Source: an optimization exercise on an open RTL-to-GDS flow (aim: small area and a short achievable clock period). Production flows keep margins and buffers that such runs may drop. Where RTL was checked, it was by simulation tests only, not by an equivalence proof against the original. The series may have gaps, and a smaller design here may also do less where the tests do not look. Only the layout flow was run in runs 19 and 20; the RTL was not checked for function there. In runs 1 to 4 and 6 to 20 the design's own scripts or RTL, not TritonCTS, make the clock network. The clock input has no modelled driver; a real chip could not lean on it and would need a root buffer or a full tree. Power figures rest on the tool's default switching activity, not on a simulated workload.

===== flow/flow/post_cts.tcl =====
# POST_CTS hook: stronger output port buffers, then the clock tree.
set post_cts_dir [file dirname [info script]]
source [file join $post_cts_dir outbuf.tcl]
source [file join $post_cts_dir clocktree.tcl]

===== flow/config.mk =====
export PLATFORM = sky130hd
export DESIGN_NAME = adder_top
export DESIGN_NICKNAME = adder_top
export VERILOG_FILES = /design/flow/design.v
export SDC_FILE = /design/flow/constraint.sdc
export NUM_CORES = 4
export LEC_CHECK = 0
export ABC_CLOCK_PERIOD_IN_PS = 1500
export CAP_MARGIN = 20
export CORE_MARGIN = 2
export CORE_UTILIZATION = 40
export PLACE_DENSITY = 0.6
export SETUP_SLACK_MARGIN = 1.4
export SLEW_MARGIN = 20
export SYNTH_HIERARCHICAL = 1

===== flow/constraint.sdc =====
create_clock -name core_clock -period 3.1 [get_ports {clk}]
set_input_delay 0.6200 -clock core_clock [delete_from_list [all_inputs] [get_ports {clk}]]
set_output_delay 0.6200 -clock core_clock [all_outputs]
set_load 0.01 [all_outputs]

===== flow/flow/clocktree.tcl =====
proc ct_env { name default } {
  if { [info exists ::env($name)] && $::env($name) ne "" } { return $::env($name) }
  return $default
}
set in_roots   [ct_env CT_IN_ROOTS 3]
set in_leaves  [ct_env CT_IN_LEAVES 9]
set in_cell    [ct_env CT_IN_CELL sky130_fd_sc_hd__clkbuf_16]
set in_leaf_cell [ct_env CT_IN_LEAF_CELL sky130_fd_sc_hd__clkbuf_16]
set mid_cell   [ct_env CT_MID_CELL sky130_fd_sc_hd__clkbuf_8]
set out_leaves [ct_env CT_OUT_LEAVES 4]
set out_cell   [ct_env CT_OUT_CELL sky130_fd_sc_hd__clkbuf_16]

# signal (or clock) input and output pins, leaving out the supply pins
proc ct_in { it } {
  set mt [$it getMTerm]
  return [expr { [$mt getSigType] in {SIGNAL CLOCK} && [$mt getIoType] eq "INPUT" }]
}
proc ct_out { it } {
  set mt [$it getMTerm]
  return [expr { [$mt getSigType] in {SIGNAL CLOCK} && [$mt getIoType] eq "OUTPUT" }]
}

set db [ord::get_db]
set block [ord::get_db_block]
set clk_net [[$block findBTerm clk] getNet]

# Walk the clock network: registers' clock pins are sinks; everything else on
# it (CTS buffers and its dummy loads) is removed.
set sinks {}
set old_insts {}
set old_nets {}
set todo [list $clk_net]
while { [llength $todo] } {
  set net [lindex $todo 0]
  set todo [lrange $todo 1 end]
  foreach it [$net getITerms] {
    if { ![ct_in $it] } { continue }
    set inst [$it getInst]
    set m [[$inst getMaster] getName]
    if { [string match "*df*" $m] } {
      lappend sinks $it
      continue
    }
    if { ![string match "*buf*" $m] && ![string match "*inv*" $m] } {
      error "unexpected cell $m ([$inst getName]) on the clock network"
    }
    if { [lsearch -exact $old_insts $inst] >= 0 } { continue }
    lappend old_insts $inst
    foreach ot [$inst getITerms] {
      if { [ct_out $ot] && [$ot getNet] ne "NULL" } {
        if { [string match "*inv*" $m] && [llength [[$ot getNet] getITerms]] > 1 } {
          error "inverter [$inst getName] drives a clock net"
        }
        lappend todo [$ot getNet]
        lappend old_nets [$ot getNet]
      }
    }
  }
}
puts "clocktree: [llength $sinks] register clock pins, removing [llength $old_insts] cells and [llength $old_nets] nets"
foreach it $sinks { $it disconnect }
foreach inst $old_insts { odb::dbInst_destroy $inst }
foreach net $old_nets { odb::dbNet_destroy $net }

proc ct_center { it } {
  set b [[$it getInst] getBBox]
  return [list [expr { ([$b xMin] + [$b xMax]) / 2 }] [expr { ([$b yMin] + [$b yMax]) / 2 }]]
}

# k-means clustering of clock pins by position, into k groups of similar size
proc ct_cluster { iterms k } {
  set pts {}
  foreach it $iterms { lappend pts [ct_center $it] }
  set n [llength $pts]
  # start from points spread along a sort by angle around the centroid
  set cx 0; set cy 0
  foreach p $pts { set cx [expr { $cx + [lindex $p 0] }]; set cy [expr { $cy + [lindex $p 1] }] }
  set cx [expr { double($cx) / $n }]; set cy [expr { double($cy) / $n }]
  set order {}
  set i 0
  foreach p $pts {
    lappend order [list $i [expr { atan2([lindex $p 1] - $cy, [lindex $p 0] - $cx) }]]
    incr i
  }
  set order [lsort -real -index 1 $order]
  set cap [expr { int(ceil(double($n) / $k)) }]
  set assign [lrepeat $n 0]
  set i 0
  foreach o $order {
    lset assign [lindex $o 0] [expr { $i / $cap }]
    incr i
  }
  for { set iter 0 } { $iter < 20 } { incr iter } {
    set sx [lrepeat $k 0.0]; set sy [lrepeat $k 0.0]; set sn [lrepeat $k 0]
    for { set i 0 } { $i < $n } { incr i } {
      set c [lindex $assign $i]
      lset sx $c [expr { [lindex $sx $c] + [lindex $pts $i 0] }]
      lset sy $c [expr { [lindex $sy $c] + [lindex $pts $i 1] }]
      lset sn $c [expr { [lindex $sn $c] + 1 }]
    }
    set cent {}
    for { set c 0 } { $c < $k } { incr c } {
      set m [expr { max(1, [lindex $sn $c]) }]
      lappend cent [list [expr { [lindex $sx $c] / $m }] [expr { [lindex $sy $c] / $m }]]
    }
    # balanced assignment: points in order of their best distance, capped per cluster
    set cand {}
    for { set i 0 } { $i < $n } { incr i } {
      for { set c 0 } { $c < $k } { incr c } {
        set d [expr { abs([lindex $pts $i 0] - [lindex $cent $c 0]) + abs([lindex $pts $i 1] - [lindex $cent $c 1]) }]
        lappend cand [list $i $c $d]
      }
    }
    set cand [lsort -real -index 2 $cand]
    set done [lrepeat $n 0]
    set cnt [lrepeat $k 0]
    foreach e $cand {
      lassign $e i c d
      if { [lindex $done $i] || [lindex $cnt $c] >= $cap } { continue }
      lset assign $i $c
      lset done $i 1
      lset cnt $c [expr { [lindex $cnt $c] + 1 }]
    }
  }
  set groups {}
  for { set c 0 } { $c < $k } { incr c } { lappend groups {} }
  for { set i 0 } { $i < $n } { incr i } {
    set c [lindex $assign $i]
    lset groups $c [concat [lindex $groups $c] [list [lindex $iterms $i]]]
  }
  return $groups
}

set ::ct_count 0
# a buffer of master cell driving a new net, placed at (x, y), input on net in_net
proc ct_buffer { cell in_net x y } {
  set db [ord::get_db]
  set block [ord::get_db_block]
  set master [$db findMaster $cell]
  if { $master eq "NULL" } { error "no cell $cell" }
  set inst [odb::dbInst_create $block $master "clktree_buf_$::ct_count"]
  set ::ct_last_inst $inst
  set net [odb::dbNet_create $block "clktree_net_$::ct_count"]
  incr ::ct_count
  $net setSigType CLOCK
  set w [$master getWidth]
  set h [$master getHeight]
  $inst setLocation [expr { int($x - $w / 2) }] [expr { int($y - $h / 2) }]
  $inst setPlacementStatus PLACED
  foreach it [$inst getITerms] {
    if { [ct_in $it] } { $it connect $in_net }
    if { [ct_out $it] } { $it connect $net }
  }
  return $net
}

proc ct_centroid { iterms } {
  set sx 0; set sy 0
  foreach it $iterms {
    lassign [ct_center $it] x y
    set sx [expr { $sx + $x }]; set sy [expr { $sy + $y }]
  }
  set n [llength $iterms]
  return [list [expr { $sx / $n }] [expr { $sy / $n }]]
}

set in_sinks {}
set out_sinks {}
foreach it $sinks {
  set n [[$it getInst] getName]
  if { [string match "sum_q*" $n] || [string match "cout_q*" $n] } {
    lappend out_sinks $it
  } else {
    lappend in_sinks $it
  }
}

# leaf buffers on clusters of registers; their input pins, clustered again, go
# to the root buffers.  Returns the leaf buffers' input pins.
proc ct_leaves { regs nleaves cell what } {
  set pins {}
  foreach g [ct_cluster $regs $nleaves] {
    lassign [ct_centroid $g] x y
    set net [odb::dbNet_create [ord::get_db_block] "clktree_tmp_$::ct_count"]
    set leafnet [ct_buffer $cell $net $x $y]
    foreach it $g { $it connect $leafnet }
    set inst $::ct_last_inst
    foreach it [$inst getITerms] {
      if { [ct_in $it] } { lappend pins $it }
    }
    puts "clocktree: $cell at ([expr {$x/1000.0}], [expr {$y/1000.0}]) drives [llength $g] $what registers"
  }
  return $pins
}
proc ct_drive { pins cell in_net } {
  lassign [ct_centroid $pins] x y
  set net [ct_buffer $cell $in_net $x $y]
  foreach it $pins {
    set old [$it getNet]
    $it disconnect
    if { $old ne "NULL" && [llength [$old getITerms]] == 0 } { odb::dbNet_destroy $old }
    $it connect $net
  }
  puts "clocktree: $cell at ([expr {$x/1000.0}], [expr {$y/1000.0}]) drives [llength $pins] buffers"
  return $net
}

set in_leaf_pins [ct_leaves $in_sinks $in_leaves $in_leaf_cell operand]
foreach g [ct_cluster $in_leaf_pins $in_roots] {
  ct_drive $g $in_cell $clk_net
}
set out_leaf_pins [ct_leaves $out_sinks $out_leaves $out_cell result]
ct_drive $out_leaf_pins $mid_cell $clk_net

global_connect
detailed_placement
check_placement -verbose
estimate_parasitics -placement
report_clock_skew
report_clock_latency
report_checks -path_delay max -digits 3
report_checks -path_delay max -to [all_outputs] -digits 3
report_worst_slack -max
report_worst_slack -min

===== flow/standard.sh =====
#!/bin/bash
# synth_recipe.tcl (not shown) runs the flow's synth.tcl, then flattens the netlist and writes it again
# the make line also repeats each setting of config.mk as NAME=value (left out here)
make -C /OpenROAD-flow-scripts/flow DESIGN_CONFIG=/design/flow/config.mk WORK_HOME=/design/flow/orfs CLKGATE_MAP_FILE= SYNTH_SCRIPT=/design/flow/synth_recipe.tcl "${@:-finish}"

===== flow/design.v =====
module adder_top (
    input         clk,
    input  [63:0] a,
    input  [63:0] b,
    input         cin,
    output [63:0] sum,
    output        cout
);
    reg [63:0] a_q, b_q;
    reg        cin_q;
    reg [63:0] sum_q;
    reg        cout_q;
    wire [63:0] s;
    wire        c;
    Adder #(.WIDTH(64)) u_adder (
        .io_a   (a_q),
        .io_b   (b_q),
        .io_cin (cin_q),
        .io_sum (s),
        .io_cout(c)
    );
    always @(posedge clk) begin
        a_q    <= a;
        b_q    <= b;
        cin_q  <= cin;
        sum_q  <= s;
        cout_q <= c;
    end
    assign sum  = sum_q;
    assign cout = cout_q;
endmodule

module Adder #(
    parameter WIDTH = 64
) (
    input  [WIDTH-1:0] io_a,
    input  [WIDTH-1:0] io_b,
    input              io_cin,
    output [WIDTH-1:0] io_sum,
    output             io_cout
);
wire gn0_0, pn0_0;
AdderPgN pg1 (.a(io_a[0]), .b(io_b[0]), .gn(gn0_0), .pn(pn0_0));
wire gn0_1, pn0_1;
AdderPgN pg2 (.a(io_a[1]), .b(io_b[1]), .gn(gn0_1), .pn(pn0_1));
wire gn0_2, pn0_2;
AdderPgN pg3 (.a(io_a[2]), .b(io_b[2]), .gn(gn0_2), .pn(pn0_2));
wire gn0_3, pn0_3;
AdderPgN pg4 (.a(io_a[3]), .b(io_b[3]), .gn(gn0_3), .pn(pn0_3));
wire gn0_4, pn0_4;
AdderPgN pg5 (.a(io_a[4]), .b(io_b[4]), .gn(gn0_4), .pn(pn0_4));
wire gn0_5, pn0_5;
AdderPgN pg6 (.a(io_a[5]), .b(io_b[5]), .gn(gn0_5), .pn(pn0_5));
wire gn0_6, pn0_6;
AdderPgN pg7 (.a(io_a[6]), .b(io_b[6]), .gn(gn0_6), .pn(pn0_6));
wire gn0_7, pn0_7;
AdderPgN pg8 (.a(io_a[7]), .b(io_b[7]), .gn(gn0_7), .pn(pn0_7));
wire gn0_8, pn0_8;
AdderPgN pg9 (.a(io_a[8]), .b(io_b[8]), .gn(gn0_8), .pn(pn0_8));
wire gn0_9, pn0_9;
AdderPgN pg10 (.a(io_a[9]), .b(io_b[9]), .gn(gn0_9), .pn(pn0_9));
wire gn0_10, pn0_10;
AdderPgN pg11 (.a(io_a[10]), .b(io_b[10]), .gn(gn0_10), .pn(pn0_10));
wire gn0_11, pn0_11;
AdderPgN pg12 (.a(io_a[11]), .b(io_b[11]), .gn(gn0_11), .pn(pn0_11));
wire gn0_12, pn0_12;
AdderPgN pg13 (.a(io_a[12]), .b(io_b[12]), .gn(gn0_12), .pn(pn0_12));
wire gn0_13, pn0_13;
AdderPgN pg14 (.a(io_a[13]), .b(io_b[13]), .gn(gn0_13), .pn(pn0_13));
wire gn0_14, pn0_14;
AdderPgN pg15 (.a(io_a[14]), .b(io_b[14]), .gn(gn0_14), .pn(pn0_14));
wire gn0_15, pn0_15;
AdderPgN pg16 (.a(io_a[15]), .b(io_b[15]), .gn(gn0_15), .pn(pn0_15));
wire gn0_16, pn0_16;
AdderPgN pg17 (.a(io_a[16]), .b(io_b[16]), .gn(gn0_16), .pn(pn0_16));
wire gn0_17, pn0_17;
AdderPgN pg18 (.a(io_a[17]), .b(io_b[17]), .gn(gn0_17), .pn(pn0_17));
wire gn0_18, pn0_18;
AdderPgN pg19 (.a(io_a[18]), .b(io_b[18]), .gn(gn0_18), .pn(pn0_18));
wire gn0_19, pn0_19;
AdderPgN pg20 (.a(io_a[19]), .b(io_b[19]), .gn(gn0_19), .pn(pn0_19));
wire gn0_20, pn0_20;
AdderPgN pg21 (.a(io_a[20]), .b(io_b[20]), .gn(gn0_20), .pn(pn0_20));
wire gn0_21, pn0_21;
AdderPgN pg22 (.a(io_a[21]), .b(io_b[21]), .gn(gn0_21), .pn(pn0_21));
wire gn0_22, pn0_22;
AdderPgN pg23 (.a(io_a[22]), .b(io_b[22]), .gn(gn0_22), .pn(pn0_22));
wire gn0_23, pn0_23;
AdderPgN pg24 (.a(io_a[23]), .b(io_b[23]), .gn(gn0_23), .pn(pn0_23));
wire gn0_24, pn0_24;
AdderPgN pg25 (.a(io_a[24]), .b(io_b[24]), .gn(gn0_24), .pn(pn0_24));
wire gn0_25, pn0_25;
AdderPgN pg26 (.a(io_a[25]), .b(io_b[25]), .gn(gn0_25), .pn(pn0_25));
wire gn0_26, pn0_26;
AdderPgN pg27 (.a(io_a[26]), .b(io_b[26]), .gn(gn0_26), .pn(pn0_26));
wire gn0_27, pn0_27;
AdderPgN pg28 (.a(io_a[27]), .b(io_b[27]), .gn(gn0_27), .pn(pn0_27));
wire gn0_28, pn0_28;
AdderPgN pg29 (.a(io_a[28]), .b(io_b[28]), .gn(gn0_28), .pn(pn0_28));
wire gn0_29, pn0_29;
AdderPgN pg30 (.a(io_a[29]), .b(io_b[29]), .gn(gn0_29), .pn(pn0_29));
wire gn0_30, pn0_30;
AdderPgN pg31 (.a(io_a[30]), .b(io_b[30]), .gn(gn0_30), .pn(pn0_30));
wire gn0_31, pn0_31;
AdderPgN pg32 (.a(io_a[31]), .b(io_b[31]), .gn(gn0_31), .pn(pn0_31));
wire gn0_32, pn0_32;
AdderPgN pg33 (.a(io_a[32]), .b(io_b[32]), .gn(gn0_32), .pn(pn0_32));
wire gn0_33, pn0_33;
AdderPgN pg34 (.a(io_a[33]), .b(io_b[33]), .gn(gn0_33), .pn(pn0_33));
wire gn0_34, pn0_34;
AdderPgN pg35 (.a(io_a[34]), .b(io_b[34]), .gn(gn0_34), .pn(pn0_34));
wire gn0_35, pn0_35;
AdderPgN pg36 (.a(io_a[35]), .b(io_b[35]), .gn(gn0_35), .pn(pn0_35));
wire gn0_36, pn0_36;
AdderPgN pg37 (.a(io_a[36]), .b(io_b[36]), .gn(gn0_36), .pn(pn0_36));
wire gn0_37, pn0_37;
AdderPgN pg38 (.a(io_a[37]), .b(io_b[37]), .gn(gn0_37), .pn(pn0_37));
wire gn0_38, pn0_38;
AdderPgN pg39 (.a(io_a[38]), .b(io_b[38]), .gn(gn0_38), .pn(pn0_38));
wire gn0_39, pn0_39;
AdderPgN pg40 (.a(io_a[39]), .b(io_b[39]), .gn(gn0_39), .pn(pn0_39));
wire gn0_40, pn0_40;
AdderPgN pg41 (.a(io_a[40]), .b(io_b[40]), .gn(gn0_40), .pn(pn0_40));
wire gn0_41, pn0_41;
AdderPgN pg42 (.a(io_a[41]), .b(io_b[41]), .gn(gn0_41), .pn(pn0_41));
wire gn0_42, pn0_42;
AdderPgN pg43 (.a(io_a[42]), .b(io_b[42]), .gn(gn0_42), .pn(pn0_42));
wire gn0_43, pn0_43;
AdderPgN pg44 (.a(io_a[43]), .b(io_b[43]), .gn(gn0_43), .pn(pn0_43));
wire gn0_44, pn0_44;
AdderPgN pg45 (.a(io_a[44]), .b(io_b[44]), .gn(gn0_44), .pn(pn0_44));
wire gn0_45, pn0_45;
AdderPgN pg46 (.a(io_a[45]), .b(io_b[45]), .gn(gn0_45), .pn(pn0_45));
wire gn0_46, pn0_46;
AdderPgN pg47 (.a(io_a[46]), .b(io_b[46]), .gn(gn0_46), .pn(pn0_46));
wire gn0_47, pn0_47;
AdderPgN pg48 (.a(io_a[47]), .b(io_b[47]), .gn(gn0_47), .pn(pn0_47));
wire gn0_48, pn0_48;
AdderPgN pg49 (.a(io_a[48]), .b(io_b[48]), .gn(gn0_48), .pn(pn0_48));
wire gn0_49, pn0_49;
AdderPgN pg50 (.a(io_a[49]), .b(io_b[49]), .gn(gn0_49), .pn(pn0_49));
wire gn0_50, pn0_50;
AdderPgN pg51 (.a(io_a[50]), .b(io_b[50]), .gn(gn0_50), .pn(pn0_50));
wire gn0_51, pn0_51;
AdderPgN pg52 (.a(io_a[51]), .b(io_b[51]), .gn(gn0_51), .pn(pn0_51));
wire gn0_52, pn0_52;
AdderPgN pg53 (.a(io_a[52]), .b(io_b[52]), .gn(gn0_52), .pn(pn0_52));
wire gn0_53, pn0_53;
AdderPgN pg54 (.a(io_a[53]), .b(io_b[53]), .gn(gn0_53), .pn(pn0_53));
wire gn0_54, pn0_54;
AdderPgN pg55 (.a(io_a[54]), .b(io_b[54]), .gn(gn0_54), .pn(pn0_54));
wire gn0_55, pn0_55;
AdderPgN pg56 (.a(io_a[55]), .b(io_b[55]), .gn(gn0_55), .pn(pn0_55));
wire gn0_56, pn0_56;
AdderPgN pg57 (.a(io_a[56]), .b(io_b[56]), .gn(gn0_56), .pn(pn0_56));
wire gn0_57, pn0_57;
AdderPgN pg58 (.a(io_a[57]), .b(io_b[57]), .gn(gn0_57), .pn(pn0_57));
wire gn0_58, pn0_58;
AdderPgN pg59 (.a(io_a[58]), .b(io_b[58]), .gn(gn0_58), .pn(pn0_58));
wire gn0_59, pn0_59;
AdderPgN pg60 (.a(io_a[59]), .b(io_b[59]), .gn(gn0_59), .pn(pn0_59));
wire gn0_60, pn0_60;
AdderPgN pg61 (.a(io_a[60]), .b(io_b[60]), .gn(gn0_60), .pn(pn0_60));
wire gn0_61, pn0_61;
AdderPgN pg62 (.a(io_a[61]), .b(io_b[61]), .gn(gn0_61), .pn(pn0_61));
wire gn0_62, pn0_62;
AdderPgN pg63 (.a(io_a[62]), .b(io_b[62]), .gn(gn0_62), .pn(pn0_62));
wire gn0_63, pn0_63;
AdderPgN pg64 (.a(io_a[63]), .b(io_b[63]), .gn(gn0_63), .pn(pn0_63));
wire inv_io_cin;
AdderInv iv65 (.a(io_cin), .y(inv_io_cin));
wire g1_1;
AdderGreyN gn66 (.gin(gn0_0), .pin(pn0_0), .gjn(inv_io_cin), .g(g1_1));
wire g1_3, p1_3;
AdderBlackN bn67 (.gin(gn0_2), .pin(pn0_2), .gjn(gn0_1), .pjn(pn0_1), .g(g1_3), .p(p1_3));
wire g1_5, p1_5;
AdderBlackN bn68 (.gin(gn0_4), .pin(pn0_4), .gjn(gn0_3), .pjn(pn0_3), .g(g1_5), .p(p1_5));
wire g1_7, p1_7;
AdderBlackN bn69 (.gin(gn0_6), .pin(pn0_6), .gjn(gn0_5), .pjn(pn0_5), .g(g1_7), .p(p1_7));
wire g1_9, p1_9;
AdderBlackN bn70 (.gin(gn0_8), .pin(pn0_8), .gjn(gn0_7), .pjn(pn0_7), .g(g1_9), .p(p1_9));
wire g1_11, p1_11;
AdderBlackN bn71 (.gin(gn0_10), .pin(pn0_10), .gjn(gn0_9), .pjn(pn0_9), .g(g1_11), .p(p1_11));
wire g1_13, p1_13;
AdderBlackN bn72 (.gin(gn0_12), .pin(pn0_12), .gjn(gn0_11), .pjn(pn0_11), .g(g1_13), .p(p1_13));
wire g1_15, p1_15;
AdderBlackN bn73 (.gin(gn0_14), .pin(pn0_14), .gjn(gn0_13), .pjn(pn0_13), .g(g1_15), .p(p1_15));
wire g1_17, p1_17;
AdderBlackN bn74 (.gin(gn0_16), .pin(pn0_16), .gjn(gn0_15), .pjn(pn0_15), .g(g1_17), .p(p1_17));
wire g1_19, p1_19;
AdderBlackN bn75 (.gin(gn0_18), .pin(pn0_18), .gjn(gn0_17), .pjn(pn0_17), .g(g1_19), .p(p1_19));
wire g1_21, p1_21;
AdderBlackN bn76 (.gin(gn0_20), .pin(pn0_20), .gjn(gn0_19), .pjn(pn0_19), .g(g1_21), .p(p1_21));
wire g1_23, p1_23;
AdderBlackN bn77 (.gin(gn0_22), .pin(pn0_22), .gjn(gn0_21), .pjn(pn0_21), .g(g1_23), .p(p1_23));
wire g1_25, p1_25;
AdderBlackN bn78 (.gin(gn0_24), .pin(pn0_24), .gjn(gn0_23), .pjn(pn0_23), .g(g1_25), .p(p1_25));
wire g1_27, p1_27;
AdderBlackN bn79 (.gin(gn0_26), .pin(pn0_26), .gjn(gn0_25), .pjn(pn0_25), .g(g1_27), .p(p1_27));
wire g1_29, p1_29;
AdderBlackN bn80 (.gin(gn0_28), .pin(pn0_28), .gjn(gn0_27), .pjn(pn0_27), .g(g1_29), .p(p1_29));
wire g1_31, p1_31;
AdderBlackN bn81 (.gin(gn0_30), .pin(pn0_30), .gjn(gn0_29), .pjn(pn0_29), .g(g1_31), .p(p1_31));
wire g1_33, p1_33;
AdderBlackN bn82 (.gin(gn0_32), .pin(pn0_32), .gjn(gn0_31), .pjn(pn0_31), .g(g1_33), .p(p1_33));
wire g1_35, p1_35;
AdderBlackN bn83 (.gin(gn0_34), .pin(pn0_34), .gjn(gn0_33), .pjn(pn0_33), .g(g1_35), .p(p1_35));
wire g1_37, p1_37;
AdderBlackN bn84 (.gin(gn0_36), .pin(pn0_36), .gjn(gn0_35), .pjn(pn0_35), .g(g1_37), .p(p1_37));
wire g1_39, p1_39;
AdderBlackN bn85 (.gin(gn0_38), .pin(pn0_38), .gjn(gn0_37), .pjn(pn0_37), .g(g1_39), .p(p1_39));
wire g1_41, p1_41;
AdderBlackN bn86 (.gin(gn0_40), .pin(pn0_40), .gjn(gn0_39), .pjn(pn0_39), .g(g1_41), .p(p1_41));
wire g1_43, p1_43;
AdderBlackN bn87 (.gin(gn0_42), .pin(pn0_42), .gjn(gn0_41), .pjn(pn0_41), .g(g1_43), .p(p1_43));
wire g1_45, p1_45;
AdderBlackN bn88 (.gin(gn0_44), .pin(pn0_44), .gjn(gn0_43), .pjn(pn0_43), .g(g1_45), .p(p1_45));
wire g1_47, p1_47;
AdderBlackN bn89 (.gin(gn0_46), .pin(pn0_46), .gjn(gn0_45), .pjn(pn0_45), .g(g1_47), .p(p1_47));
wire g1_49, p1_49;
AdderBlackN bn90 (.gin(gn0_48), .pin(pn0_48), .gjn(gn0_47), .pjn(pn0_47), .g(g1_49), .p(p1_49));
wire g1_51, p1_51;
AdderBlackN bn91 (.gin(gn0_50), .pin(pn0_50), .gjn(gn0_49), .pjn(pn0_49), .g(g1_51), .p(p1_51));
wire g1_53, p1_53;
AdderBlackN bn92 (.gin(gn0_52), .pin(pn0_52), .gjn(gn0_51), .pjn(pn0_51), .g(g1_53), .p(p1_53));
wire g1_55, p1_55;
AdderBlackN bn93 (.gin(gn0_54), .pin(pn0_54), .gjn(gn0_53), .pjn(pn0_53), .g(g1_55), .p(p1_55));
wire g1_57, p1_57;
AdderBlackN bn94 (.gin(gn0_56), .pin(pn0_56), .gjn(gn0_55), .pjn(pn0_55), .g(g1_57), .p(p1_57));
wire g1_59, p1_59;
AdderBlackN bn95 (.gin(gn0_58), .pin(pn0_58), .gjn(gn0_57), .pjn(pn0_57), .g(g1_59), .p(p1_59));
wire g1_61, p1_61;
AdderBlackN bn96 (.gin(gn0_60), .pin(pn0_60), .gjn(gn0_59), .pjn(pn0_59), .g(g1_61), .p(p1_61));
wire g1_63, p1_63;
AdderBlackN bn97 (.gin(gn0_62), .pin(pn0_62), .gjn(gn0_61), .pjn(pn0_61), .g(g1_63), .p(p1_63));
wire g2_3;
AdderGreyP gp98 (.gi(g1_3), .pi(p1_3), .gj(g1_1), .gn(g2_3));
wire g2_5, p2_5;
AdderBlackP bp99 (.gi(g1_5), .pi(p1_5), .gj(g1_3), .pj(p1_3), .gn(g2_5), .pn(p2_5));
wire g2_7, p2_7;
AdderBlackP bp100 (.gi(g1_7), .pi(p1_7), .gj(g1_5), .pj(p1_5), .gn(g2_7), .pn(p2_7));
wire g2_9, p2_9;
AdderBlackP bp101 (.gi(g1_9), .pi(p1_9), .gj(g1_7), .pj(p1_7), .gn(g2_9), .pn(p2_9));
wire g2_11, p2_11;
AdderBlackP bp102 (.gi(g1_11), .pi(p1_11), .gj(g1_9), .pj(p1_9), .gn(g2_11), .pn(p2_11));
wire g2_13, p2_13;
AdderBlackP bp103 (.gi(g1_13), .pi(p1_13), .gj(g1_11), .pj(p1_11), .gn(g2_13), .pn(p2_13));
wire g2_15, p2_15;
AdderBlackP bp104 (.gi(g1_15), .pi(p1_15), .gj(g1_13), .pj(p1_13), .gn(g2_15), .pn(p2_15));
wire g2_17, p2_17;
AdderBlackP bp105 (.gi(g1_17), .pi(p1_17), .gj(g1_15), .pj(p1_15), .gn(g2_17), .pn(p2_17));
wire g2_19, p2_19;
AdderBlackP bp106 (.gi(g1_19), .pi(p1_19), .gj(g1_17), .pj(p1_17), .gn(g2_19), .pn(p2_19));
wire g2_21, p2_21;
AdderBlackP bp107 (.gi(g1_21), .pi(p1_21), .gj(g1_19), .pj(p1_19), .gn(g2_21), .pn(p2_21));
wire g2_23, p2_23;
AdderBlackP bp108 (.gi(g1_23), .pi(p1_23), .gj(g1_21), .pj(p1_21), .gn(g2_23), .pn(p2_23));
wire g2_25, p2_25;
AdderBlackP bp109 (.gi(g1_25), .pi(p1_25), .gj(g1_23), .pj(p1_23), .gn(g2_25), .pn(p2_25));
wire g2_27, p2_27;
AdderBlackP bp110 (.gi(g1_27), .pi(p1_27), .gj(g1_25), .pj(p1_25), .gn(g2_27), .pn(p2_27));
wire g2_29, p2_29;
AdderBlackP bp111 (.gi(g1_29), .pi(p1_29), .gj(g1_27), .pj(p1_27), .gn(g2_29), .pn(p2_29));
wire g2_31, p2_31;
AdderBlackP bp112 (.gi(g1_31), .pi(p1_31), .gj(g1_29), .pj(p1_29), .gn(g2_31), .pn(p2_31));
wire g2_33, p2_33;
AdderBlackP bp113 (.gi(g1_33), .pi(p1_33), .gj(g1_31), .pj(p1_31), .gn(g2_33), .pn(p2_33));
wire g2_35, p2_35;
AdderBlackP bp114 (.gi(g1_35), .pi(p1_35), .gj(g1_33), .pj(p1_33), .gn(g2_35), .pn(p2_35));
wire g2_37, p2_37;
AdderBlackP bp115 (.gi(g1_37), .pi(p1_37), .gj(g1_35), .pj(p1_35), .gn(g2_37), .pn(p2_37));
wire g2_39, p2_39;
AdderBlackP bp116 (.gi(g1_39), .pi(p1_39), .gj(g1_37), .pj(p1_37), .gn(g2_39), .pn(p2_39));
wire g2_41, p2_41;
AdderBlackP bp117 (.gi(g1_41), .pi(p1_41), .gj(g1_39), .pj(p1_39), .gn(g2_41), .pn(p2_41));
wire g2_43, p2_43;
AdderBlackP bp118 (.gi(g1_43), .pi(p1_43), .gj(g1_41), .pj(p1_41), .gn(g2_43), .pn(p2_43));
wire g2_45, p2_45;
AdderBlackP bp119 (.gi(g1_45), .pi(p1_45), .gj(g1_43), .pj(p1_43), .gn(g2_45), .pn(p2_45));
wire g2_47, p2_47;
AdderBlackP bp120 (.gi(g1_47), .pi(p1_47), .gj(g1_45), .pj(p1_45), .gn(g2_47), .pn(p2_47));
wire g2_49, p2_49;
AdderBlackP bp121 (.gi(g1_49), .pi(p1_49), .gj(g1_47), .pj(p1_47), .gn(g2_49), .pn(p2_49));
wire g2_51, p2_51;
AdderBlackP bp122 (.gi(g1_51), .pi(p1_51), .gj(g1_49), .pj(p1_49), .gn(g2_51), .pn(p2_51));
wire g2_53, p2_53;
AdderBlackP bp123 (.gi(g1_53), .pi(p1_53), .gj(g1_51), .pj(p1_51), .gn(g2_53), .pn(p2_53));
wire g2_55, p2_55;
AdderBlackP bp124 (.gi(g1_55), .pi(p1_55), .gj(g1_53), .pj(p1_53), .gn(g2_55), .pn(p2_55));
wire g2_57, p2_57;
AdderBlackP bp125 (.gi(g1_57), .pi(p1_57), .gj(g1_55), .pj(p1_55), .gn(g2_57), .pn(p2_57));
wire g2_59, p2_59;
AdderBlackP bp126 (.gi(g1_59), .pi(p1_59), .gj(g1_57), .pj(p1_57), .gn(g2_59), .pn(p2_59));
wire g2_61, p2_61;
AdderBlackP bp127 (.gi(g1_61), .pi(p1_61), .gj(g1_59), .pj(p1_59), .gn(g2_61), .pn(p2_61));
wire g2_63, p2_63;
AdderBlackP bp128 (.gi(g1_63), .pi(p1_63), .gj(g1_61), .pj(p1_61), .gn(g2_63), .pn(p2_63));
wire inv_g1_1;
AdderInv iv129 (.a(g1_1), .y(inv_g1_1));
wire g3_5;
AdderGreyN gn130 (.gin(g2_5), .pin(p2_5), .gjn(inv_g1_1), .g(g3_5));
wire g3_7;
AdderGreyN gn131 (.gin(g2_7), .pin(p2_7), .gjn(g2_3), .g(g3_7));
wire g3_9, p3_9;
AdderBlackN bn132 (.gin(g2_9), .pin(p2_9), .gjn(g2_5), .pjn(p2_5), .g(g3_9), .p(p3_9));
wire g3_11, p3_11;
AdderBlackN bn133 (.gin(g2_11), .pin(p2_11), .gjn(g2_7), .pjn(p2_7), .g(g3_11), .p(p3_11));
wire g3_13, p3_13;
AdderBlackN bn134 (.gin(g2_13), .pin(p2_13), .gjn(g2_9), .pjn(p2_9), .g(g3_13), .p(p3_13));
wire g3_15, p3_15;
AdderBlackN bn135 (.gin(g2_15), .pin(p2_15), .gjn(g2_11), .pjn(p2_11), .g(g3_15), .p(p3_15));
wire g3_17, p3_17;
AdderBlackN bn136 (.gin(g2_17), .pin(p2_17), .gjn(g2_13), .pjn(p2_13), .g(g3_17), .p(p3_17));
wire g3_19, p3_19;
AdderBlackN bn137 (.gin(g2_19), .pin(p2_19), .gjn(g2_15), .pjn(p2_15), .g(g3_19), .p(p3_19));
wire g3_21, p3_21;
AdderBlackN bn138 (.gin(g2_21), .pin(p2_21), .gjn(g2_17), .pjn(p2_17), .g(g3_21), .p(p3_21));
wire g3_23, p3_23;
AdderBlackN bn139 (.gin(g2_23), .pin(p2_23), .gjn(g2_19), .pjn(p2_19), .g(g3_23), .p(p3_23));
wire g3_25, p3_25;
AdderBlackN bn140 (.gin(g2_25), .pin(p2_25), .gjn(g2_21), .pjn(p2_21), .g(g3_25), .p(p3_25));
wire g3_27, p3_27;
AdderBlackN bn141 (.gin(g2_27), .pin(p2_27), .gjn(g2_23), .pjn(p2_23), .g(g3_27), .p(p3_27));
wire g3_29, p3_29;
AdderBlackN bn142 (.gin(g2_29), .pin(p2_29), .gjn(g2_25), .pjn(p2_25), .g(g3_29), .p(p3_29));
wire g3_31, p3_31;
AdderBlackN bn143 (.gin(g2_31), .pin(p2_31), .gjn(g2_27), .pjn(p2_27), .g(g3_31), .p(p3_31));
wire g3_33, p3_33;
AdderBlackN bn144 (.gin(g2_33), .pin(p2_33), .gjn(g2_29), .pjn(p2_29), .g(g3_33), .p(p3_33));
wire g3_35, p3_35;
AdderBlackN bn145 (.gin(g2_35), .pin(p2_35), .gjn(g2_31), .pjn(p2_31), .g(g3_35), .p(p3_35));
wire g3_37, p3_37;
AdderBlackN bn146 (.gin(g2_37), .pin(p2_37), .gjn(g2_33), .pjn(p2_33), .g(g3_37), .p(p3_37));
wire g3_39, p3_39;
AdderBlackN bn147 (.gin(g2_39), .pin(p2_39), .gjn(g2_35), .pjn(p2_35), .g(g3_39), .p(p3_39));
wire g3_41, p3_41;
AdderBlackN bn148 (.gin(g2_41), .pin(p2_41), .gjn(g2_37), .pjn(p2_37), .g(g3_41), .p(p3_41));
wire g3_43, p3_43;
AdderBlackN bn149 (.gin(g2_43), .pin(p2_43), .gjn(g2_39), .pjn(p2_39), .g(g3_43), .p(p3_43));
wire g3_45, p3_45;
AdderBlackN bn150 (.gin(g2_45), .pin(p2_45), .gjn(g2_41), .pjn(p2_41), .g(g3_45), .p(p3_45));
wire g3_47, p3_47;
AdderBlackN bn151 (.gin(g2_47), .pin(p2_47), .gjn(g2_43), .pjn(p2_43), .g(g3_47), .p(p3_47));
wire g3_49, p3_49;
AdderBlackN bn152 (.gin(g2_49), .pin(p2_49), .gjn(g2_45), .pjn(p2_45), .g(g3_49), .p(p3_49));
wire g3_51, p3_51;
AdderBlackN bn153 (.gin(g2_51), .pin(p2_51), .gjn(g2_47), .pjn(p2_47), .g(g3_51), .p(p3_51));
wire g3_53, p3_53;
AdderBlackN bn154 (.gin(g2_53), .pin(p2_53), .gjn(g2_49), .pjn(p2_49), .g(g3_53), .p(p3_53));
wire g3_55, p3_55;
AdderBlackN bn155 (.gin(g2_55), .pin(p2_55), .gjn(g2_51), .pjn(p2_51), .g(g3_55), .p(p3_55));
wire g3_57, p3_57;
AdderBlackN bn156 (.gin(g2_57), .pin(p2_57), .gjn(g2_53), .pjn(p2_53), .g(g3_57), .p(p3_57));
wire g3_59, p3_59;
AdderBlackN bn157 (.gin(g2_59), .pin(p2_59), .gjn(g2_55), .pjn(p2_55), .g(g3_59), .p(p3_59));
wire g3_61, p3_61;
AdderBlackN bn158 (.gin(g2_61), .pin(p2_61), .gjn(g2_57), .pjn(p2_57), .g(g3_61), .p(p3_61));
wire g3_63, p3_63;
AdderBlackN bn159 (.gin(g2_63), .pin(p2_63), .gjn(g2_59), .pjn(p2_59), .g(g3_63), .p(p3_63));
wire g4_9;
AdderGreyP gp160 (.gi(g3_9), .pi(p3_9), .gj(g1_1), .gn(g4_9));
wire inv_g2_3;
AdderInv iv161 (.a(g2_3), .y(inv_g2_3));
wire g4_11;
AdderGreyP gp162 (.gi(g3_11), .pi(p3_11), .gj(inv_g2_3), .gn(g4_11));
wire g4_13;
AdderGreyP gp163 (.gi(g3_13), .pi(p3_13), .gj(g3_5), .gn(g4_13));
wire g4_15;
AdderGreyP gp164 (.gi(g3_15), .pi(p3_15), .gj(g3_7), .gn(g4_15));
wire g4_17, p4_17;
AdderBlackP bp165 (.gi(g3_17), .pi(p3_17), .gj(g3_9), .pj(p3_9), .gn(g4_17), .pn(p4_17));
wire g4_19, p4_19;
AdderBlackP bp166 (.gi(g3_19), .pi(p3_19), .gj(g3_11), .pj(p3_11), .gn(g4_19), .pn(p4_19));
wire g4_21, p4_21;
AdderBlackP bp167 (.gi(g3_21), .pi(p3_21), .gj(g3_13), .pj(p3_13), .gn(g4_21), .pn(p4_21));
wire g4_23, p4_23;
AdderBlackP bp168 (.gi(g3_23), .pi(p3_23), .gj(g3_15), .pj(p3_15), .gn(g4_23), .pn(p4_23));
wire g4_25, p4_25;
AdderBlackP bp169 (.gi(g3_25), .pi(p3_25), .gj(g3_17), .pj(p3_17), .gn(g4_25), .pn(p4_25));
wire g4_27, p4_27;
AdderBlackP bp170 (.gi(g3_27), .pi(p3_27), .gj(g3_19), .pj(p3_19), .gn(g4_27), .pn(p4_27));
wire g4_29, p4_29;
AdderBlackP bp171 (.gi(g3_29), .pi(p3_29), .gj(g3_21), .pj(p3_21), .gn(g4_29), .pn(p4_29));
wire g4_31, p4_31;
AdderBlackP bp172 (.gi(g3_31), .pi(p3_31), .gj(g3_23), .pj(p3_23), .gn(g4_31), .pn(p4_31));
wire g4_33, p4_33;
AdderBlackP bp173 (.gi(g3_33), .pi(p3_33), .gj(g3_25), .pj(p3_25), .gn(g4_33), .pn(p4_33));
wire g4_35, p4_35;
AdderBlackP bp174 (.gi(g3_35), .pi(p3_35), .gj(g3_27), .pj(p3_27), .gn(g4_35), .pn(p4_35));
wire g4_37, p4_37;
AdderBlackP bp175 (.gi(g3_37), .pi(p3_37), .gj(g3_29), .pj(p3_29), .gn(g4_37), .pn(p4_37));
wire g4_39, p4_39;
AdderBlackP bp176 (.gi(g3_39), .pi(p3_39), .gj(g3_31), .pj(p3_31), .gn(g4_39), .pn(p4_39));
wire g4_41, p4_41;
AdderBlackP bp177 (.gi(g3_41), .pi(p3_41), .gj(g3_33), .pj(p3_33), .gn(g4_41), .pn(p4_41));
wire g4_43, p4_43;
AdderBlackP bp178 (.gi(g3_43), .pi(p3_43), .gj(g3_35), .pj(p3_35), .gn(g4_43), .pn(p4_43));
wire g4_45, p4_45;
AdderBlackP bp179 (.gi(g3_45), .pi(p3_45), .gj(g3_37), .pj(p3_37), .gn(g4_45), .pn(p4_45));
wire g4_47, p4_47;
AdderBlackP bp180 (.gi(g3_47), .pi(p3_47), .gj(g3_39), .pj(p3_39), .gn(g4_47), .pn(p4_47));
wire g4_49, p4_49;
AdderBlackP bp181 (.gi(g3_49), .pi(p3_49), .gj(g3_41), .pj(p3_41), .gn(g4_49), .pn(p4_49));
wire g4_51, p4_51;
AdderBlackP bp182 (.gi(g3_51), .pi(p3_51), .gj(g3_43), .pj(p3_43), .gn(g4_51), .pn(p4_51));
wire g4_53, p4_53;
AdderBlackP bp183 (.gi(g3_53), .pi(p3_53), .gj(g3_45), .pj(p3_45), .gn(g4_53), .pn(p4_53));
wire g4_55, p4_55;
AdderBlackP bp184 (.gi(g3_55), .pi(p3_55), .gj(g3_47), .pj(p3_47), .gn(g4_55), .pn(p4_55));
wire g4_57, p4_57;
AdderBlackP bp185 (.gi(g3_57), .pi(p3_57), .gj(g3_49), .pj(p3_49), .gn(g4_57), .pn(p4_57));
wire g4_59, p4_59;
AdderBlackP bp186 (.gi(g3_59), .pi(p3_59), .gj(g3_51), .pj(p3_51), .gn(g4_59), .pn(p4_59));
wire g4_61, p4_61;
AdderBlackP bp187 (.gi(g3_61), .pi(p3_61), .gj(g3_53), .pj(p3_53), .gn(g4_61), .pn(p4_61));
wire g4_63, p4_63;
AdderBlackP bp188 (.gi(g3_63), .pi(p3_63), .gj(g3_55), .pj(p3_55), .gn(g4_63), .pn(p4_63));
wire g5_17;
AdderGreyN gn189 (.gin(g4_17), .pin(p4_17), .gjn(inv_g1_1), .g(g5_17));
wire g5_19;
AdderGreyN gn190 (.gin(g4_19), .pin(p4_19), .gjn(g2_3), .g(g5_19));
wire inv_g3_5;
AdderInv iv191 (.a(g3_5), .y(inv_g3_5));
wire g5_21;
AdderGreyN gn192 (.gin(g4_21), .pin(p4_21), .gjn(inv_g3_5), .g(g5_21));
wire inv_g3_7;
AdderInv iv193 (.a(g3_7), .y(inv_g3_7));
wire g5_23;
AdderGreyN gn194 (.gin(g4_23), .pin(p4_23), .gjn(inv_g3_7), .g(g5_23));
wire g5_25;
AdderGreyN gn195 (.gin(g4_25), .pin(p4_25), .gjn(g4_9), .g(g5_25));
wire g5_27;
AdderGreyN gn196 (.gin(g4_27), .pin(p4_27), .gjn(g4_11), .g(g5_27));
wire g5_29;
AdderGreyN gn197 (.gin(g4_29), .pin(p4_29), .gjn(g4_13), .g(g5_29));
wire g5_31;
AdderGreyN gn198 (.gin(g4_31), .pin(p4_31), .gjn(g4_15), .g(g5_31));
wire g5_33, p5_33;
AdderBlackN bn199 (.gin(g4_33), .pin(p4_33), .gjn(g4_17), .pjn(p4_17), .g(g5_33), .p(p5_33));
wire g5_35, p5_35;
AdderBlackN bn200 (.gin(g4_35), .pin(p4_35), .gjn(g4_19), .pjn(p4_19), .g(g5_35), .p(p5_35));
wire g5_37, p5_37;
AdderBlackN bn201 (.gin(g4_37), .pin(p4_37), .gjn(g4_21), .pjn(p4_21), .g(g5_37), .p(p5_37));
wire g5_39, p5_39;
AdderBlackN bn202 (.gin(g4_39), .pin(p4_39), .gjn(g4_23), .pjn(p4_23), .g(g5_39), .p(p5_39));
wire g5_41, p5_41;
AdderBlackN bn203 (.gin(g4_41), .pin(p4_41), .gjn(g4_25), .pjn(p4_25), .g(g5_41), .p(p5_41));
wire g5_43, p5_43;
AdderBlackN bn204 (.gin(g4_43), .pin(p4_43), .gjn(g4_27), .pjn(p4_27), .g(g5_43), .p(p5_43));
wire g5_45, p5_45;
AdderBlackN bn205 (.gin(g4_45), .pin(p4_45), .gjn(g4_29), .pjn(p4_29), .g(g5_45), .p(p5_45));
wire g5_47, p5_47;
AdderBlackN bn206 (.gin(g4_47), .pin(p4_47), .gjn(g4_31), .pjn(p4_31), .g(g5_47), .p(p5_47));
wire g5_49, p5_49;
AdderBlackN bn207 (.gin(g4_49), .pin(p4_49), .gjn(g4_33), .pjn(p4_33), .g(g5_49), .p(p5_49));
wire g5_51, p5_51;
AdderBlackN bn208 (.gin(g4_51), .pin(p4_51), .gjn(g4_35), .pjn(p4_35), .g(g5_51), .p(p5_51));
wire g5_53, p5_53;
AdderBlackN bn209 (.gin(g4_53), .pin(p4_53), .gjn(g4_37), .pjn(p4_37), .g(g5_53), .p(p5_53));
wire g5_55, p5_55;
AdderBlackN bn210 (.gin(g4_55), .pin(p4_55), .gjn(g4_39), .pjn(p4_39), .g(g5_55), .p(p5_55));
wire g5_57, p5_57;
AdderBlackN bn211 (.gin(g4_57), .pin(p4_57), .gjn(g4_41), .pjn(p4_41), .g(g5_57), .p(p5_57));
wire g5_59, p5_59;
AdderBlackN bn212 (.gin(g4_59), .pin(p4_59), .gjn(g4_43), .pjn(p4_43), .g(g5_59), .p(p5_59));
wire g5_61, p5_61;
AdderBlackN bn213 (.gin(g4_61), .pin(p4_61), .gjn(g4_45), .pjn(p4_45), .g(g5_61), .p(p5_61));
wire g5_63, p5_63;
AdderBlackN bn214 (.gin(g4_63), .pin(p4_63), .gjn(g4_47), .pjn(p4_47), .g(g5_63), .p(p5_63));
wire g6_33;
AdderGreyP gp215 (.gi(g5_33), .pi(p5_33), .gj(g1_1), .gn(g6_33));
wire g6_35;
AdderGreyP gp216 (.gi(g5_35), .pi(p5_35), .gj(inv_g2_3), .gn(g6_35));
wire g6_37;
AdderGreyP gp217 (.gi(g5_37), .pi(p5_37), .gj(g3_5), .gn(g6_37));
wire g6_39;
AdderGreyP gp218 (.gi(g5_39), .pi(p5_39), .gj(g3_7), .gn(g6_39));
wire inv_g4_9;
AdderInv iv219 (.a(g4_9), .y(inv_g4_9));
wire g6_41;
AdderGreyP gp220 (.gi(g5_41), .pi(p5_41), .gj(inv_g4_9), .gn(g6_41));
wire inv_g4_11;
AdderInv iv221 (.a(g4_11), .y(inv_g4_11));
wire g6_43;
AdderGreyP gp222 (.gi(g5_43), .pi(p5_43), .gj(inv_g4_11), .gn(g6_43));
wire inv_g4_13;
AdderInv iv223 (.a(g4_13), .y(inv_g4_13));
wire g6_45;
AdderGreyP gp224 (.gi(g5_45), .pi(p5_45), .gj(inv_g4_13), .gn(g6_45));
wire inv_g4_15;
AdderInv iv225 (.a(g4_15), .y(inv_g4_15));
wire g6_47;
AdderGreyP gp226 (.gi(g5_47), .pi(p5_47), .gj(inv_g4_15), .gn(g6_47));
wire g6_49;
AdderGreyP gp227 (.gi(g5_49), .pi(p5_49), .gj(g5_17), .gn(g6_49));
wire g6_51;
AdderGreyP gp228 (.gi(g5_51), .pi(p5_51), .gj(g5_19), .gn(g6_51));
wire g6_53;
AdderGreyP gp229 (.gi(g5_53), .pi(p5_53), .gj(g5_21), .gn(g6_53));
wire g6_55;
AdderGreyP gp230 (.gi(g5_55), .pi(p5_55), .gj(g5_23), .gn(g6_55));
wire g6_57;
AdderGreyP gp231 (.gi(g5_57), .pi(p5_57), .gj(g5_25), .gn(g6_57));
wire g6_59;
AdderGreyP gp232 (.gi(g5_59), .pi(p5_59), .gj(g5_27), .gn(g6_59));
wire g6_61;
AdderGreyP gp233 (.gi(g5_61), .pi(p5_61), .gj(g5_29), .gn(g6_61));
wire g6_63;
AdderGreyP gp234 (.gi(g5_63), .pi(p5_63), .gj(g5_31), .gn(g6_63));
wire inv_gn0_1;
AdderInv iv235 (.a(gn0_1), .y(inv_gn0_1));
wire inv_pn0_1;
AdderInv iv236 (.a(pn0_1), .y(inv_pn0_1));
wire g7_2;
AdderGreyP gp237 (.gi(inv_gn0_1), .pi(inv_pn0_1), .gj(g1_1), .gn(g7_2));
wire g7_4;
AdderGreyN gn238 (.gin(gn0_3), .pin(pn0_3), .gjn(g2_3), .g(g7_4));
wire inv_gn0_5;
AdderInv iv239 (.a(gn0_5), .y(inv_gn0_5));
wire inv_pn0_5;
AdderInv iv240 (.a(pn0_5), .y(inv_pn0_5));
wire g7_6;
AdderGreyP gp241 (.gi(inv_gn0_5), .pi(inv_pn0_5), .gj(g3_5), .gn(g7_6));
wire inv_gn0_7;
AdderInv iv242 (.a(gn0_7), .y(inv_gn0_7));
wire inv_pn0_7;
AdderInv iv243 (.a(pn0_7), .y(inv_pn0_7));
wire g7_8;
AdderGreyP gp244 (.gi(inv_gn0_7), .pi(inv_pn0_7), .gj(g3_7), .gn(g7_8));
wire g7_10;
AdderGreyN gn245 (.gin(gn0_9), .pin(pn0_9), .gjn(g4_9), .g(g7_10));
wire g7_12;
AdderGreyN gn246 (.gin(gn0_11), .pin(pn0_11), .gjn(g4_11), .g(g7_12));
wire g7_14;
AdderGreyN gn247 (.gin(gn0_13), .pin(pn0_13), .gjn(g4_13), .g(g7_14));
wire g7_16;
AdderGreyN gn248 (.gin(gn0_15), .pin(pn0_15), .gjn(g4_15), .g(g7_16));
wire inv_gn0_17;
AdderInv iv249 (.a(gn0_17), .y(inv_gn0_17));
wire inv_pn0_17;
AdderInv iv250 (.a(pn0_17), .y(inv_pn0_17));
wire g7_18;
AdderGreyP gp251 (.gi(inv_gn0_17), .pi(inv_pn0_17), .gj(g5_17), .gn(g7_18));
wire inv_gn0_19;
AdderInv iv252 (.a(gn0_19), .y(inv_gn0_19));
wire inv_pn0_19;
AdderInv iv253 (.a(pn0_19), .y(inv_pn0_19));
wire g7_20;
AdderGreyP gp254 (.gi(inv_gn0_19), .pi(inv_pn0_19), .gj(g5_19), .gn(g7_20));
wire inv_gn0_21;
AdderInv iv255 (.a(gn0_21), .y(inv_gn0_21));
wire inv_pn0_21;
AdderInv iv256 (.a(pn0_21), .y(inv_pn0_21));
wire g7_22;
AdderGreyP gp257 (.gi(inv_gn0_21), .pi(inv_pn0_21), .gj(g5_21), .gn(g7_22));
wire inv_gn0_23;
AdderInv iv258 (.a(gn0_23), .y(inv_gn0_23));
wire inv_pn0_23;
AdderInv iv259 (.a(pn0_23), .y(inv_pn0_23));
wire g7_24;
AdderGreyP gp260 (.gi(inv_gn0_23), .pi(inv_pn0_23), .gj(g5_23), .gn(g7_24));
wire inv_gn0_25;
AdderInv iv261 (.a(gn0_25), .y(inv_gn0_25));
wire inv_pn0_25;
AdderInv iv262 (.a(pn0_25), .y(inv_pn0_25));
wire g7_26;
AdderGreyP gp263 (.gi(inv_gn0_25), .pi(inv_pn0_25), .gj(g5_25), .gn(g7_26));
wire inv_gn0_27;
AdderInv iv264 (.a(gn0_27), .y(inv_gn0_27));
wire inv_pn0_27;
AdderInv iv265 (.a(pn0_27), .y(inv_pn0_27));
wire g7_28;
AdderGreyP gp266 (.gi(inv_gn0_27), .pi(inv_pn0_27), .gj(g5_27), .gn(g7_28));
wire inv_gn0_29;
AdderInv iv267 (.a(gn0_29), .y(inv_gn0_29));
wire inv_pn0_29;
AdderInv iv268 (.a(pn0_29), .y(inv_pn0_29));
wire g7_30;
AdderGreyP gp269 (.gi(inv_gn0_29), .pi(inv_pn0_29), .gj(g5_29), .gn(g7_30));
wire inv_gn0_31;
AdderInv iv270 (.a(gn0_31), .y(inv_gn0_31));
wire inv_pn0_31;
AdderInv iv271 (.a(pn0_31), .y(inv_pn0_31));
wire g7_32;
AdderGreyP gp272 (.gi(inv_gn0_31), .pi(inv_pn0_31), .gj(g5_31), .gn(g7_32));
wire g7_34;
AdderGreyN gn273 (.gin(gn0_33), .pin(pn0_33), .gjn(g6_33), .g(g7_34));
wire g7_36;
AdderGreyN gn274 (.gin(gn0_35), .pin(pn0_35), .gjn(g6_35), .g(g7_36));
wire g7_38;
AdderGreyN gn275 (.gin(gn0_37), .pin(pn0_37), .gjn(g6_37), .g(g7_38));
wire g7_40;
AdderGreyN gn276 (.gin(gn0_39), .pin(pn0_39), .gjn(g6_39), .g(g7_40));
wire g7_42;
AdderGreyN gn277 (.gin(gn0_41), .pin(pn0_41), .gjn(g6_41), .g(g7_42));
wire g7_44;
AdderGreyN gn278 (.gin(gn0_43), .pin(pn0_43), .gjn(g6_43), .g(g7_44));
wire g7_46;
AdderGreyN gn279 (.gin(gn0_45), .pin(pn0_45), .gjn(g6_45), .g(g7_46));
wire g7_48;
AdderGreyN gn280 (.gin(gn0_47), .pin(pn0_47), .gjn(g6_47), .g(g7_48));
wire g7_50;
AdderGreyN gn281 (.gin(gn0_49), .pin(pn0_49), .gjn(g6_49), .g(g7_50));
wire g7_52;
AdderGreyN gn282 (.gin(gn0_51), .pin(pn0_51), .gjn(g6_51), .g(g7_52));
wire g7_54;
AdderGreyN gn283 (.gin(gn0_53), .pin(pn0_53), .gjn(g6_53), .g(g7_54));
wire g7_56;
AdderGreyN gn284 (.gin(gn0_55), .pin(pn0_55), .gjn(g6_55), .g(g7_56));
wire g7_58;
AdderGreyN gn285 (.gin(gn0_57), .pin(pn0_57), .gjn(g6_57), .g(g7_58));
wire g7_60;
AdderGreyN gn286 (.gin(gn0_59), .pin(pn0_59), .gjn(g6_59), .g(g7_60));
wire g7_62;
AdderGreyN gn287 (.gin(gn0_61), .pin(pn0_61), .gjn(g6_61), .g(g7_62));
wire g7_64;
AdderGreyN gn288 (.gin(gn0_63), .pin(pn0_63), .gjn(g6_63), .g(g7_64));
wire [WIDTH-1:0] x;
AdderHalf hx289 (.gn(gn0_0), .pn(pn0_0), .x(x[0]));
AdderXor sx290 (.a(x[0]), .b(io_cin), .y(io_sum[0]));
AdderHalf hx291 (.gn(gn0_1), .pn(pn0_1), .x(x[1]));
AdderXor sx292 (.a(x[1]), .b(g1_1), .y(io_sum[1]));
AdderHalfN hx293 (.gn(gn0_2), .pn(pn0_2), .xn(x[2]));
AdderXor sx294 (.a(x[2]), .b(g7_2), .y(io_sum[2]));
AdderHalfN hx295 (.gn(gn0_3), .pn(pn0_3), .xn(x[3]));
AdderXor sx296 (.a(x[3]), .b(g2_3), .y(io_sum[3]));
AdderHalf hx297 (.gn(gn0_4), .pn(pn0_4), .x(x[4]));
AdderXor sx298 (.a(x[4]), .b(g7_4), .y(io_sum[4]));
AdderHalf hx299 (.gn(gn0_5), .pn(pn0_5), .x(x[5]));
AdderXor sx300 (.a(x[5]), .b(g3_5), .y(io_sum[5]));
AdderHalfN hx301 (.gn(gn0_6), .pn(pn0_6), .xn(x[6]));
AdderXor sx302 (.a(x[6]), .b(g7_6), .y(io_sum[6]));
AdderHalf hx303 (.gn(gn0_7), .pn(pn0_7), .x(x[7]));
AdderXor sx304 (.a(x[7]), .b(g3_7), .y(io_sum[7]));
AdderHalfN hx305 (.gn(gn0_8), .pn(pn0_8), .xn(x[8]));
AdderXor sx306 (.a(x[8]), .b(g7_8), .y(io_sum[8]));
AdderHalfN hx307 (.gn(gn0_9), .pn(pn0_9), .xn(x[9]));
AdderXor sx308 (.a(x[9]), .b(g4_9), .y(io_sum[9]));
AdderHalf hx309 (.gn(gn0_10), .pn(pn0_10), .x(x[10]));
AdderXor sx310 (.a(x[10]), .b(g7_10), .y(io_sum[10]));
AdderHalfN hx311 (.gn(gn0_11), .pn(pn0_11), .xn(x[11]));
AdderXor sx312 (.a(x[11]), .b(g4_11), .y(io_sum[11]));
AdderHalf hx313 (.gn(gn0_12), .pn(pn0_12), .x(x[12]));
AdderXor sx314 (.a(x[12]), .b(g7_12), .y(io_sum[12]));
AdderHalfN hx315 (.gn(gn0_13), .pn(pn0_13), .xn(x[13]));
AdderXor sx316 (.a(x[13]), .b(g4_13), .y(io_sum[13]));
AdderHalf hx317 (.gn(gn0_14), .pn(pn0_14), .x(x[14]));
AdderXor sx318 (.a(x[14]), .b(g7_14), .y(io_sum[14]));
AdderHalfN hx319 (.gn(gn0_15), .pn(pn0_15), .xn(x[15]));
AdderXor sx320 (.a(x[15]), .b(g4_15), .y(io_sum[15]));
AdderHalf hx321 (.gn(gn0_16), .pn(pn0_16), .x(x[16]));
AdderXor sx322 (.a(x[16]), .b(g7_16), .y(io_sum[16]));
AdderHalf hx323 (.gn(gn0_17), .pn(pn0_17), .x(x[17]));
AdderXor sx324 (.a(x[17]), .b(g5_17), .y(io_sum[17]));
AdderHalfN hx325 (.gn(gn0_18), .pn(pn0_18), .xn(x[18]));
AdderXor sx326 (.a(x[18]), .b(g7_18), .y(io_sum[18]));
AdderHalf hx327 (.gn(gn0_19), .pn(pn0_19), .x(x[19]));
AdderXor sx328 (.a(x[19]), .b(g5_19), .y(io_sum[19]));
AdderHalfN hx329 (.gn(gn0_20), .pn(pn0_20), .xn(x[20]));
AdderXor sx330 (.a(x[20]), .b(g7_20), .y(io_sum[20]));
AdderHalf hx331 (.gn(gn0_21), .pn(pn0_21), .x(x[21]));
AdderXor sx332 (.a(x[21]), .b(g5_21), .y(io_sum[21]));
AdderHalfN hx333 (.gn(gn0_22), .pn(pn0_22), .xn(x[22]));
AdderXor sx334 (.a(x[22]), .b(g7_22), .y(io_sum[22]));
AdderHalf hx335 (.gn(gn0_23), .pn(pn0_23), .x(x[23]));
AdderXor sx336 (.a(x[23]), .b(g5_23), .y(io_sum[23]));
AdderHalfN hx337 (.gn(gn0_24), .pn(pn0_24), .xn(x[24]));
AdderXor sx338 (.a(x[24]), .b(g7_24), .y(io_sum[24]));
AdderHalf hx339 (.gn(gn0_25), .pn(pn0_25), .x(x[25]));
AdderXor sx340 (.a(x[25]), .b(g5_25), .y(io_sum[25]));
AdderHalfN hx341 (.gn(gn0_26), .pn(pn0_26), .xn(x[26]));
AdderXor sx342 (.a(x[26]), .b(g7_26), .y(io_sum[26]));
AdderHalf hx343 (.gn(gn0_27), .pn(pn0_27), .x(x[27]));
AdderXor sx344 (.a(x[27]), .b(g5_27), .y(io_sum[27]));
AdderHalfN hx345 (.gn(gn0_28), .pn(pn0_28), .xn(x[28]));
AdderXor sx346 (.a(x[28]), .b(g7_28), .y(io_sum[28]));
AdderHalf hx347 (.gn(gn0_29), .pn(pn0_29), .x(x[29]));
AdderXor sx348 (.a(x[29]), .b(g5_29), .y(io_sum[29]));
AdderHalfN hx349 (.gn(gn0_30), .pn(pn0_30), .xn(x[30]));
AdderXor sx350 (.a(x[30]), .b(g7_30), .y(io_sum[30]));
AdderHalf hx351 (.gn(gn0_31), .pn(pn0_31), .x(x[31]));
AdderXor sx352 (.a(x[31]), .b(g5_31), .y(io_sum[31]));
AdderHalfN hx353 (.gn(gn0_32), .pn(pn0_32), .xn(x[32]));
AdderXor sx354 (.a(x[32]), .b(g7_32), .y(io_sum[32]));
AdderHalfN hx355 (.gn(gn0_33), .pn(pn0_33), .xn(x[33]));
AdderXor sx356 (.a(x[33]), .b(g6_33), .y(io_sum[33]));
AdderHalf hx357 (.gn(gn0_34), .pn(pn0_34), .x(x[34]));
AdderXor sx358 (.a(x[34]), .b(g7_34), .y(io_sum[34]));
AdderHalfN hx359 (.gn(gn0_35), .pn(pn0_35), .xn(x[35]));
AdderXor sx360 (.a(x[35]), .b(g6_35), .y(io_sum[35]));
AdderHalf hx361 (.gn(gn0_36), .pn(pn0_36), .x(x[36]));
AdderXor sx362 (.a(x[36]), .b(g7_36), .y(io_sum[36]));
AdderHalfN hx363 (.gn(gn0_37), .pn(pn0_37), .xn(x[37]));
AdderXor sx364 (.a(x[37]), .b(g6_37), .y(io_sum[37]));
AdderHalf hx365 (.gn(gn0_38), .pn(pn0_38), .x(x[38]));
AdderXor sx366 (.a(x[38]), .b(g7_38), .y(io_sum[38]));
AdderHalfN hx367 (.gn(gn0_39), .pn(pn0_39), .xn(x[39]));
AdderXor sx368 (.a(x[39]), .b(g6_39), .y(io_sum[39]));
AdderHalf hx369 (.gn(gn0_40), .pn(pn0_40), .x(x[40]));
AdderXor sx370 (.a(x[40]), .b(g7_40), .y(io_sum[40]));
AdderHalfN hx371 (.gn(gn0_41), .pn(pn0_41), .xn(x[41]));
AdderXor sx372 (.a(x[41]), .b(g6_41), .y(io_sum[41]));
AdderHalf hx373 (.gn(gn0_42), .pn(pn0_42), .x(x[42]));
AdderXor sx374 (.a(x[42]), .b(g7_42), .y(io_sum[42]));
AdderHalfN hx375 (.gn(gn0_43), .pn(pn0_43), .xn(x[43]));
AdderXor sx376 (.a(x[43]), .b(g6_43), .y(io_sum[43]));
AdderHalf hx377 (.gn(gn0_44), .pn(pn0_44), .x(x[44]));
AdderXor sx378 (.a(x[44]), .b(g7_44), .y(io_sum[44]));
AdderHalfN hx379 (.gn(gn0_45), .pn(pn0_45), .xn(x[45]));
AdderXor sx380 (.a(x[45]), .b(g6_45), .y(io_sum[45]));
AdderHalf hx381 (.gn(gn0_46), .pn(pn0_46), .x(x[46]));
AdderXor sx382 (.a(x[46]), .b(g7_46), .y(io_sum[46]));
AdderHalfN hx383 (.gn(gn0_47), .pn(pn0_47), .xn(x[47]));
AdderXor sx384 (.a(x[47]), .b(g6_47), .y(io_sum[47]));
AdderHalf hx385 (.gn(gn0_48), .pn(pn0_48), .x(x[48]));
AdderXor sx386 (.a(x[48]), .b(g7_48), .y(io_sum[48]));
AdderHalfN hx387 (.gn(gn0_49), .pn(pn0_49), .xn(x[49]));
AdderXor sx388 (.a(x[49]), .b(g6_49), .y(io_sum[49]));
AdderHalf hx389 (.gn(gn0_50), .pn(pn0_50), .x(x[50]));
AdderXor sx390 (.a(x[50]), .b(g7_50), .y(io_sum[50]));
AdderHalfN hx391 (.gn(gn0_51), .pn(pn0_51), .xn(x[51]));
AdderXor sx392 (.a(x[51]), .b(g6_51), .y(io_sum[51]));
AdderHalf hx393 (.gn(gn0_52), .pn(pn0_52), .x(x[52]));
AdderXor sx394 (.a(x[52]), .b(g7_52), .y(io_sum[52]));
AdderHalfN hx395 (.gn(gn0_53), .pn(pn0_53), .xn(x[53]));
AdderXor sx396 (.a(x[53]), .b(g6_53), .y(io_sum[53]));
AdderHalf hx397 (.gn(gn0_54), .pn(pn0_54), .x(x[54]));
AdderXor sx398 (.a(x[54]), .b(g7_54), .y(io_sum[54]));
AdderHalfN hx399 (.gn(gn0_55), .pn(pn0_55), .xn(x[55]));
AdderXor sx400 (.a(x[55]), .b(g6_55), .y(io_sum[55]));
AdderHalf hx401 (.gn(gn0_56), .pn(pn0_56), .x(x[56]));
AdderXor sx402 (.a(x[56]), .b(g7_56), .y(io_sum[56]));
AdderHalfN hx403 (.gn(gn0_57), .pn(pn0_57), .xn(x[57]));
AdderXor sx404 (.a(x[57]), .b(g6_57), .y(io_sum[57]));
AdderHalf hx405 (.gn(gn0_58), .pn(pn0_58), .x(x[58]));
AdderXor sx406 (.a(x[58]), .b(g7_58), .y(io_sum[58]));
AdderHalfN hx407 (.gn(gn0_59), .pn(pn0_59), .xn(x[59]));
AdderXor sx408 (.a(x[59]), .b(g6_59), .y(io_sum[59]));
AdderHalf hx409 (.gn(gn0_60), .pn(pn0_60), .x(x[60]));
AdderXor sx410 (.a(x[60]), .b(g7_60), .y(io_sum[60]));
AdderHalfN hx411 (.gn(gn0_61), .pn(pn0_61), .xn(x[61]));
AdderXor sx412 (.a(x[61]), .b(g6_61), .y(io_sum[61]));
AdderHalf hx413 (.gn(gn0_62), .pn(pn0_62), .x(x[62]));
AdderXor sx414 (.a(x[62]), .b(g7_62), .y(io_sum[62]));
AdderHalfN hx415 (.gn(gn0_63), .pn(pn0_63), .xn(x[63]));
AdderXor sx416 (.a(x[63]), .b(g6_63), .y(io_sum[63]));
assign io_cout = g7_64;
endmodule
module AdderPgN (input a, input b, output gn, output pn);
  assign gn = ~(a & b);
  assign pn = ~(a | b);
endmodule
module AdderHalf (input gn, input pn, output x);
  assign x = gn & ~pn;
endmodule
module AdderHalfN (input gn, input pn, output xn);
  assign xn = ~(gn & ~pn);
endmodule
module AdderXor (input a, input b, output y);
  assign y = a ^ b;
endmodule
module AdderBlackP (input gi, input pi, input gj, input pj, output gn, output pn);
  assign gn = ~(gi | (pi & gj));
  assign pn = ~(pi & pj);
endmodule
module AdderGreyP (input gi, input pi, input gj, output gn);
  assign gn = ~(gi | (pi & gj));
endmodule
module AdderBlackN (input gin, input pin, input gjn, input pjn, output g, output p);
  assign g = ~(gin & (pin | gjn));
  assign p = ~(pin | pjn);
endmodule
module AdderGreyN (input gin, input pin, input gjn, output g);
  assign g = ~(gin & (pin | gjn));
endmodule
module AdderInv (input a, output y);
  assign y = ~a;
endmodule

===== flow/flow/run.sh =====
#!/bin/bash
# Layout: the standard ORFS flow (standard.sh) with these changes:
#  - the input and output ports are buffered by buf_1 (buffer_ports -buffer_cell),
#    and after clock tree synthesis flow/outbuf.tcl makes the output ones stronger;
#  - after clock tree synthesis, flow/clocktree.tcl replaces the clock tree with
#    a two-level one (see its header); timing repair then runs after global
#    routing, on the new tree.
# make's full output goes to flow_make.log; each ORFS step logs to orfs/logs/.
set -euo pipefail
here=$(pwd)
# clock tree cells (read by flow/clocktree.tcl)
export CT_IN_ROOTS=3 CT_IN_LEAVES=9 CT_OUT_LEAVES=4
export CT_IN_CELL=sky130_fd_sc_hd__clkbuf_16
export CT_IN_LEAF_CELL=sky130_fd_sc_hd__clkbuf_8
export CT_MID_CELL=sky130_fd_sc_hd__clkbuf_2
export CT_OUT_CELL=sky130_fd_sc_hd__clkbuf_16
# output port buffer (read by flow/outbuf.tcl)
export OUT_PORT_BUF=sky130_fd_sc_hd__buf_2
bash standard.sh \
  BUFFER_PORTS_ARGS="-buffer_cell sky130_fd_sc_hd__buf_1" \
  SKIP_CTS_REPAIR_TIMING=1 \
  POST_CTS_TCL="$here/flow/post_cts.tcl" \
  finish > flow_make.log 2>&1

===== flow/flow/outbuf.tcl =====
# Give the output ports a stronger buffer than the one buffer_ports put on
# every port (OUT_PORT_BUF, default buf_2): the path from the result
# registers to the outputs is one of the critical ones.
set ob_cell [expr { [info exists ::env(OUT_PORT_BUF)] ? $::env(OUT_PORT_BUF) : "sky130_fd_sc_hd__buf_2" }]
set ob_master [[ord::get_db] findMaster $ob_cell]
if { $ob_master eq "NULL" } { error "no cell $ob_cell" }
set ob_count 0
foreach bt [[ord::get_db_block] getBTerms] {
  if { [$bt getIoType] ne "OUTPUT" } { continue }
  set net [$bt getNet]
  foreach it [$net getITerms] {
    if { [[$it getMTerm] getIoType] ne "OUTPUT" } { continue }
    set inst [$it getInst]
    if { [string match "sky130_fd_sc_hd__buf_*" [[$inst getMaster] getName]] } {
      $inst swapMaster $ob_master
      incr ob_count
    }
  }
}
puts "outbuf: $ob_count output port buffers are now $ob_cell"

Run 1, PDN straps and rails:
The bar under the picture is 50 um long. Pins as bars on the die edge. Tap cells in grey.
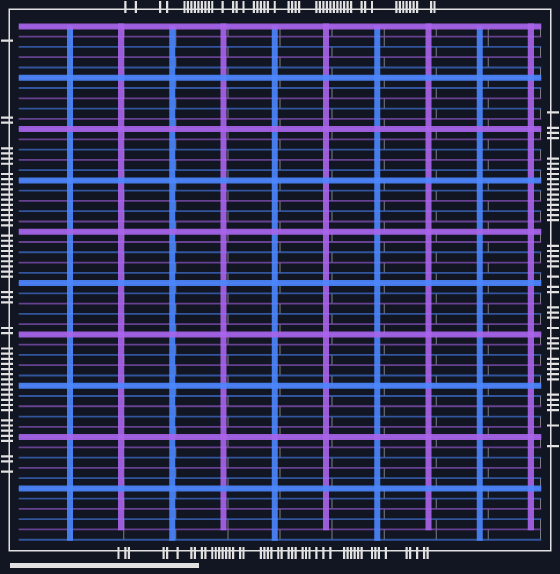
- purple: VDD
- blue: VSS
- tap cells: 260
- met5 straps: 10
- signal pins: 195
- met1 rails: 51
chip width: 143 um
Worst VDD drop: 0.376 mV
core area: 18,800 um^2

Run 1, cells coloured by class:
Fill, decap, tap and diode cells in grey.
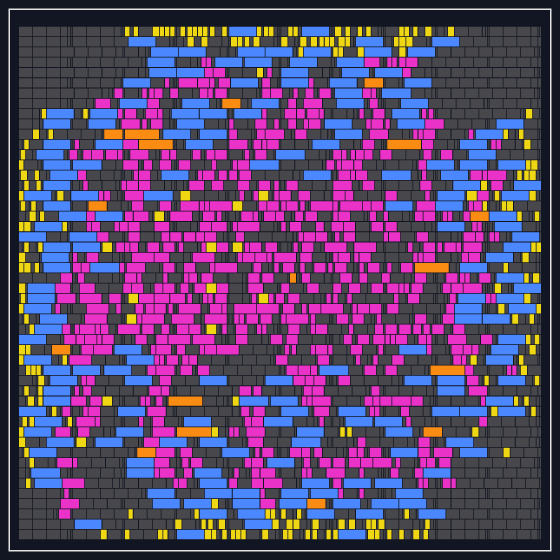
- blue: flops (cells 194)
- orange: clock drivers (cells 17)
- yellow: other buffers and delay cells (cells 209)
- magenta: combinational and other logic (cells 609)
finished layout cell area: 9960 um^2
fraction of area in registers: 39.2%
std cell rows: 50
Layout Utilization: 52.9%

Run 1, clock wires, drivers and flops:
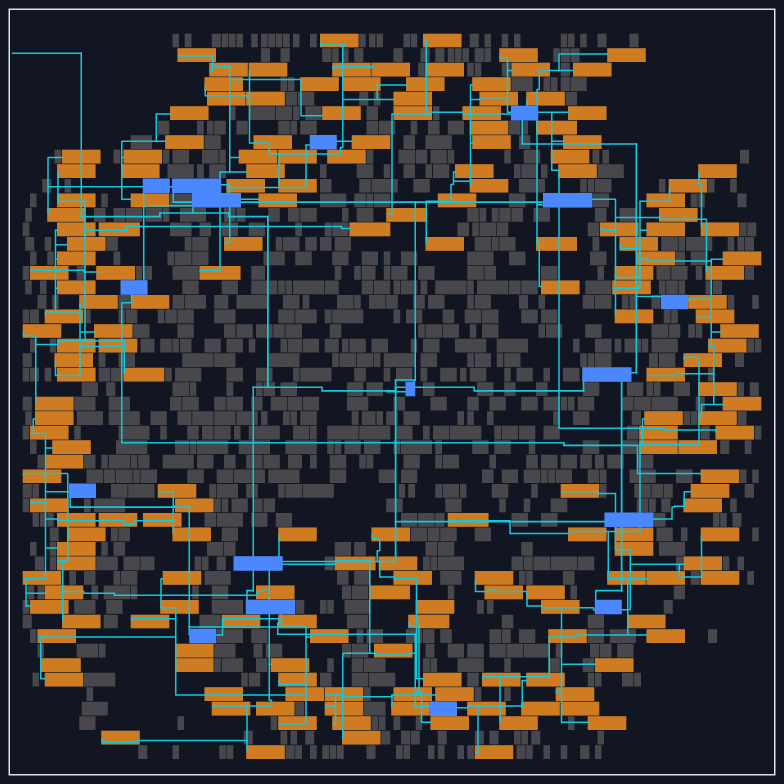
- blue: clock drivers (count 17)
- orange: flip-flops (count 194)
- cyan: clock wires (length 2,770 um)
- routed clock nets: 18
- flops lie: widely spread
clock latency (worst-skew pair): 0.56 ns
part of the power in the clock network: 26.4%

## run 1: per-module statistics from Yosys, one instance, submodules excluded, excerpt
module,copies in the design,area (um^2),cells inside
AdderInv,31,3.75,1
AdderBlackN,75,12.5,2
AdderPgN,64,7.51,2
AdderHalfN,32,6.26,1
AdderGreyN,32,5.00,1
adder_top,1,3880,194
AdderGreyP,32,8.76,1
AdderHalf,32,13.8,1
AdderBlackP,54,12.5,2
AdderXor,64,8.76,1
## run 1: synth_stat cells
cell,count,area (um^2)
o21ai_2,75,657
nand2b_1,32,200
dfxtp_1,194,3880
nand2_1,118,443
o21ai_1,32,160
nor2_1,139,522
inv_1,31,116
nor2b_4,32,440
xor2_1,64,561
a21oi_2,86,753
## run 1: metrics by stage
step                      hold WS (ns)  instances  util [%]  total power, mW  worst slack (ns)
after floorplan                  0.431        803         -             3.70              1.38
after global placement           0.444       1257      47.4             4.08             0.992
after detailed placement         0.452       1257      47.4             4.08             0.962
after global routing             0.201       1289      52.9             6.01              1.36
final                            0.195       1289      52.9             5.70              1.42
## run 1: registers in the layout, summed over array words and instances (netlist names)
name	count
a_q	64
b_q	64
cin_q	1
cout_q	1
sum_q	64
==> results.txt, run 1 <==
Num Clock Sinks - 194
Reg2Reg Depth - 9
Inverters - 31
# Max-Cap Violations - 0
Post-synthesis simple-gate area fraction - 20.8%
First-pass GRT wire length - 27,500 um
Seq pwr - 2.88 mW
Sequential element share of the synthesized area - 50.2%
CP arrival - 2.12 ns
Sw frac - 30.3%
Post-Synth Adder-Cell Area - 0%
Delay-heaviest family, CP - compound AO/OA/AOI/OAI gates
Iteration-0 DRC count of the detailed router - 163
FILL cells - 1,779
#MultiIn Comb - 578
Hold Startpoint - cin_q
Status - finished clean
Vias - 5,827
# setup viols final - 0
Pre-antenna DRT Iters - 4
Metal2 WL - 9260 um
Drt wl/cell - 14.2 um
Uppermost layer routed - met4
Commonest non-fill, non-tap cell in the layout - dfxtp_1
Placed Area - 8920 um^2
Largest fanout on the critical path - 3
Post-synthesis register bit count - 194
Pin count of the biggest net entering global routing - 18
Dominant class by area - multi-input combinational cells
Required time of the worst setup path - 3.54 ns
GRT busiest layer - met2
Final Hold Vio Count - 0
GRT overflow - 0
==> run 2: changes to the inputs <==
--- a/flow/config.mk
+++ b/flow/config.mk
@@ -10,6 +10,6 @@
 export CORE_MARGIN = 2
 export CORE_UTILIZATION = 40
 export PLACE_DENSITY = 0.6
-export SETUP_SLACK_MARGIN = 1.4
+export SETUP_SLACK_MARGIN = 1.3
 export SLEW_MARGIN = 20
 export SYNTH_HIERARCHICAL = 1
Run 2, clock wires, drivers and flops:
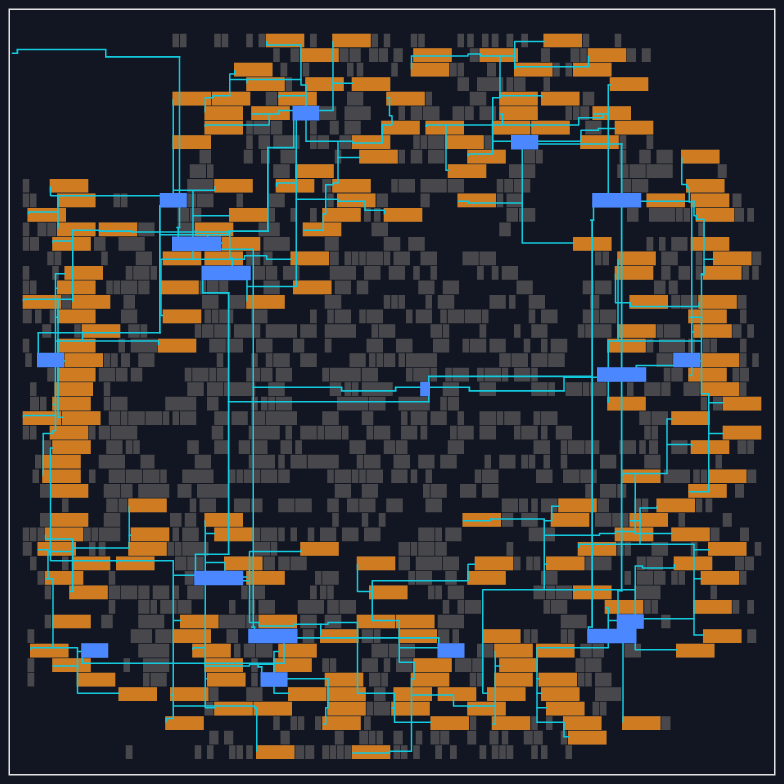
- orange: flip-flops (count 194)
- cyan: clock wires (length 2,520 um)
- blue: clock drivers (count 17)
- routed clock nets: 18
final setup skew: 0.296 ns
part of the power in the clock network: 26.3%
P_clk: 1.47 mW

Run 2, metal layers overlaid:
Two of the layers only.
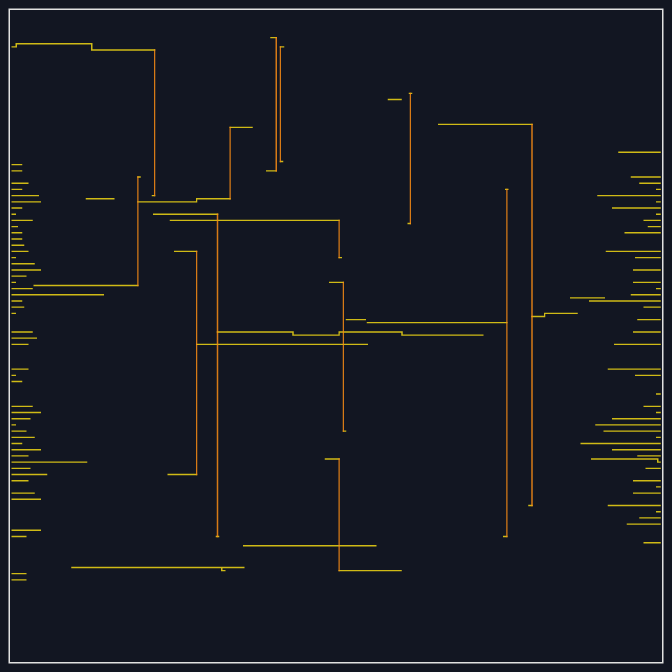
- orange: metal 4 (wire length 499 um)
- yellow: metal 3 (wire length 901 um)
total wire length: 17,400 um
total track usage: 16.5%
drt wl/cell: 13.6 um
vias: 5,725

==> results.txt, run 2 <==
Rel. slew slack - 74.4%
Largest fanout on the critical path - 3 (unchanged)
Synth cell count leaders - dfxtp_1, nor2_1, nand2_1
Clock latency (worst-skew pair) - 0.56 ns (about the same)
EDFF count, synth - 0 (unchanged)
FILL cells - 1,802 (+1.3%)
Area leader, netlist - dfxtp_1
Asr flop ratio synth - 0% (unchanged)
Share of the synthesized area in the top cell type - 50.2% (unchanged)
Reg2Reg Depth - 9 (unchanged)
# Max-Cap Violations - 0 (unchanged)
Largest regs - a_q x64, b_q x64, sum_q x64
Finished layout cell area - 9570 um^2 (-3.8%)
Multi-input logic area - 4070 um^2
Main synth FF type - dfxtp_1
Pre-antenna DRT Iters - 4 (unchanged)
Iteration-0 DRC count of the detailed router - 203 (+25%)
Pin count of the biggest net entering global routing - 18 (unchanged)
Metal2 WL - 8640 um (-6.7%)
CP arrival - 2.15 ns (+0.03 ns)
Chip width - 143 um (unchanged)
Post-placement setup slack - 0.833 ns (-0.129 ns)
Post-Synth Adder-Cell Area - 0% (unchanged)
Worst VDD drop - 0.419 mV (+11%)
Placed cell count - 1,257 (unchanged)
Sw frac - 29.5% (-0.84 points)
Post-synthesis register bit count - 194 (unchanged)
Worst Slack Setup Final - 1.40 ns (-0.0239 ns)
Sequential element share of the synthesized area - 50.2% (unchanged)
Synthesized area per cell - 9.63 um^2
Layout Utilization - 50.8% (-2.0 points)
Std cell rows - 50 (unchanged)
Fraction of area in registers - 40.6% (+1.4 points)
Pwr Total - 5.57 mW (-2.3%)
Seq pwr - 2.87 mW (about the same)
Core area - 18,800 um^2 (unchanged)
Commonest non-fill, non-tap cell in the layout - dfxtp_1
Final Hold Vio Count - 0 (unchanged)
First-pass GRT wire length - 26,100 um (-5.0%)
Status - finished clean
Min Hold Slack - 0.157 ns (-0.0377 ns)
GRT busiest layer - met2
# setup viols final - 0 (unchanged)
M1 WL - 7360 um
#MultiIn Comb - 578 (unchanged)
Hold Path Class - flop to flop
GRT overflow - 0 (unchanged)
Num Clock Sinks - 194 (unchanged)
Inverters - 31 (unchanged)
Uppermost layer routed - met4
Post-synthesis simple-gate area fraction - 20.8% (unchanged)
Largest cells by area after synthesis - dfxtp_1, a21oi_2, o21ai_2
Count leader, synth - dfxtp_1
Dominant class by area - multi-input combinational cells
Required time of the worst setup path - 3.55 ns (about the same)
Placed Area - 8830 um^2 (-0.98%)
[run 2: cell counts after synthesis]
No cell type changed its count.
[run 2: worst paths after layout]
kind / startpoint / endpoint / slack (ns)
max: b_q[12] / sum_q[54] / 1.40
min: cin_q / sum_q[0] / 0.16
max reg2reg: b_q[12] / sum_q[54] / 1.40
min reg2reg: cin_q / sum_q[0] / 0.16
[run 2: critical path, delay by kind of cell (launching register included)]
kind            cells  cell delay [ns]
simple gates        2             0.32
compound gates      6             1.06
flops               1             0.33
xor+xnor            1             0.17
[run 2: modules after synthesis (local to each module, per instance), excerpt]
| module | flops+latches | cells | area, um^2 |
|---|---|---|---|
| AdderHalf | 0 | 1 | 13.8 |
| AdderHalfN | 0 | 1 | 6.26 |
| adder_top | 194 | 194 | 3880 |
| AdderGreyN | 0 | 1 | 5.00 |
| AdderGreyP | 0 | 1 | 8.76 |
| AdderBlackN | 0 | 2 | 12.5 |
| AdderXor | 0 | 1 | 8.76 |
| AdderPgN | 0 | 2 | 7.51 |
| AdderBlackP | 0 | 2 | 12.5 |
| AdderInv | 0 | 1 | 3.75 |
==> run 3: changes to the inputs <==
--- a/flow/config.mk
+++ b/flow/config.mk
@@ -5,7 +5,7 @@
 export SDC_FILE = /design/flow/constraint.sdc
 export NUM_CORES = 4
 export LEC_CHECK = 0
-export ABC_CLOCK_PERIOD_IN_PS = 1500
+export ABC_CLOCK_PERIOD_IN_PS = 100000
 export CAP_MARGIN = 20
 export CORE_MARGIN = 2
 export CORE_UTILIZATION = 40
Run 3, PDN straps and rails:
The bar under the picture is 50 um long. Pins as bars on the die edge. Tap cells in grey.
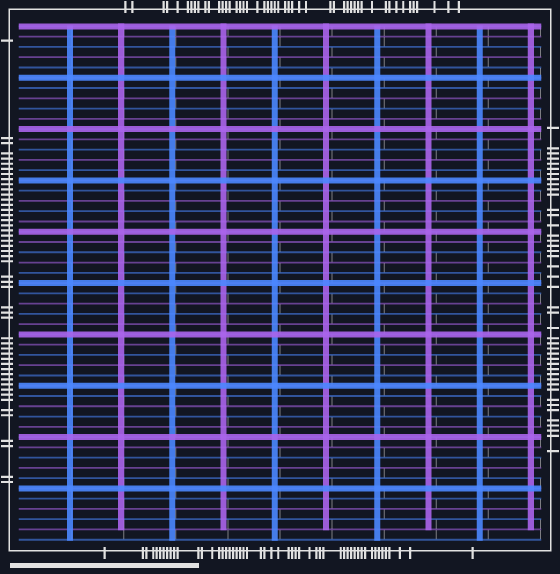
- purple: VDD
- blue: VSS
- met4 straps: 10
- signal pins: 195
- rows: 50
die height: 143 um
Worst VDD drop: 0.419 mV

Run 3, cells coloured by class:
Fill, decap, tap and diode cells in grey.
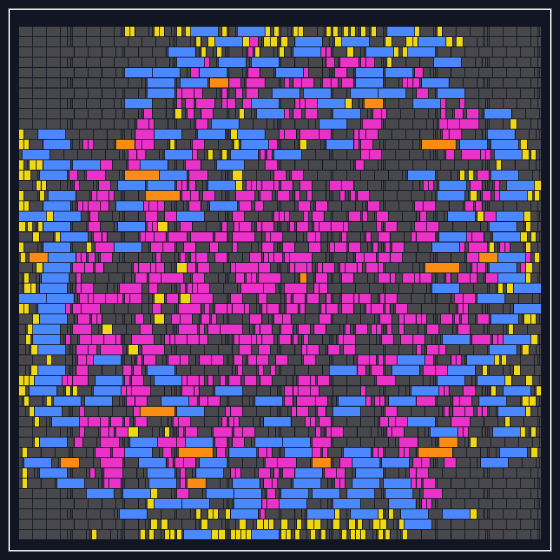
- orange: clock drivers (cells 17)
- blue: flops (cells 194)
- magenta: combinational and other logic (cells 609)
- yellow: other buffers and delay cells (cells 203)
Layout Utilization: 50.8%
finished layout cell area: 9570 um^2
fraction of area in registers: 40.6%

==> results.txt, run 3 <==
Uppermost layer routed - met4
Metal2 WL - 8640 um (unchanged)
Reg2Reg Depth - 9 (unchanged)
Worst Slack Setup Final - 1.40 ns (unchanged)
Required time of the worst setup path - 3.55 ns (about the same)
Std cell rows - 50 (unchanged)
Num Clock Sinks - 194 (unchanged)
Total track usage - 16.5% (unchanged)
Sequential element share of the synthesized area - 50.2% (unchanged)
Final Hold Vio Count - 0 (unchanged)
Reg-to-reg slack, setup - 1.40 ns (about the same)
Iteration-0 DRC count of the detailed router - 203 (unchanged)
Core area - 18,800 um^2 (unchanged)
Placed Area - 8830 um^2 (unchanged)
Vias - 5,725 (unchanged)
Multi-input logic area - 4070 um^2 (unchanged)
Crit. path cell count - 9 (unchanged)
Crit Reg-Reg Startpoint - b_q[12]
GRT overflow - 0 (unchanged)
Largest regs - a_q x64, b_q x64, sum_q x64
# Max-Cap Violations - 0 (unchanged)
Count leader, synth - dfxtp_1
M1 WL - 7360 um (unchanged)
Worst reg2reg endpoint - sum_q[54]
Post-synthesis simple-gate area fraction - 20.8% (unchanged)
GRT busiest layer - met2
Total wire length - 17,400 um (unchanged)
First-pass GRT wire length - 26,100 um (unchanged)
Largest cells by area after synthesis - dfxtp_1, a21oi_2, o21ai_2
FILL cells - 1,802 (unchanged)
Hold Path Class - flop to flop
Critical Path Start - b_q[12]
Hold worst-path end - sum_q[0]
CP arrival - 2.15 ns (about the same)
Post-Synth Adder-Cell Area - 0% (unchanged)
Largest fanout on the critical path - 3 (unchanged)
Status - finished clean
Share of the synthesized area in the top cell type - 50.2% (unchanged)
EDFF count, synth - 0 (unchanged)
Pin count of the biggest net entering global routing - 18 (unchanged)
Min Hold Slack - 0.157 ns (unchanged)
Post-placement setup slack - 0.833 ns (unchanged)
-- run 3: cell counts after synthesis --
Identical to the previous run, type by type.
-- run 3: layout make-up --
class | instances | share of cell area [%]
tap | 260 | 3.40
multi-input combinational | 578 | 42.5
sequential | 194 | 40.6
buffer | 17 | 3.18
inverter | 31 | 1.22
timing repair buffer | 203 | 9.16
-- run 3: worst max-delay path by stage --
stage | to
global placement | sum_q[54]
finish | sum_q[54]
floorplan | sum_q[54]
global route | sum_q[54]
detailed placement | sum_q[54]
-- run 3: Yosys stat by module, one instance, submodules excluded, excerpt --
module / flops+latches / area [um^2]
AdderInv: 0 / 3.75
AdderBlackN: 0 / 12.5
adder_top: 194 / 3880
AdderPgN: 0 / 7.51
AdderHalf: 0 / 13.8
AdderHalfN: 0 / 6.26
AdderGreyP: 0 / 8.76
AdderXor: 0 / 8.76
AdderGreyN: 0 / 5.00
AdderBlackP: 0 / 12.5
-- run 3: worst reg2reg max path: stages, from the launching register on --
cell and delay (ns):
dfxtp_1 0.33, nor2_2 0.22, nor2_2 0.10, a21oi_2 0.21, o21ai_2 0.12, a21oi_2 0.23
o21ai_4 0.12, a21oi_2 0.26, o21ai_1 0.13, xor2_1 0.17
==> run 4: changes to the inputs <==
--- a/flow/flow/run.sh
+++ b/flow/flow/run.sh
@@ -1,5 +1,7 @@
 #!/bin/bash
 # Layout: the standard ORFS flow (standard.sh) with these changes:
+#  - after floorplanning, flow/downsize.tcl sets every logic gate to its
+#    smallest drive strength (timing repair later upsizes what it needs);
 #  - the input and output ports are buffered by buf_1 (buffer_ports -buffer_cell),
 #    and after clock tree synthesis flow/outbuf.tcl makes the output ones stronger;
 #  - after clock tree synthesis, flow/clocktree.tcl replaces the clock tree with
@@ -18,6 +20,7 @@
 export OUT_PORT_BUF=sky130_fd_sc_hd__buf_2
 bash standard.sh \
   BUFFER_PORTS_ARGS="-buffer_cell sky130_fd_sc_hd__buf_1" \
+  POST_FLOORPLAN_TCL="$here/flow/downsize.tcl" \
   SKIP_CTS_REPAIR_TIMING=1 \
   POST_CTS_TCL="$here/flow/post_cts.tcl" \
   finish > flow_make.log 2>&1
==> flow/flow/downsize.tcl (new file) <==
# POST_FLOORPLAN hook: synthesis maps each small helper module of the adder
# once, at whatever drive strength ABC picks, and every instance inherits it.
# Start all logic gates from the smallest drive strength of their kind
# instead; timing repair after placement and routing upsizes the ones on
# critical paths.  Registers and tie cells are left alone.
set db [ord::get_db]
set ds_count 0
foreach inst [[ord::get_db_block] getInsts] {
  set m [[$inst getMaster] getName]
  if { ![regexp {^(sky130_fd_sc_hd__(?:a21oi|o21ai|nand2|nor2|nand2b|nor2b|xor2|xnor2|inv|and2|or2|a21o|o21a|a21boi|o21bai))_([0-9]+)$} $m -> base size] } { continue }
  if { $size == 1 } { continue }
  set small [$db findMaster "${base}_1"]
  if { $small eq "NULL" } { continue }
  $inst swapMaster $small
  incr ds_count
}
puts "downsize: $ds_count logic gates set to drive strength 1"
--- a/flow/config.mk
+++ b/flow/config.mk
@@ -5,7 +5,7 @@
 export SDC_FILE = /design/flow/constraint.sdc
 export NUM_CORES = 4
 export LEC_CHECK = 0
-export ABC_CLOCK_PERIOD_IN_PS = 100000
+export ABC_CLOCK_PERIOD_IN_PS = 1500
 export CAP_MARGIN = 20
 export CORE_MARGIN = 2
 export CORE_UTILIZATION = 40
Run 4, metal layers overlaid:
Two of the layers only.
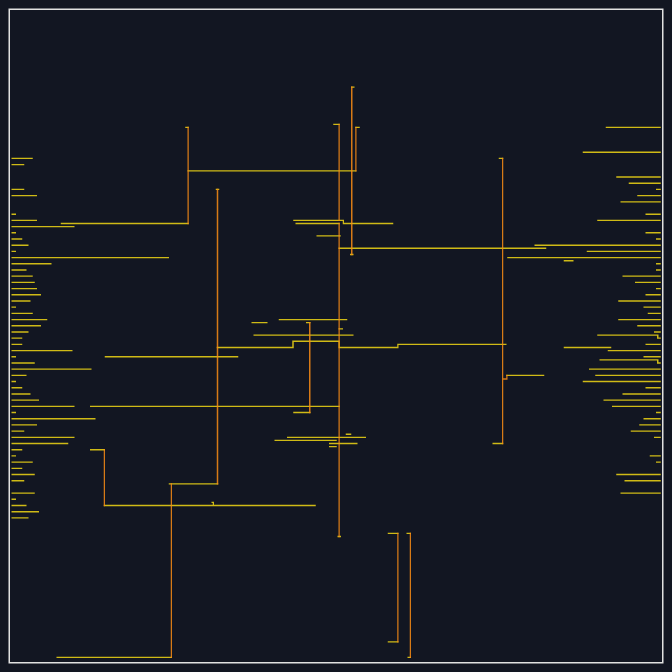
- orange: metal 4 (wire length 407 um)
- yellow: metal 3 (wire length 1,160 um)
drt wl/cell: 14.2 um
vias: 5,840
total track usage: 16.9%

Run 4, routing congestion map:
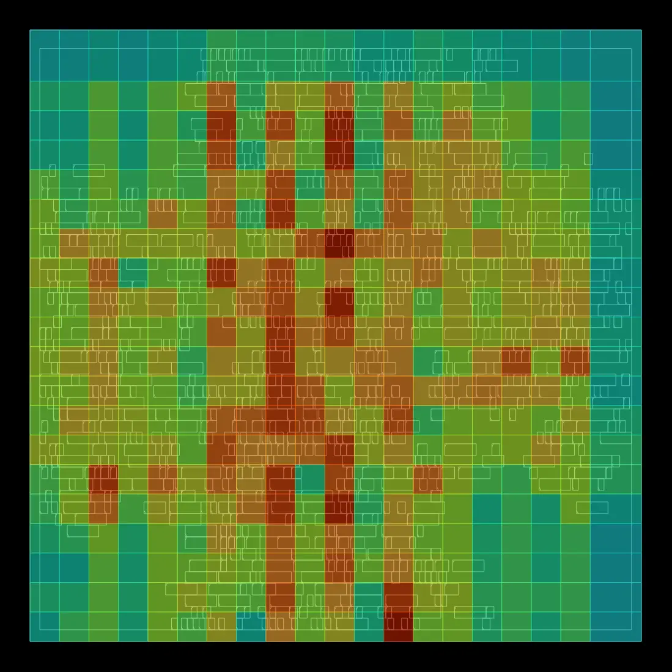
met2 usage: 27.8%
Layout Utilization: 46.6%
GRT busiest layer: met2
GRT met1 Usage: 21.9%
routing usage on met3: 3.66%

==> results.txt, run 4 <==
Largest fanout on the critical path - 6 (+3)
Total wire length - 18,300 um (+4.9%)
CP arrival - 2.24 ns (+0.09 ns)
Pin count of the biggest net entering global routing - 18 (unchanged)
Hold worst-path end - sum_q[0]
Critical Path Sink - sum_q[60]
Share of the synthesized area in the top cell type - 50.2% (unchanged)
Count leader, synth - dfxtp_1
Largest regs - a_q x64, b_q x64, sum_q x64
Uppermost layer routed - met4
Critical Path Start - b_q[0]
Tapcells - 260 (unchanged)
Seq_cells - 194 (unchanged)
Post-placement setup slack - 0.510 ns (-0.324 ns)
Min Hold Slack - 0.183 ns (+0.0265 ns)
Multi-input logic area - 3270 um^2 (-20%)
Asr flop ratio synth - 0%
Reg2Reg Depth - 9 (unchanged)
#MultiIn Comb - 578 (unchanged)
Std cell rows - 50 (unchanged)
Post-synthesis simple-gate area fraction - 20.8% (unchanged)
Required time of the worst setup path - 3.54 ns (about the same)
Core area - 18,800 um^2 (unchanged)
Reg-to-reg slack, setup - 1.30 ns (-0.09 ns)
M1 WL - 8270 um (+12%)
# Max-Cap Violations - 0 (unchanged)
Crit. path cell count - 9 (unchanged)
GRT overflow - 0 (unchanged)
Metal2 WL - 8410 um (-2.7%)
Dominant class by area - sequential cells
FILL cells - 1,928 (+7.0%)
Fraction of area in multi-input gates - 37.2% (-5.2 points)
Die height - 143 um (unchanged)
Final Hold Vio Count - 0 (unchanged)
Status - finished clean
Sequential element share of the synthesized area - 50.2% (unchanged)
Worst reg2reg endpoint - sum_q[60]
Worst VDD drop - 0.383 mV (-8.6%)
Worst Slack Setup Final - 1.30 ns (-0.0949 ns)
Placed Area - 7950 um^2 (-10%)
Crit Reg-Reg Startpoint - b_q[0]
Post-Synth Adder-Cell Area - 0% (unchanged)
Hold Path Class - flop to flop
==> run 4: changes by cell type in the layout (fill, tap and decap cells not counted), moves of 31 or more <==
| cell | before | now |
|---|---|---|
| a21oi_1 | 0 | 42 |
| o21ai_2 | 78 | 8 |
| o21ai_1 | 21 | 92 |
| a21oi_2 | 78 | 41 |
| nor2b_1 | 0 | 32 |
| nor2b_4 | 32 | 0 |
| nor2_1 | 77 | 108 |
==> run 4: logic make-up (layout without fill, tap and decap cells) <==
group / after synthesis / after routing
simple gates: 321 / 321
compound gates: 193 / 193
buf+inv: 31 / 250
other cells: 0 / 1
xor+xnor: 64 / 64
flops: 194 / 194
==> run 4: modules after synthesis (local to each module, per instance), excerpt <==
module / times used / flip-flops and latches / cells / cell area [um^2]
AdderBlackN: 75 / 0 / 2 / 12.5
AdderXor: 64 / 0 / 1 / 8.76
AdderGreyP: 32 / 0 / 1 / 8.76
AdderHalf: 32 / 0 / 1 / 13.8
AdderPgN: 64 / 0 / 2 / 7.51
AdderBlackP: 54 / 0 / 2 / 12.5
adder_top: 1 / 194 / 194 / 3880
AdderGreyN: 32 / 0 / 1 / 5.00
AdderInv: 31 / 0 / 1 / 3.75
AdderHalfN: 32 / 0 / 1 / 6.26
==> run 5: changes to the inputs <==
==> flow/flow/run.sh (replaced) <==
#!/bin/bash
# Layout: the standard ORFS flow with two changes:
#  - the input and output ports are buffered by buf_1 (buffer_ports -buffer_cell)
#  - after clock tree synthesis, flow/skew.tcl gives the result registers a
#    later clock (useful skew on the register-to-register adder path); timing
#    repair then runs after global routing, with the skew in place.
set -euo pipefail
here=$(pwd)
bash standard.sh \
  BUFFER_PORTS_ARGS="-buffer_cell sky130_fd_sc_hd__buf_1" \
  SKIP_CTS_REPAIR_TIMING=1 \
  POST_CTS_TCL="$here/flow/skew.tcl" \
  finish > flow_make.log 2>&1
==> flow/flow/skew.tcl (new file) <==
# POST_CTS hook: give the result registers (sum_q, cout_q) a later clock than
# the operand registers, so the adder path between them gets more of the
# cycle.  Every result register's clock pin is moved from its leaf clock net
# onto a new net driven by a delay buffer hung on that same leaf net.
set skew_cell sky130_fd_sc_hd__clkbuf_4
set block [ord::get_db_block]
set master [[ord::get_db] findMaster $skew_cell]
if { $master == "NULL" } { error "no master $skew_cell" }
set groups [dict create]
foreach inst [$block getInsts] {
  set n [$inst getName]
  if { [string match "sum_q*" $n] || [string match "cout_q*" $n] } {
    set it [$inst findITerm CLK]
    set net [$it getNet]
    dict lappend groups [$net getName] $it
  }
}
set k 0
foreach netname [dict keys $groups] {
  set net [$block findNet $netname]
  set iterms [dict get $groups $netname]
  set newnet [odb::dbNet_create $block "clk_late_$k"]
  $newnet setSigType CLOCK
  set buf [odb::dbInst_create $block $master "clk_late_buf_$k"]
  set sx 0
  set sy 0
  foreach it $iterms {
    set b [[$it getInst] getBBox]
    set sx [expr { $sx + ([$b xMin] + [$b xMax]) / 2 }]
    set sy [expr { $sy + ([$b yMin] + [$b yMax]) / 2 }]
    $it disconnect
    $it connect $newnet
  }
  set n [llength $iterms]
  $buf setLocation [expr { $sx / $n }] [expr { $sy / $n }]
  $buf setPlacementStatus PLACED
  foreach it [$buf getITerms] {
    set mt [$it getMTerm]
    if { [$mt getSigType] == "POWER" || [$mt getSigType] == "GROUND" } { continue }
    if { [$mt getIoType] == "INPUT" } { $it connect $net }
    if { [$mt getIoType] == "OUTPUT" } { $it connect $newnet }
  }
  puts "skew: $netname -> clk_late_$k ($n result registers)"
  incr k
}
global_connect
detailed_placement
check_placement -verbose
estimate_parasitics -placement
report_clock_skew
report_checks -path_delay max -digits 3
report_checks -path_delay max -to [all_outputs] -digits 3
report_worst_slack -max
report_worst_slack -min
--- a/flow/config.mk
+++ b/flow/config.mk
@@ -5,10 +5,12 @@
 export SDC_FILE = /design/flow/constraint.sdc
 export NUM_CORES = 4
 export LEC_CHECK = 0
+export ABC_AREA = 1
 export ABC_CLOCK_PERIOD_IN_PS = 1500
 export CAP_MARGIN = 20
 export CORE_MARGIN = 2
 export CORE_UTILIZATION = 40
+export CTS_BUF_LIST = sky130_fd_sc_hd__clkbuf_8
 export PLACE_DENSITY = 0.6
 export SETUP_SLACK_MARGIN = 1.3
 export SLEW_MARGIN = 20
removed: flow/flow/clocktree.tcl
removed: flow/flow/downsize.tcl
removed: flow/flow/outbuf.tcl
removed: flow/flow/post_cts.tcl
Run 5, clock wires, drivers and flops:
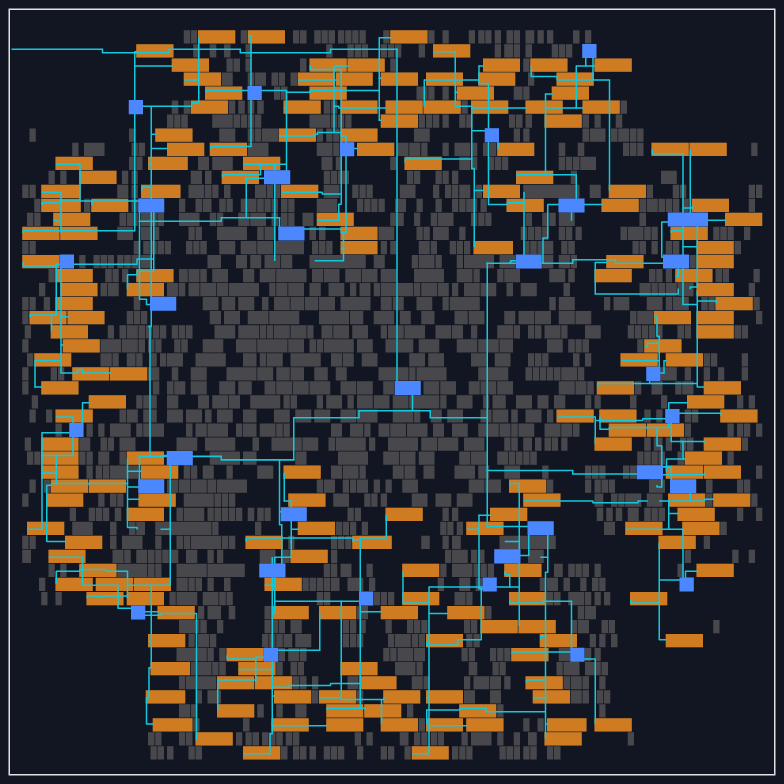
- blue: clock drivers (count 33)
- orange: flip-flops (count 194)
- cyan: clock wires (length 2,640 um)
- routed clock nets: 34
- flops lie: widely spread
P_clk: 2.14 mW
final setup skew: 0.186 ns
part of the power in the clock network: 33.8%

Run 5, metal layers overlaid:
Two of the layers only.
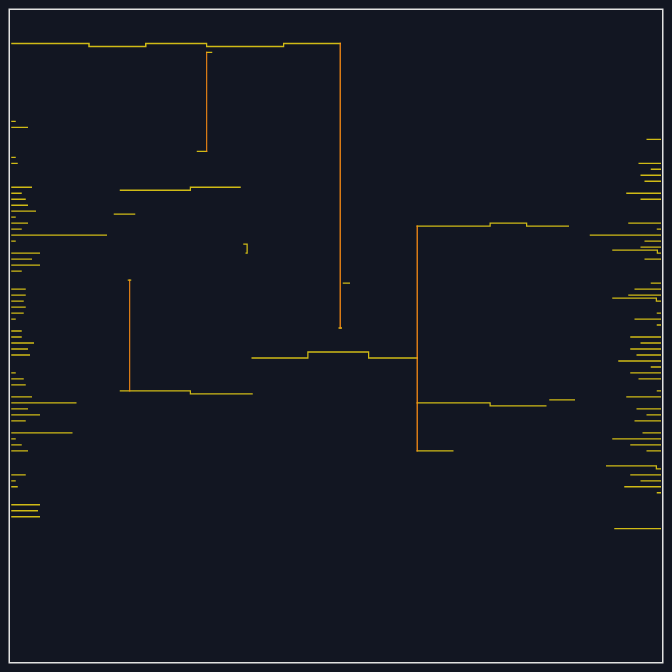
- yellow: metal 3 (wire length 696 um)
- orange: metal 4 (wire length 163 um)
total wire length: 20,200 um
drt wl/cell: 12.2 um
total track usage: 17.8%
vias: 7,199

==> results.txt, run 5 <==
Status - finished clean
Placed Area - 9400 um^2 (+18%)
Count leader, synth - nand2_1
Final Hold Vio Count - 0 (unchanged)
Required time of the worst setup path - 3.63 ns (+0.09 ns)
Reg2Reg Depth - 11 (+2)
Die height - 148 um (+3.5%)
Layout Utilization - 53.9% (+7.4 points)
Pin count of the biggest net entering global routing - 17 (-1)
GRT overflow - 0 (unchanged)
Core area - 20,300 um^2 (+7.8%)
Sequential element share of the synthesized area - 46.8% (-3.4 points)
Asr flop ratio synth - 0% (unchanged)
Share of the synthesized area in the top cell type - 46.8% (-3.4 points)
CP arrival - 2.28 ns (+0.04 ns)
Worst VDD drop - 0.309 mV (-19%)
Critical Path Start - b_q[6]
Post-placement setup slack - 0.835 ns (+0.325 ns)
Largest fanout on the critical path - 3 (-3)
Reg-to-reg slack, setup - 1.35 ns (+0.05 ns)
# Max-Cap Violations - 0 (unchanged)
Hold Path Class - primary input to flop
Chip width - 148 um
Crit. path cell count - 11 (+2)
Hold worst-path end - b_q[32]
Worst Slack Setup Final - 1.35 ns (+0.0462 ns)
Critical Path Sink - sum_q[18]
[run 5: cell types whose count changed after synthesis, sizes merged]
cell | previous run | this run
nand2b | 32 | 0
nand2 | 118 | 342
nor2 | 139 | 171
inv | 31 | 223
nor2b | 32 | 0
xor2 | 64 | 0
[run 5: logic make-up (layout without fill, tap and decap cells)]
family,Yosys count,count (layout),synth area share (%)
buf+inv,223,486,10.1
flops,194,194,46.8
compound gates,193,193,18.9
simple gates,513,513,24.2
[run 5: metal layers]
layer | vias up | part of all wire (%) | track usage (%)
met4 | 0 | 0.81 | 4.76
li1 | 3894 | - | -
met1 | 3178 | 44 | 21.5
met3 | 10 | 3.4 | 3.92
met2 | 117 | 51 | 31.9
met5 | - | 0 | 0
[run 5: where the power goes]
part	switching (mW)	total, mW	internal, mW	leakage (nW)
Combinational	0.873	1.36	0.489	3.25
Clock	1.01	2.14	1.12	0.301
Sequential	0.102	2.83	2.72	1.64
[run 5: cell type report, without the clock buffers]
type                    instances  area, um^2
repair buffers                215         907
multi-input cells             706        4410
flip-flops and latches        194        3900
well taps                     270         338
fillers                      1957        9350
inverters                     223         837
clock inverters                15         204
plain buffers                  16         120
## Run 6: files that changed since run 5, shown whole
removed: flow/flow/skew.tcl
==> flow/design.v <==
module adder_top (
    input         clk,
    input  [63:0] a,
    input  [63:0] b,
    input         cin,
    output [63:0] sum,
    output        cout
);
    reg [63:0] a_q, b_q;
    reg        cin_q;
    reg [63:0] sum_q;
    reg        cout_q;
    wire [63:0] s;
    wire        c;
    Adder #(.WIDTH(64)) u_adder (
        .io_a   (a_q),
        .io_b   (b_q),
        .io_cin (cin_q),
        .io_sum (s),
        .io_cout(c)
    );
    always @(posedge clk) begin
        a_q    <= a;
        b_q    <= b;
        cin_q  <= cin;
        sum_q  <= s;
        cout_q <= c;
    end
    assign sum  = sum_q;
    assign cout = cout_q;
endmodule

module Adder #(
    parameter WIDTH = 64
) (
    input  [WIDTH-1:0] io_a,
    input  [WIDTH-1:0] io_b,
    input              io_cin,
    output [WIDTH-1:0] io_sum,
    output             io_cout
);
wire gn0_0, pn0_0;
AdderPgN pg1 (.a(io_a[0]), .b(io_b[0]), .gn(gn0_0), .pn(pn0_0));
wire gn0_1, pn0_1;
AdderPgN pg2 (.a(io_a[1]), .b(io_b[1]), .gn(gn0_1), .pn(pn0_1));
wire gn0_2, pn0_2;
AdderPgN pg3 (.a(io_a[2]), .b(io_b[2]), .gn(gn0_2), .pn(pn0_2));
wire gn0_3, pn0_3;
AdderPgN pg4 (.a(io_a[3]), .b(io_b[3]), .gn(gn0_3), .pn(pn0_3));
wire gn0_4, pn0_4;
AdderPgN pg5 (.a(io_a[4]), .b(io_b[4]), .gn(gn0_4), .pn(pn0_4));
wire gn0_5, pn0_5;
AdderPgN pg6 (.a(io_a[5]), .b(io_b[5]), .gn(gn0_5), .pn(pn0_5));
wire gn0_6, pn0_6;
AdderPgN pg7 (.a(io_a[6]), .b(io_b[6]), .gn(gn0_6), .pn(pn0_6));
wire gn0_7, pn0_7;
AdderPgN pg8 (.a(io_a[7]), .b(io_b[7]), .gn(gn0_7), .pn(pn0_7));
wire gn0_8, pn0_8;
AdderPgN pg9 (.a(io_a[8]), .b(io_b[8]), .gn(gn0_8), .pn(pn0_8));
wire gn0_9, pn0_9;
AdderPgN pg10 (.a(io_a[9]), .b(io_b[9]), .gn(gn0_9), .pn(pn0_9));
wire gn0_10, pn0_10;
AdderPgN pg11 (.a(io_a[10]), .b(io_b[10]), .gn(gn0_10), .pn(pn0_10));
wire gn0_11, pn0_11;
AdderPgN pg12 (.a(io_a[11]), .b(io_b[11]), .gn(gn0_11), .pn(pn0_11));
wire gn0_12, pn0_12;
AdderPgN pg13 (.a(io_a[12]), .b(io_b[12]), .gn(gn0_12), .pn(pn0_12));
wire gn0_13, pn0_13;
AdderPgN pg14 (.a(io_a[13]), .b(io_b[13]), .gn(gn0_13), .pn(pn0_13));
wire gn0_14, pn0_14;
AdderPgN pg15 (.a(io_a[14]), .b(io_b[14]), .gn(gn0_14), .pn(pn0_14));
wire gn0_15, pn0_15;
AdderPgN pg16 (.a(io_a[15]), .b(io_b[15]), .gn(gn0_15), .pn(pn0_15));
wire gn0_16, pn0_16;
AdderPgN pg17 (.a(io_a[16]), .b(io_b[16]), .gn(gn0_16), .pn(pn0_16));
wire gn0_17, pn0_17;
AdderPgN pg18 (.a(io_a[17]), .b(io_b[17]), .gn(gn0_17), .pn(pn0_17));
wire gn0_18, pn0_18;
AdderPgN pg19 (.a(io_a[18]), .b(io_b[18]), .gn(gn0_18), .pn(pn0_18));
wire gn0_19, pn0_19;
AdderPgN pg20 (.a(io_a[19]), .b(io_b[19]), .gn(gn0_19), .pn(pn0_19));
wire gn0_20, pn0_20;
AdderPgN pg21 (.a(io_a[20]), .b(io_b[20]), .gn(gn0_20), .pn(pn0_20));
wire gn0_21, pn0_21;
AdderPgN pg22 (.a(io_a[21]), .b(io_b[21]), .gn(gn0_21), .pn(pn0_21));
wire gn0_22, pn0_22;
AdderPgN pg23 (.a(io_a[22]), .b(io_b[22]), .gn(gn0_22), .pn(pn0_22));
wire gn0_23, pn0_23;
AdderPgN pg24 (.a(io_a[23]), .b(io_b[23]), .gn(gn0_23), .pn(pn0_23));
wire gn0_24, pn0_24;
AdderPgN pg25 (.a(io_a[24]), .b(io_b[24]), .gn(gn0_24), .pn(pn0_24));
wire gn0_25, pn0_25;
AdderPgN pg26 (.a(io_a[25]), .b(io_b[25]), .gn(gn0_25), .pn(pn0_25));
wire gn0_26, pn0_26;
AdderPgN pg27 (.a(io_a[26]), .b(io_b[26]), .gn(gn0_26), .pn(pn0_26));
wire gn0_27, pn0_27;
AdderPgN pg28 (.a(io_a[27]), .b(io_b[27]), .gn(gn0_27), .pn(pn0_27));
wire gn0_28, pn0_28;
AdderPgN pg29 (.a(io_a[28]), .b(io_b[28]), .gn(gn0_28), .pn(pn0_28));
wire gn0_29, pn0_29;
AdderPgN pg30 (.a(io_a[29]), .b(io_b[29]), .gn(gn0_29), .pn(pn0_29));
wire gn0_30, pn0_30;
AdderPgN pg31 (.a(io_a[30]), .b(io_b[30]), .gn(gn0_30), .pn(pn0_30));
wire gn0_31, pn0_31;
AdderPgN pg32 (.a(io_a[31]), .b(io_b[31]), .gn(gn0_31), .pn(pn0_31));
wire gn0_32, pn0_32;
AdderPgN pg33 (.a(io_a[32]), .b(io_b[32]), .gn(gn0_32), .pn(pn0_32));
wire gn0_33, pn0_33;
AdderPgN pg34 (.a(io_a[33]), .b(io_b[33]), .gn(gn0_33), .pn(pn0_33));
wire gn0_34, pn0_34;
AdderPgN pg35 (.a(io_a[34]), .b(io_b[34]), .gn(gn0_34), .pn(pn0_34));
wire gn0_35, pn0_35;
AdderPgN pg36 (.a(io_a[35]), .b(io_b[35]), .gn(gn0_35), .pn(pn0_35));
wire gn0_36, pn0_36;
AdderPgN pg37 (.a(io_a[36]), .b(io_b[36]), .gn(gn0_36), .pn(pn0_36));
wire gn0_37, pn0_37;
AdderPgN pg38 (.a(io_a[37]), .b(io_b[37]), .gn(gn0_37), .pn(pn0_37));
wire gn0_38, pn0_38;
AdderPgN pg39 (.a(io_a[38]), .b(io_b[38]), .gn(gn0_38), .pn(pn0_38));
wire gn0_39, pn0_39;
AdderPgN pg40 (.a(io_a[39]), .b(io_b[39]), .gn(gn0_39), .pn(pn0_39));
wire gn0_40, pn0_40;
AdderPgN pg41 (.a(io_a[40]), .b(io_b[40]), .gn(gn0_40), .pn(pn0_40));
wire gn0_41, pn0_41;
AdderPgN pg42 (.a(io_a[41]), .b(io_b[41]), .gn(gn0_41), .pn(pn0_41));
wire gn0_42, pn0_42;
AdderPgN pg43 (.a(io_a[42]), .b(io_b[42]), .gn(gn0_42), .pn(pn0_42));
wire gn0_43, pn0_43;
AdderPgN pg44 (.a(io_a[43]), .b(io_b[43]), .gn(gn0_43), .pn(pn0_43));
wire gn0_44, pn0_44;
AdderPgN pg45 (.a(io_a[44]), .b(io_b[44]), .gn(gn0_44), .pn(pn0_44));
wire gn0_45, pn0_45;
AdderPgN pg46 (.a(io_a[45]), .b(io_b[45]), .gn(gn0_45), .pn(pn0_45));
wire gn0_46, pn0_46;
AdderPgN pg47 (.a(io_a[46]), .b(io_b[46]), .gn(gn0_46), .pn(pn0_46));
wire gn0_47, pn0_47;
AdderPgN pg48 (.a(io_a[47]), .b(io_b[47]), .gn(gn0_47), .pn(pn0_47));
wire gn0_48, pn0_48;
AdderPgN pg49 (.a(io_a[48]), .b(io_b[48]), .gn(gn0_48), .pn(pn0_48));
wire gn0_49, pn0_49;
AdderPgN pg50 (.a(io_a[49]), .b(io_b[49]), .gn(gn0_49), .pn(pn0_49));
wire gn0_50, pn0_50;
AdderPgN pg51 (.a(io_a[50]), .b(io_b[50]), .gn(gn0_50), .pn(pn0_50));
wire gn0_51, pn0_51;
AdderPgN pg52 (.a(io_a[51]), .b(io_b[51]), .gn(gn0_51), .pn(pn0_51));
wire gn0_52, pn0_52;
AdderPgN pg53 (.a(io_a[52]), .b(io_b[52]), .gn(gn0_52), .pn(pn0_52));
wire gn0_53, pn0_53;
AdderPgN pg54 (.a(io_a[53]), .b(io_b[53]), .gn(gn0_53), .pn(pn0_53));
wire gn0_54, pn0_54;
AdderPgN pg55 (.a(io_a[54]), .b(io_b[54]), .gn(gn0_54), .pn(pn0_54));
wire gn0_55, pn0_55;
AdderPgN pg56 (.a(io_a[55]), .b(io_b[55]), .gn(gn0_55), .pn(pn0_55));
wire gn0_56, pn0_56;
AdderPgN pg57 (.a(io_a[56]), .b(io_b[56]), .gn(gn0_56), .pn(pn0_56));
wire gn0_57, pn0_57;
AdderPgN pg58 (.a(io_a[57]), .b(io_b[57]), .gn(gn0_57), .pn(pn0_57));
wire gn0_58, pn0_58;
AdderPgN pg59 (.a(io_a[58]), .b(io_b[58]), .gn(gn0_58), .pn(pn0_58));
wire gn0_59, pn0_59;
AdderPgN pg60 (.a(io_a[59]), .b(io_b[59]), .gn(gn0_59), .pn(pn0_59));
wire gn0_60, pn0_60;
AdderPgN pg61 (.a(io_a[60]), .b(io_b[60]), .gn(gn0_60), .pn(pn0_60));
wire gn0_61, pn0_61;
AdderPgN pg62 (.a(io_a[61]), .b(io_b[61]), .gn(gn0_61), .pn(pn0_61));
wire gn0_62, pn0_62;
AdderPgN pg63 (.a(io_a[62]), .b(io_b[62]), .gn(gn0_62), .pn(pn0_62));
wire gn0_63, pn0_63;
AdderPgN pg64 (.a(io_a[63]), .b(io_b[63]), .gn(gn0_63), .pn(pn0_63));
wire g1_2, p1_2;
AdderBlackN bn65 (.gin(gn0_1), .pin(pn0_1), .gjn(gn0_0), .pjn(pn0_0), .g(g1_2), .p(p1_2));
wire g1_4, p1_4;
AdderBlackN bn66 (.gin(gn0_3), .pin(pn0_3), .gjn(gn0_2), .pjn(pn0_2), .g(g1_4), .p(p1_4));
wire g1_6, p1_6;
AdderBlackN bn67 (.gin(gn0_5), .pin(pn0_5), .gjn(gn0_4), .pjn(pn0_4), .g(g1_6), .p(p1_6));
wire g1_8, p1_8;
AdderBlackN bn68 (.gin(gn0_7), .pin(pn0_7), .gjn(gn0_6), .pjn(pn0_6), .g(g1_8), .p(p1_8));
wire g1_10, p1_10;
AdderBlackN bn69 (.gin(gn0_9), .pin(pn0_9), .gjn(gn0_8), .pjn(pn0_8), .g(g1_10), .p(p1_10));
wire g1_12, p1_12;
AdderBlackN bn70 (.gin(gn0_11), .pin(pn0_11), .gjn(gn0_10), .pjn(pn0_10), .g(g1_12), .p(p1_12));
wire g1_14, p1_14;
AdderBlackN bn71 (.gin(gn0_13), .pin(pn0_13), .gjn(gn0_12), .pjn(pn0_12), .g(g1_14), .p(p1_14));
wire g1_16, p1_16;
AdderBlackN bn72 (.gin(gn0_15), .pin(pn0_15), .gjn(gn0_14), .pjn(pn0_14), .g(g1_16), .p(p1_16));
wire g1_18, p1_18;
AdderBlackN bn73 (.gin(gn0_17), .pin(pn0_17), .gjn(gn0_16), .pjn(pn0_16), .g(g1_18), .p(p1_18));
wire g1_20, p1_20;
AdderBlackN bn74 (.gin(gn0_19), .pin(pn0_19), .gjn(gn0_18), .pjn(pn0_18), .g(g1_20), .p(p1_20));
wire g1_22, p1_22;
AdderBlackN bn75 (.gin(gn0_21), .pin(pn0_21), .gjn(gn0_20), .pjn(pn0_20), .g(g1_22), .p(p1_22));
wire g1_24, p1_24;
AdderBlackN bn76 (.gin(gn0_23), .pin(pn0_23), .gjn(gn0_22), .pjn(pn0_22), .g(g1_24), .p(p1_24));
wire g1_26, p1_26;
AdderBlackN bn77 (.gin(gn0_25), .pin(pn0_25), .gjn(gn0_24), .pjn(pn0_24), .g(g1_26), .p(p1_26));
wire g1_28, p1_28;
AdderBlackN bn78 (.gin(gn0_27), .pin(pn0_27), .gjn(gn0_26), .pjn(pn0_26), .g(g1_28), .p(p1_28));
wire g1_30, p1_30;
AdderBlackN bn79 (.gin(gn0_29), .pin(pn0_29), .gjn(gn0_28), .pjn(pn0_28), .g(g1_30), .p(p1_30));
wire g1_32, p1_32;
AdderBlackN bn80 (.gin(gn0_31), .pin(pn0_31), .gjn(gn0_30), .pjn(pn0_30), .g(g1_32), .p(p1_32));
wire g1_34, p1_34;
AdderBlackN bn81 (.gin(gn0_33), .pin(pn0_33), .gjn(gn0_32), .pjn(pn0_32), .g(g1_34), .p(p1_34));
wire g1_36, p1_36;
AdderBlackN bn82 (.gin(gn0_35), .pin(pn0_35), .gjn(gn0_34), .pjn(pn0_34), .g(g1_36), .p(p1_36));
wire g1_38, p1_38;
AdderBlackN bn83 (.gin(gn0_37), .pin(pn0_37), .gjn(gn0_36), .pjn(pn0_36), .g(g1_38), .p(p1_38));
wire g1_40, p1_40;
AdderBlackN bn84 (.gin(gn0_39), .pin(pn0_39), .gjn(gn0_38), .pjn(pn0_38), .g(g1_40), .p(p1_40));
wire g1_42, p1_42;
AdderBlackN bn85 (.gin(gn0_41), .pin(pn0_41), .gjn(gn0_40), .pjn(pn0_40), .g(g1_42), .p(p1_42));
wire g1_44, p1_44;
AdderBlackN bn86 (.gin(gn0_43), .pin(pn0_43), .gjn(gn0_42), .pjn(pn0_42), .g(g1_44), .p(p1_44));
wire g1_46, p1_46;
AdderBlackN bn87 (.gin(gn0_45), .pin(pn0_45), .gjn(gn0_44), .pjn(pn0_44), .g(g1_46), .p(p1_46));
wire g1_48, p1_48;
AdderBlackN bn88 (.gin(gn0_47), .pin(pn0_47), .gjn(gn0_46), .pjn(pn0_46), .g(g1_48), .p(p1_48));
wire g1_50, p1_50;
AdderBlackN bn89 (.gin(gn0_49), .pin(pn0_49), .gjn(gn0_48), .pjn(pn0_48), .g(g1_50), .p(p1_50));
wire g1_52, p1_52;
AdderBlackN bn90 (.gin(gn0_51), .pin(pn0_51), .gjn(gn0_50), .pjn(pn0_50), .g(g1_52), .p(p1_52));
wire g1_54, p1_54;
AdderBlackN bn91 (.gin(gn0_53), .pin(pn0_53), .gjn(gn0_52), .pjn(pn0_52), .g(g1_54), .p(p1_54));
wire g1_56, p1_56;
AdderBlackN bn92 (.gin(gn0_55), .pin(pn0_55), .gjn(gn0_54), .pjn(pn0_54), .g(g1_56), .p(p1_56));
wire g1_58, p1_58;
AdderBlackN bn93 (.gin(gn0_57), .pin(pn0_57), .gjn(gn0_56), .pjn(pn0_56), .g(g1_58), .p(p1_58));
wire g1_60, p1_60;
AdderBlackN bn94 (.gin(gn0_59), .pin(pn0_59), .gjn(gn0_58), .pjn(pn0_58), .g(g1_60), .p(p1_60));
wire g1_62, p1_62;
AdderBlackN bn95 (.gin(gn0_61), .pin(pn0_61), .gjn(gn0_60), .pjn(pn0_60), .g(g1_62), .p(p1_62));
wire g1_64, p1_64;
AdderBlackN bn96 (.gin(gn0_63), .pin(pn0_63), .gjn(gn0_62), .pjn(pn0_62), .g(g1_64), .p(p1_64));
wire inv_gn0_2;
AdderInv iv97 (.a(gn0_2), .y(inv_gn0_2));
wire inv_pn0_2;
AdderInv iv98 (.a(pn0_2), .y(inv_pn0_2));
wire g2_3, p2_3;
AdderBlackP bp99 (.gi(inv_gn0_2), .pi(inv_pn0_2), .gj(g1_2), .pj(p1_2), .gn(g2_3), .pn(p2_3));
wire g2_4, p2_4;
AdderBlackP bp100 (.gi(g1_4), .pi(p1_4), .gj(g1_2), .pj(p1_2), .gn(g2_4), .pn(p2_4));
wire inv_gn0_6;
AdderInv iv101 (.a(gn0_6), .y(inv_gn0_6));
wire inv_pn0_6;
AdderInv iv102 (.a(pn0_6), .y(inv_pn0_6));
wire g2_7, p2_7;
AdderBlackP bp103 (.gi(inv_gn0_6), .pi(inv_pn0_6), .gj(g1_6), .pj(p1_6), .gn(g2_7), .pn(p2_7));
wire g2_8, p2_8;
AdderBlackP bp104 (.gi(g1_8), .pi(p1_8), .gj(g1_6), .pj(p1_6), .gn(g2_8), .pn(p2_8));
wire inv_gn0_10;
AdderInv iv105 (.a(gn0_10), .y(inv_gn0_10));
wire inv_pn0_10;
AdderInv iv106 (.a(pn0_10), .y(inv_pn0_10));
wire g2_11, p2_11;
AdderBlackP bp107 (.gi(inv_gn0_10), .pi(inv_pn0_10), .gj(g1_10), .pj(p1_10), .gn(g2_11), .pn(p2_11));
wire g2_12, p2_12;
AdderBlackP bp108 (.gi(g1_12), .pi(p1_12), .gj(g1_10), .pj(p1_10), .gn(g2_12), .pn(p2_12));
wire inv_gn0_14;
AdderInv iv109 (.a(gn0_14), .y(inv_gn0_14));
wire inv_pn0_14;
AdderInv iv110 (.a(pn0_14), .y(inv_pn0_14));
wire g2_15, p2_15;
AdderBlackP bp111 (.gi(inv_gn0_14), .pi(inv_pn0_14), .gj(g1_14), .pj(p1_14), .gn(g2_15), .pn(p2_15));
wire g2_16, p2_16;
AdderBlackP bp112 (.gi(g1_16), .pi(p1_16), .gj(g1_14), .pj(p1_14), .gn(g2_16), .pn(p2_16));
wire inv_gn0_18;
AdderInv iv113 (.a(gn0_18), .y(inv_gn0_18));
wire inv_pn0_18;
AdderInv iv114 (.a(pn0_18), .y(inv_pn0_18));
wire g2_19, p2_19;
AdderBlackP bp115 (.gi(inv_gn0_18), .pi(inv_pn0_18), .gj(g1_18), .pj(p1_18), .gn(g2_19), .pn(p2_19));
wire g2_20, p2_20;
AdderBlackP bp116 (.gi(g1_20), .pi(p1_20), .gj(g1_18), .pj(p1_18), .gn(g2_20), .pn(p2_20));
wire inv_gn0_22;
AdderInv iv117 (.a(gn0_22), .y(inv_gn0_22));
wire inv_pn0_22;
AdderInv iv118 (.a(pn0_22), .y(inv_pn0_22));
wire g2_23, p2_23;
AdderBlackP bp119 (.gi(inv_gn0_22), .pi(inv_pn0_22), .gj(g1_22), .pj(p1_22), .gn(g2_23), .pn(p2_23));
wire g2_24, p2_24;
AdderBlackP bp120 (.gi(g1_24), .pi(p1_24), .gj(g1_22), .pj(p1_22), .gn(g2_24), .pn(p2_24));
wire inv_gn0_26;
AdderInv iv121 (.a(gn0_26), .y(inv_gn0_26));
wire inv_pn0_26;
AdderInv iv122 (.a(pn0_26), .y(inv_pn0_26));
wire g2_27, p2_27;
AdderBlackP bp123 (.gi(inv_gn0_26), .pi(inv_pn0_26), .gj(g1_26), .pj(p1_26), .gn(g2_27), .pn(p2_27));
wire g2_28, p2_28;
AdderBlackP bp124 (.gi(g1_28), .pi(p1_28), .gj(g1_26), .pj(p1_26), .gn(g2_28), .pn(p2_28));
wire inv_gn0_30;
AdderInv iv125 (.a(gn0_30), .y(inv_gn0_30));
wire inv_pn0_30;
AdderInv iv126 (.a(pn0_30), .y(inv_pn0_30));
wire g2_31, p2_31;
AdderBlackP bp127 (.gi(inv_gn0_30), .pi(inv_pn0_30), .gj(g1_30), .pj(p1_30), .gn(g2_31), .pn(p2_31));
wire g2_32, p2_32;
AdderBlackP bp128 (.gi(g1_32), .pi(p1_32), .gj(g1_30), .pj(p1_30), .gn(g2_32), .pn(p2_32));
wire inv_gn0_34;
AdderInv iv129 (.a(gn0_34), .y(inv_gn0_34));
wire inv_pn0_34;
AdderInv iv130 (.a(pn0_34), .y(inv_pn0_34));
wire g2_35, p2_35;
AdderBlackP bp131 (.gi(inv_gn0_34), .pi(inv_pn0_34), .gj(g1_34), .pj(p1_34), .gn(g2_35), .pn(p2_35));
wire g2_36, p2_36;
AdderBlackP bp132 (.gi(g1_36), .pi(p1_36), .gj(g1_34), .pj(p1_34), .gn(g2_36), .pn(p2_36));
wire inv_gn0_38;
AdderInv iv133 (.a(gn0_38), .y(inv_gn0_38));
wire inv_pn0_38;
AdderInv iv134 (.a(pn0_38), .y(inv_pn0_38));
wire g2_39, p2_39;
AdderBlackP bp135 (.gi(inv_gn0_38), .pi(inv_pn0_38), .gj(g1_38), .pj(p1_38), .gn(g2_39), .pn(p2_39));
wire g2_40, p2_40;
AdderBlackP bp136 (.gi(g1_40), .pi(p1_40), .gj(g1_38), .pj(p1_38), .gn(g2_40), .pn(p2_40));
wire inv_gn0_42;
AdderInv iv137 (.a(gn0_42), .y(inv_gn0_42));
wire inv_pn0_42;
AdderInv iv138 (.a(pn0_42), .y(inv_pn0_42));
wire g2_43, p2_43;
AdderBlackP bp139 (.gi(inv_gn0_42), .pi(inv_pn0_42), .gj(g1_42), .pj(p1_42), .gn(g2_43), .pn(p2_43));
wire g2_44, p2_44;
AdderBlackP bp140 (.gi(g1_44), .pi(p1_44), .gj(g1_42), .pj(p1_42), .gn(g2_44), .pn(p2_44));
wire inv_gn0_46;
AdderInv iv141 (.a(gn0_46), .y(inv_gn0_46));
wire inv_pn0_46;
AdderInv iv142 (.a(pn0_46), .y(inv_pn0_46));
wire g2_47, p2_47;
AdderBlackP bp143 (.gi(inv_gn0_46), .pi(inv_pn0_46), .gj(g1_46), .pj(p1_46), .gn(g2_47), .pn(p2_47));
wire g2_48, p2_48;
AdderBlackP bp144 (.gi(g1_48), .pi(p1_48), .gj(g1_46), .pj(p1_46), .gn(g2_48), .pn(p2_48));
wire inv_gn0_50;
AdderInv iv145 (.a(gn0_50), .y(inv_gn0_50));
wire inv_pn0_50;
AdderInv iv146 (.a(pn0_50), .y(inv_pn0_50));
wire g2_51, p2_51;
AdderBlackP bp147 (.gi(inv_gn0_50), .pi(inv_pn0_50), .gj(g1_50), .pj(p1_50), .gn(g2_51), .pn(p2_51));
wire g2_52, p2_52;
AdderBlackP bp148 (.gi(g1_52), .pi(p1_52), .gj(g1_50), .pj(p1_50), .gn(g2_52), .pn(p2_52));
wire inv_gn0_54;
AdderInv iv149 (.a(gn0_54), .y(inv_gn0_54));
wire inv_pn0_54;
AdderInv iv150 (.a(pn0_54), .y(inv_pn0_54));
wire g2_55, p2_55;
AdderBlackP bp151 (.gi(inv_gn0_54), .pi(inv_pn0_54), .gj(g1_54), .pj(p1_54), .gn(g2_55), .pn(p2_55));
wire g2_56, p2_56;
AdderBlackP bp152 (.gi(g1_56), .pi(p1_56), .gj(g1_54), .pj(p1_54), .gn(g2_56), .pn(p2_56));
wire inv_gn0_58;
AdderInv iv153 (.a(gn0_58), .y(inv_gn0_58));
wire inv_pn0_58;
AdderInv iv154 (.a(pn0_58), .y(inv_pn0_58));
wire g2_59, p2_59;
AdderBlackP bp155 (.gi(inv_gn0_58), .pi(inv_pn0_58), .gj(g1_58), .pj(p1_58), .gn(g2_59), .pn(p2_59));
wire g2_60, p2_60;
AdderBlackP bp156 (.gi(g1_60), .pi(p1_60), .gj(g1_58), .pj(p1_58), .gn(g2_60), .pn(p2_60));
wire inv_gn0_62;
AdderInv iv157 (.a(gn0_62), .y(inv_gn0_62));
wire inv_pn0_62;
AdderInv iv158 (.a(pn0_62), .y(inv_pn0_62));
wire g2_63, p2_63;
AdderBlackP bp159 (.gi(inv_gn0_62), .pi(inv_pn0_62), .gj(g1_62), .pj(p1_62), .gn(g2_63), .pn(p2_63));
wire g2_64, p2_64;
AdderBlackP bp160 (.gi(g1_64), .pi(p1_64), .gj(g1_62), .pj(p1_62), .gn(g2_64), .pn(p2_64));
wire inv_io_cin;
AdderInv iv161 (.a(io_cin), .y(inv_io_cin));
wire g3_4;
AdderGreyN gn162 (.gin(g2_4), .pin(p2_4), .gjn(inv_io_cin), .g(g3_4));
wire g3_8, p3_8;
AdderBlackN bn163 (.gin(g2_8), .pin(p2_8), .gjn(g2_4), .pjn(p2_4), .g(g3_8), .p(p3_8));
wire g3_12, p3_12;
AdderBlackN bn164 (.gin(g2_12), .pin(p2_12), .gjn(g2_8), .pjn(p2_8), .g(g3_12), .p(p3_12));
wire g3_16, p3_16;
AdderBlackN bn165 (.gin(g2_16), .pin(p2_16), .gjn(g2_12), .pjn(p2_12), .g(g3_16), .p(p3_16));
wire g3_20, p3_20;
AdderBlackN bn166 (.gin(g2_20), .pin(p2_20), .gjn(g2_16), .pjn(p2_16), .g(g3_20), .p(p3_20));
wire g3_24, p3_24;
AdderBlackN bn167 (.gin(g2_24), .pin(p2_24), .gjn(g2_20), .pjn(p2_20), .g(g3_24), .p(p3_24));
wire g3_28, p3_28;
AdderBlackN bn168 (.gin(g2_28), .pin(p2_28), .gjn(g2_24), .pjn(p2_24), .g(g3_28), .p(p3_28));
wire g3_32, p3_32;
AdderBlackN bn169 (.gin(g2_32), .pin(p2_32), .gjn(g2_28), .pjn(p2_28), .g(g3_32), .p(p3_32));
wire g3_36, p3_36;
AdderBlackN bn170 (.gin(g2_36), .pin(p2_36), .gjn(g2_32), .pjn(p2_32), .g(g3_36), .p(p3_36));
wire g3_40, p3_40;
AdderBlackN bn171 (.gin(g2_40), .pin(p2_40), .gjn(g2_36), .pjn(p2_36), .g(g3_40), .p(p3_40));
wire g3_44, p3_44;
AdderBlackN bn172 (.gin(g2_44), .pin(p2_44), .gjn(g2_40), .pjn(p2_40), .g(g3_44), .p(p3_44));
wire g3_48, p3_48;
AdderBlackN bn173 (.gin(g2_48), .pin(p2_48), .gjn(g2_44), .pjn(p2_44), .g(g3_48), .p(p3_48));
wire g3_52, p3_52;
AdderBlackN bn174 (.gin(g2_52), .pin(p2_52), .gjn(g2_48), .pjn(p2_48), .g(g3_52), .p(p3_52));
wire g3_56, p3_56;
AdderBlackN bn175 (.gin(g2_56), .pin(p2_56), .gjn(g2_52), .pjn(p2_52), .g(g3_56), .p(p3_56));
wire g3_60, p3_60;
AdderBlackN bn176 (.gin(g2_60), .pin(p2_60), .gjn(g2_56), .pjn(p2_56), .g(g3_60), .p(p3_60));
wire g3_64, p3_64;
AdderBlackN bn177 (.gin(g2_64), .pin(p2_64), .gjn(g2_60), .pjn(p2_60), .g(g3_64), .p(p3_64));
wire g4_8;
AdderGreyP gp178 (.gi(g3_8), .pi(p3_8), .gj(io_cin), .gn(g4_8));
wire g4_12;
AdderGreyP gp179 (.gi(g3_12), .pi(p3_12), .gj(g3_4), .gn(g4_12));
wire g4_16, p4_16;
AdderBlackP bp180 (.gi(g3_16), .pi(p3_16), .gj(g3_8), .pj(p3_8), .gn(g4_16), .pn(p4_16));
wire g4_20, p4_20;
AdderBlackP bp181 (.gi(g3_20), .pi(p3_20), .gj(g3_12), .pj(p3_12), .gn(g4_20), .pn(p4_20));
wire g4_24, p4_24;
AdderBlackP bp182 (.gi(g3_24), .pi(p3_24), .gj(g3_16), .pj(p3_16), .gn(g4_24), .pn(p4_24));
wire g4_28, p4_28;
AdderBlackP bp183 (.gi(g3_28), .pi(p3_28), .gj(g3_20), .pj(p3_20), .gn(g4_28), .pn(p4_28));
wire g4_32, p4_32;
AdderBlackP bp184 (.gi(g3_32), .pi(p3_32), .gj(g3_24), .pj(p3_24), .gn(g4_32), .pn(p4_32));
wire g4_36, p4_36;
AdderBlackP bp185 (.gi(g3_36), .pi(p3_36), .gj(g3_28), .pj(p3_28), .gn(g4_36), .pn(p4_36));
wire g4_40, p4_40;
AdderBlackP bp186 (.gi(g3_40), .pi(p3_40), .gj(g3_32), .pj(p3_32), .gn(g4_40), .pn(p4_40));
wire g4_44, p4_44;
AdderBlackP bp187 (.gi(g3_44), .pi(p3_44), .gj(g3_36), .pj(p3_36), .gn(g4_44), .pn(p4_44));
wire g4_48, p4_48;
AdderBlackP bp188 (.gi(g3_48), .pi(p3_48), .gj(g3_40), .pj(p3_40), .gn(g4_48), .pn(p4_48));
wire g4_52, p4_52;
AdderBlackP bp189 (.gi(g3_52), .pi(p3_52), .gj(g3_44), .pj(p3_44), .gn(g4_52), .pn(p4_52));
wire g4_56, p4_56;
AdderBlackP bp190 (.gi(g3_56), .pi(p3_56), .gj(g3_48), .pj(p3_48), .gn(g4_56), .pn(p4_56));
wire g4_60, p4_60;
AdderBlackP bp191 (.gi(g3_60), .pi(p3_60), .gj(g3_52), .pj(p3_52), .gn(g4_60), .pn(p4_60));
wire g4_64, p4_64;
AdderBlackP bp192 (.gi(g3_64), .pi(p3_64), .gj(g3_56), .pj(p3_56), .gn(g4_64), .pn(p4_64));
wire g5_16;
AdderGreyN gn193 (.gin(g4_16), .pin(p4_16), .gjn(inv_io_cin), .g(g5_16));
wire inv_g3_4;
AdderInv iv194 (.a(g3_4), .y(inv_g3_4));
wire g5_20;
AdderGreyN gn195 (.gin(g4_20), .pin(p4_20), .gjn(inv_g3_4), .g(g5_20));
wire g5_24;
AdderGreyN gn196 (.gin(g4_24), .pin(p4_24), .gjn(g4_8), .g(g5_24));
wire g5_28;
AdderGreyN gn197 (.gin(g4_28), .pin(p4_28), .gjn(g4_12), .g(g5_28));
wire g5_32, p5_32;
AdderBlackN bn198 (.gin(g4_32), .pin(p4_32), .gjn(g4_16), .pjn(p4_16), .g(g5_32), .p(p5_32));
wire g5_36, p5_36;
AdderBlackN bn199 (.gin(g4_36), .pin(p4_36), .gjn(g4_20), .pjn(p4_20), .g(g5_36), .p(p5_36));
wire g5_40, p5_40;
AdderBlackN bn200 (.gin(g4_40), .pin(p4_40), .gjn(g4_24), .pjn(p4_24), .g(g5_40), .p(p5_40));
wire g5_44, p5_44;
AdderBlackN bn201 (.gin(g4_44), .pin(p4_44), .gjn(g4_28), .pjn(p4_28), .g(g5_44), .p(p5_44));
wire g5_48, p5_48;
AdderBlackN bn202 (.gin(g4_48), .pin(p4_48), .gjn(g4_32), .pjn(p4_32), .g(g5_48), .p(p5_48));
wire g5_52, p5_52;
AdderBlackN bn203 (.gin(g4_52), .pin(p4_52), .gjn(g4_36), .pjn(p4_36), .g(g5_52), .p(p5_52));
wire g5_56, p5_56;
AdderBlackN bn204 (.gin(g4_56), .pin(p4_56), .gjn(g4_40), .pjn(p4_40), .g(g5_56), .p(p5_56));
wire g5_60, p5_60;
AdderBlackN bn205 (.gin(g4_60), .pin(p4_60), .gjn(g4_44), .pjn(p4_44), .g(g5_60), .p(p5_60));
wire g5_64, p5_64;
AdderBlackN bn206 (.gin(g4_64), .pin(p4_64), .gjn(g4_48), .pjn(p4_48), .g(g5_64), .p(p5_64));
wire g6_32;
AdderGreyP gp207 (.gi(g5_32), .pi(p5_32), .gj(io_cin), .gn(g6_32));
wire g6_36;
AdderGreyP gp208 (.gi(g5_36), .pi(p5_36), .gj(g3_4), .gn(g6_36));
wire inv_g4_8;
AdderInv iv209 (.a(g4_8), .y(inv_g4_8));
wire g6_40;
AdderGreyP gp210 (.gi(g5_40), .pi(p5_40), .gj(inv_g4_8), .gn(g6_40));
wire inv_g4_12;
AdderInv iv211 (.a(g4_12), .y(inv_g4_12));
wire g6_44;
AdderGreyP gp212 (.gi(g5_44), .pi(p5_44), .gj(inv_g4_12), .gn(g6_44));
wire g6_48;
AdderGreyP gp213 (.gi(g5_48), .pi(p5_48), .gj(g5_16), .gn(g6_48));
wire g6_52;
AdderGreyP gp214 (.gi(g5_52), .pi(p5_52), .gj(g5_20), .gn(g6_52));
wire g6_56;
AdderGreyP gp215 (.gi(g5_56), .pi(p5_56), .gj(g5_24), .gn(g6_56));
wire g6_60;
AdderGreyP gp216 (.gi(g5_60), .pi(p5_60), .gj(g5_28), .gn(g6_60));
wire g6_64, p6_64;
AdderBlackP bp217 (.gi(g5_64), .pi(p5_64), .gj(g5_32), .pj(p5_32), .gn(g6_64), .pn(p6_64));
wire g7_64;
AdderGreyN gn218 (.gin(g6_64), .pin(p6_64), .gjn(inv_io_cin), .g(g7_64));
wire g8_1;
AdderGreyN gn219 (.gin(gn0_0), .pin(pn0_0), .gjn(inv_io_cin), .g(g8_1));
wire g8_2;
AdderGreyP gp220 (.gi(g1_2), .pi(p1_2), .gj(io_cin), .gn(g8_2));
wire g8_3;
AdderGreyN gn221 (.gin(g2_3), .pin(p2_3), .gjn(inv_io_cin), .g(g8_3));
wire inv_gn0_4;
AdderInv iv222 (.a(gn0_4), .y(inv_gn0_4));
wire inv_pn0_4;
AdderInv iv223 (.a(pn0_4), .y(inv_pn0_4));
wire g8_5;
AdderGreyP gp224 (.gi(inv_gn0_4), .pi(inv_pn0_4), .gj(g3_4), .gn(g8_5));
wire g8_6;
AdderGreyP gp225 (.gi(g1_6), .pi(p1_6), .gj(g3_4), .gn(g8_6));
wire inv_g2_7;
AdderInv iv226 (.a(g2_7), .y(inv_g2_7));
wire inv_p2_7;
AdderInv iv227 (.a(p2_7), .y(inv_p2_7));
wire g8_7;
AdderGreyP gp228 (.gi(inv_g2_7), .pi(inv_p2_7), .gj(g3_4), .gn(g8_7));
wire g8_9;
AdderGreyN gn229 (.gin(gn0_8), .pin(pn0_8), .gjn(g4_8), .g(g8_9));
wire inv_g1_10;
AdderInv iv230 (.a(g1_10), .y(inv_g1_10));
wire inv_p1_10;
AdderInv iv231 (.a(p1_10), .y(inv_p1_10));
wire g8_10;
AdderGreyN gn232 (.gin(inv_g1_10), .pin(inv_p1_10), .gjn(g4_8), .g(g8_10));
wire g8_11;
AdderGreyN gn233 (.gin(g2_11), .pin(p2_11), .gjn(g4_8), .g(g8_11));
wire g8_13;
AdderGreyN gn234 (.gin(gn0_12), .pin(pn0_12), .gjn(g4_12), .g(g8_13));
wire inv_g1_14;
AdderInv iv235 (.a(g1_14), .y(inv_g1_14));
wire inv_p1_14;
AdderInv iv236 (.a(p1_14), .y(inv_p1_14));
wire g8_14;
AdderGreyN gn237 (.gin(inv_g1_14), .pin(inv_p1_14), .gjn(g4_12), .g(g8_14));
wire g8_15;
AdderGreyN gn238 (.gin(g2_15), .pin(p2_15), .gjn(g4_12), .g(g8_15));
wire inv_gn0_16;
AdderInv iv239 (.a(gn0_16), .y(inv_gn0_16));
wire inv_pn0_16;
AdderInv iv240 (.a(pn0_16), .y(inv_pn0_16));
wire g8_17;
AdderGreyP gp241 (.gi(inv_gn0_16), .pi(inv_pn0_16), .gj(g5_16), .gn(g8_17));
wire g8_18;
AdderGreyP gp242 (.gi(g1_18), .pi(p1_18), .gj(g5_16), .gn(g8_18));
wire inv_g2_19;
AdderInv iv243 (.a(g2_19), .y(inv_g2_19));
wire inv_p2_19;
AdderInv iv244 (.a(p2_19), .y(inv_p2_19));
wire g8_19;
AdderGreyP gp245 (.gi(inv_g2_19), .pi(inv_p2_19), .gj(g5_16), .gn(g8_19));
wire inv_gn0_20;
AdderInv iv246 (.a(gn0_20), .y(inv_gn0_20));
wire inv_pn0_20;
AdderInv iv247 (.a(pn0_20), .y(inv_pn0_20));
wire g8_21;
AdderGreyP gp248 (.gi(inv_gn0_20), .pi(inv_pn0_20), .gj(g5_20), .gn(g8_21));
wire g8_22;
AdderGreyP gp249 (.gi(g1_22), .pi(p1_22), .gj(g5_20), .gn(g8_22));
wire inv_g2_23;
AdderInv iv250 (.a(g2_23), .y(inv_g2_23));
wire inv_p2_23;
AdderInv iv251 (.a(p2_23), .y(inv_p2_23));
wire g8_23;
AdderGreyP gp252 (.gi(inv_g2_23), .pi(inv_p2_23), .gj(g5_20), .gn(g8_23));
wire inv_gn0_24;
AdderInv iv253 (.a(gn0_24), .y(inv_gn0_24));
wire inv_pn0_24;
AdderInv iv254 (.a(pn0_24), .y(inv_pn0_24));
wire g8_25;
AdderGreyP gp255 (.gi(inv_gn0_24), .pi(inv_pn0_24), .gj(g5_24), .gn(g8_25));
wire g8_26;
AdderGreyP gp256 (.gi(g1_26), .pi(p1_26), .gj(g5_24), .gn(g8_26));
wire inv_g2_27;
AdderInv iv257 (.a(g2_27), .y(inv_g2_27));
wire inv_p2_27;
AdderInv iv258 (.a(p2_27), .y(inv_p2_27));
wire g8_27;
AdderGreyP gp259 (.gi(inv_g2_27), .pi(inv_p2_27), .gj(g5_24), .gn(g8_27));
wire inv_gn0_28;
AdderInv iv260 (.a(gn0_28), .y(inv_gn0_28));
wire inv_pn0_28;
AdderInv iv261 (.a(pn0_28), .y(inv_pn0_28));
wire g8_29;
AdderGreyP gp262 (.gi(inv_gn0_28), .pi(inv_pn0_28), .gj(g5_28), .gn(g8_29));
wire g8_30;
AdderGreyP gp263 (.gi(g1_30), .pi(p1_30), .gj(g5_28), .gn(g8_30));
wire inv_g2_31;
AdderInv iv264 (.a(g2_31), .y(inv_g2_31));
wire inv_p2_31;
AdderInv iv265 (.a(p2_31), .y(inv_p2_31));
wire g8_31;
AdderGreyP gp266 (.gi(inv_g2_31), .pi(inv_p2_31), .gj(g5_28), .gn(g8_31));
wire g8_33;
AdderGreyN gn267 (.gin(gn0_32), .pin(pn0_32), .gjn(g6_32), .g(g8_33));
wire inv_g1_34;
AdderInv iv268 (.a(g1_34), .y(inv_g1_34));
wire inv_p1_34;
AdderInv iv269 (.a(p1_34), .y(inv_p1_34));
wire g8_34;
AdderGreyN gn270 (.gin(inv_g1_34), .pin(inv_p1_34), .gjn(g6_32), .g(g8_34));
wire g8_35;
AdderGreyN gn271 (.gin(g2_35), .pin(p2_35), .gjn(g6_32), .g(g8_35));
wire g8_37;
AdderGreyN gn272 (.gin(gn0_36), .pin(pn0_36), .gjn(g6_36), .g(g8_37));
wire inv_g1_38;
AdderInv iv273 (.a(g1_38), .y(inv_g1_38));
wire inv_p1_38;
AdderInv iv274 (.a(p1_38), .y(inv_p1_38));
wire g8_38;
AdderGreyN gn275 (.gin(inv_g1_38), .pin(inv_p1_38), .gjn(g6_36), .g(g8_38));
wire g8_39;
AdderGreyN gn276 (.gin(g2_39), .pin(p2_39), .gjn(g6_36), .g(g8_39));
wire g8_41;
AdderGreyN gn277 (.gin(gn0_40), .pin(pn0_40), .gjn(g6_40), .g(g8_41));
wire inv_g1_42;
AdderInv iv278 (.a(g1_42), .y(inv_g1_42));
wire inv_p1_42;
AdderInv iv279 (.a(p1_42), .y(inv_p1_42));
wire g8_42;
AdderGreyN gn280 (.gin(inv_g1_42), .pin(inv_p1_42), .gjn(g6_40), .g(g8_42));
wire g8_43;
AdderGreyN gn281 (.gin(g2_43), .pin(p2_43), .gjn(g6_40), .g(g8_43));
wire g8_45;
AdderGreyN gn282 (.gin(gn0_44), .pin(pn0_44), .gjn(g6_44), .g(g8_45));
wire inv_g1_46;
AdderInv iv283 (.a(g1_46), .y(inv_g1_46));
wire inv_p1_46;
AdderInv iv284 (.a(p1_46), .y(inv_p1_46));
wire g8_46;
AdderGreyN gn285 (.gin(inv_g1_46), .pin(inv_p1_46), .gjn(g6_44), .g(g8_46));
wire g8_47;
AdderGreyN gn286 (.gin(g2_47), .pin(p2_47), .gjn(g6_44), .g(g8_47));
wire g8_49;
AdderGreyN gn287 (.gin(gn0_48), .pin(pn0_48), .gjn(g6_48), .g(g8_49));
wire inv_g1_50;
AdderInv iv288 (.a(g1_50), .y(inv_g1_50));
wire inv_p1_50;
AdderInv iv289 (.a(p1_50), .y(inv_p1_50));
wire g8_50;
AdderGreyN gn290 (.gin(inv_g1_50), .pin(inv_p1_50), .gjn(g6_48), .g(g8_50));
wire g8_51;
AdderGreyN gn291 (.gin(g2_51), .pin(p2_51), .gjn(g6_48), .g(g8_51));
wire g8_53;
AdderGreyN gn292 (.gin(gn0_52), .pin(pn0_52), .gjn(g6_52), .g(g8_53));
wire inv_g1_54;
AdderInv iv293 (.a(g1_54), .y(inv_g1_54));
wire inv_p1_54;
AdderInv iv294 (.a(p1_54), .y(inv_p1_54));
wire g8_54;
AdderGreyN gn295 (.gin(inv_g1_54), .pin(inv_p1_54), .gjn(g6_52), .g(g8_54));
wire g8_55;
AdderGreyN gn296 (.gin(g2_55), .pin(p2_55), .gjn(g6_52), .g(g8_55));
wire g8_57;
AdderGreyN gn297 (.gin(gn0_56), .pin(pn0_56), .gjn(g6_56), .g(g8_57));
wire inv_g1_58;
AdderInv iv298 (.a(g1_58), .y(inv_g1_58));
wire inv_p1_58;
AdderInv iv299 (.a(p1_58), .y(inv_p1_58));
wire g8_58;
AdderGreyN gn300 (.gin(inv_g1_58), .pin(inv_p1_58), .gjn(g6_56), .g(g8_58));
wire g8_59;
AdderGreyN gn301 (.gin(g2_59), .pin(p2_59), .gjn(g6_56), .g(g8_59));
wire g8_61;
AdderGreyN gn302 (.gin(gn0_60), .pin(pn0_60), .gjn(g6_60), .g(g8_61));
wire inv_g1_62;
AdderInv iv303 (.a(g1_62), .y(inv_g1_62));
wire inv_p1_62;
AdderInv iv304 (.a(p1_62), .y(inv_p1_62));
wire g8_62;
AdderGreyN gn305 (.gin(inv_g1_62), .pin(inv_p1_62), .gjn(g6_60), .g(g8_62));
wire g8_63;
AdderGreyN gn306 (.gin(g2_63), .pin(p2_63), .gjn(g6_60), .g(g8_63));
wire [WIDTH-1:0] x;
AdderHalf hx307 (.gn(gn0_0), .pn(pn0_0), .x(x[0]));
AdderXor sx308 (.a(x[0]), .b(io_cin), .y(io_sum[0]));
AdderHalf hx309 (.gn(gn0_1), .pn(pn0_1), .x(x[1]));
AdderXor sx310 (.a(x[1]), .b(g8_1), .y(io_sum[1]));
AdderHalfN hx311 (.gn(gn0_2), .pn(pn0_2), .xn(x[2]));
AdderXor sx312 (.a(x[2]), .b(g8_2), .y(io_sum[2]));
AdderHalf hx313 (.gn(gn0_3), .pn(pn0_3), .x(x[3]));
AdderXor sx314 (.a(x[3]), .b(g8_3), .y(io_sum[3]));
AdderHalf hx315 (.gn(gn0_4), .pn(pn0_4), .x(x[4]));
AdderXor sx316 (.a(x[4]), .b(g3_4), .y(io_sum[4]));
AdderHalfN hx317 (.gn(gn0_5), .pn(pn0_5), .xn(x[5]));
AdderXor sx318 (.a(x[5]), .b(g8_5), .y(io_sum[5]));
AdderHalfN hx319 (.gn(gn0_6), .pn(pn0_6), .xn(x[6]));
AdderXor sx320 (.a(x[6]), .b(g8_6), .y(io_sum[6]));
AdderHalfN hx321 (.gn(gn0_7), .pn(pn0_7), .xn(x[7]));
AdderXor sx322 (.a(x[7]), .b(g8_7), .y(io_sum[7]));
AdderHalfN hx323 (.gn(gn0_8), .pn(pn0_8), .xn(x[8]));
AdderXor sx324 (.a(x[8]), .b(g4_8), .y(io_sum[8]));
AdderHalf hx325 (.gn(gn0_9), .pn(pn0_9), .x(x[9]));
AdderXor sx326 (.a(x[9]), .b(g8_9), .y(io_sum[9]));
AdderHalf hx327 (.gn(gn0_10), .pn(pn0_10), .x(x[10]));
AdderXor sx328 (.a(x[10]), .b(g8_10), .y(io_sum[10]));
AdderHalf hx329 (.gn(gn0_11), .pn(pn0_11), .x(x[11]));
AdderXor sx330 (.a(x[11]), .b(g8_11), .y(io_sum[11]));
AdderHalfN hx331 (.gn(gn0_12), .pn(pn0_12), .xn(x[12]));
AdderXor sx332 (.a(x[12]), .b(g4_12), .y(io_sum[12]));
AdderHalf hx333 (.gn(gn0_13), .pn(pn0_13), .x(x[13]));
AdderXor sx334 (.a(x[13]), .b(g8_13), .y(io_sum[13]));
AdderHalf hx335 (.gn(gn0_14), .pn(pn0_14), .x(x[14]));
AdderXor sx336 (.a(x[14]), .b(g8_14), .y(io_sum[14]));
AdderHalf hx337 (.gn(gn0_15), .pn(pn0_15), .x(x[15]));
AdderXor sx338 (.a(x[15]), .b(g8_15), .y(io_sum[15]));
AdderHalf hx339 (.gn(gn0_16), .pn(pn0_16), .x(x[16]));
AdderXor sx340 (.a(x[16]), .b(g5_16), .y(io_sum[16]));
AdderHalfN hx341 (.gn(gn0_17), .pn(pn0_17), .xn(x[17]));
AdderXor sx342 (.a(x[17]), .b(g8_17), .y(io_sum[17]));
AdderHalfN hx343 (.gn(gn0_18), .pn(pn0_18), .xn(x[18]));
AdderXor sx344 (.a(x[18]), .b(g8_18), .y(io_sum[18]));
AdderHalfN hx345 (.gn(gn0_19), .pn(pn0_19), .xn(x[19]));
AdderXor sx346 (.a(x[19]), .b(g8_19), .y(io_sum[19]));
AdderHalf hx347 (.gn(gn0_20), .pn(pn0_20), .x(x[20]));
AdderXor sx348 (.a(x[20]), .b(g5_20), .y(io_sum[20]));
AdderHalfN hx349 (.gn(gn0_21), .pn(pn0_21), .xn(x[21]));
AdderXor sx350 (.a(x[21]), .b(g8_21), .y(io_sum[21]));
AdderHalfN hx351 (.gn(gn0_22), .pn(pn0_22), .xn(x[22]));
AdderXor sx352 (.a(x[22]), .b(g8_22), .y(io_sum[22]));
AdderHalfN hx353 (.gn(gn0_23), .pn(pn0_23), .xn(x[23]));
AdderXor sx354 (.a(x[23]), .b(g8_23), .y(io_sum[23]));
AdderHalf hx355 (.gn(gn0_24), .pn(pn0_24), .x(x[24]));
AdderXor sx356 (.a(x[24]), .b(g5_24), .y(io_sum[24]));
AdderHalfN hx357 (.gn(gn0_25), .pn(pn0_25), .xn(x[25]));
AdderXor sx358 (.a(x[25]), .b(g8_25), .y(io_sum[25]));
AdderHalfN hx359 (.gn(gn0_26), .pn(pn0_26), .xn(x[26]));
AdderXor sx360 (.a(x[26]), .b(g8_26), .y(io_sum[26]));
AdderHalfN hx361 (.gn(gn0_27), .pn(pn0_27), .xn(x[27]));
AdderXor sx362 (.a(x[27]), .b(g8_27), .y(io_sum[27]));
AdderHalf hx363 (.gn(gn0_28), .pn(pn0_28), .x(x[28]));
AdderXor sx364 (.a(x[28]), .b(g5_28), .y(io_sum[28]));
AdderHalfN hx365 (.gn(gn0_29), .pn(pn0_29), .xn(x[29]));
AdderXor sx366 (.a(x[29]), .b(g8_29), .y(io_sum[29]));
AdderHalfN hx367 (.gn(gn0_30), .pn(pn0_30), .xn(x[30]));
AdderXor sx368 (.a(x[30]), .b(g8_30), .y(io_sum[30]));
AdderHalfN hx369 (.gn(gn0_31), .pn(pn0_31), .xn(x[31]));
AdderXor sx370 (.a(x[31]), .b(g8_31), .y(io_sum[31]));
AdderHalfN hx371 (.gn(gn0_32), .pn(pn0_32), .xn(x[32]));
AdderXor sx372 (.a(x[32]), .b(g6_32), .y(io_sum[32]));
AdderHalf hx373 (.gn(gn0_33), .pn(pn0_33), .x(x[33]));
AdderXor sx374 (.a(x[33]), .b(g8_33), .y(io_sum[33]));
AdderHalf hx375 (.gn(gn0_34), .pn(pn0_34), .x(x[34]));
AdderXor sx376 (.a(x[34]), .b(g8_34), .y(io_sum[34]));
AdderHalf hx377 (.gn(gn0_35), .pn(pn0_35), .x(x[35]));
AdderXor sx378 (.a(x[35]), .b(g8_35), .y(io_sum[35]));
AdderHalfN hx379 (.gn(gn0_36), .pn(pn0_36), .xn(x[36]));
AdderXor sx380 (.a(x[36]), .b(g6_36), .y(io_sum[36]));
AdderHalf hx381 (.gn(gn0_37), .pn(pn0_37), .x(x[37]));
AdderXor sx382 (.a(x[37]), .b(g8_37), .y(io_sum[37]));
AdderHalf hx383 (.gn(gn0_38), .pn(pn0_38), .x(x[38]));
AdderXor sx384 (.a(x[38]), .b(g8_38), .y(io_sum[38]));
AdderHalf hx385 (.gn(gn0_39), .pn(pn0_39), .x(x[39]));
AdderXor sx386 (.a(x[39]), .b(g8_39), .y(io_sum[39]));
AdderHalfN hx387 (.gn(gn0_40), .pn(pn0_40), .xn(x[40]));
AdderXor sx388 (.a(x[40]), .b(g6_40), .y(io_sum[40]));
AdderHalf hx389 (.gn(gn0_41), .pn(pn0_41), .x(x[41]));
AdderXor sx390 (.a(x[41]), .b(g8_41), .y(io_sum[41]));
AdderHalf hx391 (.gn(gn0_42), .pn(pn0_42), .x(x[42]));
AdderXor sx392 (.a(x[42]), .b(g8_42), .y(io_sum[42]));
AdderHalf hx393 (.gn(gn0_43), .pn(pn0_43), .x(x[43]));
AdderXor sx394 (.a(x[43]), .b(g8_43), .y(io_sum[43]));
AdderHalfN hx395 (.gn(gn0_44), .pn(pn0_44), .xn(x[44]));
AdderXor sx396 (.a(x[44]), .b(g6_44), .y(io_sum[44]));
AdderHalf hx397 (.gn(gn0_45), .pn(pn0_45), .x(x[45]));
AdderXor sx398 (.a(x[45]), .b(g8_45), .y(io_sum[45]));
AdderHalf hx399 (.gn(gn0_46), .pn(pn0_46), .x(x[46]));
AdderXor sx400 (.a(x[46]), .b(g8_46), .y(io_sum[46]));
AdderHalf hx401 (.gn(gn0_47), .pn(pn0_47), .x(x[47]));
AdderXor sx402 (.a(x[47]), .b(g8_47), .y(io_sum[47]));
AdderHalfN hx403 (.gn(gn0_48), .pn(pn0_48), .xn(x[48]));
AdderXor sx404 (.a(x[48]), .b(g6_48), .y(io_sum[48]));
AdderHalf hx405 (.gn(gn0_49), .pn(pn0_49), .x(x[49]));
AdderXor sx406 (.a(x[49]), .b(g8_49), .y(io_sum[49]));
AdderHalf hx407 (.gn(gn0_50), .pn(pn0_50), .x(x[50]));
AdderXor sx408 (.a(x[50]), .b(g8_50), .y(io_sum[50]));
AdderHalf hx409 (.gn(gn0_51), .pn(pn0_51), .x(x[51]));
AdderXor sx410 (.a(x[51]), .b(g8_51), .y(io_sum[51]));
AdderHalfN hx411 (.gn(gn0_52), .pn(pn0_52), .xn(x[52]));
AdderXor sx412 (.a(x[52]), .b(g6_52), .y(io_sum[52]));
AdderHalf hx413 (.gn(gn0_53), .pn(pn0_53), .x(x[53]));
AdderXor sx414 (.a(x[53]), .b(g8_53), .y(io_sum[53]));
AdderHalf hx415 (.gn(gn0_54), .pn(pn0_54), .x(x[54]));
AdderXor sx416 (.a(x[54]), .b(g8_54), .y(io_sum[54]));
AdderHalf hx417 (.gn(gn0_55), .pn(pn0_55), .x(x[55]));
AdderXor sx418 (.a(x[55]), .b(g8_55), .y(io_sum[55]));
AdderHalfN hx419 (.gn(gn0_56), .pn(pn0_56), .xn(x[56]));
AdderXor sx420 (.a(x[56]), .b(g6_56), .y(io_sum[56]));
AdderHalf hx421 (.gn(gn0_57), .pn(pn0_57), .x(x[57]));
AdderXor sx422 (.a(x[57]), .b(g8_57), .y(io_sum[57]));
AdderHalf hx423 (.gn(gn0_58), .pn(pn0_58), .x(x[58]));
AdderXor sx424 (.a(x[58]), .b(g8_58), .y(io_sum[58]));
AdderHalf hx425 (.gn(gn0_59), .pn(pn0_59), .x(x[59]));
AdderXor sx426 (.a(x[59]), .b(g8_59), .y(io_sum[59]));
AdderHalfN hx427 (.gn(gn0_60), .pn(pn0_60), .xn(x[60]));
AdderXor sx428 (.a(x[60]), .b(g6_60), .y(io_sum[60]));
AdderHalf hx429 (.gn(gn0_61), .pn(pn0_61), .x(x[61]));
AdderXor sx430 (.a(x[61]), .b(g8_61), .y(io_sum[61]));
AdderHalf hx431 (.gn(gn0_62), .pn(pn0_62), .x(x[62]));
AdderXor sx432 (.a(x[62]), .b(g8_62), .y(io_sum[62]));
AdderHalf hx433 (.gn(gn0_63), .pn(pn0_63), .x(x[63]));
AdderXor sx434 (.a(x[63]), .b(g8_63), .y(io_sum[63]));
assign io_cout = g7_64;
endmodule
module AdderPgN (input a, input b, output gn, output pn);
  assign gn = ~(a & b);
  assign pn = ~(a | b);
endmodule
module AdderHalf (input gn, input pn, output x);
  assign x = gn & ~pn;
endmodule
module AdderHalfN (input gn, input pn, output xn);
  assign xn = ~(gn & ~pn);
endmodule
module AdderXor (input a, input b, output y);
  assign y = a ^ b;
endmodule
module AdderBlackP (input gi, input pi, input gj, input pj, output gn, output pn);
  assign gn = ~(gi | (pi & gj));
  assign pn = ~(pi & pj);
endmodule
module AdderGreyP (input gi, input pi, input gj, output gn);
  assign gn = ~(gi | (pi & gj));
endmodule
module AdderBlackN (input gin, input pin, input gjn, input pjn, output g, output p);
  assign g = ~(gin & (pin | gjn));
  assign p = ~(pin | pjn);
endmodule
module AdderGreyN (input gin, input pin, input gjn, output g);
  assign g = ~(gin & (pin | gjn));
endmodule
module AdderInv (input a, output y);
  assign y = ~a;
endmodule
==> flow/flow/run.sh <==
#!/bin/bash
# Layout: the standard ORFS flow (standard.sh) with these changes:
#  - the input and output ports are buffered by buf_1 (buffer_ports -buffer_cell),
#    and after clock tree synthesis flow/outbuf.tcl makes the output ones stronger;
#  - after clock tree synthesis, flow/clocktree.tcl replaces the clock tree with
#    a two-level one (see its header); timing repair then runs after global
#    routing, on the new tree.
# make's full output goes to flow_make.log; each ORFS step logs to orfs/logs/.
set -euo pipefail
here=$(pwd)
# clock tree cells (read by flow/clocktree.tcl)
export CT_IN_ROOTS=3 CT_IN_LEAVES=9 CT_OUT_LEAVES=4
export CT_IN_CELL=sky130_fd_sc_hd__clkbuf_16
export CT_IN_LEAF_CELL=sky130_fd_sc_hd__clkbuf_8
export CT_MID_CELL=sky130_fd_sc_hd__clkbuf_2
export CT_OUT_CELL=sky130_fd_sc_hd__clkbuf_16
# output port buffer (read by flow/outbuf.tcl)
export OUT_PORT_BUF=sky130_fd_sc_hd__buf_2
bash standard.sh \
  BUFFER_PORTS_ARGS="-buffer_cell sky130_fd_sc_hd__buf_1" \
  SKIP_CTS_REPAIR_TIMING=1 \
  POST_CTS_TCL="$here/flow/post_cts.tcl" \
  finish > flow_make.log 2>&1
==> flow/flow/clocktree.tcl <==
proc ct_env { name default } {
  if { [info exists ::env($name)] && $::env($name) ne "" } { return $::env($name) }
  return $default
}
set in_roots   [ct_env CT_IN_ROOTS 3]
set in_leaves  [ct_env CT_IN_LEAVES 9]
set in_cell    [ct_env CT_IN_CELL sky130_fd_sc_hd__clkbuf_16]
set in_leaf_cell [ct_env CT_IN_LEAF_CELL sky130_fd_sc_hd__clkbuf_16]
set mid_cell   [ct_env CT_MID_CELL sky130_fd_sc_hd__clkbuf_8]
set out_leaves [ct_env CT_OUT_LEAVES 4]
set out_cell   [ct_env CT_OUT_CELL sky130_fd_sc_hd__clkbuf_16]

# signal (or clock) input and output pins, leaving out the supply pins
proc ct_in { it } {
  set mt [$it getMTerm]
  return [expr { [$mt getSigType] in {SIGNAL CLOCK} && [$mt getIoType] eq "INPUT" }]
}
proc ct_out { it } {
  set mt [$it getMTerm]
  return [expr { [$mt getSigType] in {SIGNAL CLOCK} && [$mt getIoType] eq "OUTPUT" }]
}

set db [ord::get_db]
set block [ord::get_db_block]
set clk_net [[$block findBTerm clk] getNet]

# Walk the clock network: registers' clock pins are sinks; everything else on
# it (CTS buffers and its dummy loads) is removed.
set sinks {}
set old_insts {}
set old_nets {}
set todo [list $clk_net]
while { [llength $todo] } {
  set net [lindex $todo 0]
  set todo [lrange $todo 1 end]
  foreach it [$net getITerms] {
    if { ![ct_in $it] } { continue }
    set inst [$it getInst]
    set m [[$inst getMaster] getName]
    if { [string match "*df*" $m] } {
      lappend sinks $it
      continue
    }
    if { ![string match "*buf*" $m] && ![string match "*inv*" $m] } {
      error "unexpected cell $m ([$inst getName]) on the clock network"
    }
    if { [lsearch -exact $old_insts $inst] >= 0 } { continue }
    lappend old_insts $inst
    foreach ot [$inst getITerms] {
      if { [ct_out $ot] && [$ot getNet] ne "NULL" } {
        if { [string match "*inv*" $m] && [llength [[$ot getNet] getITerms]] > 1 } {
          error "inverter [$inst getName] drives a clock net"
        }
        lappend todo [$ot getNet]
        lappend old_nets [$ot getNet]
      }
    }
  }
}
puts "clocktree: [llength $sinks] register clock pins, removing [llength $old_insts] cells and [llength $old_nets] nets"
foreach it $sinks { $it disconnect }
foreach inst $old_insts { odb::dbInst_destroy $inst }
foreach net $old_nets { odb::dbNet_destroy $net }

proc ct_center { it } {
  set b [[$it getInst] getBBox]
  return [list [expr { ([$b xMin] + [$b xMax]) / 2 }] [expr { ([$b yMin] + [$b yMax]) / 2 }]]
}

# k-means clustering of clock pins by position, into k groups of similar size
proc ct_cluster { iterms k } {
  set pts {}
  foreach it $iterms { lappend pts [ct_center $it] }
  set n [llength $pts]
  # start from points spread along a sort by angle around the centroid
  set cx 0; set cy 0
  foreach p $pts { set cx [expr { $cx + [lindex $p 0] }]; set cy [expr { $cy + [lindex $p 1] }] }
  set cx [expr { double($cx) / $n }]; set cy [expr { double($cy) / $n }]
  set order {}
  set i 0
  foreach p $pts {
    lappend order [list $i [expr { atan2([lindex $p 1] - $cy, [lindex $p 0] - $cx) }]]
    incr i
  }
  set order [lsort -real -index 1 $order]
  set cap [expr { int(ceil(double($n) / $k)) }]
  set assign [lrepeat $n 0]
  set i 0
  foreach o $order {
    lset assign [lindex $o 0] [expr { $i / $cap }]
    incr i
  }
  for { set iter 0 } { $iter < 20 } { incr iter } {
    set sx [lrepeat $k 0.0]; set sy [lrepeat $k 0.0]; set sn [lrepeat $k 0]
    for { set i 0 } { $i < $n } { incr i } {
      set c [lindex $assign $i]
      lset sx $c [expr { [lindex $sx $c] + [lindex $pts $i 0] }]
      lset sy $c [expr { [lindex $sy $c] + [lindex $pts $i 1] }]
      lset sn $c [expr { [lindex $sn $c] + 1 }]
    }
    set cent {}
    for { set c 0 } { $c < $k } { incr c } {
      set m [expr { max(1, [lindex $sn $c]) }]
      lappend cent [list [expr { [lindex $sx $c] / $m }] [expr { [lindex $sy $c] / $m }]]
    }
    # balanced assignment: points in order of their best distance, capped per cluster
    set cand {}
    for { set i 0 } { $i < $n } { incr i } {
      for { set c 0 } { $c < $k } { incr c } {
        set d [expr { abs([lindex $pts $i 0] - [lindex $cent $c 0]) + abs([lindex $pts $i 1] - [lindex $cent $c 1]) }]
        lappend cand [list $i $c $d]
      }
    }
    set cand [lsort -real -index 2 $cand]
    set done [lrepeat $n 0]
    set cnt [lrepeat $k 0]
    foreach e $cand {
      lassign $e i c d
      if { [lindex $done $i] || [lindex $cnt $c] >= $cap } { continue }
      lset assign $i $c
      lset done $i 1
      lset cnt $c [expr { [lindex $cnt $c] + 1 }]
    }
  }
  set groups {}
  for { set c 0 } { $c < $k } { incr c } { lappend groups {} }
  for { set i 0 } { $i < $n } { incr i } {
    set c [lindex $assign $i]
    lset groups $c [concat [lindex $groups $c] [list [lindex $iterms $i]]]
  }
  return $groups
}

set ::ct_count 0
# a buffer of master cell driving a new net, placed at (x, y), input on net in_net
proc ct_buffer { cell in_net x y } {
  set db [ord::get_db]
  set block [ord::get_db_block]
  set master [$db findMaster $cell]
  if { $master eq "NULL" } { error "no cell $cell" }
  set inst [odb::dbInst_create $block $master "clktree_buf_$::ct_count"]
  set ::ct_last_inst $inst
  set net [odb::dbNet_create $block "clktree_net_$::ct_count"]
  incr ::ct_count
  $net setSigType CLOCK
  set w [$master getWidth]
  set h [$master getHeight]
  $inst setLocation [expr { int($x - $w / 2) }] [expr { int($y - $h / 2) }]
  $inst setPlacementStatus PLACED
  foreach it [$inst getITerms] {
    if { [ct_in $it] } { $it connect $in_net }
    if { [ct_out $it] } { $it connect $net }
  }
  return $net
}

proc ct_centroid { iterms } {
  set sx 0; set sy 0
  foreach it $iterms {
    lassign [ct_center $it] x y
    set sx [expr { $sx + $x }]; set sy [expr { $sy + $y }]
  }
  set n [llength $iterms]
  return [list [expr { $sx / $n }] [expr { $sy / $n }]]
}

set in_sinks {}
set out_sinks {}
foreach it $sinks {
  set n [[$it getInst] getName]
  if { [string match "sum_q*" $n] || [string match "cout_q*" $n] } {
    lappend out_sinks $it
  } else {
    lappend in_sinks $it
  }
}

# leaf buffers on clusters of registers; their input pins, clustered again, go
# to the root buffers.  Returns the leaf buffers' input pins.
proc ct_leaves { regs nleaves cell what } {
  set pins {}
  foreach g [ct_cluster $regs $nleaves] {
    lassign [ct_centroid $g] x y
    set net [odb::dbNet_create [ord::get_db_block] "clktree_tmp_$::ct_count"]
    set leafnet [ct_buffer $cell $net $x $y]
    foreach it $g { $it connect $leafnet }
    set inst $::ct_last_inst
    foreach it [$inst getITerms] {
      if { [ct_in $it] } { lappend pins $it }
    }
    puts "clocktree: $cell at ([expr {$x/1000.0}], [expr {$y/1000.0}]) drives [llength $g] $what registers"
  }
  return $pins
}
proc ct_drive { pins cell in_net } {
  lassign [ct_centroid $pins] x y
  set net [ct_buffer $cell $in_net $x $y]
  foreach it $pins {
    set old [$it getNet]
    $it disconnect
    if { $old ne "NULL" && [llength [$old getITerms]] == 0 } { odb::dbNet_destroy $old }
    $it connect $net
  }
  puts "clocktree: $cell at ([expr {$x/1000.0}], [expr {$y/1000.0}]) drives [llength $pins] buffers"
  return $net
}

set in_leaf_pins [ct_leaves $in_sinks $in_leaves $in_leaf_cell operand]
foreach g [ct_cluster $in_leaf_pins $in_roots] {
  ct_drive $g $in_cell $clk_net
}
set out_leaf_pins [ct_leaves $out_sinks $out_leaves $out_cell result]
ct_drive $out_leaf_pins $mid_cell $clk_net

global_connect
detailed_placement
check_placement -verbose
estimate_parasitics -placement
report_clock_skew
report_clock_latency
report_checks -path_delay max -digits 3
report_checks -path_delay max -to [all_outputs] -digits 3
report_worst_slack -max
report_worst_slack -min
==> flow/flow/outbuf.tcl <==
# Give the output ports a stronger buffer than the one buffer_ports put on
# every port (OUT_PORT_BUF, default buf_2): the path from the result
# registers to the outputs is one of the critical ones.
set ob_cell [expr { [info exists ::env(OUT_PORT_BUF)] ? $::env(OUT_PORT_BUF) : "sky130_fd_sc_hd__buf_2" }]
set ob_master [[ord::get_db] findMaster $ob_cell]
if { $ob_master eq "NULL" } { error "no cell $ob_cell" }
set ob_count 0
foreach bt [[ord::get_db_block] getBTerms] {
  if { [$bt getIoType] ne "OUTPUT" } { continue }
  set net [$bt getNet]
  foreach it [$net getITerms] {
    if { [[$it getMTerm] getIoType] ne "OUTPUT" } { continue }
    set inst [$it getInst]
    if { [string match "sky130_fd_sc_hd__buf_*" [[$inst getMaster] getName]] } {
      $inst swapMaster $ob_master
      incr ob_count
    }
  }
}
puts "outbuf: $ob_count output port buffers are now $ob_cell"
==> flow/flow/post_cts.tcl <==
# POST_CTS hook: stronger output port buffers, then the clock tree.
set post_cts_dir [file dirname [info script]]
source [file join $post_cts_dir outbuf.tcl]
source [file join $post_cts_dir clocktree.tcl]
==> flow/config.mk <==
export PLATFORM = sky130hd
export DESIGN_NAME = adder_top
export DESIGN_NICKNAME = adder_top
export VERILOG_FILES = /design/flow/design.v
export SDC_FILE = /design/flow/constraint.sdc
export NUM_CORES = 4
export LEC_CHECK = 0
export ABC_CLOCK_PERIOD_IN_PS = 1500
export CAP_MARGIN = 20
export CORE_MARGIN = 2
export CORE_UTILIZATION = 40
export PLACE_DENSITY = 0.6
export SETUP_SLACK_MARGIN = 1.3
export SLEW_MARGIN = 20
export SYNTH_HIERARCHICAL = 1
Run 6, metal layers overlaid:
Two of the layers only.
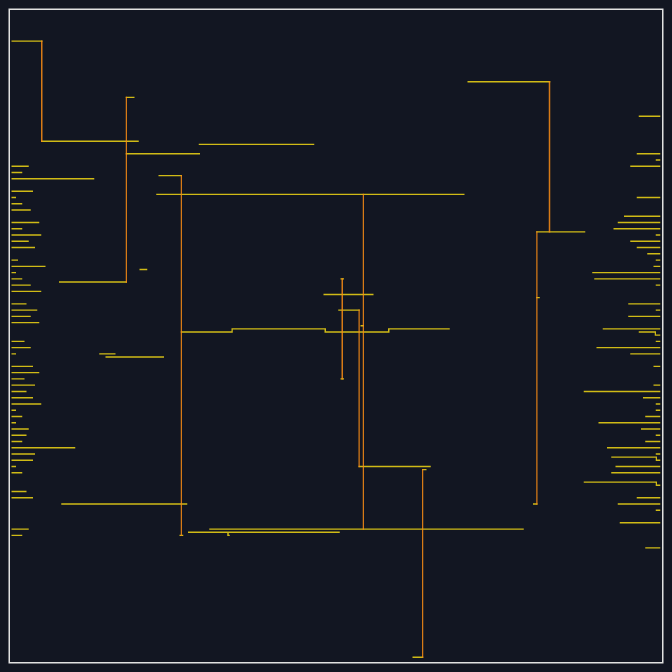
- orange: metal 4 (wire length 401 um)
- yellow: metal 3 (wire length 886 um)
total track usage: 15.7%
total wire length: 15,800 um
vias: 5,427
drt wl/cell: 12.7 um

Run 6, clock wires, drivers and flops:
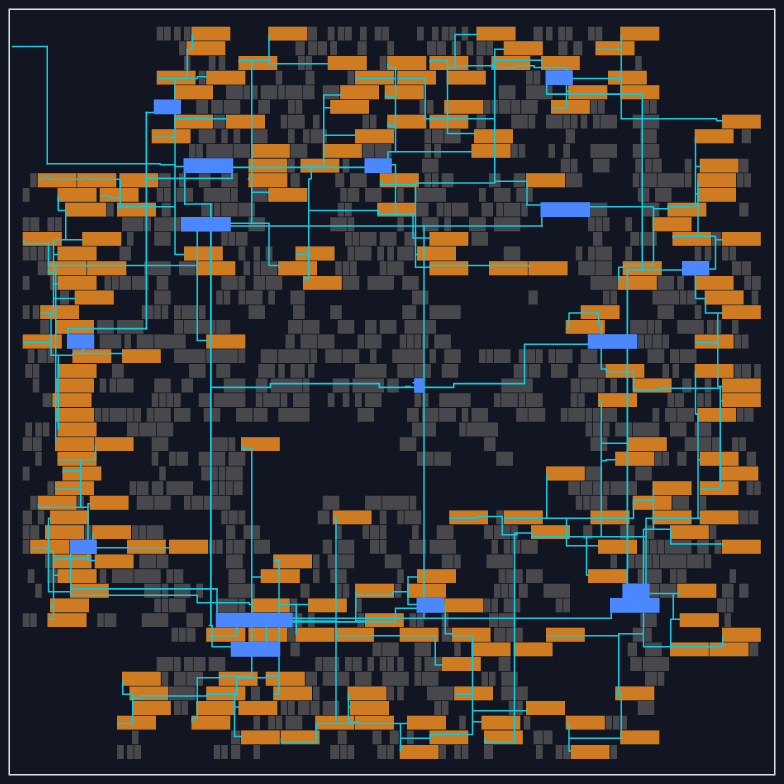
- orange: flip-flops (count 194)
- blue: clock drivers (count 17)
- cyan: clock wires (length 2,600 um)
- routed clock nets: 18
part of the power in the clock network: 27.0%
P_clk: 1.48 mW
clock latency (worst-skew pair): 0.55 ns
final setup skew: 0.280 ns

==> results.txt, run 6 <==
CP arrival - 2.15 ns (-0.13 ns)
Met3 WL - 886 um (+27%)
Sequential cell area - 3880 um^2 (-0.29%)
Metal2 WL - 7620 um (-27%)
Layout Utilization - 50.1% (-3.9 points)
Asr flop ratio synth - 0% (unchanged)
GRT met1 Usage - 18.7% (-2.8 points)
Main synth FF type - dfxtp_1
Status - finished clean
Worst Slack Setup Final - 1.39 ns (+0.0473 ns)
Placed Area - 8730 um^2 (-7.1%)
Hold Path Class - flop to flop
Largest family of logic cells by synthesized area - simple AND/OR/NAND/NOR gates
Max Clk Rate - 586 MHz
Post-synthesis simple-gate area fraction - 20.4% (-3.8 points)
Routing usage on met3 - 3.64% (-0.27 points)
Area leader, netlist - dfxtp_1
Post-synthesis mux area share - 0% (unchanged)
Multi-input logic area - 3700 um^2 (-16%)
Uppermost layer routed - met4
Synth Area in Compound Gates - 17.3% (-1.6 points)
GRT busiest layer - met2
Worst VDD drop - 0.457 mV (+48%)
Reg-to-reg slack, setup - 1.39 ns (+0.05 ns)
Core area - 18,600 um^2 (-8.2%)
FILL cells - 1,741 (-11%)
# setup viols final - 0
Count leader, synth - dfxtp_1
Final Hold Vio Count - 0 (unchanged)
Reg2Reg Depth - 9 (-2)
Post-placement setup slack - 0.925 ns (+0.0905 ns)
Die height - 142 um (-4.2%)
Vias in the first global route - 5,313
Chip width - 142 um (-4.2%)
Post-Synth Adder-Cell Area - 0% (unchanged)
Unrepaired setup endpoints after global routing - false
Xor-xnor portion of the synthesized cell area - 7.39% (+7.4 points)
Leakage power - 4.21 nW
Netlist cell types - 10
Largest fanout on the critical path - 4 (+1)
M1 WL - 6920 um (-23%)
Met2 usage - 27.7% (-4.2 points)
GRT overflow - 0 (unchanged)
Required time of the worst setup path - 3.55 ns (-0.08 ns)
-- run 6: cell types whose count changed in the layout (fill, tap and decap cells not counted), sizes merged, moves of 26 or more --
cell	delta
inv	-154
xor2	+64
nand2b	+26
nor2	-51
nor2b	+38
nand2	-232
-- run 6: critical path, delay by kind of cell (launching register included) --
family	cells	cell delay, ns
flip-flops	1	0.33
AO/OA/AOI/OAI	7	1.14
XOR/XNOR	1	0.17
AND/OR/NAND/NOR	1	0.23
-- run 6: final cells by class --
cell class              count  share of cell area, %
repair buffers            202                   9.31
multi-input cells         524                   39.6
flip-flops and latches    194                   41.6
plain buffers              17                   3.26
inverters                  76                   3.06
well taps                 234                   3.14
diodes                      1                 0.0268
-- run 6: worst paths after layout --
check / startpoint / to
min reg2reg: b_q[29] / sum_q[29]
max: b_q[5] / sum_q[35]
max reg2reg: b_q[5] / sum_q[35]
min: b_q[29] / sum_q[29]
-- run 6: power breakdown --
group	leakage, nW	switching (mW)	internal [mW]
Clock	0.155	0.810	0.668
Combinational	2.42	0.655	0.476
Sequential	1.64	0.100	2.76
Total	4.21	1.56	3.91
==> run 7: changes to the inputs <==
--- a/flow/flow/run.sh
+++ b/flow/flow/run.sh
@@ -1,5 +1,7 @@
 #!/bin/bash
 # Layout: the standard ORFS flow (standard.sh) with these changes:
+#  - after floorplanning, flow/downsize.tcl sets every logic gate to its
+#    smallest drive strength (timing repair later upsizes what it needs);
 #  - the input and output ports are buffered by buf_1 (buffer_ports -buffer_cell),
 #    and after clock tree synthesis flow/outbuf.tcl makes the output ones stronger;
 #  - after clock tree synthesis, flow/clocktree.tcl replaces the clock tree with
@@ -18,6 +20,7 @@
 export OUT_PORT_BUF=sky130_fd_sc_hd__buf_2
 bash standard.sh \
   BUFFER_PORTS_ARGS="-buffer_cell sky130_fd_sc_hd__buf_1" \
+  POST_FLOORPLAN_TCL="$here/flow/downsize.tcl" \
   SKIP_CTS_REPAIR_TIMING=1 \
   POST_CTS_TCL="$here/flow/post_cts.tcl" \
   finish > flow_make.log 2>&1
==> flow/flow/downsize.tcl (new file) <==
# POST_FLOORPLAN hook: synthesis maps each small helper module of the adder
# once, at whatever drive strength ABC picks, and every instance inherits it.
# Start all logic gates from the smallest drive strength of their kind
# instead; timing repair after placement and routing upsizes the ones on
# critical paths.  Registers and tie cells are left alone.
set db [ord::get_db]
set ds_count 0
foreach inst [[ord::get_db_block] getInsts] {
  set m [[$inst getMaster] getName]
  if { ![regexp {^(sky130_fd_sc_hd__(?:a21oi|o21ai|nand2|nor2|nand2b|nor2b|xor2|xnor2|inv|and2|or2|a21o|o21a|a21boi|o21bai))_([0-9]+)$} $m -> base size] } { continue }
  if { $size == 1 } { continue }
  set small [$db findMaster "${base}_1"]
  if { $small eq "NULL" } { continue }
  $inst swapMaster $small
  incr ds_count
}
puts "downsize: $ds_count logic gates set to drive strength 1"
--- a/flow/config.mk
+++ b/flow/config.mk
@@ -10,6 +10,6 @@
 export CORE_MARGIN = 2
 export CORE_UTILIZATION = 40
 export PLACE_DENSITY = 0.6
-export SETUP_SLACK_MARGIN = 1.3
+export SETUP_SLACK_MARGIN = 1.5
 export SLEW_MARGIN = 20
 export SYNTH_HIERARCHICAL = 1
Run 7, clock wires, drivers and flops:
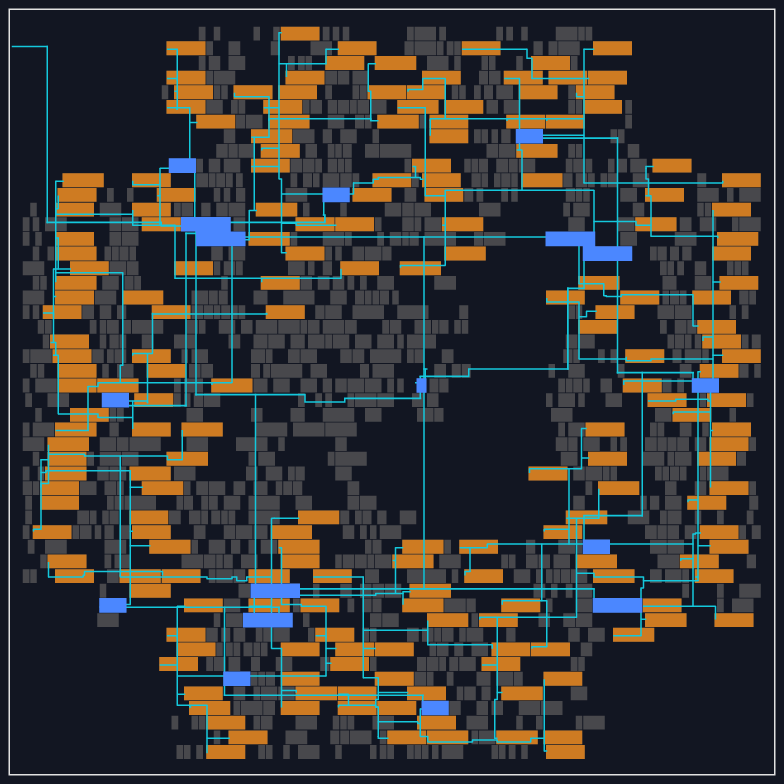
- cyan: clock wires (length 2,600 um)
- orange: flip-flops (count 194)
- blue: clock drivers (count 17)
- routed clock nets: 18
part of the power in the clock network: 26.4%
final setup skew: 0.264 ns
clock latency (worst-skew pair): 0.54 ns

Run 7, cells coloured by class:
Fill, decap, tap and diode cells in grey.
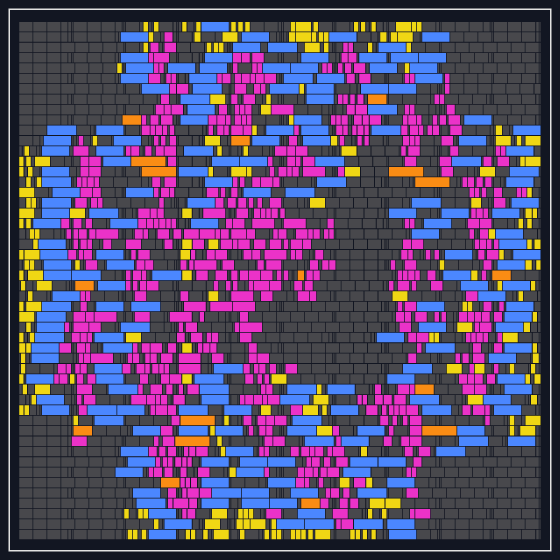
- magenta: combinational and other logic (cells 600)
- orange: clock drivers (cells 17)
- blue: flops (cells 194)
- yellow: other buffers and delay cells (cells 208)
fraction of area in registers: 42.1%
core area: 18,600 um^2
finished layout cell area: 9390 um^2

==> results.txt, run 7 <==
Status - finished clean
Required time of the worst setup path - 3.52 ns (-0.03 ns)
Comb pwr - 1.21 mW (+7%)
Area leader, netlist - dfxtp_1
Switching power total - 1.58 mW (+0.73%)
Count leader, synth - dfxtp_1
Asr flop ratio synth - 0% (unchanged)
Pwr top - sequential cells
Reg power frac - 52.1% (-0.2 points)
Hold Path Class - flop to flop
Sw frac - 28.1% (-0.52 points)
Largest fanout on the critical path - 4 (unchanged)
Main synth FF type - dfxtp_1
Post-DP HPWL - 11,900 um
Drt wl/cell - 13.0 um (+2.4%)
Placed Area - 7860 um^2 (-10%)
Leakage power - 4.00 nW (-5.0%)
Comb pwr share - 21.6% (+0.9 points)
P_clk - 1.48 mW (about the same)
Reg-to-reg slack, setup - 1.48 ns (+0.08 ns)
Chip width - 142 um (unchanged)
Die height - 142 um (unchanged)
Layout Utilization - 50.4% (+0.28 points)
Post-placement setup slack - 0.508 ns (-0.417 ns)
Final Max Tran Viols - 0
Synthesized area per cell - 9.56 um^2
Worst VDD drop - 0.367 mV (-20%)
Final Hold Vio Count - 0 (unchanged)
Worst reg2reg endpoint - sum_q[19]
Drc violations - 0
Placed cell count - 1,223
CP arrival - 2.05 ns (-0.10 ns)
Max Clk Rate - 616 MHz (+5.0%)
Int Power - 4.04 mW (+3.3%)
# setup viols final - 0 (unchanged)
Reg2Reg Depth - 9 (unchanged)
Critical Path Sink - sum_q[19]
Total track usage - 15.3% (-0.32 points)
Min Hold Slack - 0.271 ns
Worst Slack Setup Final - 1.48 ns (+0.0818 ns)
Seq pwr - 2.92 mW (+2%)
Pin count of the biggest net entering global routing - 18
GRT overflow - 0 (unchanged)
Total wire length - 16,300 um (+2.9%)
Vias - 5,575 (+2.7%)
Hold worst-path end - sum_q[0]
Critical Path Start - b_q[5]
Vias in the first global route - 5,162 (-2.8%)
Crit Reg-Reg Startpoint - b_q[5]
Hold Startpoint - cin_q
Netlist cell types - 10 (unchanged)
==> run 7: logic make-up (layout without fill, tap and decap cells) <==
family          count (synthesis)  after routing  synth area share (%)
flops                         194            194                  51.2
compound gates                166            166                  17.3
xor+xnor                       64             64                  7.39
other cells                     0              1                     0
simple gates                  294            294                  20.4
buf+inv                        76            301                  3.76
==> run 7: area by class of cell <==
| cell class | instances | area [um^2] |
|---|---|---|
| Antenna cell | 1 | 2.50 |
| Buffer | 17 | 304 |
| Fill cell | 1791 | 9250 |
| Inverter | 76 | 285 |
| Multi-Input combinational cell | 524 | 3360 |
| Sequential cell | 194 | 3950 |
| Tap cell | 234 | 293 |
| Timing Repair Buffer | 208 | 1190 |
==> run 7: routing by layer <==
metal	global-route usage (%)	up-vias	routed length, um
met3	3.75	22	994
met4	5.53	0	358
met2	26.8	138	8100
li1	-	2949	-
met1	18.3	2466	6830
met5	0	-	0
==> run 7: worst max-delay path: stages (launching register included) <==
cell     delay, ns
dfxtp_1       0.38
nor2_4        0.05
nor2_1        0.23
nand2_2       0.14
nor2_2        0.20
nand2_1       0.14
o21ai_4       0.21
buf_4         0.16
a21oi_1       0.08
xor2_1        0.16
==> run 8: changes to the inputs <==
--- a/flow/config.mk
+++ b/flow/config.mk
@@ -10,6 +10,6 @@
 export CORE_MARGIN = 2
 export CORE_UTILIZATION = 40
 export PLACE_DENSITY = 0.6
-export SETUP_SLACK_MARGIN = 1.5
+export SETUP_SLACK_MARGIN = 1.35
 export SLEW_MARGIN = 20
 export SYNTH_HIERARCHICAL = 1
Run 8, PDN straps and rails:
The bar under the picture is 50 um long. Pins as bars on the die edge. Tap cells in grey.
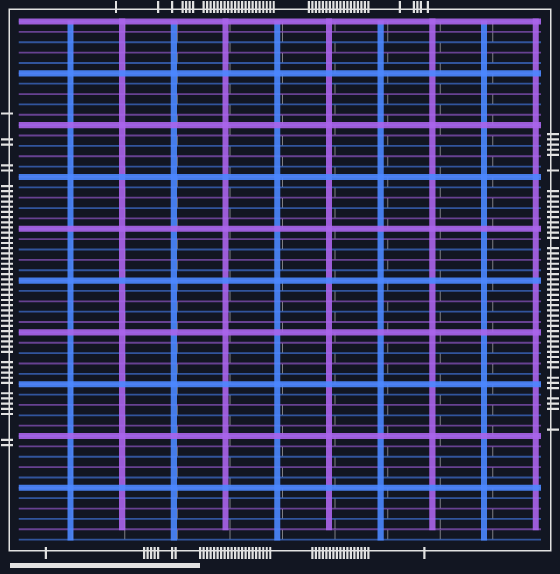
- blue: VSS
- purple: VDD
- met4 straps: 10
- tap cells: 234
chip width: 142 um
Worst VDD drop: 0.359 mV
die height: 142 um

Run 8, routing congestion map:
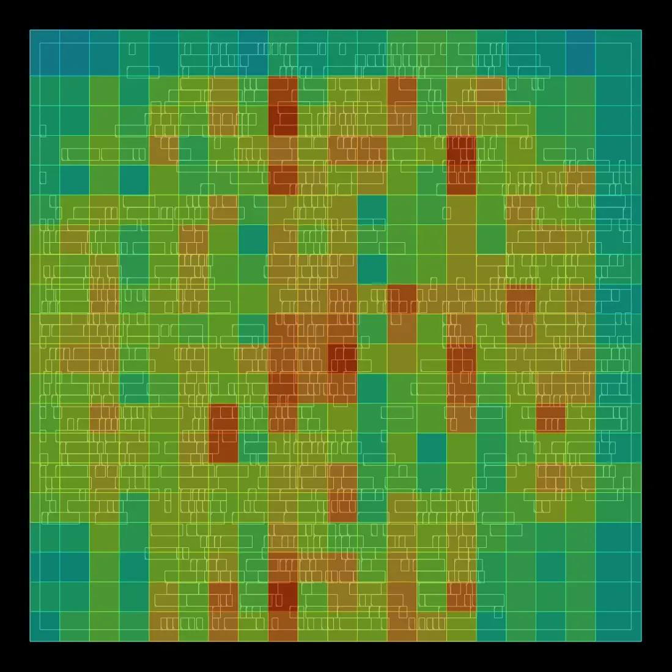
GRT met1 Usage: 18.8%
drt wl/cell: 12.7 um
total track usage: 15.1%
Layout Utilization: 46.7%

==> results.txt, run 8 <==
Power density over the cells - 614 nW/um^2
Delay-heaviest family, CP - compound AO/OA/AOI/OAI gates
Vias per std cell - 4.42
Final setup skew - 0.279 ns (+0.0149 ns)
Worst Path Buf+Inv - 1 (unchanged)
Hold Path Class - flop to flop
Max Clk Rate - 594 MHz (-3.4%)
Worst path most repeated cell - o21ai_4
Slowest stage delay, CP - 0.33 ns (-0.05 ns)
Reg clk slew, reported paths - 0.09 ns
Uppermost layer routed - met4
Share of cells above drive strength 1 - 17.8%
CP arrival - 2.12 ns (+0.07 ns)
ANT cells - 0 (-1)
Final Max Tran Viols - 0 (unchanged)
Post-DP HPWL - 12,000 um (+0.61%)
Synthesized area per cell - 9.56 um^2 (unchanged)
Metal2 WL - 7630 um (-5.8%)
Placed cell count - 1,224 (+0.082%)
Largest cells by area after synthesis - dfxtp_1, a21oi_2, xor2_1
Core area - 18,600 um^2 (unchanged)
# setup viols final - 0 (unchanged)
Met3 WL - 931 um (-6.3%)
Required time of the worst setup path - 3.53 ns (about the same)
Area grow syn2layout - 14.7%
Die area - 20,100 um^2
Vias in the first global route - 5,074 (-1.7%)
Vias - 5,550 (-0.45%)
GRT overflow - 0 (unchanged)
Largest fanout on the critical path - 6 (+2)
Slowest cell on the critical path - dfxtp_2
Final Hold Vio Count - 0 (unchanged)
Asr flop ratio synth - 0% (unchanged)
Netlist cell types - 10 (unchanged)
Min Hold Slack - 0.317 ns (+0.0455 ns)
Pin count of the biggest net entering global routing - 18 (unchanged)
Clock latency (worst-skew pair) - 0.54 ns (about the same)
Drc violations - 0 (unchanged)
Total wire length - 15,900 um (-2.2%)
Area leader, netlist - dfxtp_1
Placed Area - 7860 um^2 (about the same)
M1 WL - 7040 um (+3.1%)
Finished layout cell area - 8700 um^2 (-7.3%)
Status - finished clean
Main synth FF type - dfxtp_1
Count leader, synth - dfxtp_1
[run 8: cells by family after synthesis]
group / Yosys count / synth area share (%)
AOI/OAI and AO/OA: 166 / 17.3
and+or+nand+nor: 294 / 20.4
xor gates and xnor gates: 64 / 7.39
DFF: 194 / 51.2
buffers and inverters: 76 / 3.76
[run 8: path summary, 6_finish.rpt]
| path | slack, ns | from | depth (start not counted) | to |
|---|---|---|---|---|
| max | 1.42 | a_q[1] | 10 | sum_q[62] |
| min | 0.32 | a_q[36] | 3 | sum_q[36] |
| min reg2reg | 0.32 | a_q[36] | 3 | sum_q[36] |
| max reg2reg | 1.42 | a_q[1] | 10 | sum_q[62] |
[run 8: metal layers]
layer	global-route usage [%]	vias to the layer above
met5	0	-
met4	4.63	0
met3	3.58	25
met2	26.2	152
met1	18.8	2420
li1	-	2953
[run 8: layout make-up]
type | instances | area, um^2
multi-input combinational | 524 | 3000
timing repair buffer | 210 | 933
fill | 1813 | 9940
tap | 234 | 293
inverter | 76 | 285
buffer | 17 | 304
sequential | 194 | 3880
[run 8: where the power goes]
group          switching, mW  internal [mW]  total (mW)
registers             0.0930           2.76        2.85
logic                  0.595          0.424        1.02
clock network          0.806          0.668        1.47
total                   1.49           3.85        5.35
==> run 9: changes to the inputs <==
--- a/flow/config.mk
+++ b/flow/config.mk
@@ -10,6 +10,6 @@
 export CORE_MARGIN = 2
 export CORE_UTILIZATION = 40
 export PLACE_DENSITY = 0.6
-export SETUP_SLACK_MARGIN = 1.35
+export SETUP_SLACK_MARGIN = 1.45
 export SLEW_MARGIN = 20
 export SYNTH_HIERARCHICAL = 1
Run 9, cells coloured by class:
Fill, decap, tap and diode cells in grey.
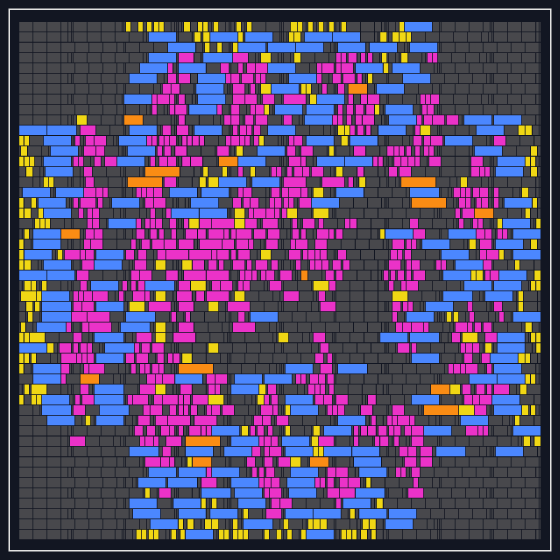
- yellow: other buffers and delay cells (cells 219)
- orange: clock drivers (cells 17)
- magenta: combinational and other logic (cells 600)
- blue: flops (cells 194)
finished layout cell area: 9290 um^2
fraction of area in registers: 42.1%
Layout Utilization: 49.9%

Run 9, routing congestion map:
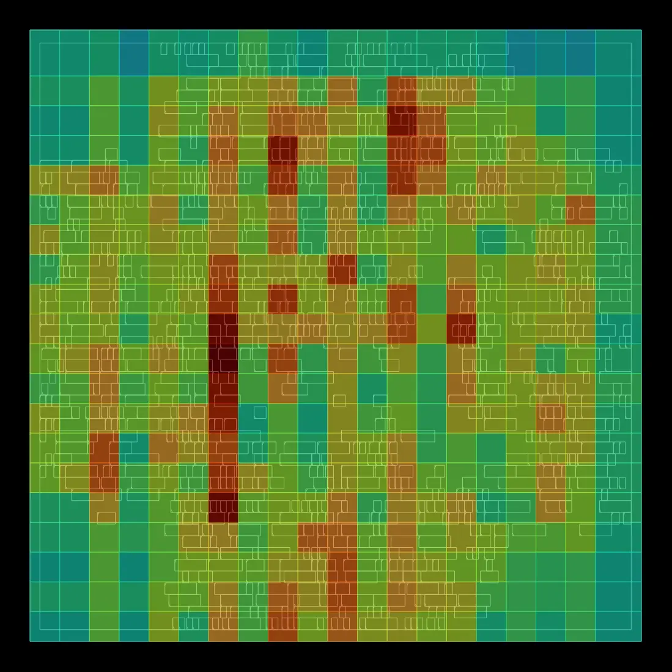
drt wl/cell: 13.2 um
routing usage on met3: 3.10%
met2 usage: 27.8%
total track usage: 15.4%
GRT met1 Usage: 18.1%

==> results.txt, run 9 <==
Worst Path Buf+Inv - 1 (unchanged)
Placed cell count - 1,225 (+0.082%)
Die area - 20,100 um^2 (unchanged)
Vias per std cell - 4.42 (-0.11%)
Slowest cell on the critical path - dfxtp_2
Largest fanout on the critical path - 4 (-2)
Count leader, synth - dfxtp_1
Min Hold Slack - 0.307 ns (-0.00923 ns)
GRT overflow - 0 (unchanged)
Synth Area in Compound Gates - 17.3% (unchanged)
Power density over the cells - 594 nW/um^2 (-3.3%)
Hold worst-path end - sum_q[0]
Post-synthesis simple-gate area fraction - 20.4% (unchanged)
Final Hold Vio Count - 0 (unchanged)
Comb pwr share - 20.9% (+1.9 points)
Hold Startpoint - cin_q
Main synth FF type - dfxtp_1
Hold Crit Depth - 1 (-2)
Sw frac - 28.6% (+0.71 points)
Netlist cell types - 10 (unchanged)
Die height - 142 um (unchanged)
Reg clk slew, reported paths - 0.09 ns (about the same)
Int Power - 3.94 mW (+2.2%)
Status - finished clean
Post-DP HPWL - 12,100 um (+0.80%)
Worst reg2reg endpoint - sum_q[58]
Final Max Tran Viols - 0 (unchanged)
-- run 9: cell counts after synthesis --
No cell type changed its count.
-- run 9: power by group through the flow --
stage / Sequential [mW] / Clock [mW] / Combinational [mW]
floorplan: 3.00 / 0 / 0.633
global placement: 2.91 / 0 / 0.864
finish: 2.88 / 1.49 / 1.16
global route: 2.90 / 1.64 / 1.26
detailed placement: 2.91 / 0 / 0.868
-- run 9: worst max-delay path by stage --
stage | to | slack (ns) | cells past startpoint | start
5_1_grt | sum_q[59] | 1.33 | 10 | a_q[5]
3_3_place_gp | sum_q[55] | 0.74 | 9 | a_q[9]
3_5_place_dp | sum_q[61] | 0.70 | 10 | a_q[1]
6_report | sum_q[58] | 1.45 | 10 | a_q[5]
2_1_floorplan | sum_q[61] | 1.30 | 9 | a_q[1]
-- run 9: area by class of cell --
cell class                      instances  share of cell area (%)
Buffer                                 17                    3.27
Timing Repair Buffer                  219                    11.4
Antenna cell                            1                  0.0269
Multi-Input combinational cell        524                    36.9
Sequential cell                       194                    42.1
Tap cell                              234                    3.15
Inverter                               76                    3.10
==> run 10: changes to the inputs <==
--- a/flow/config.mk
+++ b/flow/config.mk
@@ -10,6 +10,6 @@
 export CORE_MARGIN = 2
 export CORE_UTILIZATION = 40
 export PLACE_DENSITY = 0.6
-export SETUP_SLACK_MARGIN = 1.45
+export SETUP_SLACK_MARGIN = 1.3
 export SLEW_MARGIN = 20
 export SYNTH_HIERARCHICAL = 1
Run 10, metal layers overlaid:
Two of the layers only.
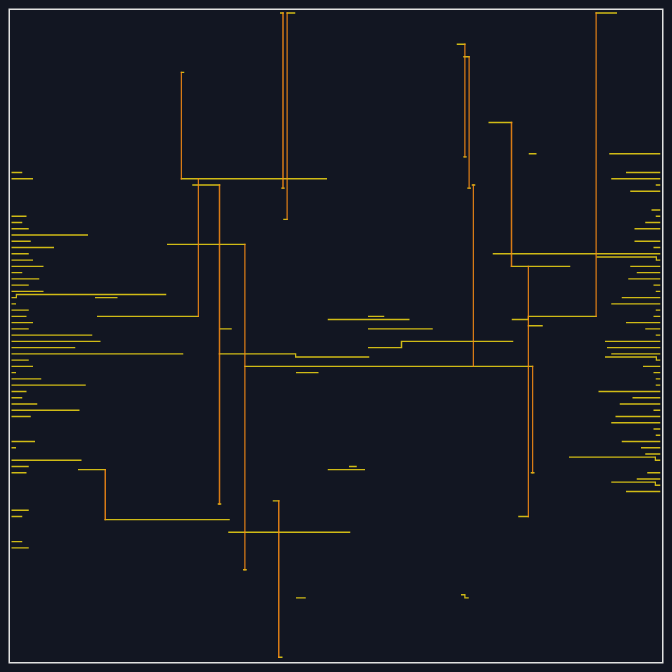
- orange: metal 4 (wire length 588 um)
- yellow: metal 3 (wire length 1,000 um)
drt wl/cell: 12.7 um
total wire length: 15,900 um

Run 10, PDN straps and rails:
The bar under the picture is 50 um long. Pins as bars on the die edge. Tap cells in grey.
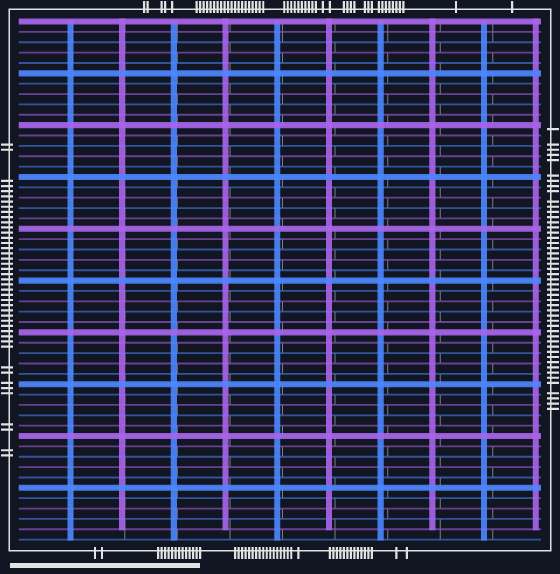
- purple: VDD
- blue: VSS
- tap cells: 234
- rows: 50
- met1 rails: 51
Worst VDD drop: 0.320 mV

==> results.txt, run 10 <==
GRT overflow - 0 (unchanged)
Min Hold Slack - 0.273 ns (-0.0341 ns)
Main synth FF type - dfxtp_1
Fraction of area in registers - 45.2% (+3.1 points)
Layout Utilization - 46.1% (-3.8 points)
Comb pwr - 0.985 mW (-15%)
Status - finished clean
Reg clk slew, reported paths - 0.09 ns (about the same)
Comb pwr share - 18.4% (-2.5 points)
P_clk - 1.50 mW (about the same)
Die height - 142 um (unchanged)
Placed cell count - 1,226 (+0.082%)
Commonest non-fill, non-tap cell in the layout - dfxtp_1
Area grow syn2layout - 13.2%
Worst Path Buf+Inv - 2 (+1)
Final Max Tran Viols - 0 (unchanged)
Pwr top - sequential cells
ANT cells - 0 (-1)
# IOs - 195
Seq pwr - 2.86 mW (about the same)
Power density over the cells - 622 nW/um^2 (+4.7%)
#MultiIn Comb - 524 (unchanged)
Netlist cell types - 10 (unchanged)
Dominant class by area - sequential cells
First-pass GRT wire length - 23,700 um
Sw frac - 28.1% (-0.53 points)
Fraction of area in multi-input gates - 34.0% (-2.9 points)
Finished layout cell area - 8590 um^2 (-7.6%)
Vias in the first global route - 5,070
Final Hold Vio Count - 0 (unchanged)
Largest fanout on the critical path - 5 (+1)
Total track usage - 15.1% (-0.31 points)
Die area - 20,100 um^2 (unchanged)
Post-DP HPWL - 11,900 um (-1.4%)
Count leader, synth - dfxtp_1
Inverters - 76 (unchanged)
Int Power - 3.84 mW (-2.5%)
Starting Density - 40.7%
[run 10: kinds of logic after synthesis]
family | share of synthesized area, %
buffers and inverters | 3.76
AO/OA/AOI/OAI | 17.3
flip-flops | 51.2
AND/OR/NAND/NOR | 20.4
XOR/XNOR | 7.39
[run 10: path summary, 6_finish.rpt]
kind                            slack [ns]        end   start  cells after the start
worst max-delay path                  1.37  sum_q[61]  a_q[1]                     11
worst min-delay path                  0.27   sum_q[0]   cin_q                      1
worst max register to register        1.37  sum_q[61]  a_q[1]                     11
worst min register to register        0.27   sum_q[0]   cin_q                      1
[run 10: Yosys stat by module, one instance, submodules excluded, excerpt]
module	flops+latches	times used	area, um^2	cells inside
adder_top	194	1	3880	194
AdderHalf	0	38	13.8	1
AdderBlackP	0	46	12.5	2
AdderXor	0	64	8.76	1
AdderPgN	0	64	7.51	2
AdderHalfN	0	26	6.26	1
AdderGreyN	0	38	5.00	1
[run 10: routing by layer]
layer	share of wire, %	up-vias	track usage, %
met5	0	-	0
met4	3.7	0	7.05
met3	6.3	33	3.71
met2	47	149	25.4
met1	43	2404	18.3
li1	-	2950	-
==> run 11: changes to the inputs <==
--- a/flow/config.mk
+++ b/flow/config.mk
@@ -10,6 +10,6 @@
 export CORE_MARGIN = 2
 export CORE_UTILIZATION = 40
 export PLACE_DENSITY = 0.6
-export SETUP_SLACK_MARGIN = 1.3
+export SETUP_SLACK_MARGIN = 1.4
 export SLEW_MARGIN = 20
 export SYNTH_HIERARCHICAL = 1
Run 11, cells coloured by class:
Fill, decap, tap and diode cells in grey.
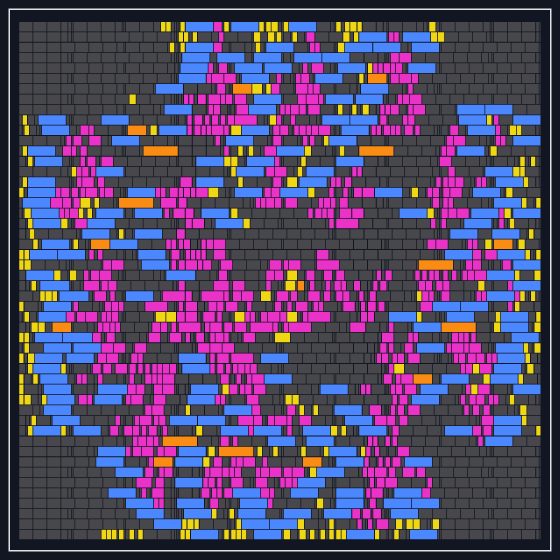
- yellow: other buffers and delay cells (cells 208)
- orange: clock drivers (cells 17)
- blue: flops (cells 194)
- magenta: combinational and other logic (cells 600)
Layout Utilization: 47.3%
fraction of area in registers: 44.1%
finished layout cell area: 8820 um^2

Run 11, metal layers overlaid:
Two of the layers only.
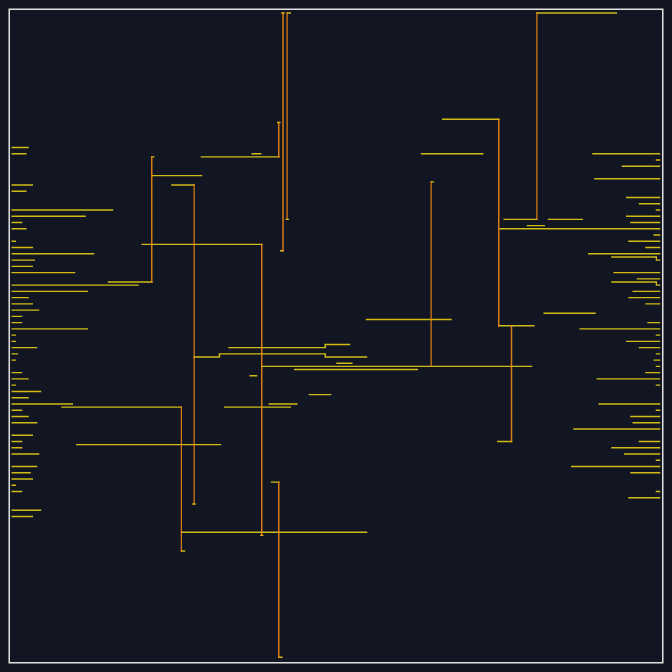
- yellow: metal 3 (wire length 1,050 um)
- orange: metal 4 (wire length 488 um)
drt wl/cell: 13.0 um
vias: 5,541
total wire length: 16,300 um
total track usage: 15.5%

==> results.txt, run 11 <==
Status - finished clean
Count leader, synth - dfxtp_1
Comb pwr share - 19.3% (+0.9 points)
Largest family of logic cells by synthesized area - simple AND/OR/NAND/NOR gates
Hold worst-path end - sum_q[27]
Area grow syn2layout - 16.2%
Largest fanout on the critical path - 1 (-4)
P_clk - 1.51 mW (about the same)
Die area - 20,100 um^2 (unchanged)
Post-Synth Adder-Cell Area - 0% (unchanged)
Seq pwr - 2.85 mW (about the same)
# IOs - 195 (unchanged)
Post-DP HPWL - 12,100 um (+0.92%)
Fraction of area in multi-input gates - 35.5% (+1.4 points)
Post-synthesis simple-gate area fraction - 20.4% (unchanged)
Hold Crit Depth - 3 (+2)
Worst reg2reg endpoint - sum_q[61]
Netlist cell types - 10 (unchanged)
Sw frac - 28.7% (+0.57 points)
Final Max Tran Viols - 0 (unchanged)
Die height - 142 um (unchanged)
Pwr top - sequential cells
#MultiIn Comb - 524 (unchanged)
Int Power - 3.86 mW (+0.55%)
Final Hold Vio Count - 0 (unchanged)
Post-synthesis mux area share - 0% (unchanged)
Crit Reg-Reg Startpoint - b_q[17]
Reg-to-reg slack, setup - 1.47 ns (+0.10 ns)
Vias in the first global route - 5,079 (+0.18%)
Critical Path Sink - cout
Starting Density - 40.7% (unchanged)
Hold Startpoint - b_q[27]
Tapcells - 234
Crit. path cell count - 1 (-10)
Dominant class by area - sequential cells
Power density over the cells - 614 nW/um^2 (-1.3%)
Main synth FF type - dfxtp_1
Reg clk slew, reported paths - 0.09 ns (about the same)
Commonest non-fill, non-tap cell in the layout - dfxtp_1
Reg2Reg Depth - 10 (-1)
Final setup skew - 0.284 ns
Unrepaired setup endpoints after global routing - true
Inverters - 76 (unchanged)
First-pass GRT wire length - 24,400 um (+2.8%)
GRT overflow - 0 (unchanged)
ANT cells - 0 (unchanged)
## run 11: through the flow
stage / std cells / setup WS (ns) / util, % / power [mW] / hold slack, ns
final: 1253 / 1.44 / 47.3 / 5.41 / 0.314
after global routing: 1253 / 1.32 / 47.3 / 5.71 / 0.336
after detailed placement: 1225 / 0.679 / 42.2 / 3.77 / 0.559
after global placement: 1225 / 0.693 / 42.2 / 3.77 / 0.529
after floorplan: 794 / 1.30 / - / 3.63 / 0.548
## run 11: per-module statistics from Yosys (local to each module, per instance), excerpt
module / copies in the design / cells inside / flip-flops and latches / area [um^2]
AdderBlackN: 56 / 2 / 0 / 12.5
AdderPgN: 64 / 2 / 0 / 7.51
AdderHalf: 38 / 1 / 0 / 13.8
AdderGreyN: 38 / 1 / 0 / 5.00
AdderGreyP: 26 / 1 / 0 / 8.76
AdderXor: 64 / 1 / 0 / 8.76
adder_top: 1 / 194 / 194 / 3880
AdderBlackP: 46 / 2 / 0 / 12.5
AdderHalfN: 26 / 1 / 0 / 6.26
AdderInv: 76 / 1 / 0 / 3.75
## run 11: layer usage
layer | track usage [%] | wire length (um)
met5 | 0 | 0
met4 | 6.47 | 488
met3 | 3.71 | 1050
met2 | 26.2 | 7860
met1 | 19.1 | 6910
==> run 12: changes to the inputs <==
--- a/flow/config.mk
+++ b/flow/config.mk
@@ -8,8 +8,8 @@
 export ABC_CLOCK_PERIOD_IN_PS = 1500
 export CAP_MARGIN = 20
 export CORE_MARGIN = 2
-export CORE_UTILIZATION = 40
-export PLACE_DENSITY = 0.6
+export CORE_UTILIZATION = 50
+export PLACE_DENSITY = 0.7
 export SETUP_SLACK_MARGIN = 1.4
 export SLEW_MARGIN = 20
 export SYNTH_HIERARCHICAL = 1
Run 12, routing congestion map:
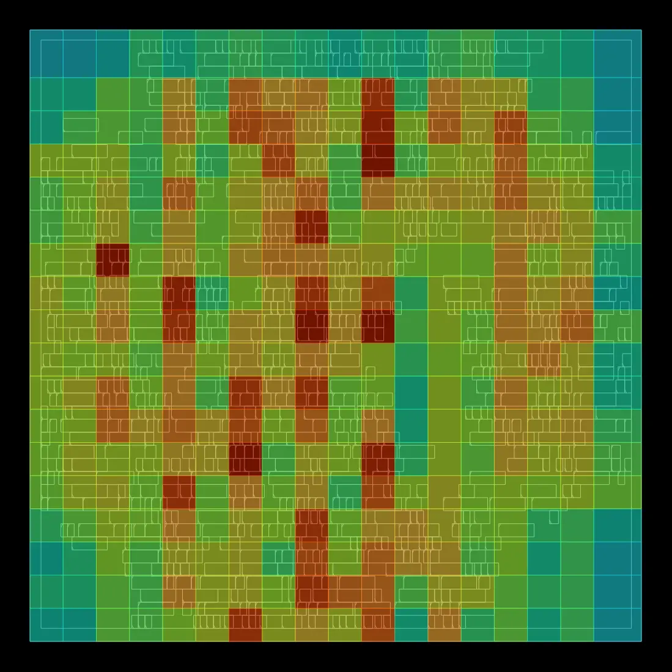
total track usage: 18.2%
routing usage on met3: 4.19%
drt wl/cell: 13.2 um
Layout Utilization: 58.8%
met2 usage: 32.3%

Run 12, cells coloured by class:
Fill, decap, tap and diode cells in grey.
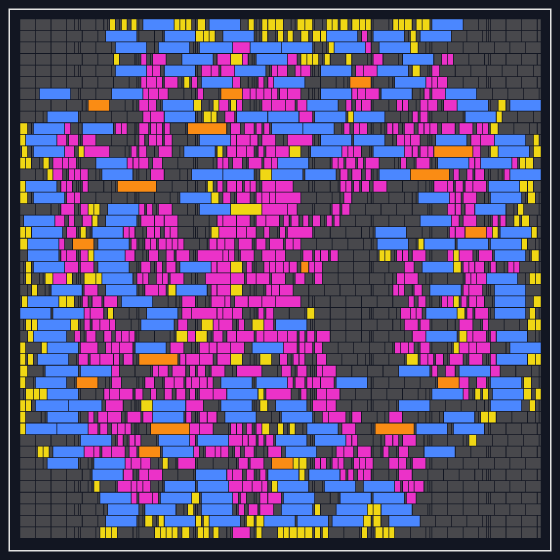
- orange: clock drivers (cells 17)
- magenta: combinational and other logic (cells 600)
- blue: flops (cells 194)
- yellow: other buffers and delay cells (cells 209)
fraction of area in registers: 44.0%
core area: 15,000 um^2
finished layout cell area: 8850 um^2

==> results.txt, run 12 <==
Post-DP HPWL - 11,300 um (-5.9%)
ANT cells - 0 (unchanged)
Vias in the first global route - 5,161 (+1.6%)
Vias per std cell - 4.69
Unrepaired setup endpoints after global routing - true
#MultiIn Comb - 524 (unchanged)
Uppermost layer routed - met4
Final Max Tran Viols - 0 (unchanged)
Final Hold Vio Count - 0 (unchanged)
Commonest non-fill, non-tap cell in the layout - dfxtp_1
Metal2 WL - 7890 um (+0.39%)
Inverters - 76 (unchanged)
Post-Synth Adder-Cell Area - 0% (unchanged)
Area grow syn2layout - 16.6%
Die area - 16,200 um^2 (-19%)
Clock latency (worst-skew pair) - 0.54 ns
GRT overflow - 0 (unchanged)
First-pass GRT wire length - 23,500 um (-3.7%)
M1 WL - 6480 um (-6.3%)
Pwr top - sequential cells
Count leader, synth - dfxtp_1
Largest family of logic cells by synthesized area - simple AND/OR/NAND/NOR gates
Required time of the worst setup path - 3.52 ns
Fraction of area in multi-input gates - 36.1% (+0.63 points)
Reg clk slew, reported paths - 0.09 ns (about the same)
Vias - 5,664 (+2.2%)
Sw frac - 28.2% (-0.49 points)
Seq_cells - 194
Dominant class by area - sequential cells
Starting Density - 50.5% (+9.8 points)
Seq pwr - 2.86 mW (about the same)
GRT met1 Usage - 21.0% (+1.9 points)
Pin count of the biggest net entering global routing - 18
# IOs - 195 (unchanged)
Post-synthesis mux area share - 0% (unchanged)
Initial antenna violation count - 0
Comb pwr share - 19.6% (+0.3 points)
Switching power total - 1.52 mW
Final setup skew - 0.270 ns (-0.0144 ns)
Met3 WL - 924 um (-12%)
Netlist cell types - 10 (unchanged)
Post-synthesis simple-gate area fraction - 20.4% (unchanged)
Chip width - 127 um
Total wire length - 15,900 um (-2.6%)
Int Power - 3.87 mW (+0.21%)
P_clk - 1.47 mW (-3%)
Status - finished clean
GRT busiest layer - met2
Power density over the cells - 609 nW/um^2 (-0.78%)
Share of the synthesized area in the top cell type - 51.2%
Main synth FF type - dfxtp_1
Min Hold Slack - 0.278 ns (-0.0362 ns)
Die height - 127 um (-10%)
Tapcells - 188 (-20%)
run 12: changes by cell type in the layout (fill, tap and decap cells not counted), moves of 3 or more:
cell     before  now
nor2_2       44   50
nor2_1       70   60
nor2_4        6   10
nand2_2       4    9
dfxtp_1     189  186
dfxtp_2       5    8
o21ai_2      24   27
nand2_1     106  101
o21ai_1      66   63
run 12: logic make-up (layout without fill, tap and decap cells):
| kind of cell | after synthesis | in the layout |
|---|---|---|
| flops | 194 | 194 |
| buf+inv | 76 | 302 |
| xor+xnor | 64 | 64 |
| simple gates | 294 | 294 |
| compound gates | 166 | 166 |
run 12: path summary, 6_finish.rpt:
path | start | to | slack (ns) | cells past startpoint
min reg2reg | cin_q | sum_q[0] | 0.28 | 1
min | cin_q | sum_q[0] | 0.28 | 1
max | a_q[5] | sum_q[50] | 1.36 | 9
max reg2reg | a_q[5] | sum_q[50] | 1.36 | 9
run 12: per-stage QoR:
step / instances / setup WS [ns] / power, mW
6_report: 1208 / 1.36 / 5.39
5_1_grt: 1208 / 1.28 / 5.66
3_5_place_dp: 1179 / 0.803 / 3.76
3_3_place_gp: 1179 / 0.822 / 3.76
2_1_floorplan: 794 / 1.30 / 3.63
==> run 13: changes to the inputs <==
--- a/flow/flow/run.sh
+++ b/flow/flow/run.sh
@@ -17,7 +17,7 @@
 export CT_MID_CELL=sky130_fd_sc_hd__clkbuf_2
 export CT_OUT_CELL=sky130_fd_sc_hd__clkbuf_16
 # output port buffer (read by flow/outbuf.tcl)
-export OUT_PORT_BUF=sky130_fd_sc_hd__buf_2
+export OUT_PORT_BUF=sky130_fd_sc_hd__buf_1
 bash standard.sh \
   BUFFER_PORTS_ARGS="-buffer_cell sky130_fd_sc_hd__buf_1" \
   POST_FLOORPLAN_TCL="$here/flow/downsize.tcl" \
--- a/flow/config.mk
+++ b/flow/config.mk
@@ -8,8 +8,8 @@
 export ABC_CLOCK_PERIOD_IN_PS = 1500
 export CAP_MARGIN = 20
 export CORE_MARGIN = 2
-export CORE_UTILIZATION = 50
-export PLACE_DENSITY = 0.7
+export CORE_UTILIZATION = 40
+export PLACE_DENSITY = 0.6
 export SETUP_SLACK_MARGIN = 1.4
 export SLEW_MARGIN = 20
 export SYNTH_HIERARCHICAL = 1
Run 13, routing congestion map:
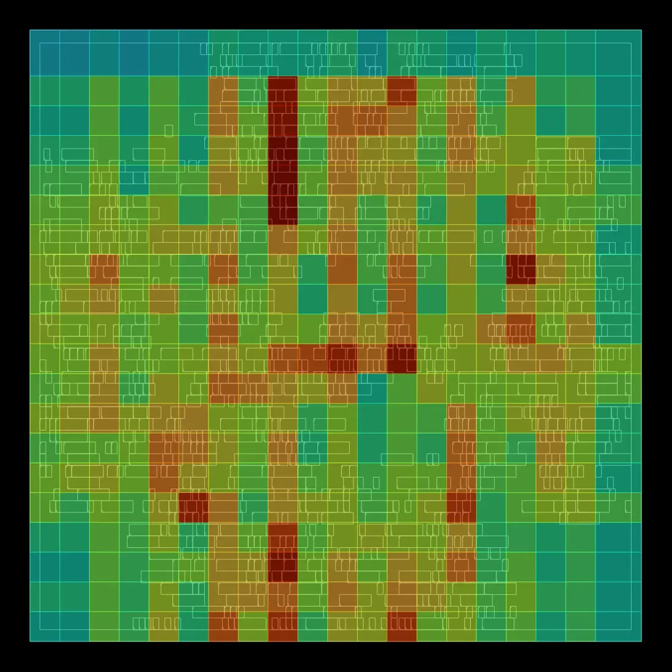
met2 usage: 26.1%
drt wl/cell: 13.1 um

Run 13, cells coloured by class:
Fill, decap, tap and diode cells in grey.
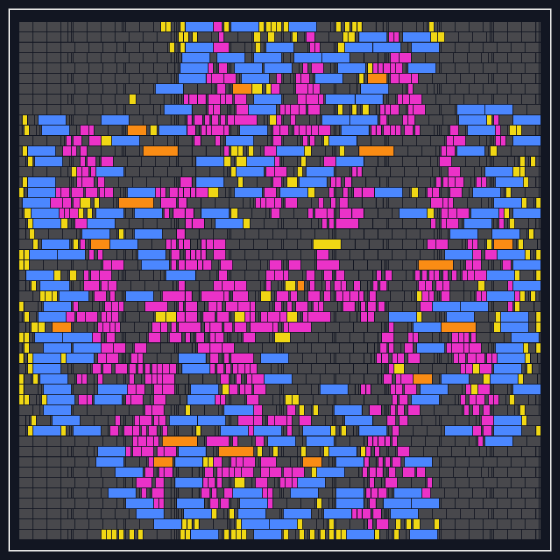
- orange: clock drivers (cells 17)
- yellow: other buffers and delay cells (cells 210)
- magenta: combinational and other logic (cells 600)
- blue: flops (cells 194)
fraction of area in registers: 44.0%
finished layout cell area: 8860 um^2

==> results.txt, run 13 <==
Status - finished clean
Crit Reg-Reg Startpoint - a_q[7]
Required time of the worst setup path - 2.48 ns (-1.04 ns)
Clock latency (worst-skew pair) - 0.57 ns (+0.03 ns)
Post-Synth Adder-Cell Area - 0% (unchanged)
Reg2Reg Depth - 10 (+1)
Min Hold Slack - 0.328 ns (+0.0495 ns)
M1 WL - 6910 um (+6.7%)
Comb pwr share - 19.2% (-0.4 points)
Chip width - 142 um (+11%)
Final Hold Vio Count - 0 (unchanged)
Final setup skew - 0.285 ns (+0.0151 ns)
Vias per std cell - 4.42 (-5.7%)
Uppermost layer routed - met4
Main synth FF type - dfxtp_1
Inverters - 76 (unchanged)
Hold Startpoint - b_q[36]
Dominant class by area - sequential cells
Area grow syn2layout - 16.7%
First-pass GRT wire length - 24,400 um (+3.8%)
Final Max Tran Viols - 0 (unchanged)
Pwr Total - 5.41 mW (+0.52%)
Vias - 5,549 (-2.0%)
Core area - 18,600 um^2 (+24%)
# IOs - 195 (unchanged)
Placed cell count - 1,225 (+3.9%)
Non-filler cells, final - 1,255 (+3.9%)
Share of the synthesized area in the top cell type - 51.2% (unchanged)
Power density over the cells - 611 nW/um^2 (+0.40%)
Post-synthesis simple-gate area fraction - 20.4% (unchanged)
Sw frac - 28.9% (+0.72 points)
Critical Path Start - sum_q[1]
#MultiIn Comb - 524 (unchanged)
Hold Crit Depth - 3 (+2)
Largest family of logic cells by synthesized area - simple AND/OR/NAND/NOR gates
GRT overflow - 0 (unchanged)
Metal2 WL - 7980 um (+1.1%)
Starting Density - 40.7% (-9.8 points)
Critical Path Sink - sum[1]
Met3 WL - 1020 um (+11%)
Post-DP HPWL - 12,100 um (+6.3%)
Crit. path cell count - 1 (-8)
Reg clk slew, reported paths - 0.09 ns (about the same)
ANT cells - 0 (unchanged)
Die area - 20,100 um^2 (+24%)
Reg-to-reg slack, setup - 1.47 ns (+0.11 ns)
Int Power - 3.85 mW (-0.49%)
Pin count of the biggest net entering global routing - 18 (unchanged)
Netlist cell types - 10 (unchanged)
Commonest non-fill, non-tap cell in the layout - dfxtp_1
Tapcells - 234 (+24%)
[run 13: changes by cell type in the layout (fill, tap and decap cells not counted)]
cell | before | now
buf_1 | 129 | 157
nor2_2 | 50 | 47
o21ai_2 | 27 | 29
nand2_1 | 101 | 106
nor2_4 | 10 | 7
nand2_2 | 9 | 4
a21oi_4 | 7 | 8
clkbuf_2 | 1 | 38
buf_6 | 0 | 1
nor2_1 | 60 | 66
o21ai_1 | 63 | 61
a21oi_1 | 41 | 40
buf_2 | 65 | 0
[run 13: layer usage]
metal  vias up  GRT usage, %
li1       2960             -
met1      2413          19.1
met2       148          26.1
met3        28          3.68
met4         0          6.47
met5         -             0
[run 13: worst min-delay path, cell delays in order (launching register included)]
cell and delay [ns]:
dfxtp_1 0.34, nand2_1 0.09, o21ai_2 0.08, xor2_1 0.06
[run 13: power groups by stage]
| stage | clock (mW) | combinational (mW) | sequential (mW) |
|---|---|---|---|
| 6_report | 1.51 | 1.04 | 2.86 |
| 3_3_place_gp | 0 | 0.861 | 2.91 |
| 5_1_grt | 1.67 | 1.15 | 2.89 |
| 2_1_floorplan | 0 | 0.633 | 3.00 |
| 3_5_place_dp | 0 | 0.867 | 2.91 |
==> run 14: changes to the inputs <==
--- a/flow/flow/run.sh
+++ b/flow/flow/run.sh
@@ -6,7 +6,8 @@
 #    and after clock tree synthesis flow/outbuf.tcl makes the output ones stronger;
 #  - after clock tree synthesis, flow/clocktree.tcl replaces the clock tree with
 #    a two-level one (see its header); timing repair then runs after global
-#    routing, on the new tree.
+#    routing, on the new tree, and is followed by power recovery (RECOVER_POWER),
+#    which downsizes gates off the critical paths.
 # make's full output goes to flow_make.log; each ORFS step logs to orfs/logs/.
 set -euo pipefail
 here=$(pwd)
@@ -17,10 +18,11 @@
 export CT_MID_CELL=sky130_fd_sc_hd__clkbuf_2
 export CT_OUT_CELL=sky130_fd_sc_hd__clkbuf_16
 # output port buffer (read by flow/outbuf.tcl)
-export OUT_PORT_BUF=sky130_fd_sc_hd__buf_1
+export OUT_PORT_BUF=sky130_fd_sc_hd__buf_2
 bash standard.sh \
   BUFFER_PORTS_ARGS="-buffer_cell sky130_fd_sc_hd__buf_1" \
   POST_FLOORPLAN_TCL="$here/flow/downsize.tcl" \
   SKIP_CTS_REPAIR_TIMING=1 \
+  RECOVER_POWER=100 \
   POST_CTS_TCL="$here/flow/post_cts.tcl" \
   finish > flow_make.log 2>&1
Run 14, cells coloured by class:
Fill, decap, tap and diode cells in grey.
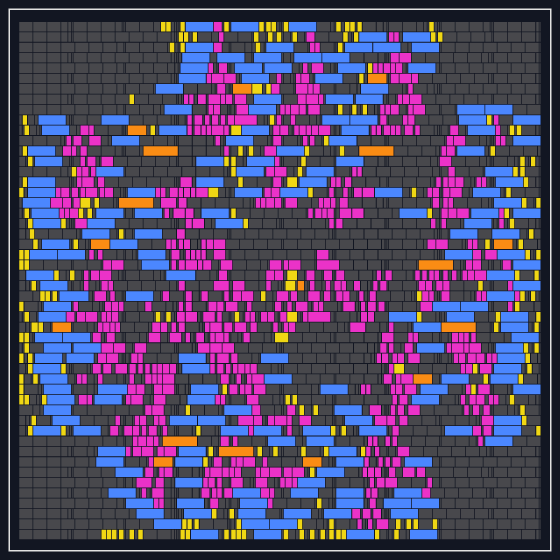
- orange: clock drivers (cells 17)
- blue: flops (cells 194)
- yellow: other buffers and delay cells (cells 208)
- magenta: combinational and other logic (cells 600)
finished layout cell area: 8600 um^2
core area: 18,600 um^2
fraction of area in registers: 45.2%

Run 14, clock wires, drivers and flops:
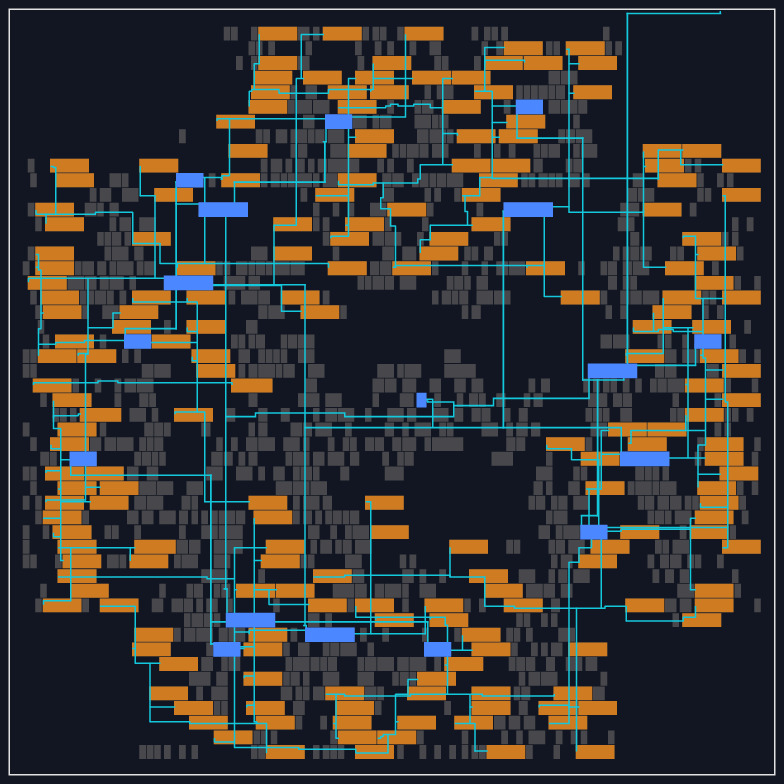
- blue: clock drivers (count 17)
- orange: flip-flops (count 194)
- cyan: clock wires (length 2,780 um)
- routed clock nets: 18
- flops lie: widely spread
clock latency (worst-skew pair): 0.57 ns
part of the power in the clock network: 28.4%
P_clk: 1.51 mW

==> results.txt, run 14 <==
Crit Reg-Reg Startpoint - b_q[5]
Worst VDD drop - 0.346 mV
# IOs - 195 (unchanged)
Hold Crit Depth - 1 (-2)
Vias - 5,548 (-0.018%)
Placed Area - 7870 um^2
Unrepaired setup endpoints after global routing - true
Min Hold Slack - 0.281 ns (-0.0465 ns)
Slowest cell on the critical path - o21ai_0
Final Max Tran Viols - 0 (unchanged)
Netlist cell types - 10 (unchanged)
Pin count of the biggest net entering global routing - 18 (unchanged)
Final setup skew - 0.285 ns (+0.000257 ns)
Layout Utilization - 46.1%
Slowest stage delay, CP - 0.69 ns
Starting Density - 40.7% (unchanged)
GRT met1 Usage - 19.1% (about the same)
Vias per std cell - 4.43 (+0.14%)
Nature of the critical path startpoint - flop
# Max-Cap Violations - 0
Pwr Total - 5.32 mW (-1.7%)
First-pass GRT wire length - 24,400 um (about the same)
Crit. path cell count - 10 (+9)
Num Clock Sinks - 194
Iteration-0 DRC count of the detailed router - 175
Critical Path Start - b_q[5]
Met2 usage - 26.2% (+0.077 points)
Worst Path Buf+Inv - 2
Routing usage on met3 - 3.71% (+0.034 points)
Non-filler cells, final - 1,253 (-0.16%)
GRT busiest layer - met2
Reg2Reg Depth - 10 (unchanged)
Placed cell count - 1,225 (unchanged)
Final Hold Vio Count - 0 (unchanged)
Hold Startpoint - cin_q
Initial antenna violation count - 0
Die area - 20,100 um^2 (unchanged)
Drt wl/cell - 13.0 um (-0.42%)
Worst Slack Setup Final - 0.908 ns
Status - finished clean
Mapped Nets - 924
GRT overflow - 0 (unchanged)
Power density over the cells - 619 nW/um^2 (+1.2%)
Final Cycle Share - 70.7%
Share of the synthesized area in the top cell type - 51.2% (unchanged)
Chip width - 142 um (unchanged)
ANT cells - 0 (unchanged)
Critical Path Sink - sum_q[25]
Commonest non-fill, non-tap cell in the layout - dfxtp_1
Reg clk slew, reported paths - 0.09 ns (about the same)
Area grow syn2layout - 13.3%
Reg-to-reg slack, setup - 0.91 ns (-0.56 ns)
Main synth FF type - dfxtp_1
Post-DP HPWL - 12,100 um (unchanged)
Hold Path Class - flop to flop
Required time of the worst setup path - 3.56 ns (+1.08 ns)
[run 14: final cells by class]
class	count	area, um^2
well taps	234	293
inverters	76	285
plain buffers	17	304
flip-flops and latches	194	3890
fillers	1879	10000
repair buffers	208	822
multi-input cells	524	3010
[run 14: report_power, final]
part | total [mW] | switching [mW] | internal [mW]
registers | 2.86 | 0.0960 | 2.76
clock network | 1.51 | 0.842 | 0.669
logic | 0.952 | 0.595 | 0.357
[run 14: per-layer routing]
| metal | vias to the layer above | routed length (um) |
|---|---|---|
| met1 | 2421 | 6920 |
| li1 | 2952 | - |
| met3 | 28 | 1080 |
| met4 | 0 | 509 |
| met5 | - | 0 |
| met2 | 147 | 7820 |
[run 14: logic make-up (layout without fill, tap and decap cells)]
| group | count (synthesis) | count (layout) | synth area share [%] |
|---|---|---|---|
| DFF | 194 | 194 | 51.2 |
| buffers and inverters | 76 | 301 | 3.76 |
| xor gates and xnor gates | 64 | 64 | 7.39 |
| and+or+nand+nor | 294 | 294 | 20.4 |
| AOI/OAI and AO/OA | 166 | 166 | 17.3 |
==> run 15: changes to the inputs <==
--- a/flow/flow/run.sh
+++ b/flow/flow/run.sh
@@ -6,15 +6,14 @@
 #    and after clock tree synthesis flow/outbuf.tcl makes the output ones stronger;
 #  - after clock tree synthesis, flow/clocktree.tcl replaces the clock tree with
 #    a two-level one (see its header); timing repair then runs after global
-#    routing, on the new tree, and is followed by power recovery (RECOVER_POWER),
-#    which downsizes gates off the critical paths.
+#    routing, on the new tree.
 # make's full output goes to flow_make.log; each ORFS step logs to orfs/logs/.
 set -euo pipefail
 here=$(pwd)
 # clock tree cells (read by flow/clocktree.tcl)
 export CT_IN_ROOTS=3 CT_IN_LEAVES=9 CT_OUT_LEAVES=4
 export CT_IN_CELL=sky130_fd_sc_hd__clkbuf_16
-export CT_IN_LEAF_CELL=sky130_fd_sc_hd__clkbuf_8
+export CT_IN_LEAF_CELL=sky130_fd_sc_hd__clkbuf_16
 export CT_MID_CELL=sky130_fd_sc_hd__clkbuf_2
 export CT_OUT_CELL=sky130_fd_sc_hd__clkbuf_16
 # output port buffer (read by flow/outbuf.tcl)
@@ -23,6 +22,5 @@
   BUFFER_PORTS_ARGS="-buffer_cell sky130_fd_sc_hd__buf_1" \
   POST_FLOORPLAN_TCL="$here/flow/downsize.tcl" \
   SKIP_CTS_REPAIR_TIMING=1 \
-  RECOVER_POWER=100 \
   POST_CTS_TCL="$here/flow/post_cts.tcl" \
   finish > flow_make.log 2>&1
Run 15, metal layers overlaid:
Two of the layers only.
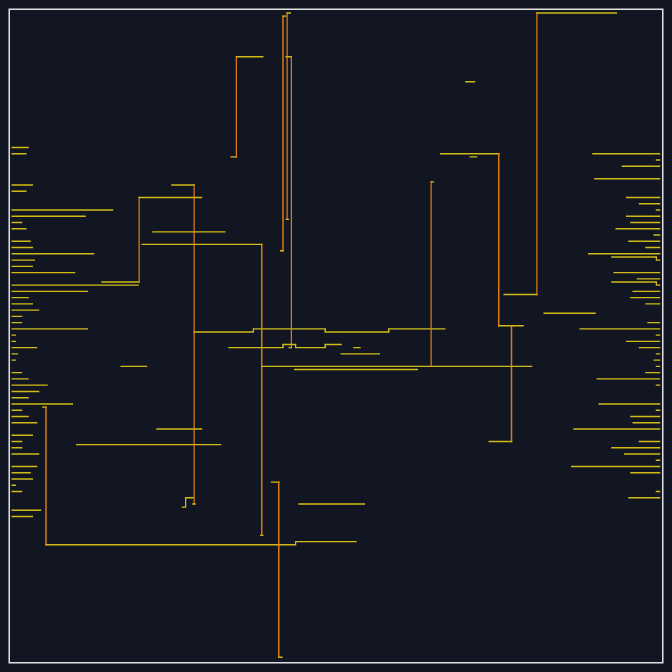
- yellow: metal 3 (wire length 1,040 um)
- orange: metal 4 (wire length 564 um)
vias: 5,540
drt wl/cell: 13.1 um

Run 15, PDN straps and rails:
The bar under the picture is 50 um long. Pins as bars on the die edge. Tap cells in grey.
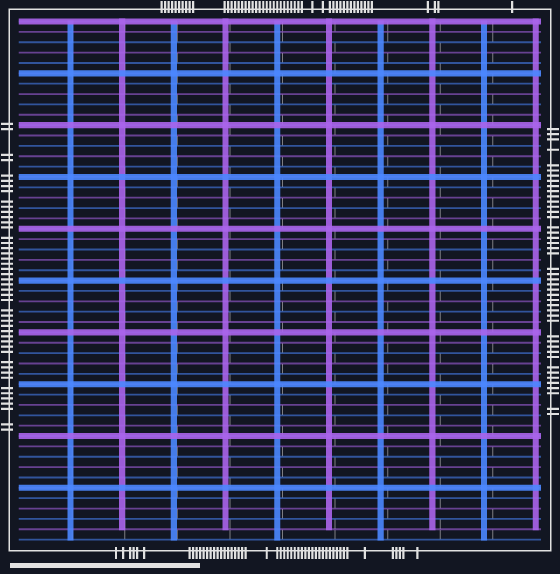
- blue: VSS
- purple: VDD
- met1 rails: 51
- tap cells: 234
- met4 straps: 10
Worst VDD drop: 0.461 mV

==> results.txt, run 15 <==
Status - finished clean
Starting Density - 40.7% (unchanged)
Share of the synthesized area in the top cell type - 51.2% (unchanged)
Num Clock Sinks - 194 (unchanged)
Power density over the cells - 639 nW/um^2 (+3.3%)
Worst Tran Pin Value - 0.353 ns
ANT cells - 0 (unchanged)
First-pass GRT wire length - 24,500 um (+0.23%)
Final Hold Vio Count - 0 (unchanged)
Layout Utilization - 47.7% (+1.6 points)
Worst Path Buf+Inv - 1 (-1)
Hold Startpoint - cin_q
# setup viols final - 0
Setup TNS - 0 ns
Iteration-0 DRC count of the detailed router - 182 (+4.0%)
# IOs - 195 (unchanged)
# Max-Cap Violations - 0 (unchanged)
Unrepaired setup endpoints after global routing - true
Post-synthesis register bit count - 194
FILL cells - 1,796 (-4.4%)
Core area - 18,600 um^2 (unchanged)
GRT overflow - 0 (unchanged)
Required time of the worst setup path - 2.48 ns (-1.08 ns)
Worst Slack Setup Final - 1.45 ns (+0.543 ns)
Chip width - 142 um (unchanged)
Pwr Total - 5.68 mW (+6.8%)
Clock latency (worst-skew pair) - 0.56 ns (about the same)
Area leader, netlist - dfxtp_1
PortBufs - 194
Min Hold Slack - 0.298 ns (+0.0166 ns)
Critical path capture point type - primary output
Initial antenna violation count - 0 (unchanged)
Nature of the critical path startpoint - flop
YS warnings - 7
Final Max Tran Viols - 0 (unchanged)
Final setup skew - 0.284 ns (-0.00132 ns)
Slowest stage delay, CP - 0.34 ns (-0.35 ns)
Critical Path Start - cout_q
Placed cell count - 1,225 (unchanged)
Netlist cell types - 10 (unchanged)
Pin count of the biggest net entering global routing - 18 (unchanged)
Main synth FF type - dfxtp_1
Slowest cell on the critical path - dfxtp_2
Finished layout cell area - 8890 um^2 (+3.4%)
Hold Path Class - flop to flop
Mapped Nets - 924 (unchanged)
Placed Area - 7870 um^2 (unchanged)
Vias per std cell - 4.43 (about the same)
Post-DP HPWL - 12,100 um (unchanged)
Die area - 20,100 um^2 (unchanged)
Reg clk slew, reported paths - 0.09 ns (about the same)
Area grow syn2layout - 17.1%
Crit Reg-Reg Startpoint - a_q[0]
Synth cell count leaders - dfxtp_1, nor2_1, nand2_1
run 15: worst paths after layout:
kind / end / slack [ns] / depth (start not counted)
setup / recovery: cout / 1.45 / 1
hold / removal: sum_q[0] / 0.30 / 1
hold reg to reg: sum_q[0] / 0.30 / 1
setup reg to reg: sum_q[59] / 1.48 / 10
run 15: cell families after synthesis:
group,Yosys count,synth area share (%)
xor gates and xnor gates,64,7.39
AOI/OAI and AO/OA,166,17.3
DFF,194,51.2
buffers and inverters,76,3.76
and+or+nand+nor,294,20.4
run 15: final cells by class:
cell class | count | area (um^2) | area share [%]
Sequential cell | 194 | 3890 | 43.8
Multi-Input combinational cell | 524 | 3120 | 35.1
Buffer | 17 | 405 | 4.56
Tap cell | 234 | 293 | 3.29
Inverter | 76 | 285 | 3.21
Timing Repair Buffer | 205 | 896 | 10.1
run 15: per-layer routing:
metal / GRT usage (%) / vias up / part of all wire [%]
met4: 6.53 / 0 / 3.4
met5: 0 / - / 0
met3: 3.71 / 28 / 6.3
met1: 18.9 / 2404 / 42
li1: - / 2957 / -
met2: 26.3 / 151 / 48
run 15: report_power, final:
part,internal (mW),switching (mW)
registers,2.76,0.0900
logic,0.422,0.617
clock network,0.920,0.870
total,4.11,1.58
==> run 16: changes to the inputs <==
--- a/flow/config.mk
+++ b/flow/config.mk
@@ -10,6 +10,6 @@
 export CORE_MARGIN = 2
 export CORE_UTILIZATION = 40
 export PLACE_DENSITY = 0.6
-export SETUP_SLACK_MARGIN = 1.4
+export SETUP_SLACK_MARGIN = 1.42
 export SLEW_MARGIN = 20
 export SYNTH_HIERARCHICAL = 1
Run 16, routing congestion map:
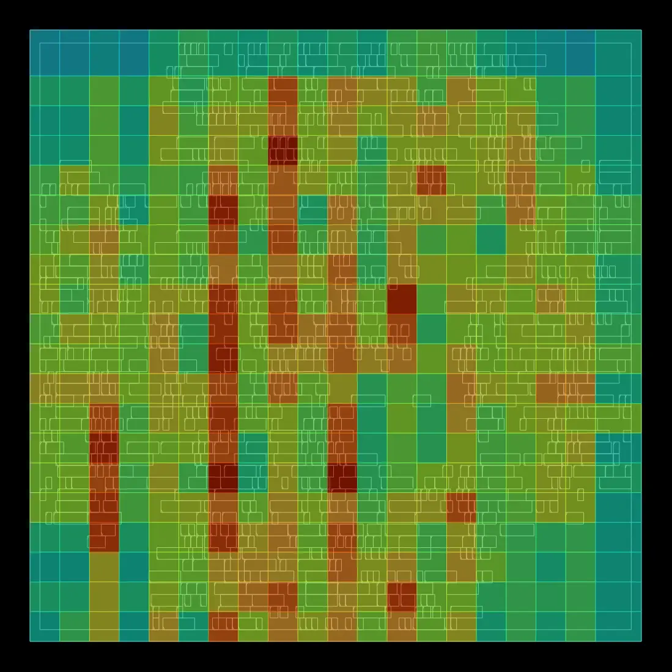
drt wl/cell: 12.8 um
total track usage: 15.3%
GRT met1 Usage: 18.3%

Run 16, clock wires, drivers and flops:
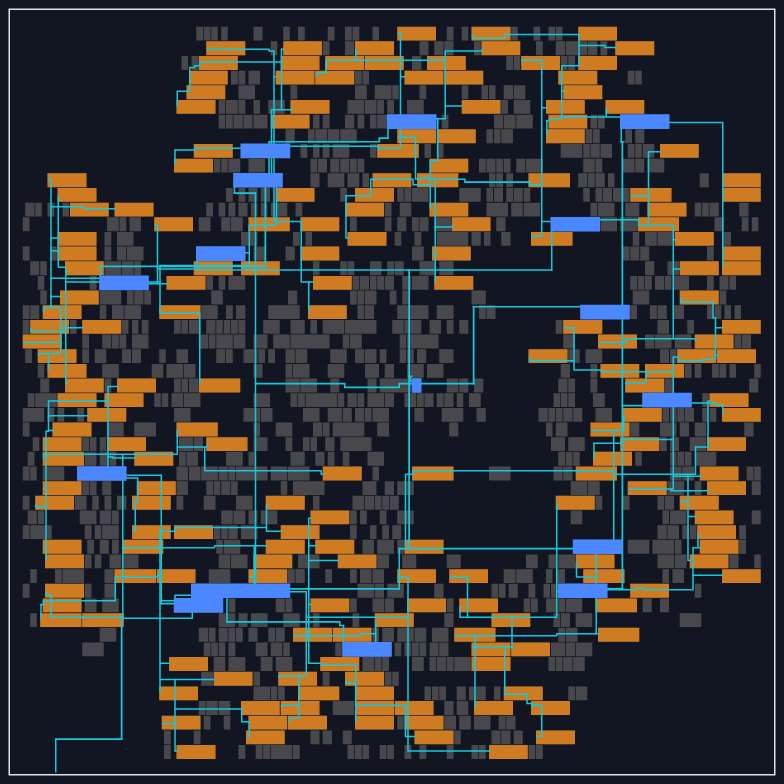
- orange: flip-flops (count 194)
- cyan: clock wires (length 2,600 um)
- blue: clock drivers (count 17)
- routed clock nets: 18
part of the power in the clock network: 30.7%
P_clk: 1.76 mW
clock latency (worst-skew pair): 0.54 ns
final setup skew: 0.271 ns

==> results.txt, run 16 <==
Final Hold Vio Count - 0 (unchanged)
Die area - 20,100 um^2 (unchanged)
Worst Path Buf+Inv - 0 (-1)
PortBufs - 194 (unchanged)
Min Hold Slack - 0.299 ns (+0.00107 ns)
Area leader, netlist - dfxtp_1
Pin count of the biggest net entering global routing - 18 (unchanged)
Vias - 5,615 (+1.4%)
Num Clock Sinks - 194 (unchanged)
Metal2 WL - 7840 um (+0.17%)
Mapped Nets - 924 (unchanged)
Worst VDD drop - 0.446 mV (-3.4%)
Reg power frac - 50.2% (about the same)
Slowest stage delay, CP - 0.31 ns (-0.03 ns)
Share of the synthesized area in the top cell type - 51.2% (unchanged)
Power density over the cells - 636 nW/um^2 (-0.51%)
Sw frac - 27.0% (-0.71 points)
Initial antenna violation count - 0 (unchanged)
Pwr top - sequential cells
# setup viols final - 0 (unchanged)
Switching power total - 1.55 mW (-1.5%)
Xor-xnor portion of the synthesized cell area - 7.39% (unchanged)
Chip width - 142 um (unchanged)
Post-DP HPWL - 11,900 um (-1.4%)
Post-Synth Adder-Cell Area - 0% (unchanged)
M1 WL - 6860 um (-0.59%)
Final Max Tran Viols - 0 (unchanged)
Main synth FF type - dfxtp_1
Seq pwr - 2.88 mW (about the same)
Placed cell count - 1,224 (-0.082%)
Netlist cell types - 10 (unchanged)
Iteration-0 DRC count of the detailed router - 128 (-30%)
Setup TNS - 0 ns (unchanged)
Status - finished clean
Vias per std cell - 4.47 (+0.79%)
Area grow syn2layout - 19.0%
Critical path capture point type - flop
GRT busiest layer - met2
Worst Tran Pin Value - 0.322 ns (-0.0310 ns)
FILL cells - 1,801 (+0.28%)
Placed Area - 7860 um^2 (about the same)
Core area - 18,600 um^2 (unchanged)
ANT cells - 0 (unchanged)
# Max-Cap Violations - 0 (unchanged)
Met2 usage - 27.0% (+0.66 points)
Required time of the worst setup path - 3.53 ns (+1.05 ns)
Nature of the critical path startpoint - flop
Hold Path Class - flop to flop
Post-synthesis simple-gate area fraction - 20.4% (unchanged)
Starting Density - 40.7% (unchanged)
Largest family of logic cells by synthesized area - simple AND/OR/NAND/NOR gates
Count leader, synth - dfxtp_1
Finished layout cell area - 9030 um^2 (+1.5%)
# IOs - 195 (unchanged)
Int Power - 4.19 mW (+2.0%)
Reg clk slew, reported paths - 0.08 ns (about the same)
Synth Area in Compound Gates - 17.3% (unchanged)
-- run 16: changes by cell type in the layout (fill, tap and decap cells not counted), moves of 10 or more --
cell     delta
buf_2      -21
buf_6      +18
dfxtp_1    -18
dfxtp_2    +18
nor2_1     +10
o21ai_2    -10
-- run 16: worst paths after layout --
| kind | startpoint | endpoint | slack [ns] | cells after the start |
|---|---|---|---|---|
| max | b_q[21] | sum_q[34] | 1.42 | 9 |
| min | b_q[29] | sum_q[29] | 0.30 | 3 |
| max reg2reg | b_q[21] | sum_q[34] | 1.42 | 9 |
| min reg2reg | b_q[29] | sum_q[29] | 0.30 | 3 |
-- run 16: cells by family (layout without fill, tap and decap cells) --
logic type                count (synthesis)  after routing
buffers and inverters                    76            305
DFF                                     194            194
and+or+nand+nor                         294            294
xor gates and xnor gates                 64             64
AOI/OAI and AO/OA                       166            166
-- run 16: area by class of cell --
cell class / count / area (um^2) / area share [%]
plain buffers: 17 / 405 / 4.49
repair buffers: 212 / 1080 / 12.0
inverters: 76 / 285 / 3.16
multi-input cells: 524 / 3050 / 33.8
well taps: 234 / 293 / 3.24
flip-flops and latches: 194 / 3910 / 43.3
==> run 17: changes to the inputs <==
--- a/flow/flow/run.sh
+++ b/flow/flow/run.sh
@@ -11,7 +11,7 @@
 set -euo pipefail
 here=$(pwd)
 # clock tree cells (read by flow/clocktree.tcl)
-export CT_IN_ROOTS=3 CT_IN_LEAVES=9 CT_OUT_LEAVES=4
+export CT_IN_ROOTS=3 CT_IN_LEAVES=7 CT_OUT_LEAVES=4
 export CT_IN_CELL=sky130_fd_sc_hd__clkbuf_16
 export CT_IN_LEAF_CELL=sky130_fd_sc_hd__clkbuf_16
 export CT_MID_CELL=sky130_fd_sc_hd__clkbuf_2
--- a/flow/config.mk
+++ b/flow/config.mk
@@ -10,6 +10,6 @@
 export CORE_MARGIN = 2
 export CORE_UTILIZATION = 40
 export PLACE_DENSITY = 0.6
-export SETUP_SLACK_MARGIN = 1.42
+export SETUP_SLACK_MARGIN = 1.4
 export SLEW_MARGIN = 20
 export SYNTH_HIERARCHICAL = 1
Run 17, metal layers overlaid:
Two of the layers only.
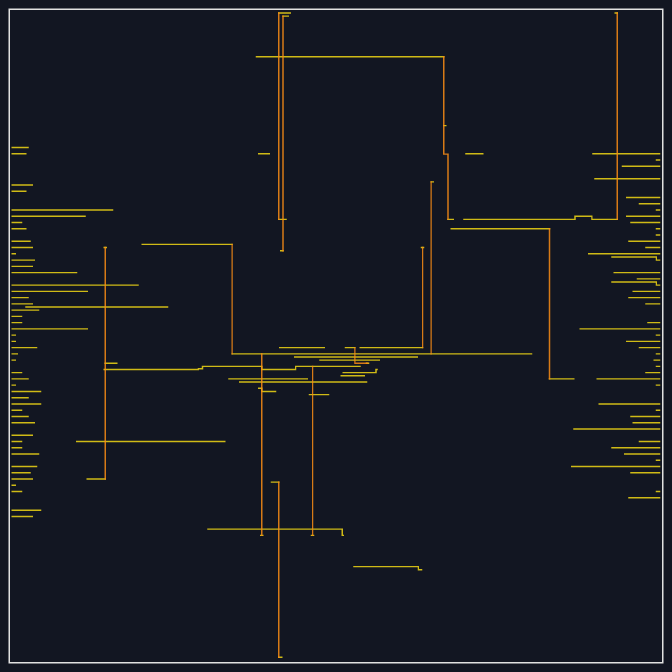
- yellow: metal 3 (wire length 1,050 um)
- orange: metal 4 (wire length 463 um)
total track usage: 15.3%
vias: 5,532
drt wl/cell: 12.9 um
total wire length: 16,100 um

Run 17, routing congestion map:
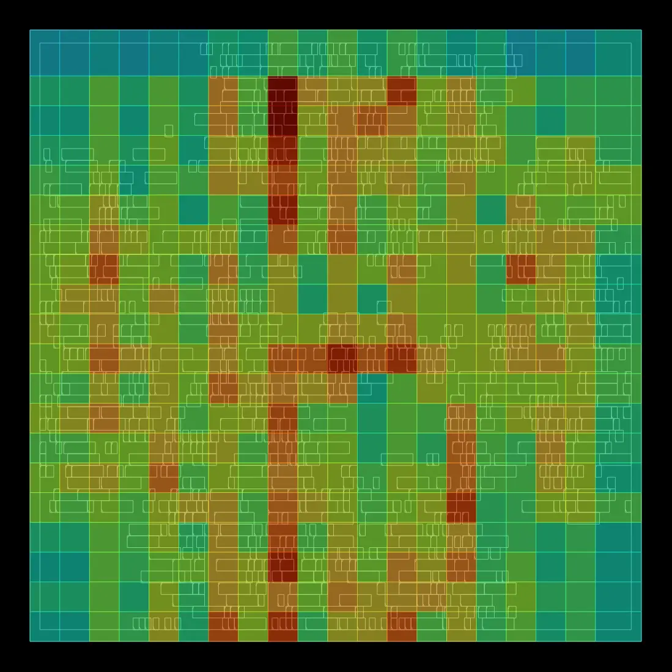
met2 usage: 25.9%
routing usage on met3: 3.88%

==> results.txt, run 17 <==
Switching power total - 1.53 mW (-1.8%)
Final setup skew - 0.289 ns (+0.0184 ns)
# Max-Cap Violations - 0 (unchanged)
Post-DP HPWL - 12,100 um (+1.5%)
PortBufs - 194 (unchanged)
Area grow syn2layout - 16.5%
ANT cells - 0 (unchanged)
Int Power - 3.99 mW (-4.7%)
Placed cell count - 1,225 (+0.082%)
Die area - 20,100 um^2 (unchanged)
Xor-xnor portion of the synthesized cell area - 7.39% (unchanged)
Placed Area - 7870 um^2 (about the same)
Hold Startpoint - b_q[21]
Starting Density - 40.7% (unchanged)
Pwr top - sequential cells
Status - finished clean
P_clk - 1.63 mW (-7%)
Hold worst-path end - sum_q[21]
Area leader, netlist - dfxtp_1
Power density over the cells - 624 nW/um^2 (-1.9%)
Sequential cell area - 3890 um^2 (-0.61%)
Core area - 18,600 um^2 (unchanged)
Pin count of the biggest net entering global routing - 20 (+2)
Worst Tran Pin Value - 0.352 ns (+0.0295 ns)
Reg clk slew, reported paths - 0.09 ns (about the same)
Share of the synthesized area in the top cell type - 51.2% (unchanged)
Count leader, synth - dfxtp_1
Post-synthesis simple-gate area fraction - 20.4% (unchanged)
Largest family of logic cells by synthesized area - simple AND/OR/NAND/NOR gates
Min Hold Slack - 0.305 ns (+0.00605 ns)
Worst VDD drop - 0.496 mV (+11%)
Sw frac - 27.6% (+0.60 points)
Reg-to-reg slack, setup - 1.45 ns (+0.03 ns)
# setup viols final - 0 (unchanged)
Finished layout cell area - 8840 um^2 (-2.1%)
FILL cells - 1,791 (-0.56%)
Hold Crit Depth - 3 (unchanged)
Final Max Tran Viols - 0 (unchanged)
-- run 17: changes by cell type in the layout (fill, tap and decap cells not counted), sizes merged --
cell	change
clkbuf	-2
buf	-6
-- run 17: area by class of cell --
cell class              instances  share of cell area, %
inverters                      76                   3.23
well taps                     234                   3.31
flip-flops and latches        194                   44.0
multi-input cells             524                   35.2
repair buffers                206                   10.2
plain buffers                  15                   4.02
-- run 17: worst max path at each step --
stage | slack [ns] | end | start | cells after the start
global route | 1.35 | sum_q[59] | b_q[47] | 9
finish | 1.45 | sum[0] | sum_q[0] | 1
floorplan | 1.30 | sum_q[61] | a_q[1] | 9
detailed placement | 0.68 | sum_q[45] | a_q[1] | 10
global placement | 0.69 | sum_q[47] | a_q[1] | 10
-- run 17: per-layer routing --
| metal | GRT usage (%) | part of all wire (%) | vias to the layer above | wire, um |
|---|---|---|---|---|
| met2 | 25.9 | 48 | 153 | 7690 |
| met3 | 3.88 | 6.5 | 28 | 1050 |
| met1 | 18.8 | 43 | 2404 | 6860 |
| met4 | 5.53 | 2.9 | 0 | 463 |
| li1 | - | - | 2947 | - |
| met5 | 0 | 0 | - | 0 |
==> run 18: changes to the inputs <==
--- a/flow/flow/run.sh
+++ b/flow/flow/run.sh
@@ -11,11 +11,11 @@
 set -euo pipefail
 here=$(pwd)
 # clock tree cells (read by flow/clocktree.tcl)
-export CT_IN_ROOTS=3 CT_IN_LEAVES=7 CT_OUT_LEAVES=4
-export CT_IN_CELL=sky130_fd_sc_hd__clkbuf_16
-export CT_IN_LEAF_CELL=sky130_fd_sc_hd__clkbuf_16
+export CT_IN_ROOTS=3 CT_IN_LEAVES=9 CT_OUT_LEAVES=5
+export CT_IN_CELL=sky130_fd_sc_hd__clkbuf_8
+export CT_IN_LEAF_CELL=sky130_fd_sc_hd__clkbuf_8
 export CT_MID_CELL=sky130_fd_sc_hd__clkbuf_2
-export CT_OUT_CELL=sky130_fd_sc_hd__clkbuf_16
+export CT_OUT_CELL=sky130_fd_sc_hd__clkbuf_8
 # output port buffer (read by flow/outbuf.tcl)
 export OUT_PORT_BUF=sky130_fd_sc_hd__buf_2
 bash standard.sh \
Run 18, metal layers overlaid:
Two of the layers only.
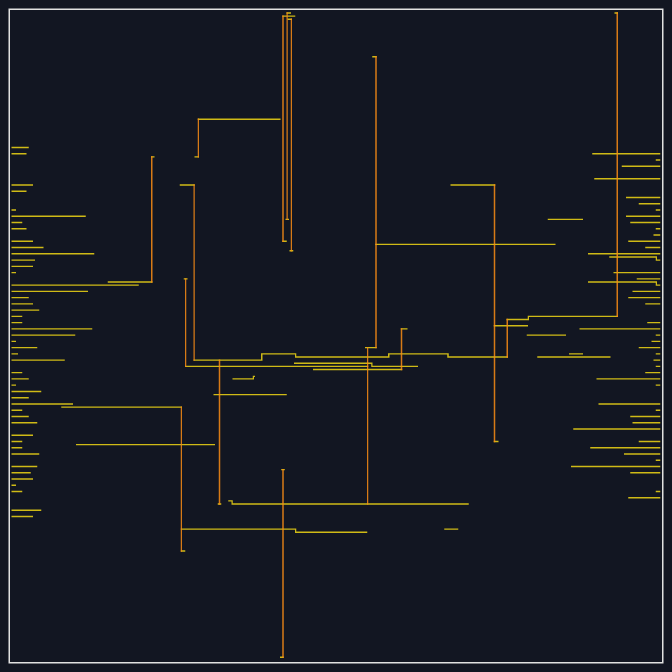
- orange: metal 4 (wire length 576 um)
- yellow: metal 3 (wire length 1,050 um)
total track usage: 15.6%
vias: 5,594
drt wl/cell: 13.2 um
total wire length: 16,600 um

Run 18, cells coloured by class:
Fill, decap, tap and diode cells in grey.
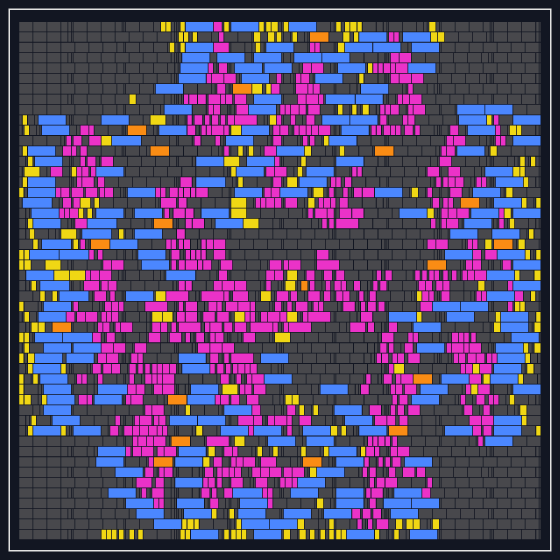
- yellow: other buffers and delay cells (cells 211)
- orange: clock drivers (cells 18)
- blue: flops (cells 194)
- magenta: combinational and other logic (cells 600)
finished layout cell area: 8950 um^2
Layout Utilization: 48.0%
fraction of area in registers: 43.6%

==> results.txt, run 18 <==
Met3 WL - 1050 um (about the same)
Placed cell count - 1,225 (unchanged)
Die height - 142 um
M1 WL - 7070 um (+3.1%)
Hold Crit Depth - 3 (unchanged)
Inverters - 76 (unchanged)
Reg clk slew, reported paths - 0.12 ns (+0.03 ns)
Metal2 WL - 7890 um (+2.6%)
Fraction of area in multi-input gates - 36.0% (+0.71 points)
Die area - 20,100 um^2 (unchanged)
Area grow syn2layout - 17.9%
Final Max Tran Viols - 0 (unchanged)
Antenna Nets Post-Route - 0
Core area - 18,600 um^2 (unchanged)
# setup viols final - 0 (unchanged)
Std cell rows - 50
Hold worst-path end - sum_q[22]
Reg-to-reg slack, setup - 1.45 ns (about the same)
Dominant class by area - sequential cells
Met2 usage - 26.0% (+0.10 points)
Seq_cells - 194 (unchanged)
Slowest cell on the critical path - dfxtp_1
Tapcells - 234 (unchanged)
Area leader, netlist - dfxtp_1
GRT busiest layer - met2
Share of the synthesized area in the top cell type - 51.2% (unchanged)
Hold Startpoint - a_q[22]
Routing usage on met3 - 3.81% (-0.067 points)
Tmin final - 1.67 ns
Uppermost layer routed - met4
Starting Density - 40.7% (unchanged)
Worst VDD drop - 0.355 mV (-28%)
Placed Area - 7870 um^2 (unchanged)
Worst Tran Pin Value - 0.340 ns (-0.0121 ns)
#MultiIn Comb - 524 (unchanged)
Post-DP HPWL - 12,100 um (unchanged)
GRT met1 Usage - 19.3% (+0.55 points)
Count leader, synth - dfxtp_1
Min Hold Slack - 0.320 ns (+0.0150 ns)
Power density over the cells - 595 nW/um^2 (-4.7%)
Multi-input logic area - 3220 um^2
# Max-Cap Violations - 0 (unchanged)
Pin count of the biggest net entering global routing - 16 (-20%)
PortBufs - 194 (unchanged)
Status - finished clean
FILL cells - 1,823 (+1.8%)
Pwr Total - 5.32 mW
ANT cells - 1 (+1)
Sequential cell area - 3900 um^2 (+0.35%)
Final setup skew - 0.283 ns (-0.00583 ns)
## run 18: cell counts after synthesis
No cell type changed its count.
## run 18: worst max path at each step
stage               from         to  slack [ns]  cells after the start
6_report       sum_q[20]    sum[20]        1.43                      1
2_1_floorplan     a_q[1]  sum_q[61]        1.30                      9
3_5_place_dp      a_q[1]  sum_q[45]        0.68                     10
5_1_grt           b_q[2]  sum_q[51]        1.33                      9
3_3_place_gp      a_q[1]  sum_q[47]        0.69                     10
## run 18: per-module statistics from Yosys (local to each module, per instance), excerpt
module / cells / flip-flops and latches / copies in the design
AdderBlackN: 2 / 0 / 56
AdderBlackP: 2 / 0 / 46
AdderGreyN: 1 / 0 / 38
AdderHalf: 1 / 0 / 38
AdderHalfN: 1 / 0 / 26
AdderInv: 1 / 0 / 76
AdderPgN: 2 / 0 / 64
## run 18: cells by family (layout without fill, tap and decap cells)
logic type	Yosys count	count (layout)	share of synthesized area, %
compound gates	166	166	17.3
flops	194	194	51.2
other cells	0	1	0
xor+xnor	64	64	7.39
simple gates	294	294	20.4
buf+inv	76	305	3.76
## run 18: where the power goes
part	internal (mW)	leakage, nW	switching [mW]
logic	0.472	2.13	0.629
clock network	0.503	0.126	0.851
registers	2.77	1.64	0.101
==> run 19: too many edits to list; what changed since run 18 <==
flow/design.v: 814 -> 880 lines; modules unchanged: 10
  Adder: edited, 752 -> 818 lines
--- a/flow/flow/run.sh
+++ b/flow/flow/run.sh
@@ -12,9 +12,9 @@
 here=$(pwd)
 # clock tree cells (read by flow/clocktree.tcl)
-export CT_IN_ROOTS=3 CT_IN_LEAVES=9 CT_OUT_LEAVES=5
-export CT_IN_CELL=sky130_fd_sc_hd__clkbuf_8
+export CT_IN_ROOTS=3 CT_IN_LEAVES=9 CT_OUT_LEAVES=4
+export CT_IN_CELL=sky130_fd_sc_hd__clkbuf_16
 export CT_IN_LEAF_CELL=sky130_fd_sc_hd__clkbuf_8
 export CT_MID_CELL=sky130_fd_sc_hd__clkbuf_2
-export CT_OUT_CELL=sky130_fd_sc_hd__clkbuf_8
+export CT_OUT_CELL=sky130_fd_sc_hd__clkbuf_16
 # output port buffer (read by flow/outbuf.tcl)
 export OUT_PORT_BUF=sky130_fd_sc_hd__buf_2
Run 19, clock wires, drivers and flops:
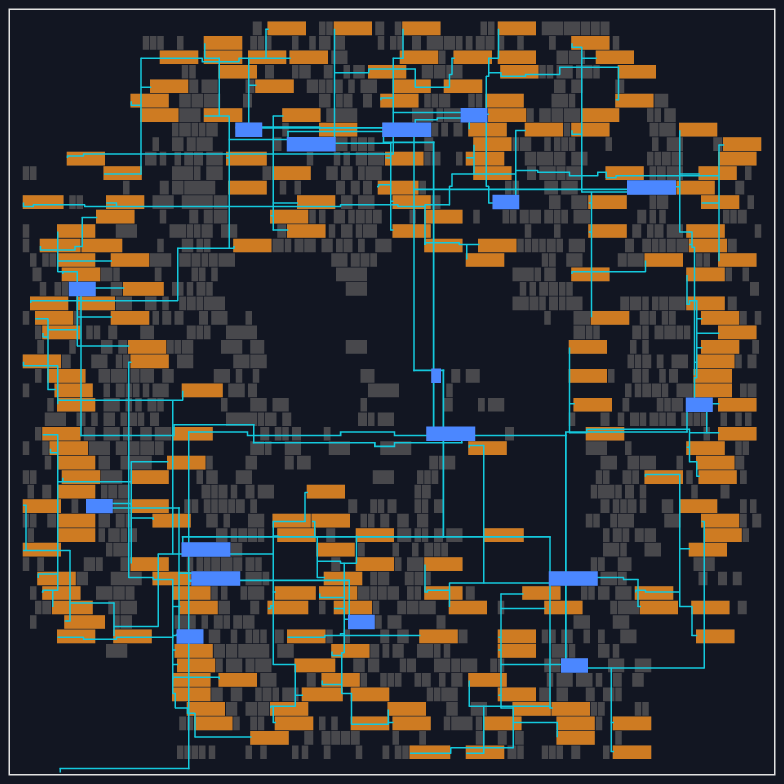
- orange: flip-flops (count 194)
- blue: clock drivers (count 17)
- cyan: clock wires (length 2,740 um)
- flops lie: widely spread
clock latency (worst-skew pair): 0.55 ns
P_clk: 1.50 mW
part of the power in the clock network: 27.6%
final setup skew: 0.274 ns

Run 19, PDN straps and rails:
The bar under the picture is 50 um long. Pins as bars on the die edge. Tap cells in grey.
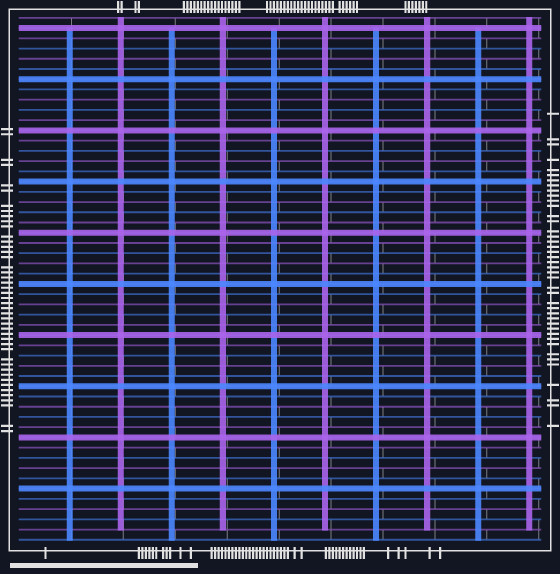
- blue: VSS
- purple: VDD
- met1 rails: 52
- signal pins: 195
- rows: 51
chip width: 144 um
core area: 19,300 um^2
Worst VDD drop: 0.407 mV
die height: 144 um

==> results.txt, run 19 <==
Status - finished clean
Mapped Nets - 964
Slowest cell on the critical path - dfxtp_1
Placed Area - 8090 um^2 (+2.8%)
# Max-Cap Violations - 0 (unchanged)
# setup viols final - 0 (unchanged)
Worst Tran Pin Value - 0.386 ns (+0.0464 ns)
Pin count of the biggest net entering global routing - 18 (+2)
Total track usage - 14.4% (-1.2 points)
Tmin final - 1.64 ns (-0.0292 ns)
ANT cells - 0 (-1)
Xor-xnor portion of the synthesized cell area - 7.20% (-0.19 points)
Largest family of logic cells by synthesized area - simple AND/OR/NAND/NOR gates
Power density over the cells - 597 nW/um^2 (+0.41%)
Synth Area in Compound Gates - 17.5% (+0.21 points)
Seq pwr - 2.87 mW (about the same)
Min Hold Slack - 0.301 ns (-0.0192 ns)
Switching power total - 1.55 mW (-1.8%)
Pwr top - sequential cells
Antenna Nets Post-Route - 0 (unchanged)
Post-synthesis mux area share - 0% (unchanged)
Vias - 5,737 (+2.6%)
Pwr Total - 5.46 mW (+2.5%)
Area leader, netlist - dfxtp_1
Count leader, synth - dfxtp_1
Die area - 20,600 um^2 (+2.5%)
Std cell rows - 51 (+2.0%)
Int Power - 3.90 mW (+4.3%)
Reg clk slew, reported paths - 0.09 ns (-0.03 ns)
Sw frac - 28.5% (-1.2 points)
Critical Setup Path Class - flop to flop
Layout Utilization - 47.4% (-0.59 points)
Placed cell count - 1,299 (+6.0%)
Total wire length - 15,700 um (-5.6%)
Post-Synth Adder-Cell Area - 0% (unchanged)
Finished layout cell area - 9140 um^2 (+2.1%)
PortBufs - 194 (unchanged)
Share of the synthesized area in the top cell type - 49.9% (-1.3 points)
Comb pwr share - 19.9% (-0.8 points)
Final Max Tran Viols - 0 (unchanged)
Post-synthesis simple-gate area fraction - 20.5% (+0.11 points)
Starting Density - 40.4% (-0.31 points)
[run 19: kinds of logic after synthesis]
group / after synthesis
AOI/OAI and AO/OA: 173
buffers and inverters: 102
DFF: 194
and+or+nand+nor: 301
xor gates and xnor gates: 64
[run 19: final timing paths]
| path | slack [ns] | start | endpoint | cells after the start |
|---|---|---|---|---|
| min reg2reg | 0.30 | b_q[21] | sum_q[21] | 3 |
| min | 0.30 | b_q[21] | sum_q[21] | 3 |
| max | 1.46 | b_q[37] | sum_q[41] | 10 |
| max reg2reg | 1.46 | b_q[37] | sum_q[41] | 10 |
[run 19: metal layers]
| layer | GRT usage, % | share of wire [%] | up-vias |
|---|---|---|---|
| met5 | 0 | 0 | - |
| met4 | 5.01 | 2.5 | 0 |
| met3 | 3.20 | 5.3 | 24 |
| met2 | 25.2 | 49 | 123 |
| met1 | 17.3 | 43 | 2527 |
| li1 | - | - | 3063 |
[run 19: area by class of cell]
cell class / instances / area [um^2]
Fill cell: 1899 / 10100
Multi-Input combinational cell: 538 / 3210
Sequential cell: 194 / 3900
Inverter: 102 / 383
Timing Repair Buffer: 214 / 1010
Buffer: 17 / 304
Tap cell: 265 / 332
--- run 20: outline of the changes from run 19 ---
flow/design.v: 880 -> 802 lines; modules unchanged: 10
  Adder: edited, 818 -> 740 lines
Run 20, PDN straps and rails:
The bar under the picture is 50 um long. Pins as bars on the die edge. Tap cells in grey.
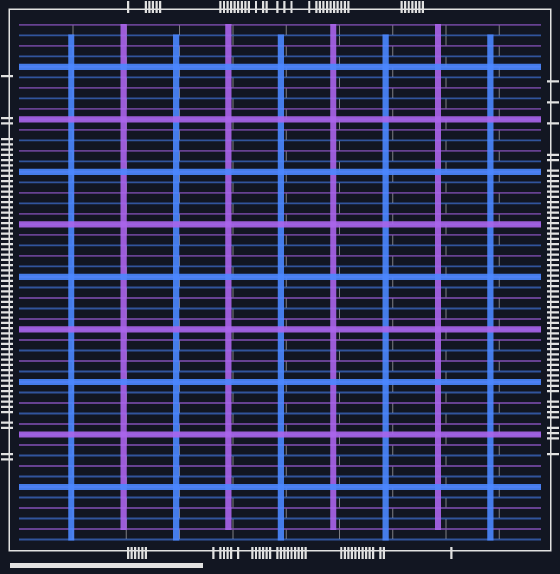
- blue: VSS
- purple: VDD
- met5 straps: 9
- tap cells: 229
die height: 140 um
chip width: 140 um
Worst VDD drop: 0.382 mV

Run 20, clock wires, drivers and flops:
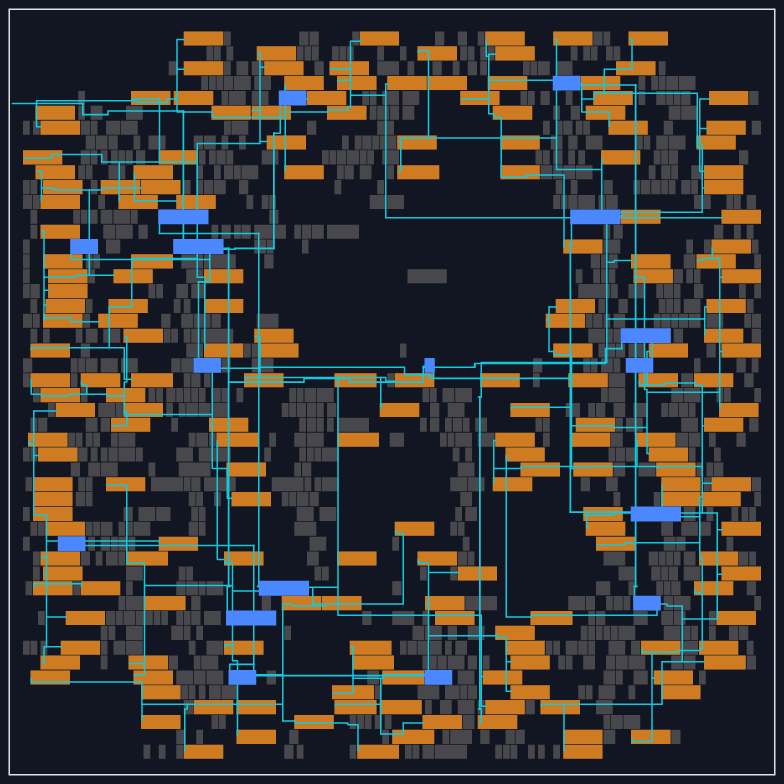
- cyan: clock wires (length 2,910 um)
- orange: flip-flops (count 194)
- blue: clock drivers (count 17)
- routed clock nets: 18
- flops lie: widely spread
P_clk: 1.52 mW
final setup skew: 0.273 ns
part of the power in the clock network: 28.4%

==> results.txt, run 20 <==
# Max-Cap Violations - 0 (unchanged)
Power density over the cells - 623 nW/um^2 (+4.3%)
Reg clk slew, reported paths - 0.10 ns (about the same)
Slowest cell on the critical path - dfxtp_2
Pwr top - sequential cells
Status - finished clean
Synth Area in Compound Gates - 15.3% (-2.2 points)
Crit. path cell count - 11 (+1)
Count leader, synth - dfxtp_1
Sw frac - 28.0% (-0.45 points)
Critical Setup Path Class - flop to flop
Largest family of logic cells by synthesized area - simple AND/OR/NAND/NOR gates
Die area - 19,600 um^2 (-5.0%)
Hold Startpoint - cin_q
Tapcells - 229 (-14%)
Reg-to-reg slack, setup - 1.31 ns (-0.14 ns)
Xor-xnor portion of the synthesized cell area - 7.59% (+0.39 points)
PortBufs - 194 (unchanged)
Total track usage - 14.3% (-0.027 points)
Total wire length - 14,700 um (-6.1%)
#MultiIn Comb - 482 (-10%)
Area leader, netlist - dfxtp_1
Pwr Total - 5.36 mW (-1.7%)
Core area - 18,000 um^2 (-6.5%)
FILL cells - 1,714 (-9.7%)
Pin count of the biggest net entering global routing - 18 (unchanged)
run 20: cell types whose count changed after synthesis:
cell and change:
nor2_1 -26, o21ai_2 -26, inv_1 -11, nand2b_1 +3, nor2b_4 -3, o21ai_1 -3
nand2_1 -2, a21oi_2 +1
run 20: logic make-up (layout without fill, tap and decap cells):
family                 Yosys count  count (layout)
AND/OR/NAND/NOR                273             273
flip-flops                     194             194
AO/OA/AOI/OAI                  145             145
buffers and inverters           91             315
XOR/XNOR                        64              64
other                            0               1
run 20: layer usage:
metal | share of wire (%) | track usage [%] | vias to the layer above
met5 | 0 | 0 | -
met2 | 46 | 23.7 | 160
met3 | 9.3 | 5.40 | 26
met4 | 2.9 | 5.16 | 0
li1 | - | - | 2831
met1 | 42 | 17.0 | 2317
run 20: per-stage QoR:
stage / util, % / cell area, um^2 / worst slack, ns / cells
detailed placement: 42.9 / 7740 / 0.626 / 1192
global placement: 42.9 / 7740 / 0.666 / 1192
floorplan: - / 7480 / 1.19 / 767
finish: 47.8 / 8610 / 1.31 / 1221
global route: 47.8 / 8610 / 1.21 / 1221

## static timing again, ports no longer ideal
The results above use ideal ports. As a check the final layouts listed here were re-extracted and re-timed, cells and wires unchanged.
Step 1 (the two cells are an assumption about what drives the block):
set clk [get_ports {clk}]
set_driving_cell -lib_cell sky130_fd_sc_hd__clkbuf_16 $clk
set_driving_cell -lib_cell sky130_fd_sc_hd__buf_2 [delete_from_list [all_inputs] $clk]
Step 2 adds t to the input delays and takes it off the output delays; t is the mean of the earliest and latest rising clock arrival at the registers after step 1. Input paths then give back, and output paths get back, about the clock's delay inside the block.
a / b / c = no drivers / after step 1 / after step 2; a / b = the first two.
| run | t (ns) | setup WS [ns] | worst setup path after step 2 |
|---|---|---|---|
| run 1 | 0.490 | 1.419 / 1.364 / 1.419 | register to register |
| run 2 | 0.498 | 1.395 / 1.332 / 1.395 | register to register |
| run 3 | 0.498 | 1.395 / 1.332 / 1.395 | register to register |
| run 4 | 0.497 | 1.300 / 1.300 / 1.300 | register to register |
| run 5 | 0.580 | 1.346 / 1.321 / 1.346 | register to register |
| run 6 | 0.493 | 1.394 / 1.332 / 1.393 | register to register |
| run 7 | 0.488 | 1.475 / 1.407 / 1.475 | register to register |
| run 8 | 0.485 | 1.418 / 1.352 / 1.417 | register to register |
| run 9 | 0.489 | 1.446 / 1.404 / 1.446 | register to register |
| run 10 | 0.500 | 1.372 / 1.367 / 1.372 | register to register |
| run 11 | 0.505 | 1.443 / 1.364 / 1.466 | register to register |
| run 12 | 0.479 | 1.358 / 1.357 / 1.357 | register to register |
| run 13 | 0.506 | 1.440 / 1.357 / 1.469 | register to register |
| run 14 | 0.506 | 0.908 / 0.907 / 0.907 | register to register |
| run 15 | 0.500 | 1.450 / 1.370 / 1.476 | register to register |
| run 16 | 0.489 | 1.423 / 1.392 / 1.423 | register to register |
| run 17 | 0.494 | 1.449 / 1.369 / 1.452 | register to register |
| run 18 | 0.508 | 1.428 / 1.355 / 1.445 | register to register |
| run 19 | 0.486 | 1.457 / 1.399 / 1.457 | register to register |
| run 20 | 0.487 | 1.313 / 1.313 / 1.313 | register to register |
After both steps setup and hold are still met in every run listed.
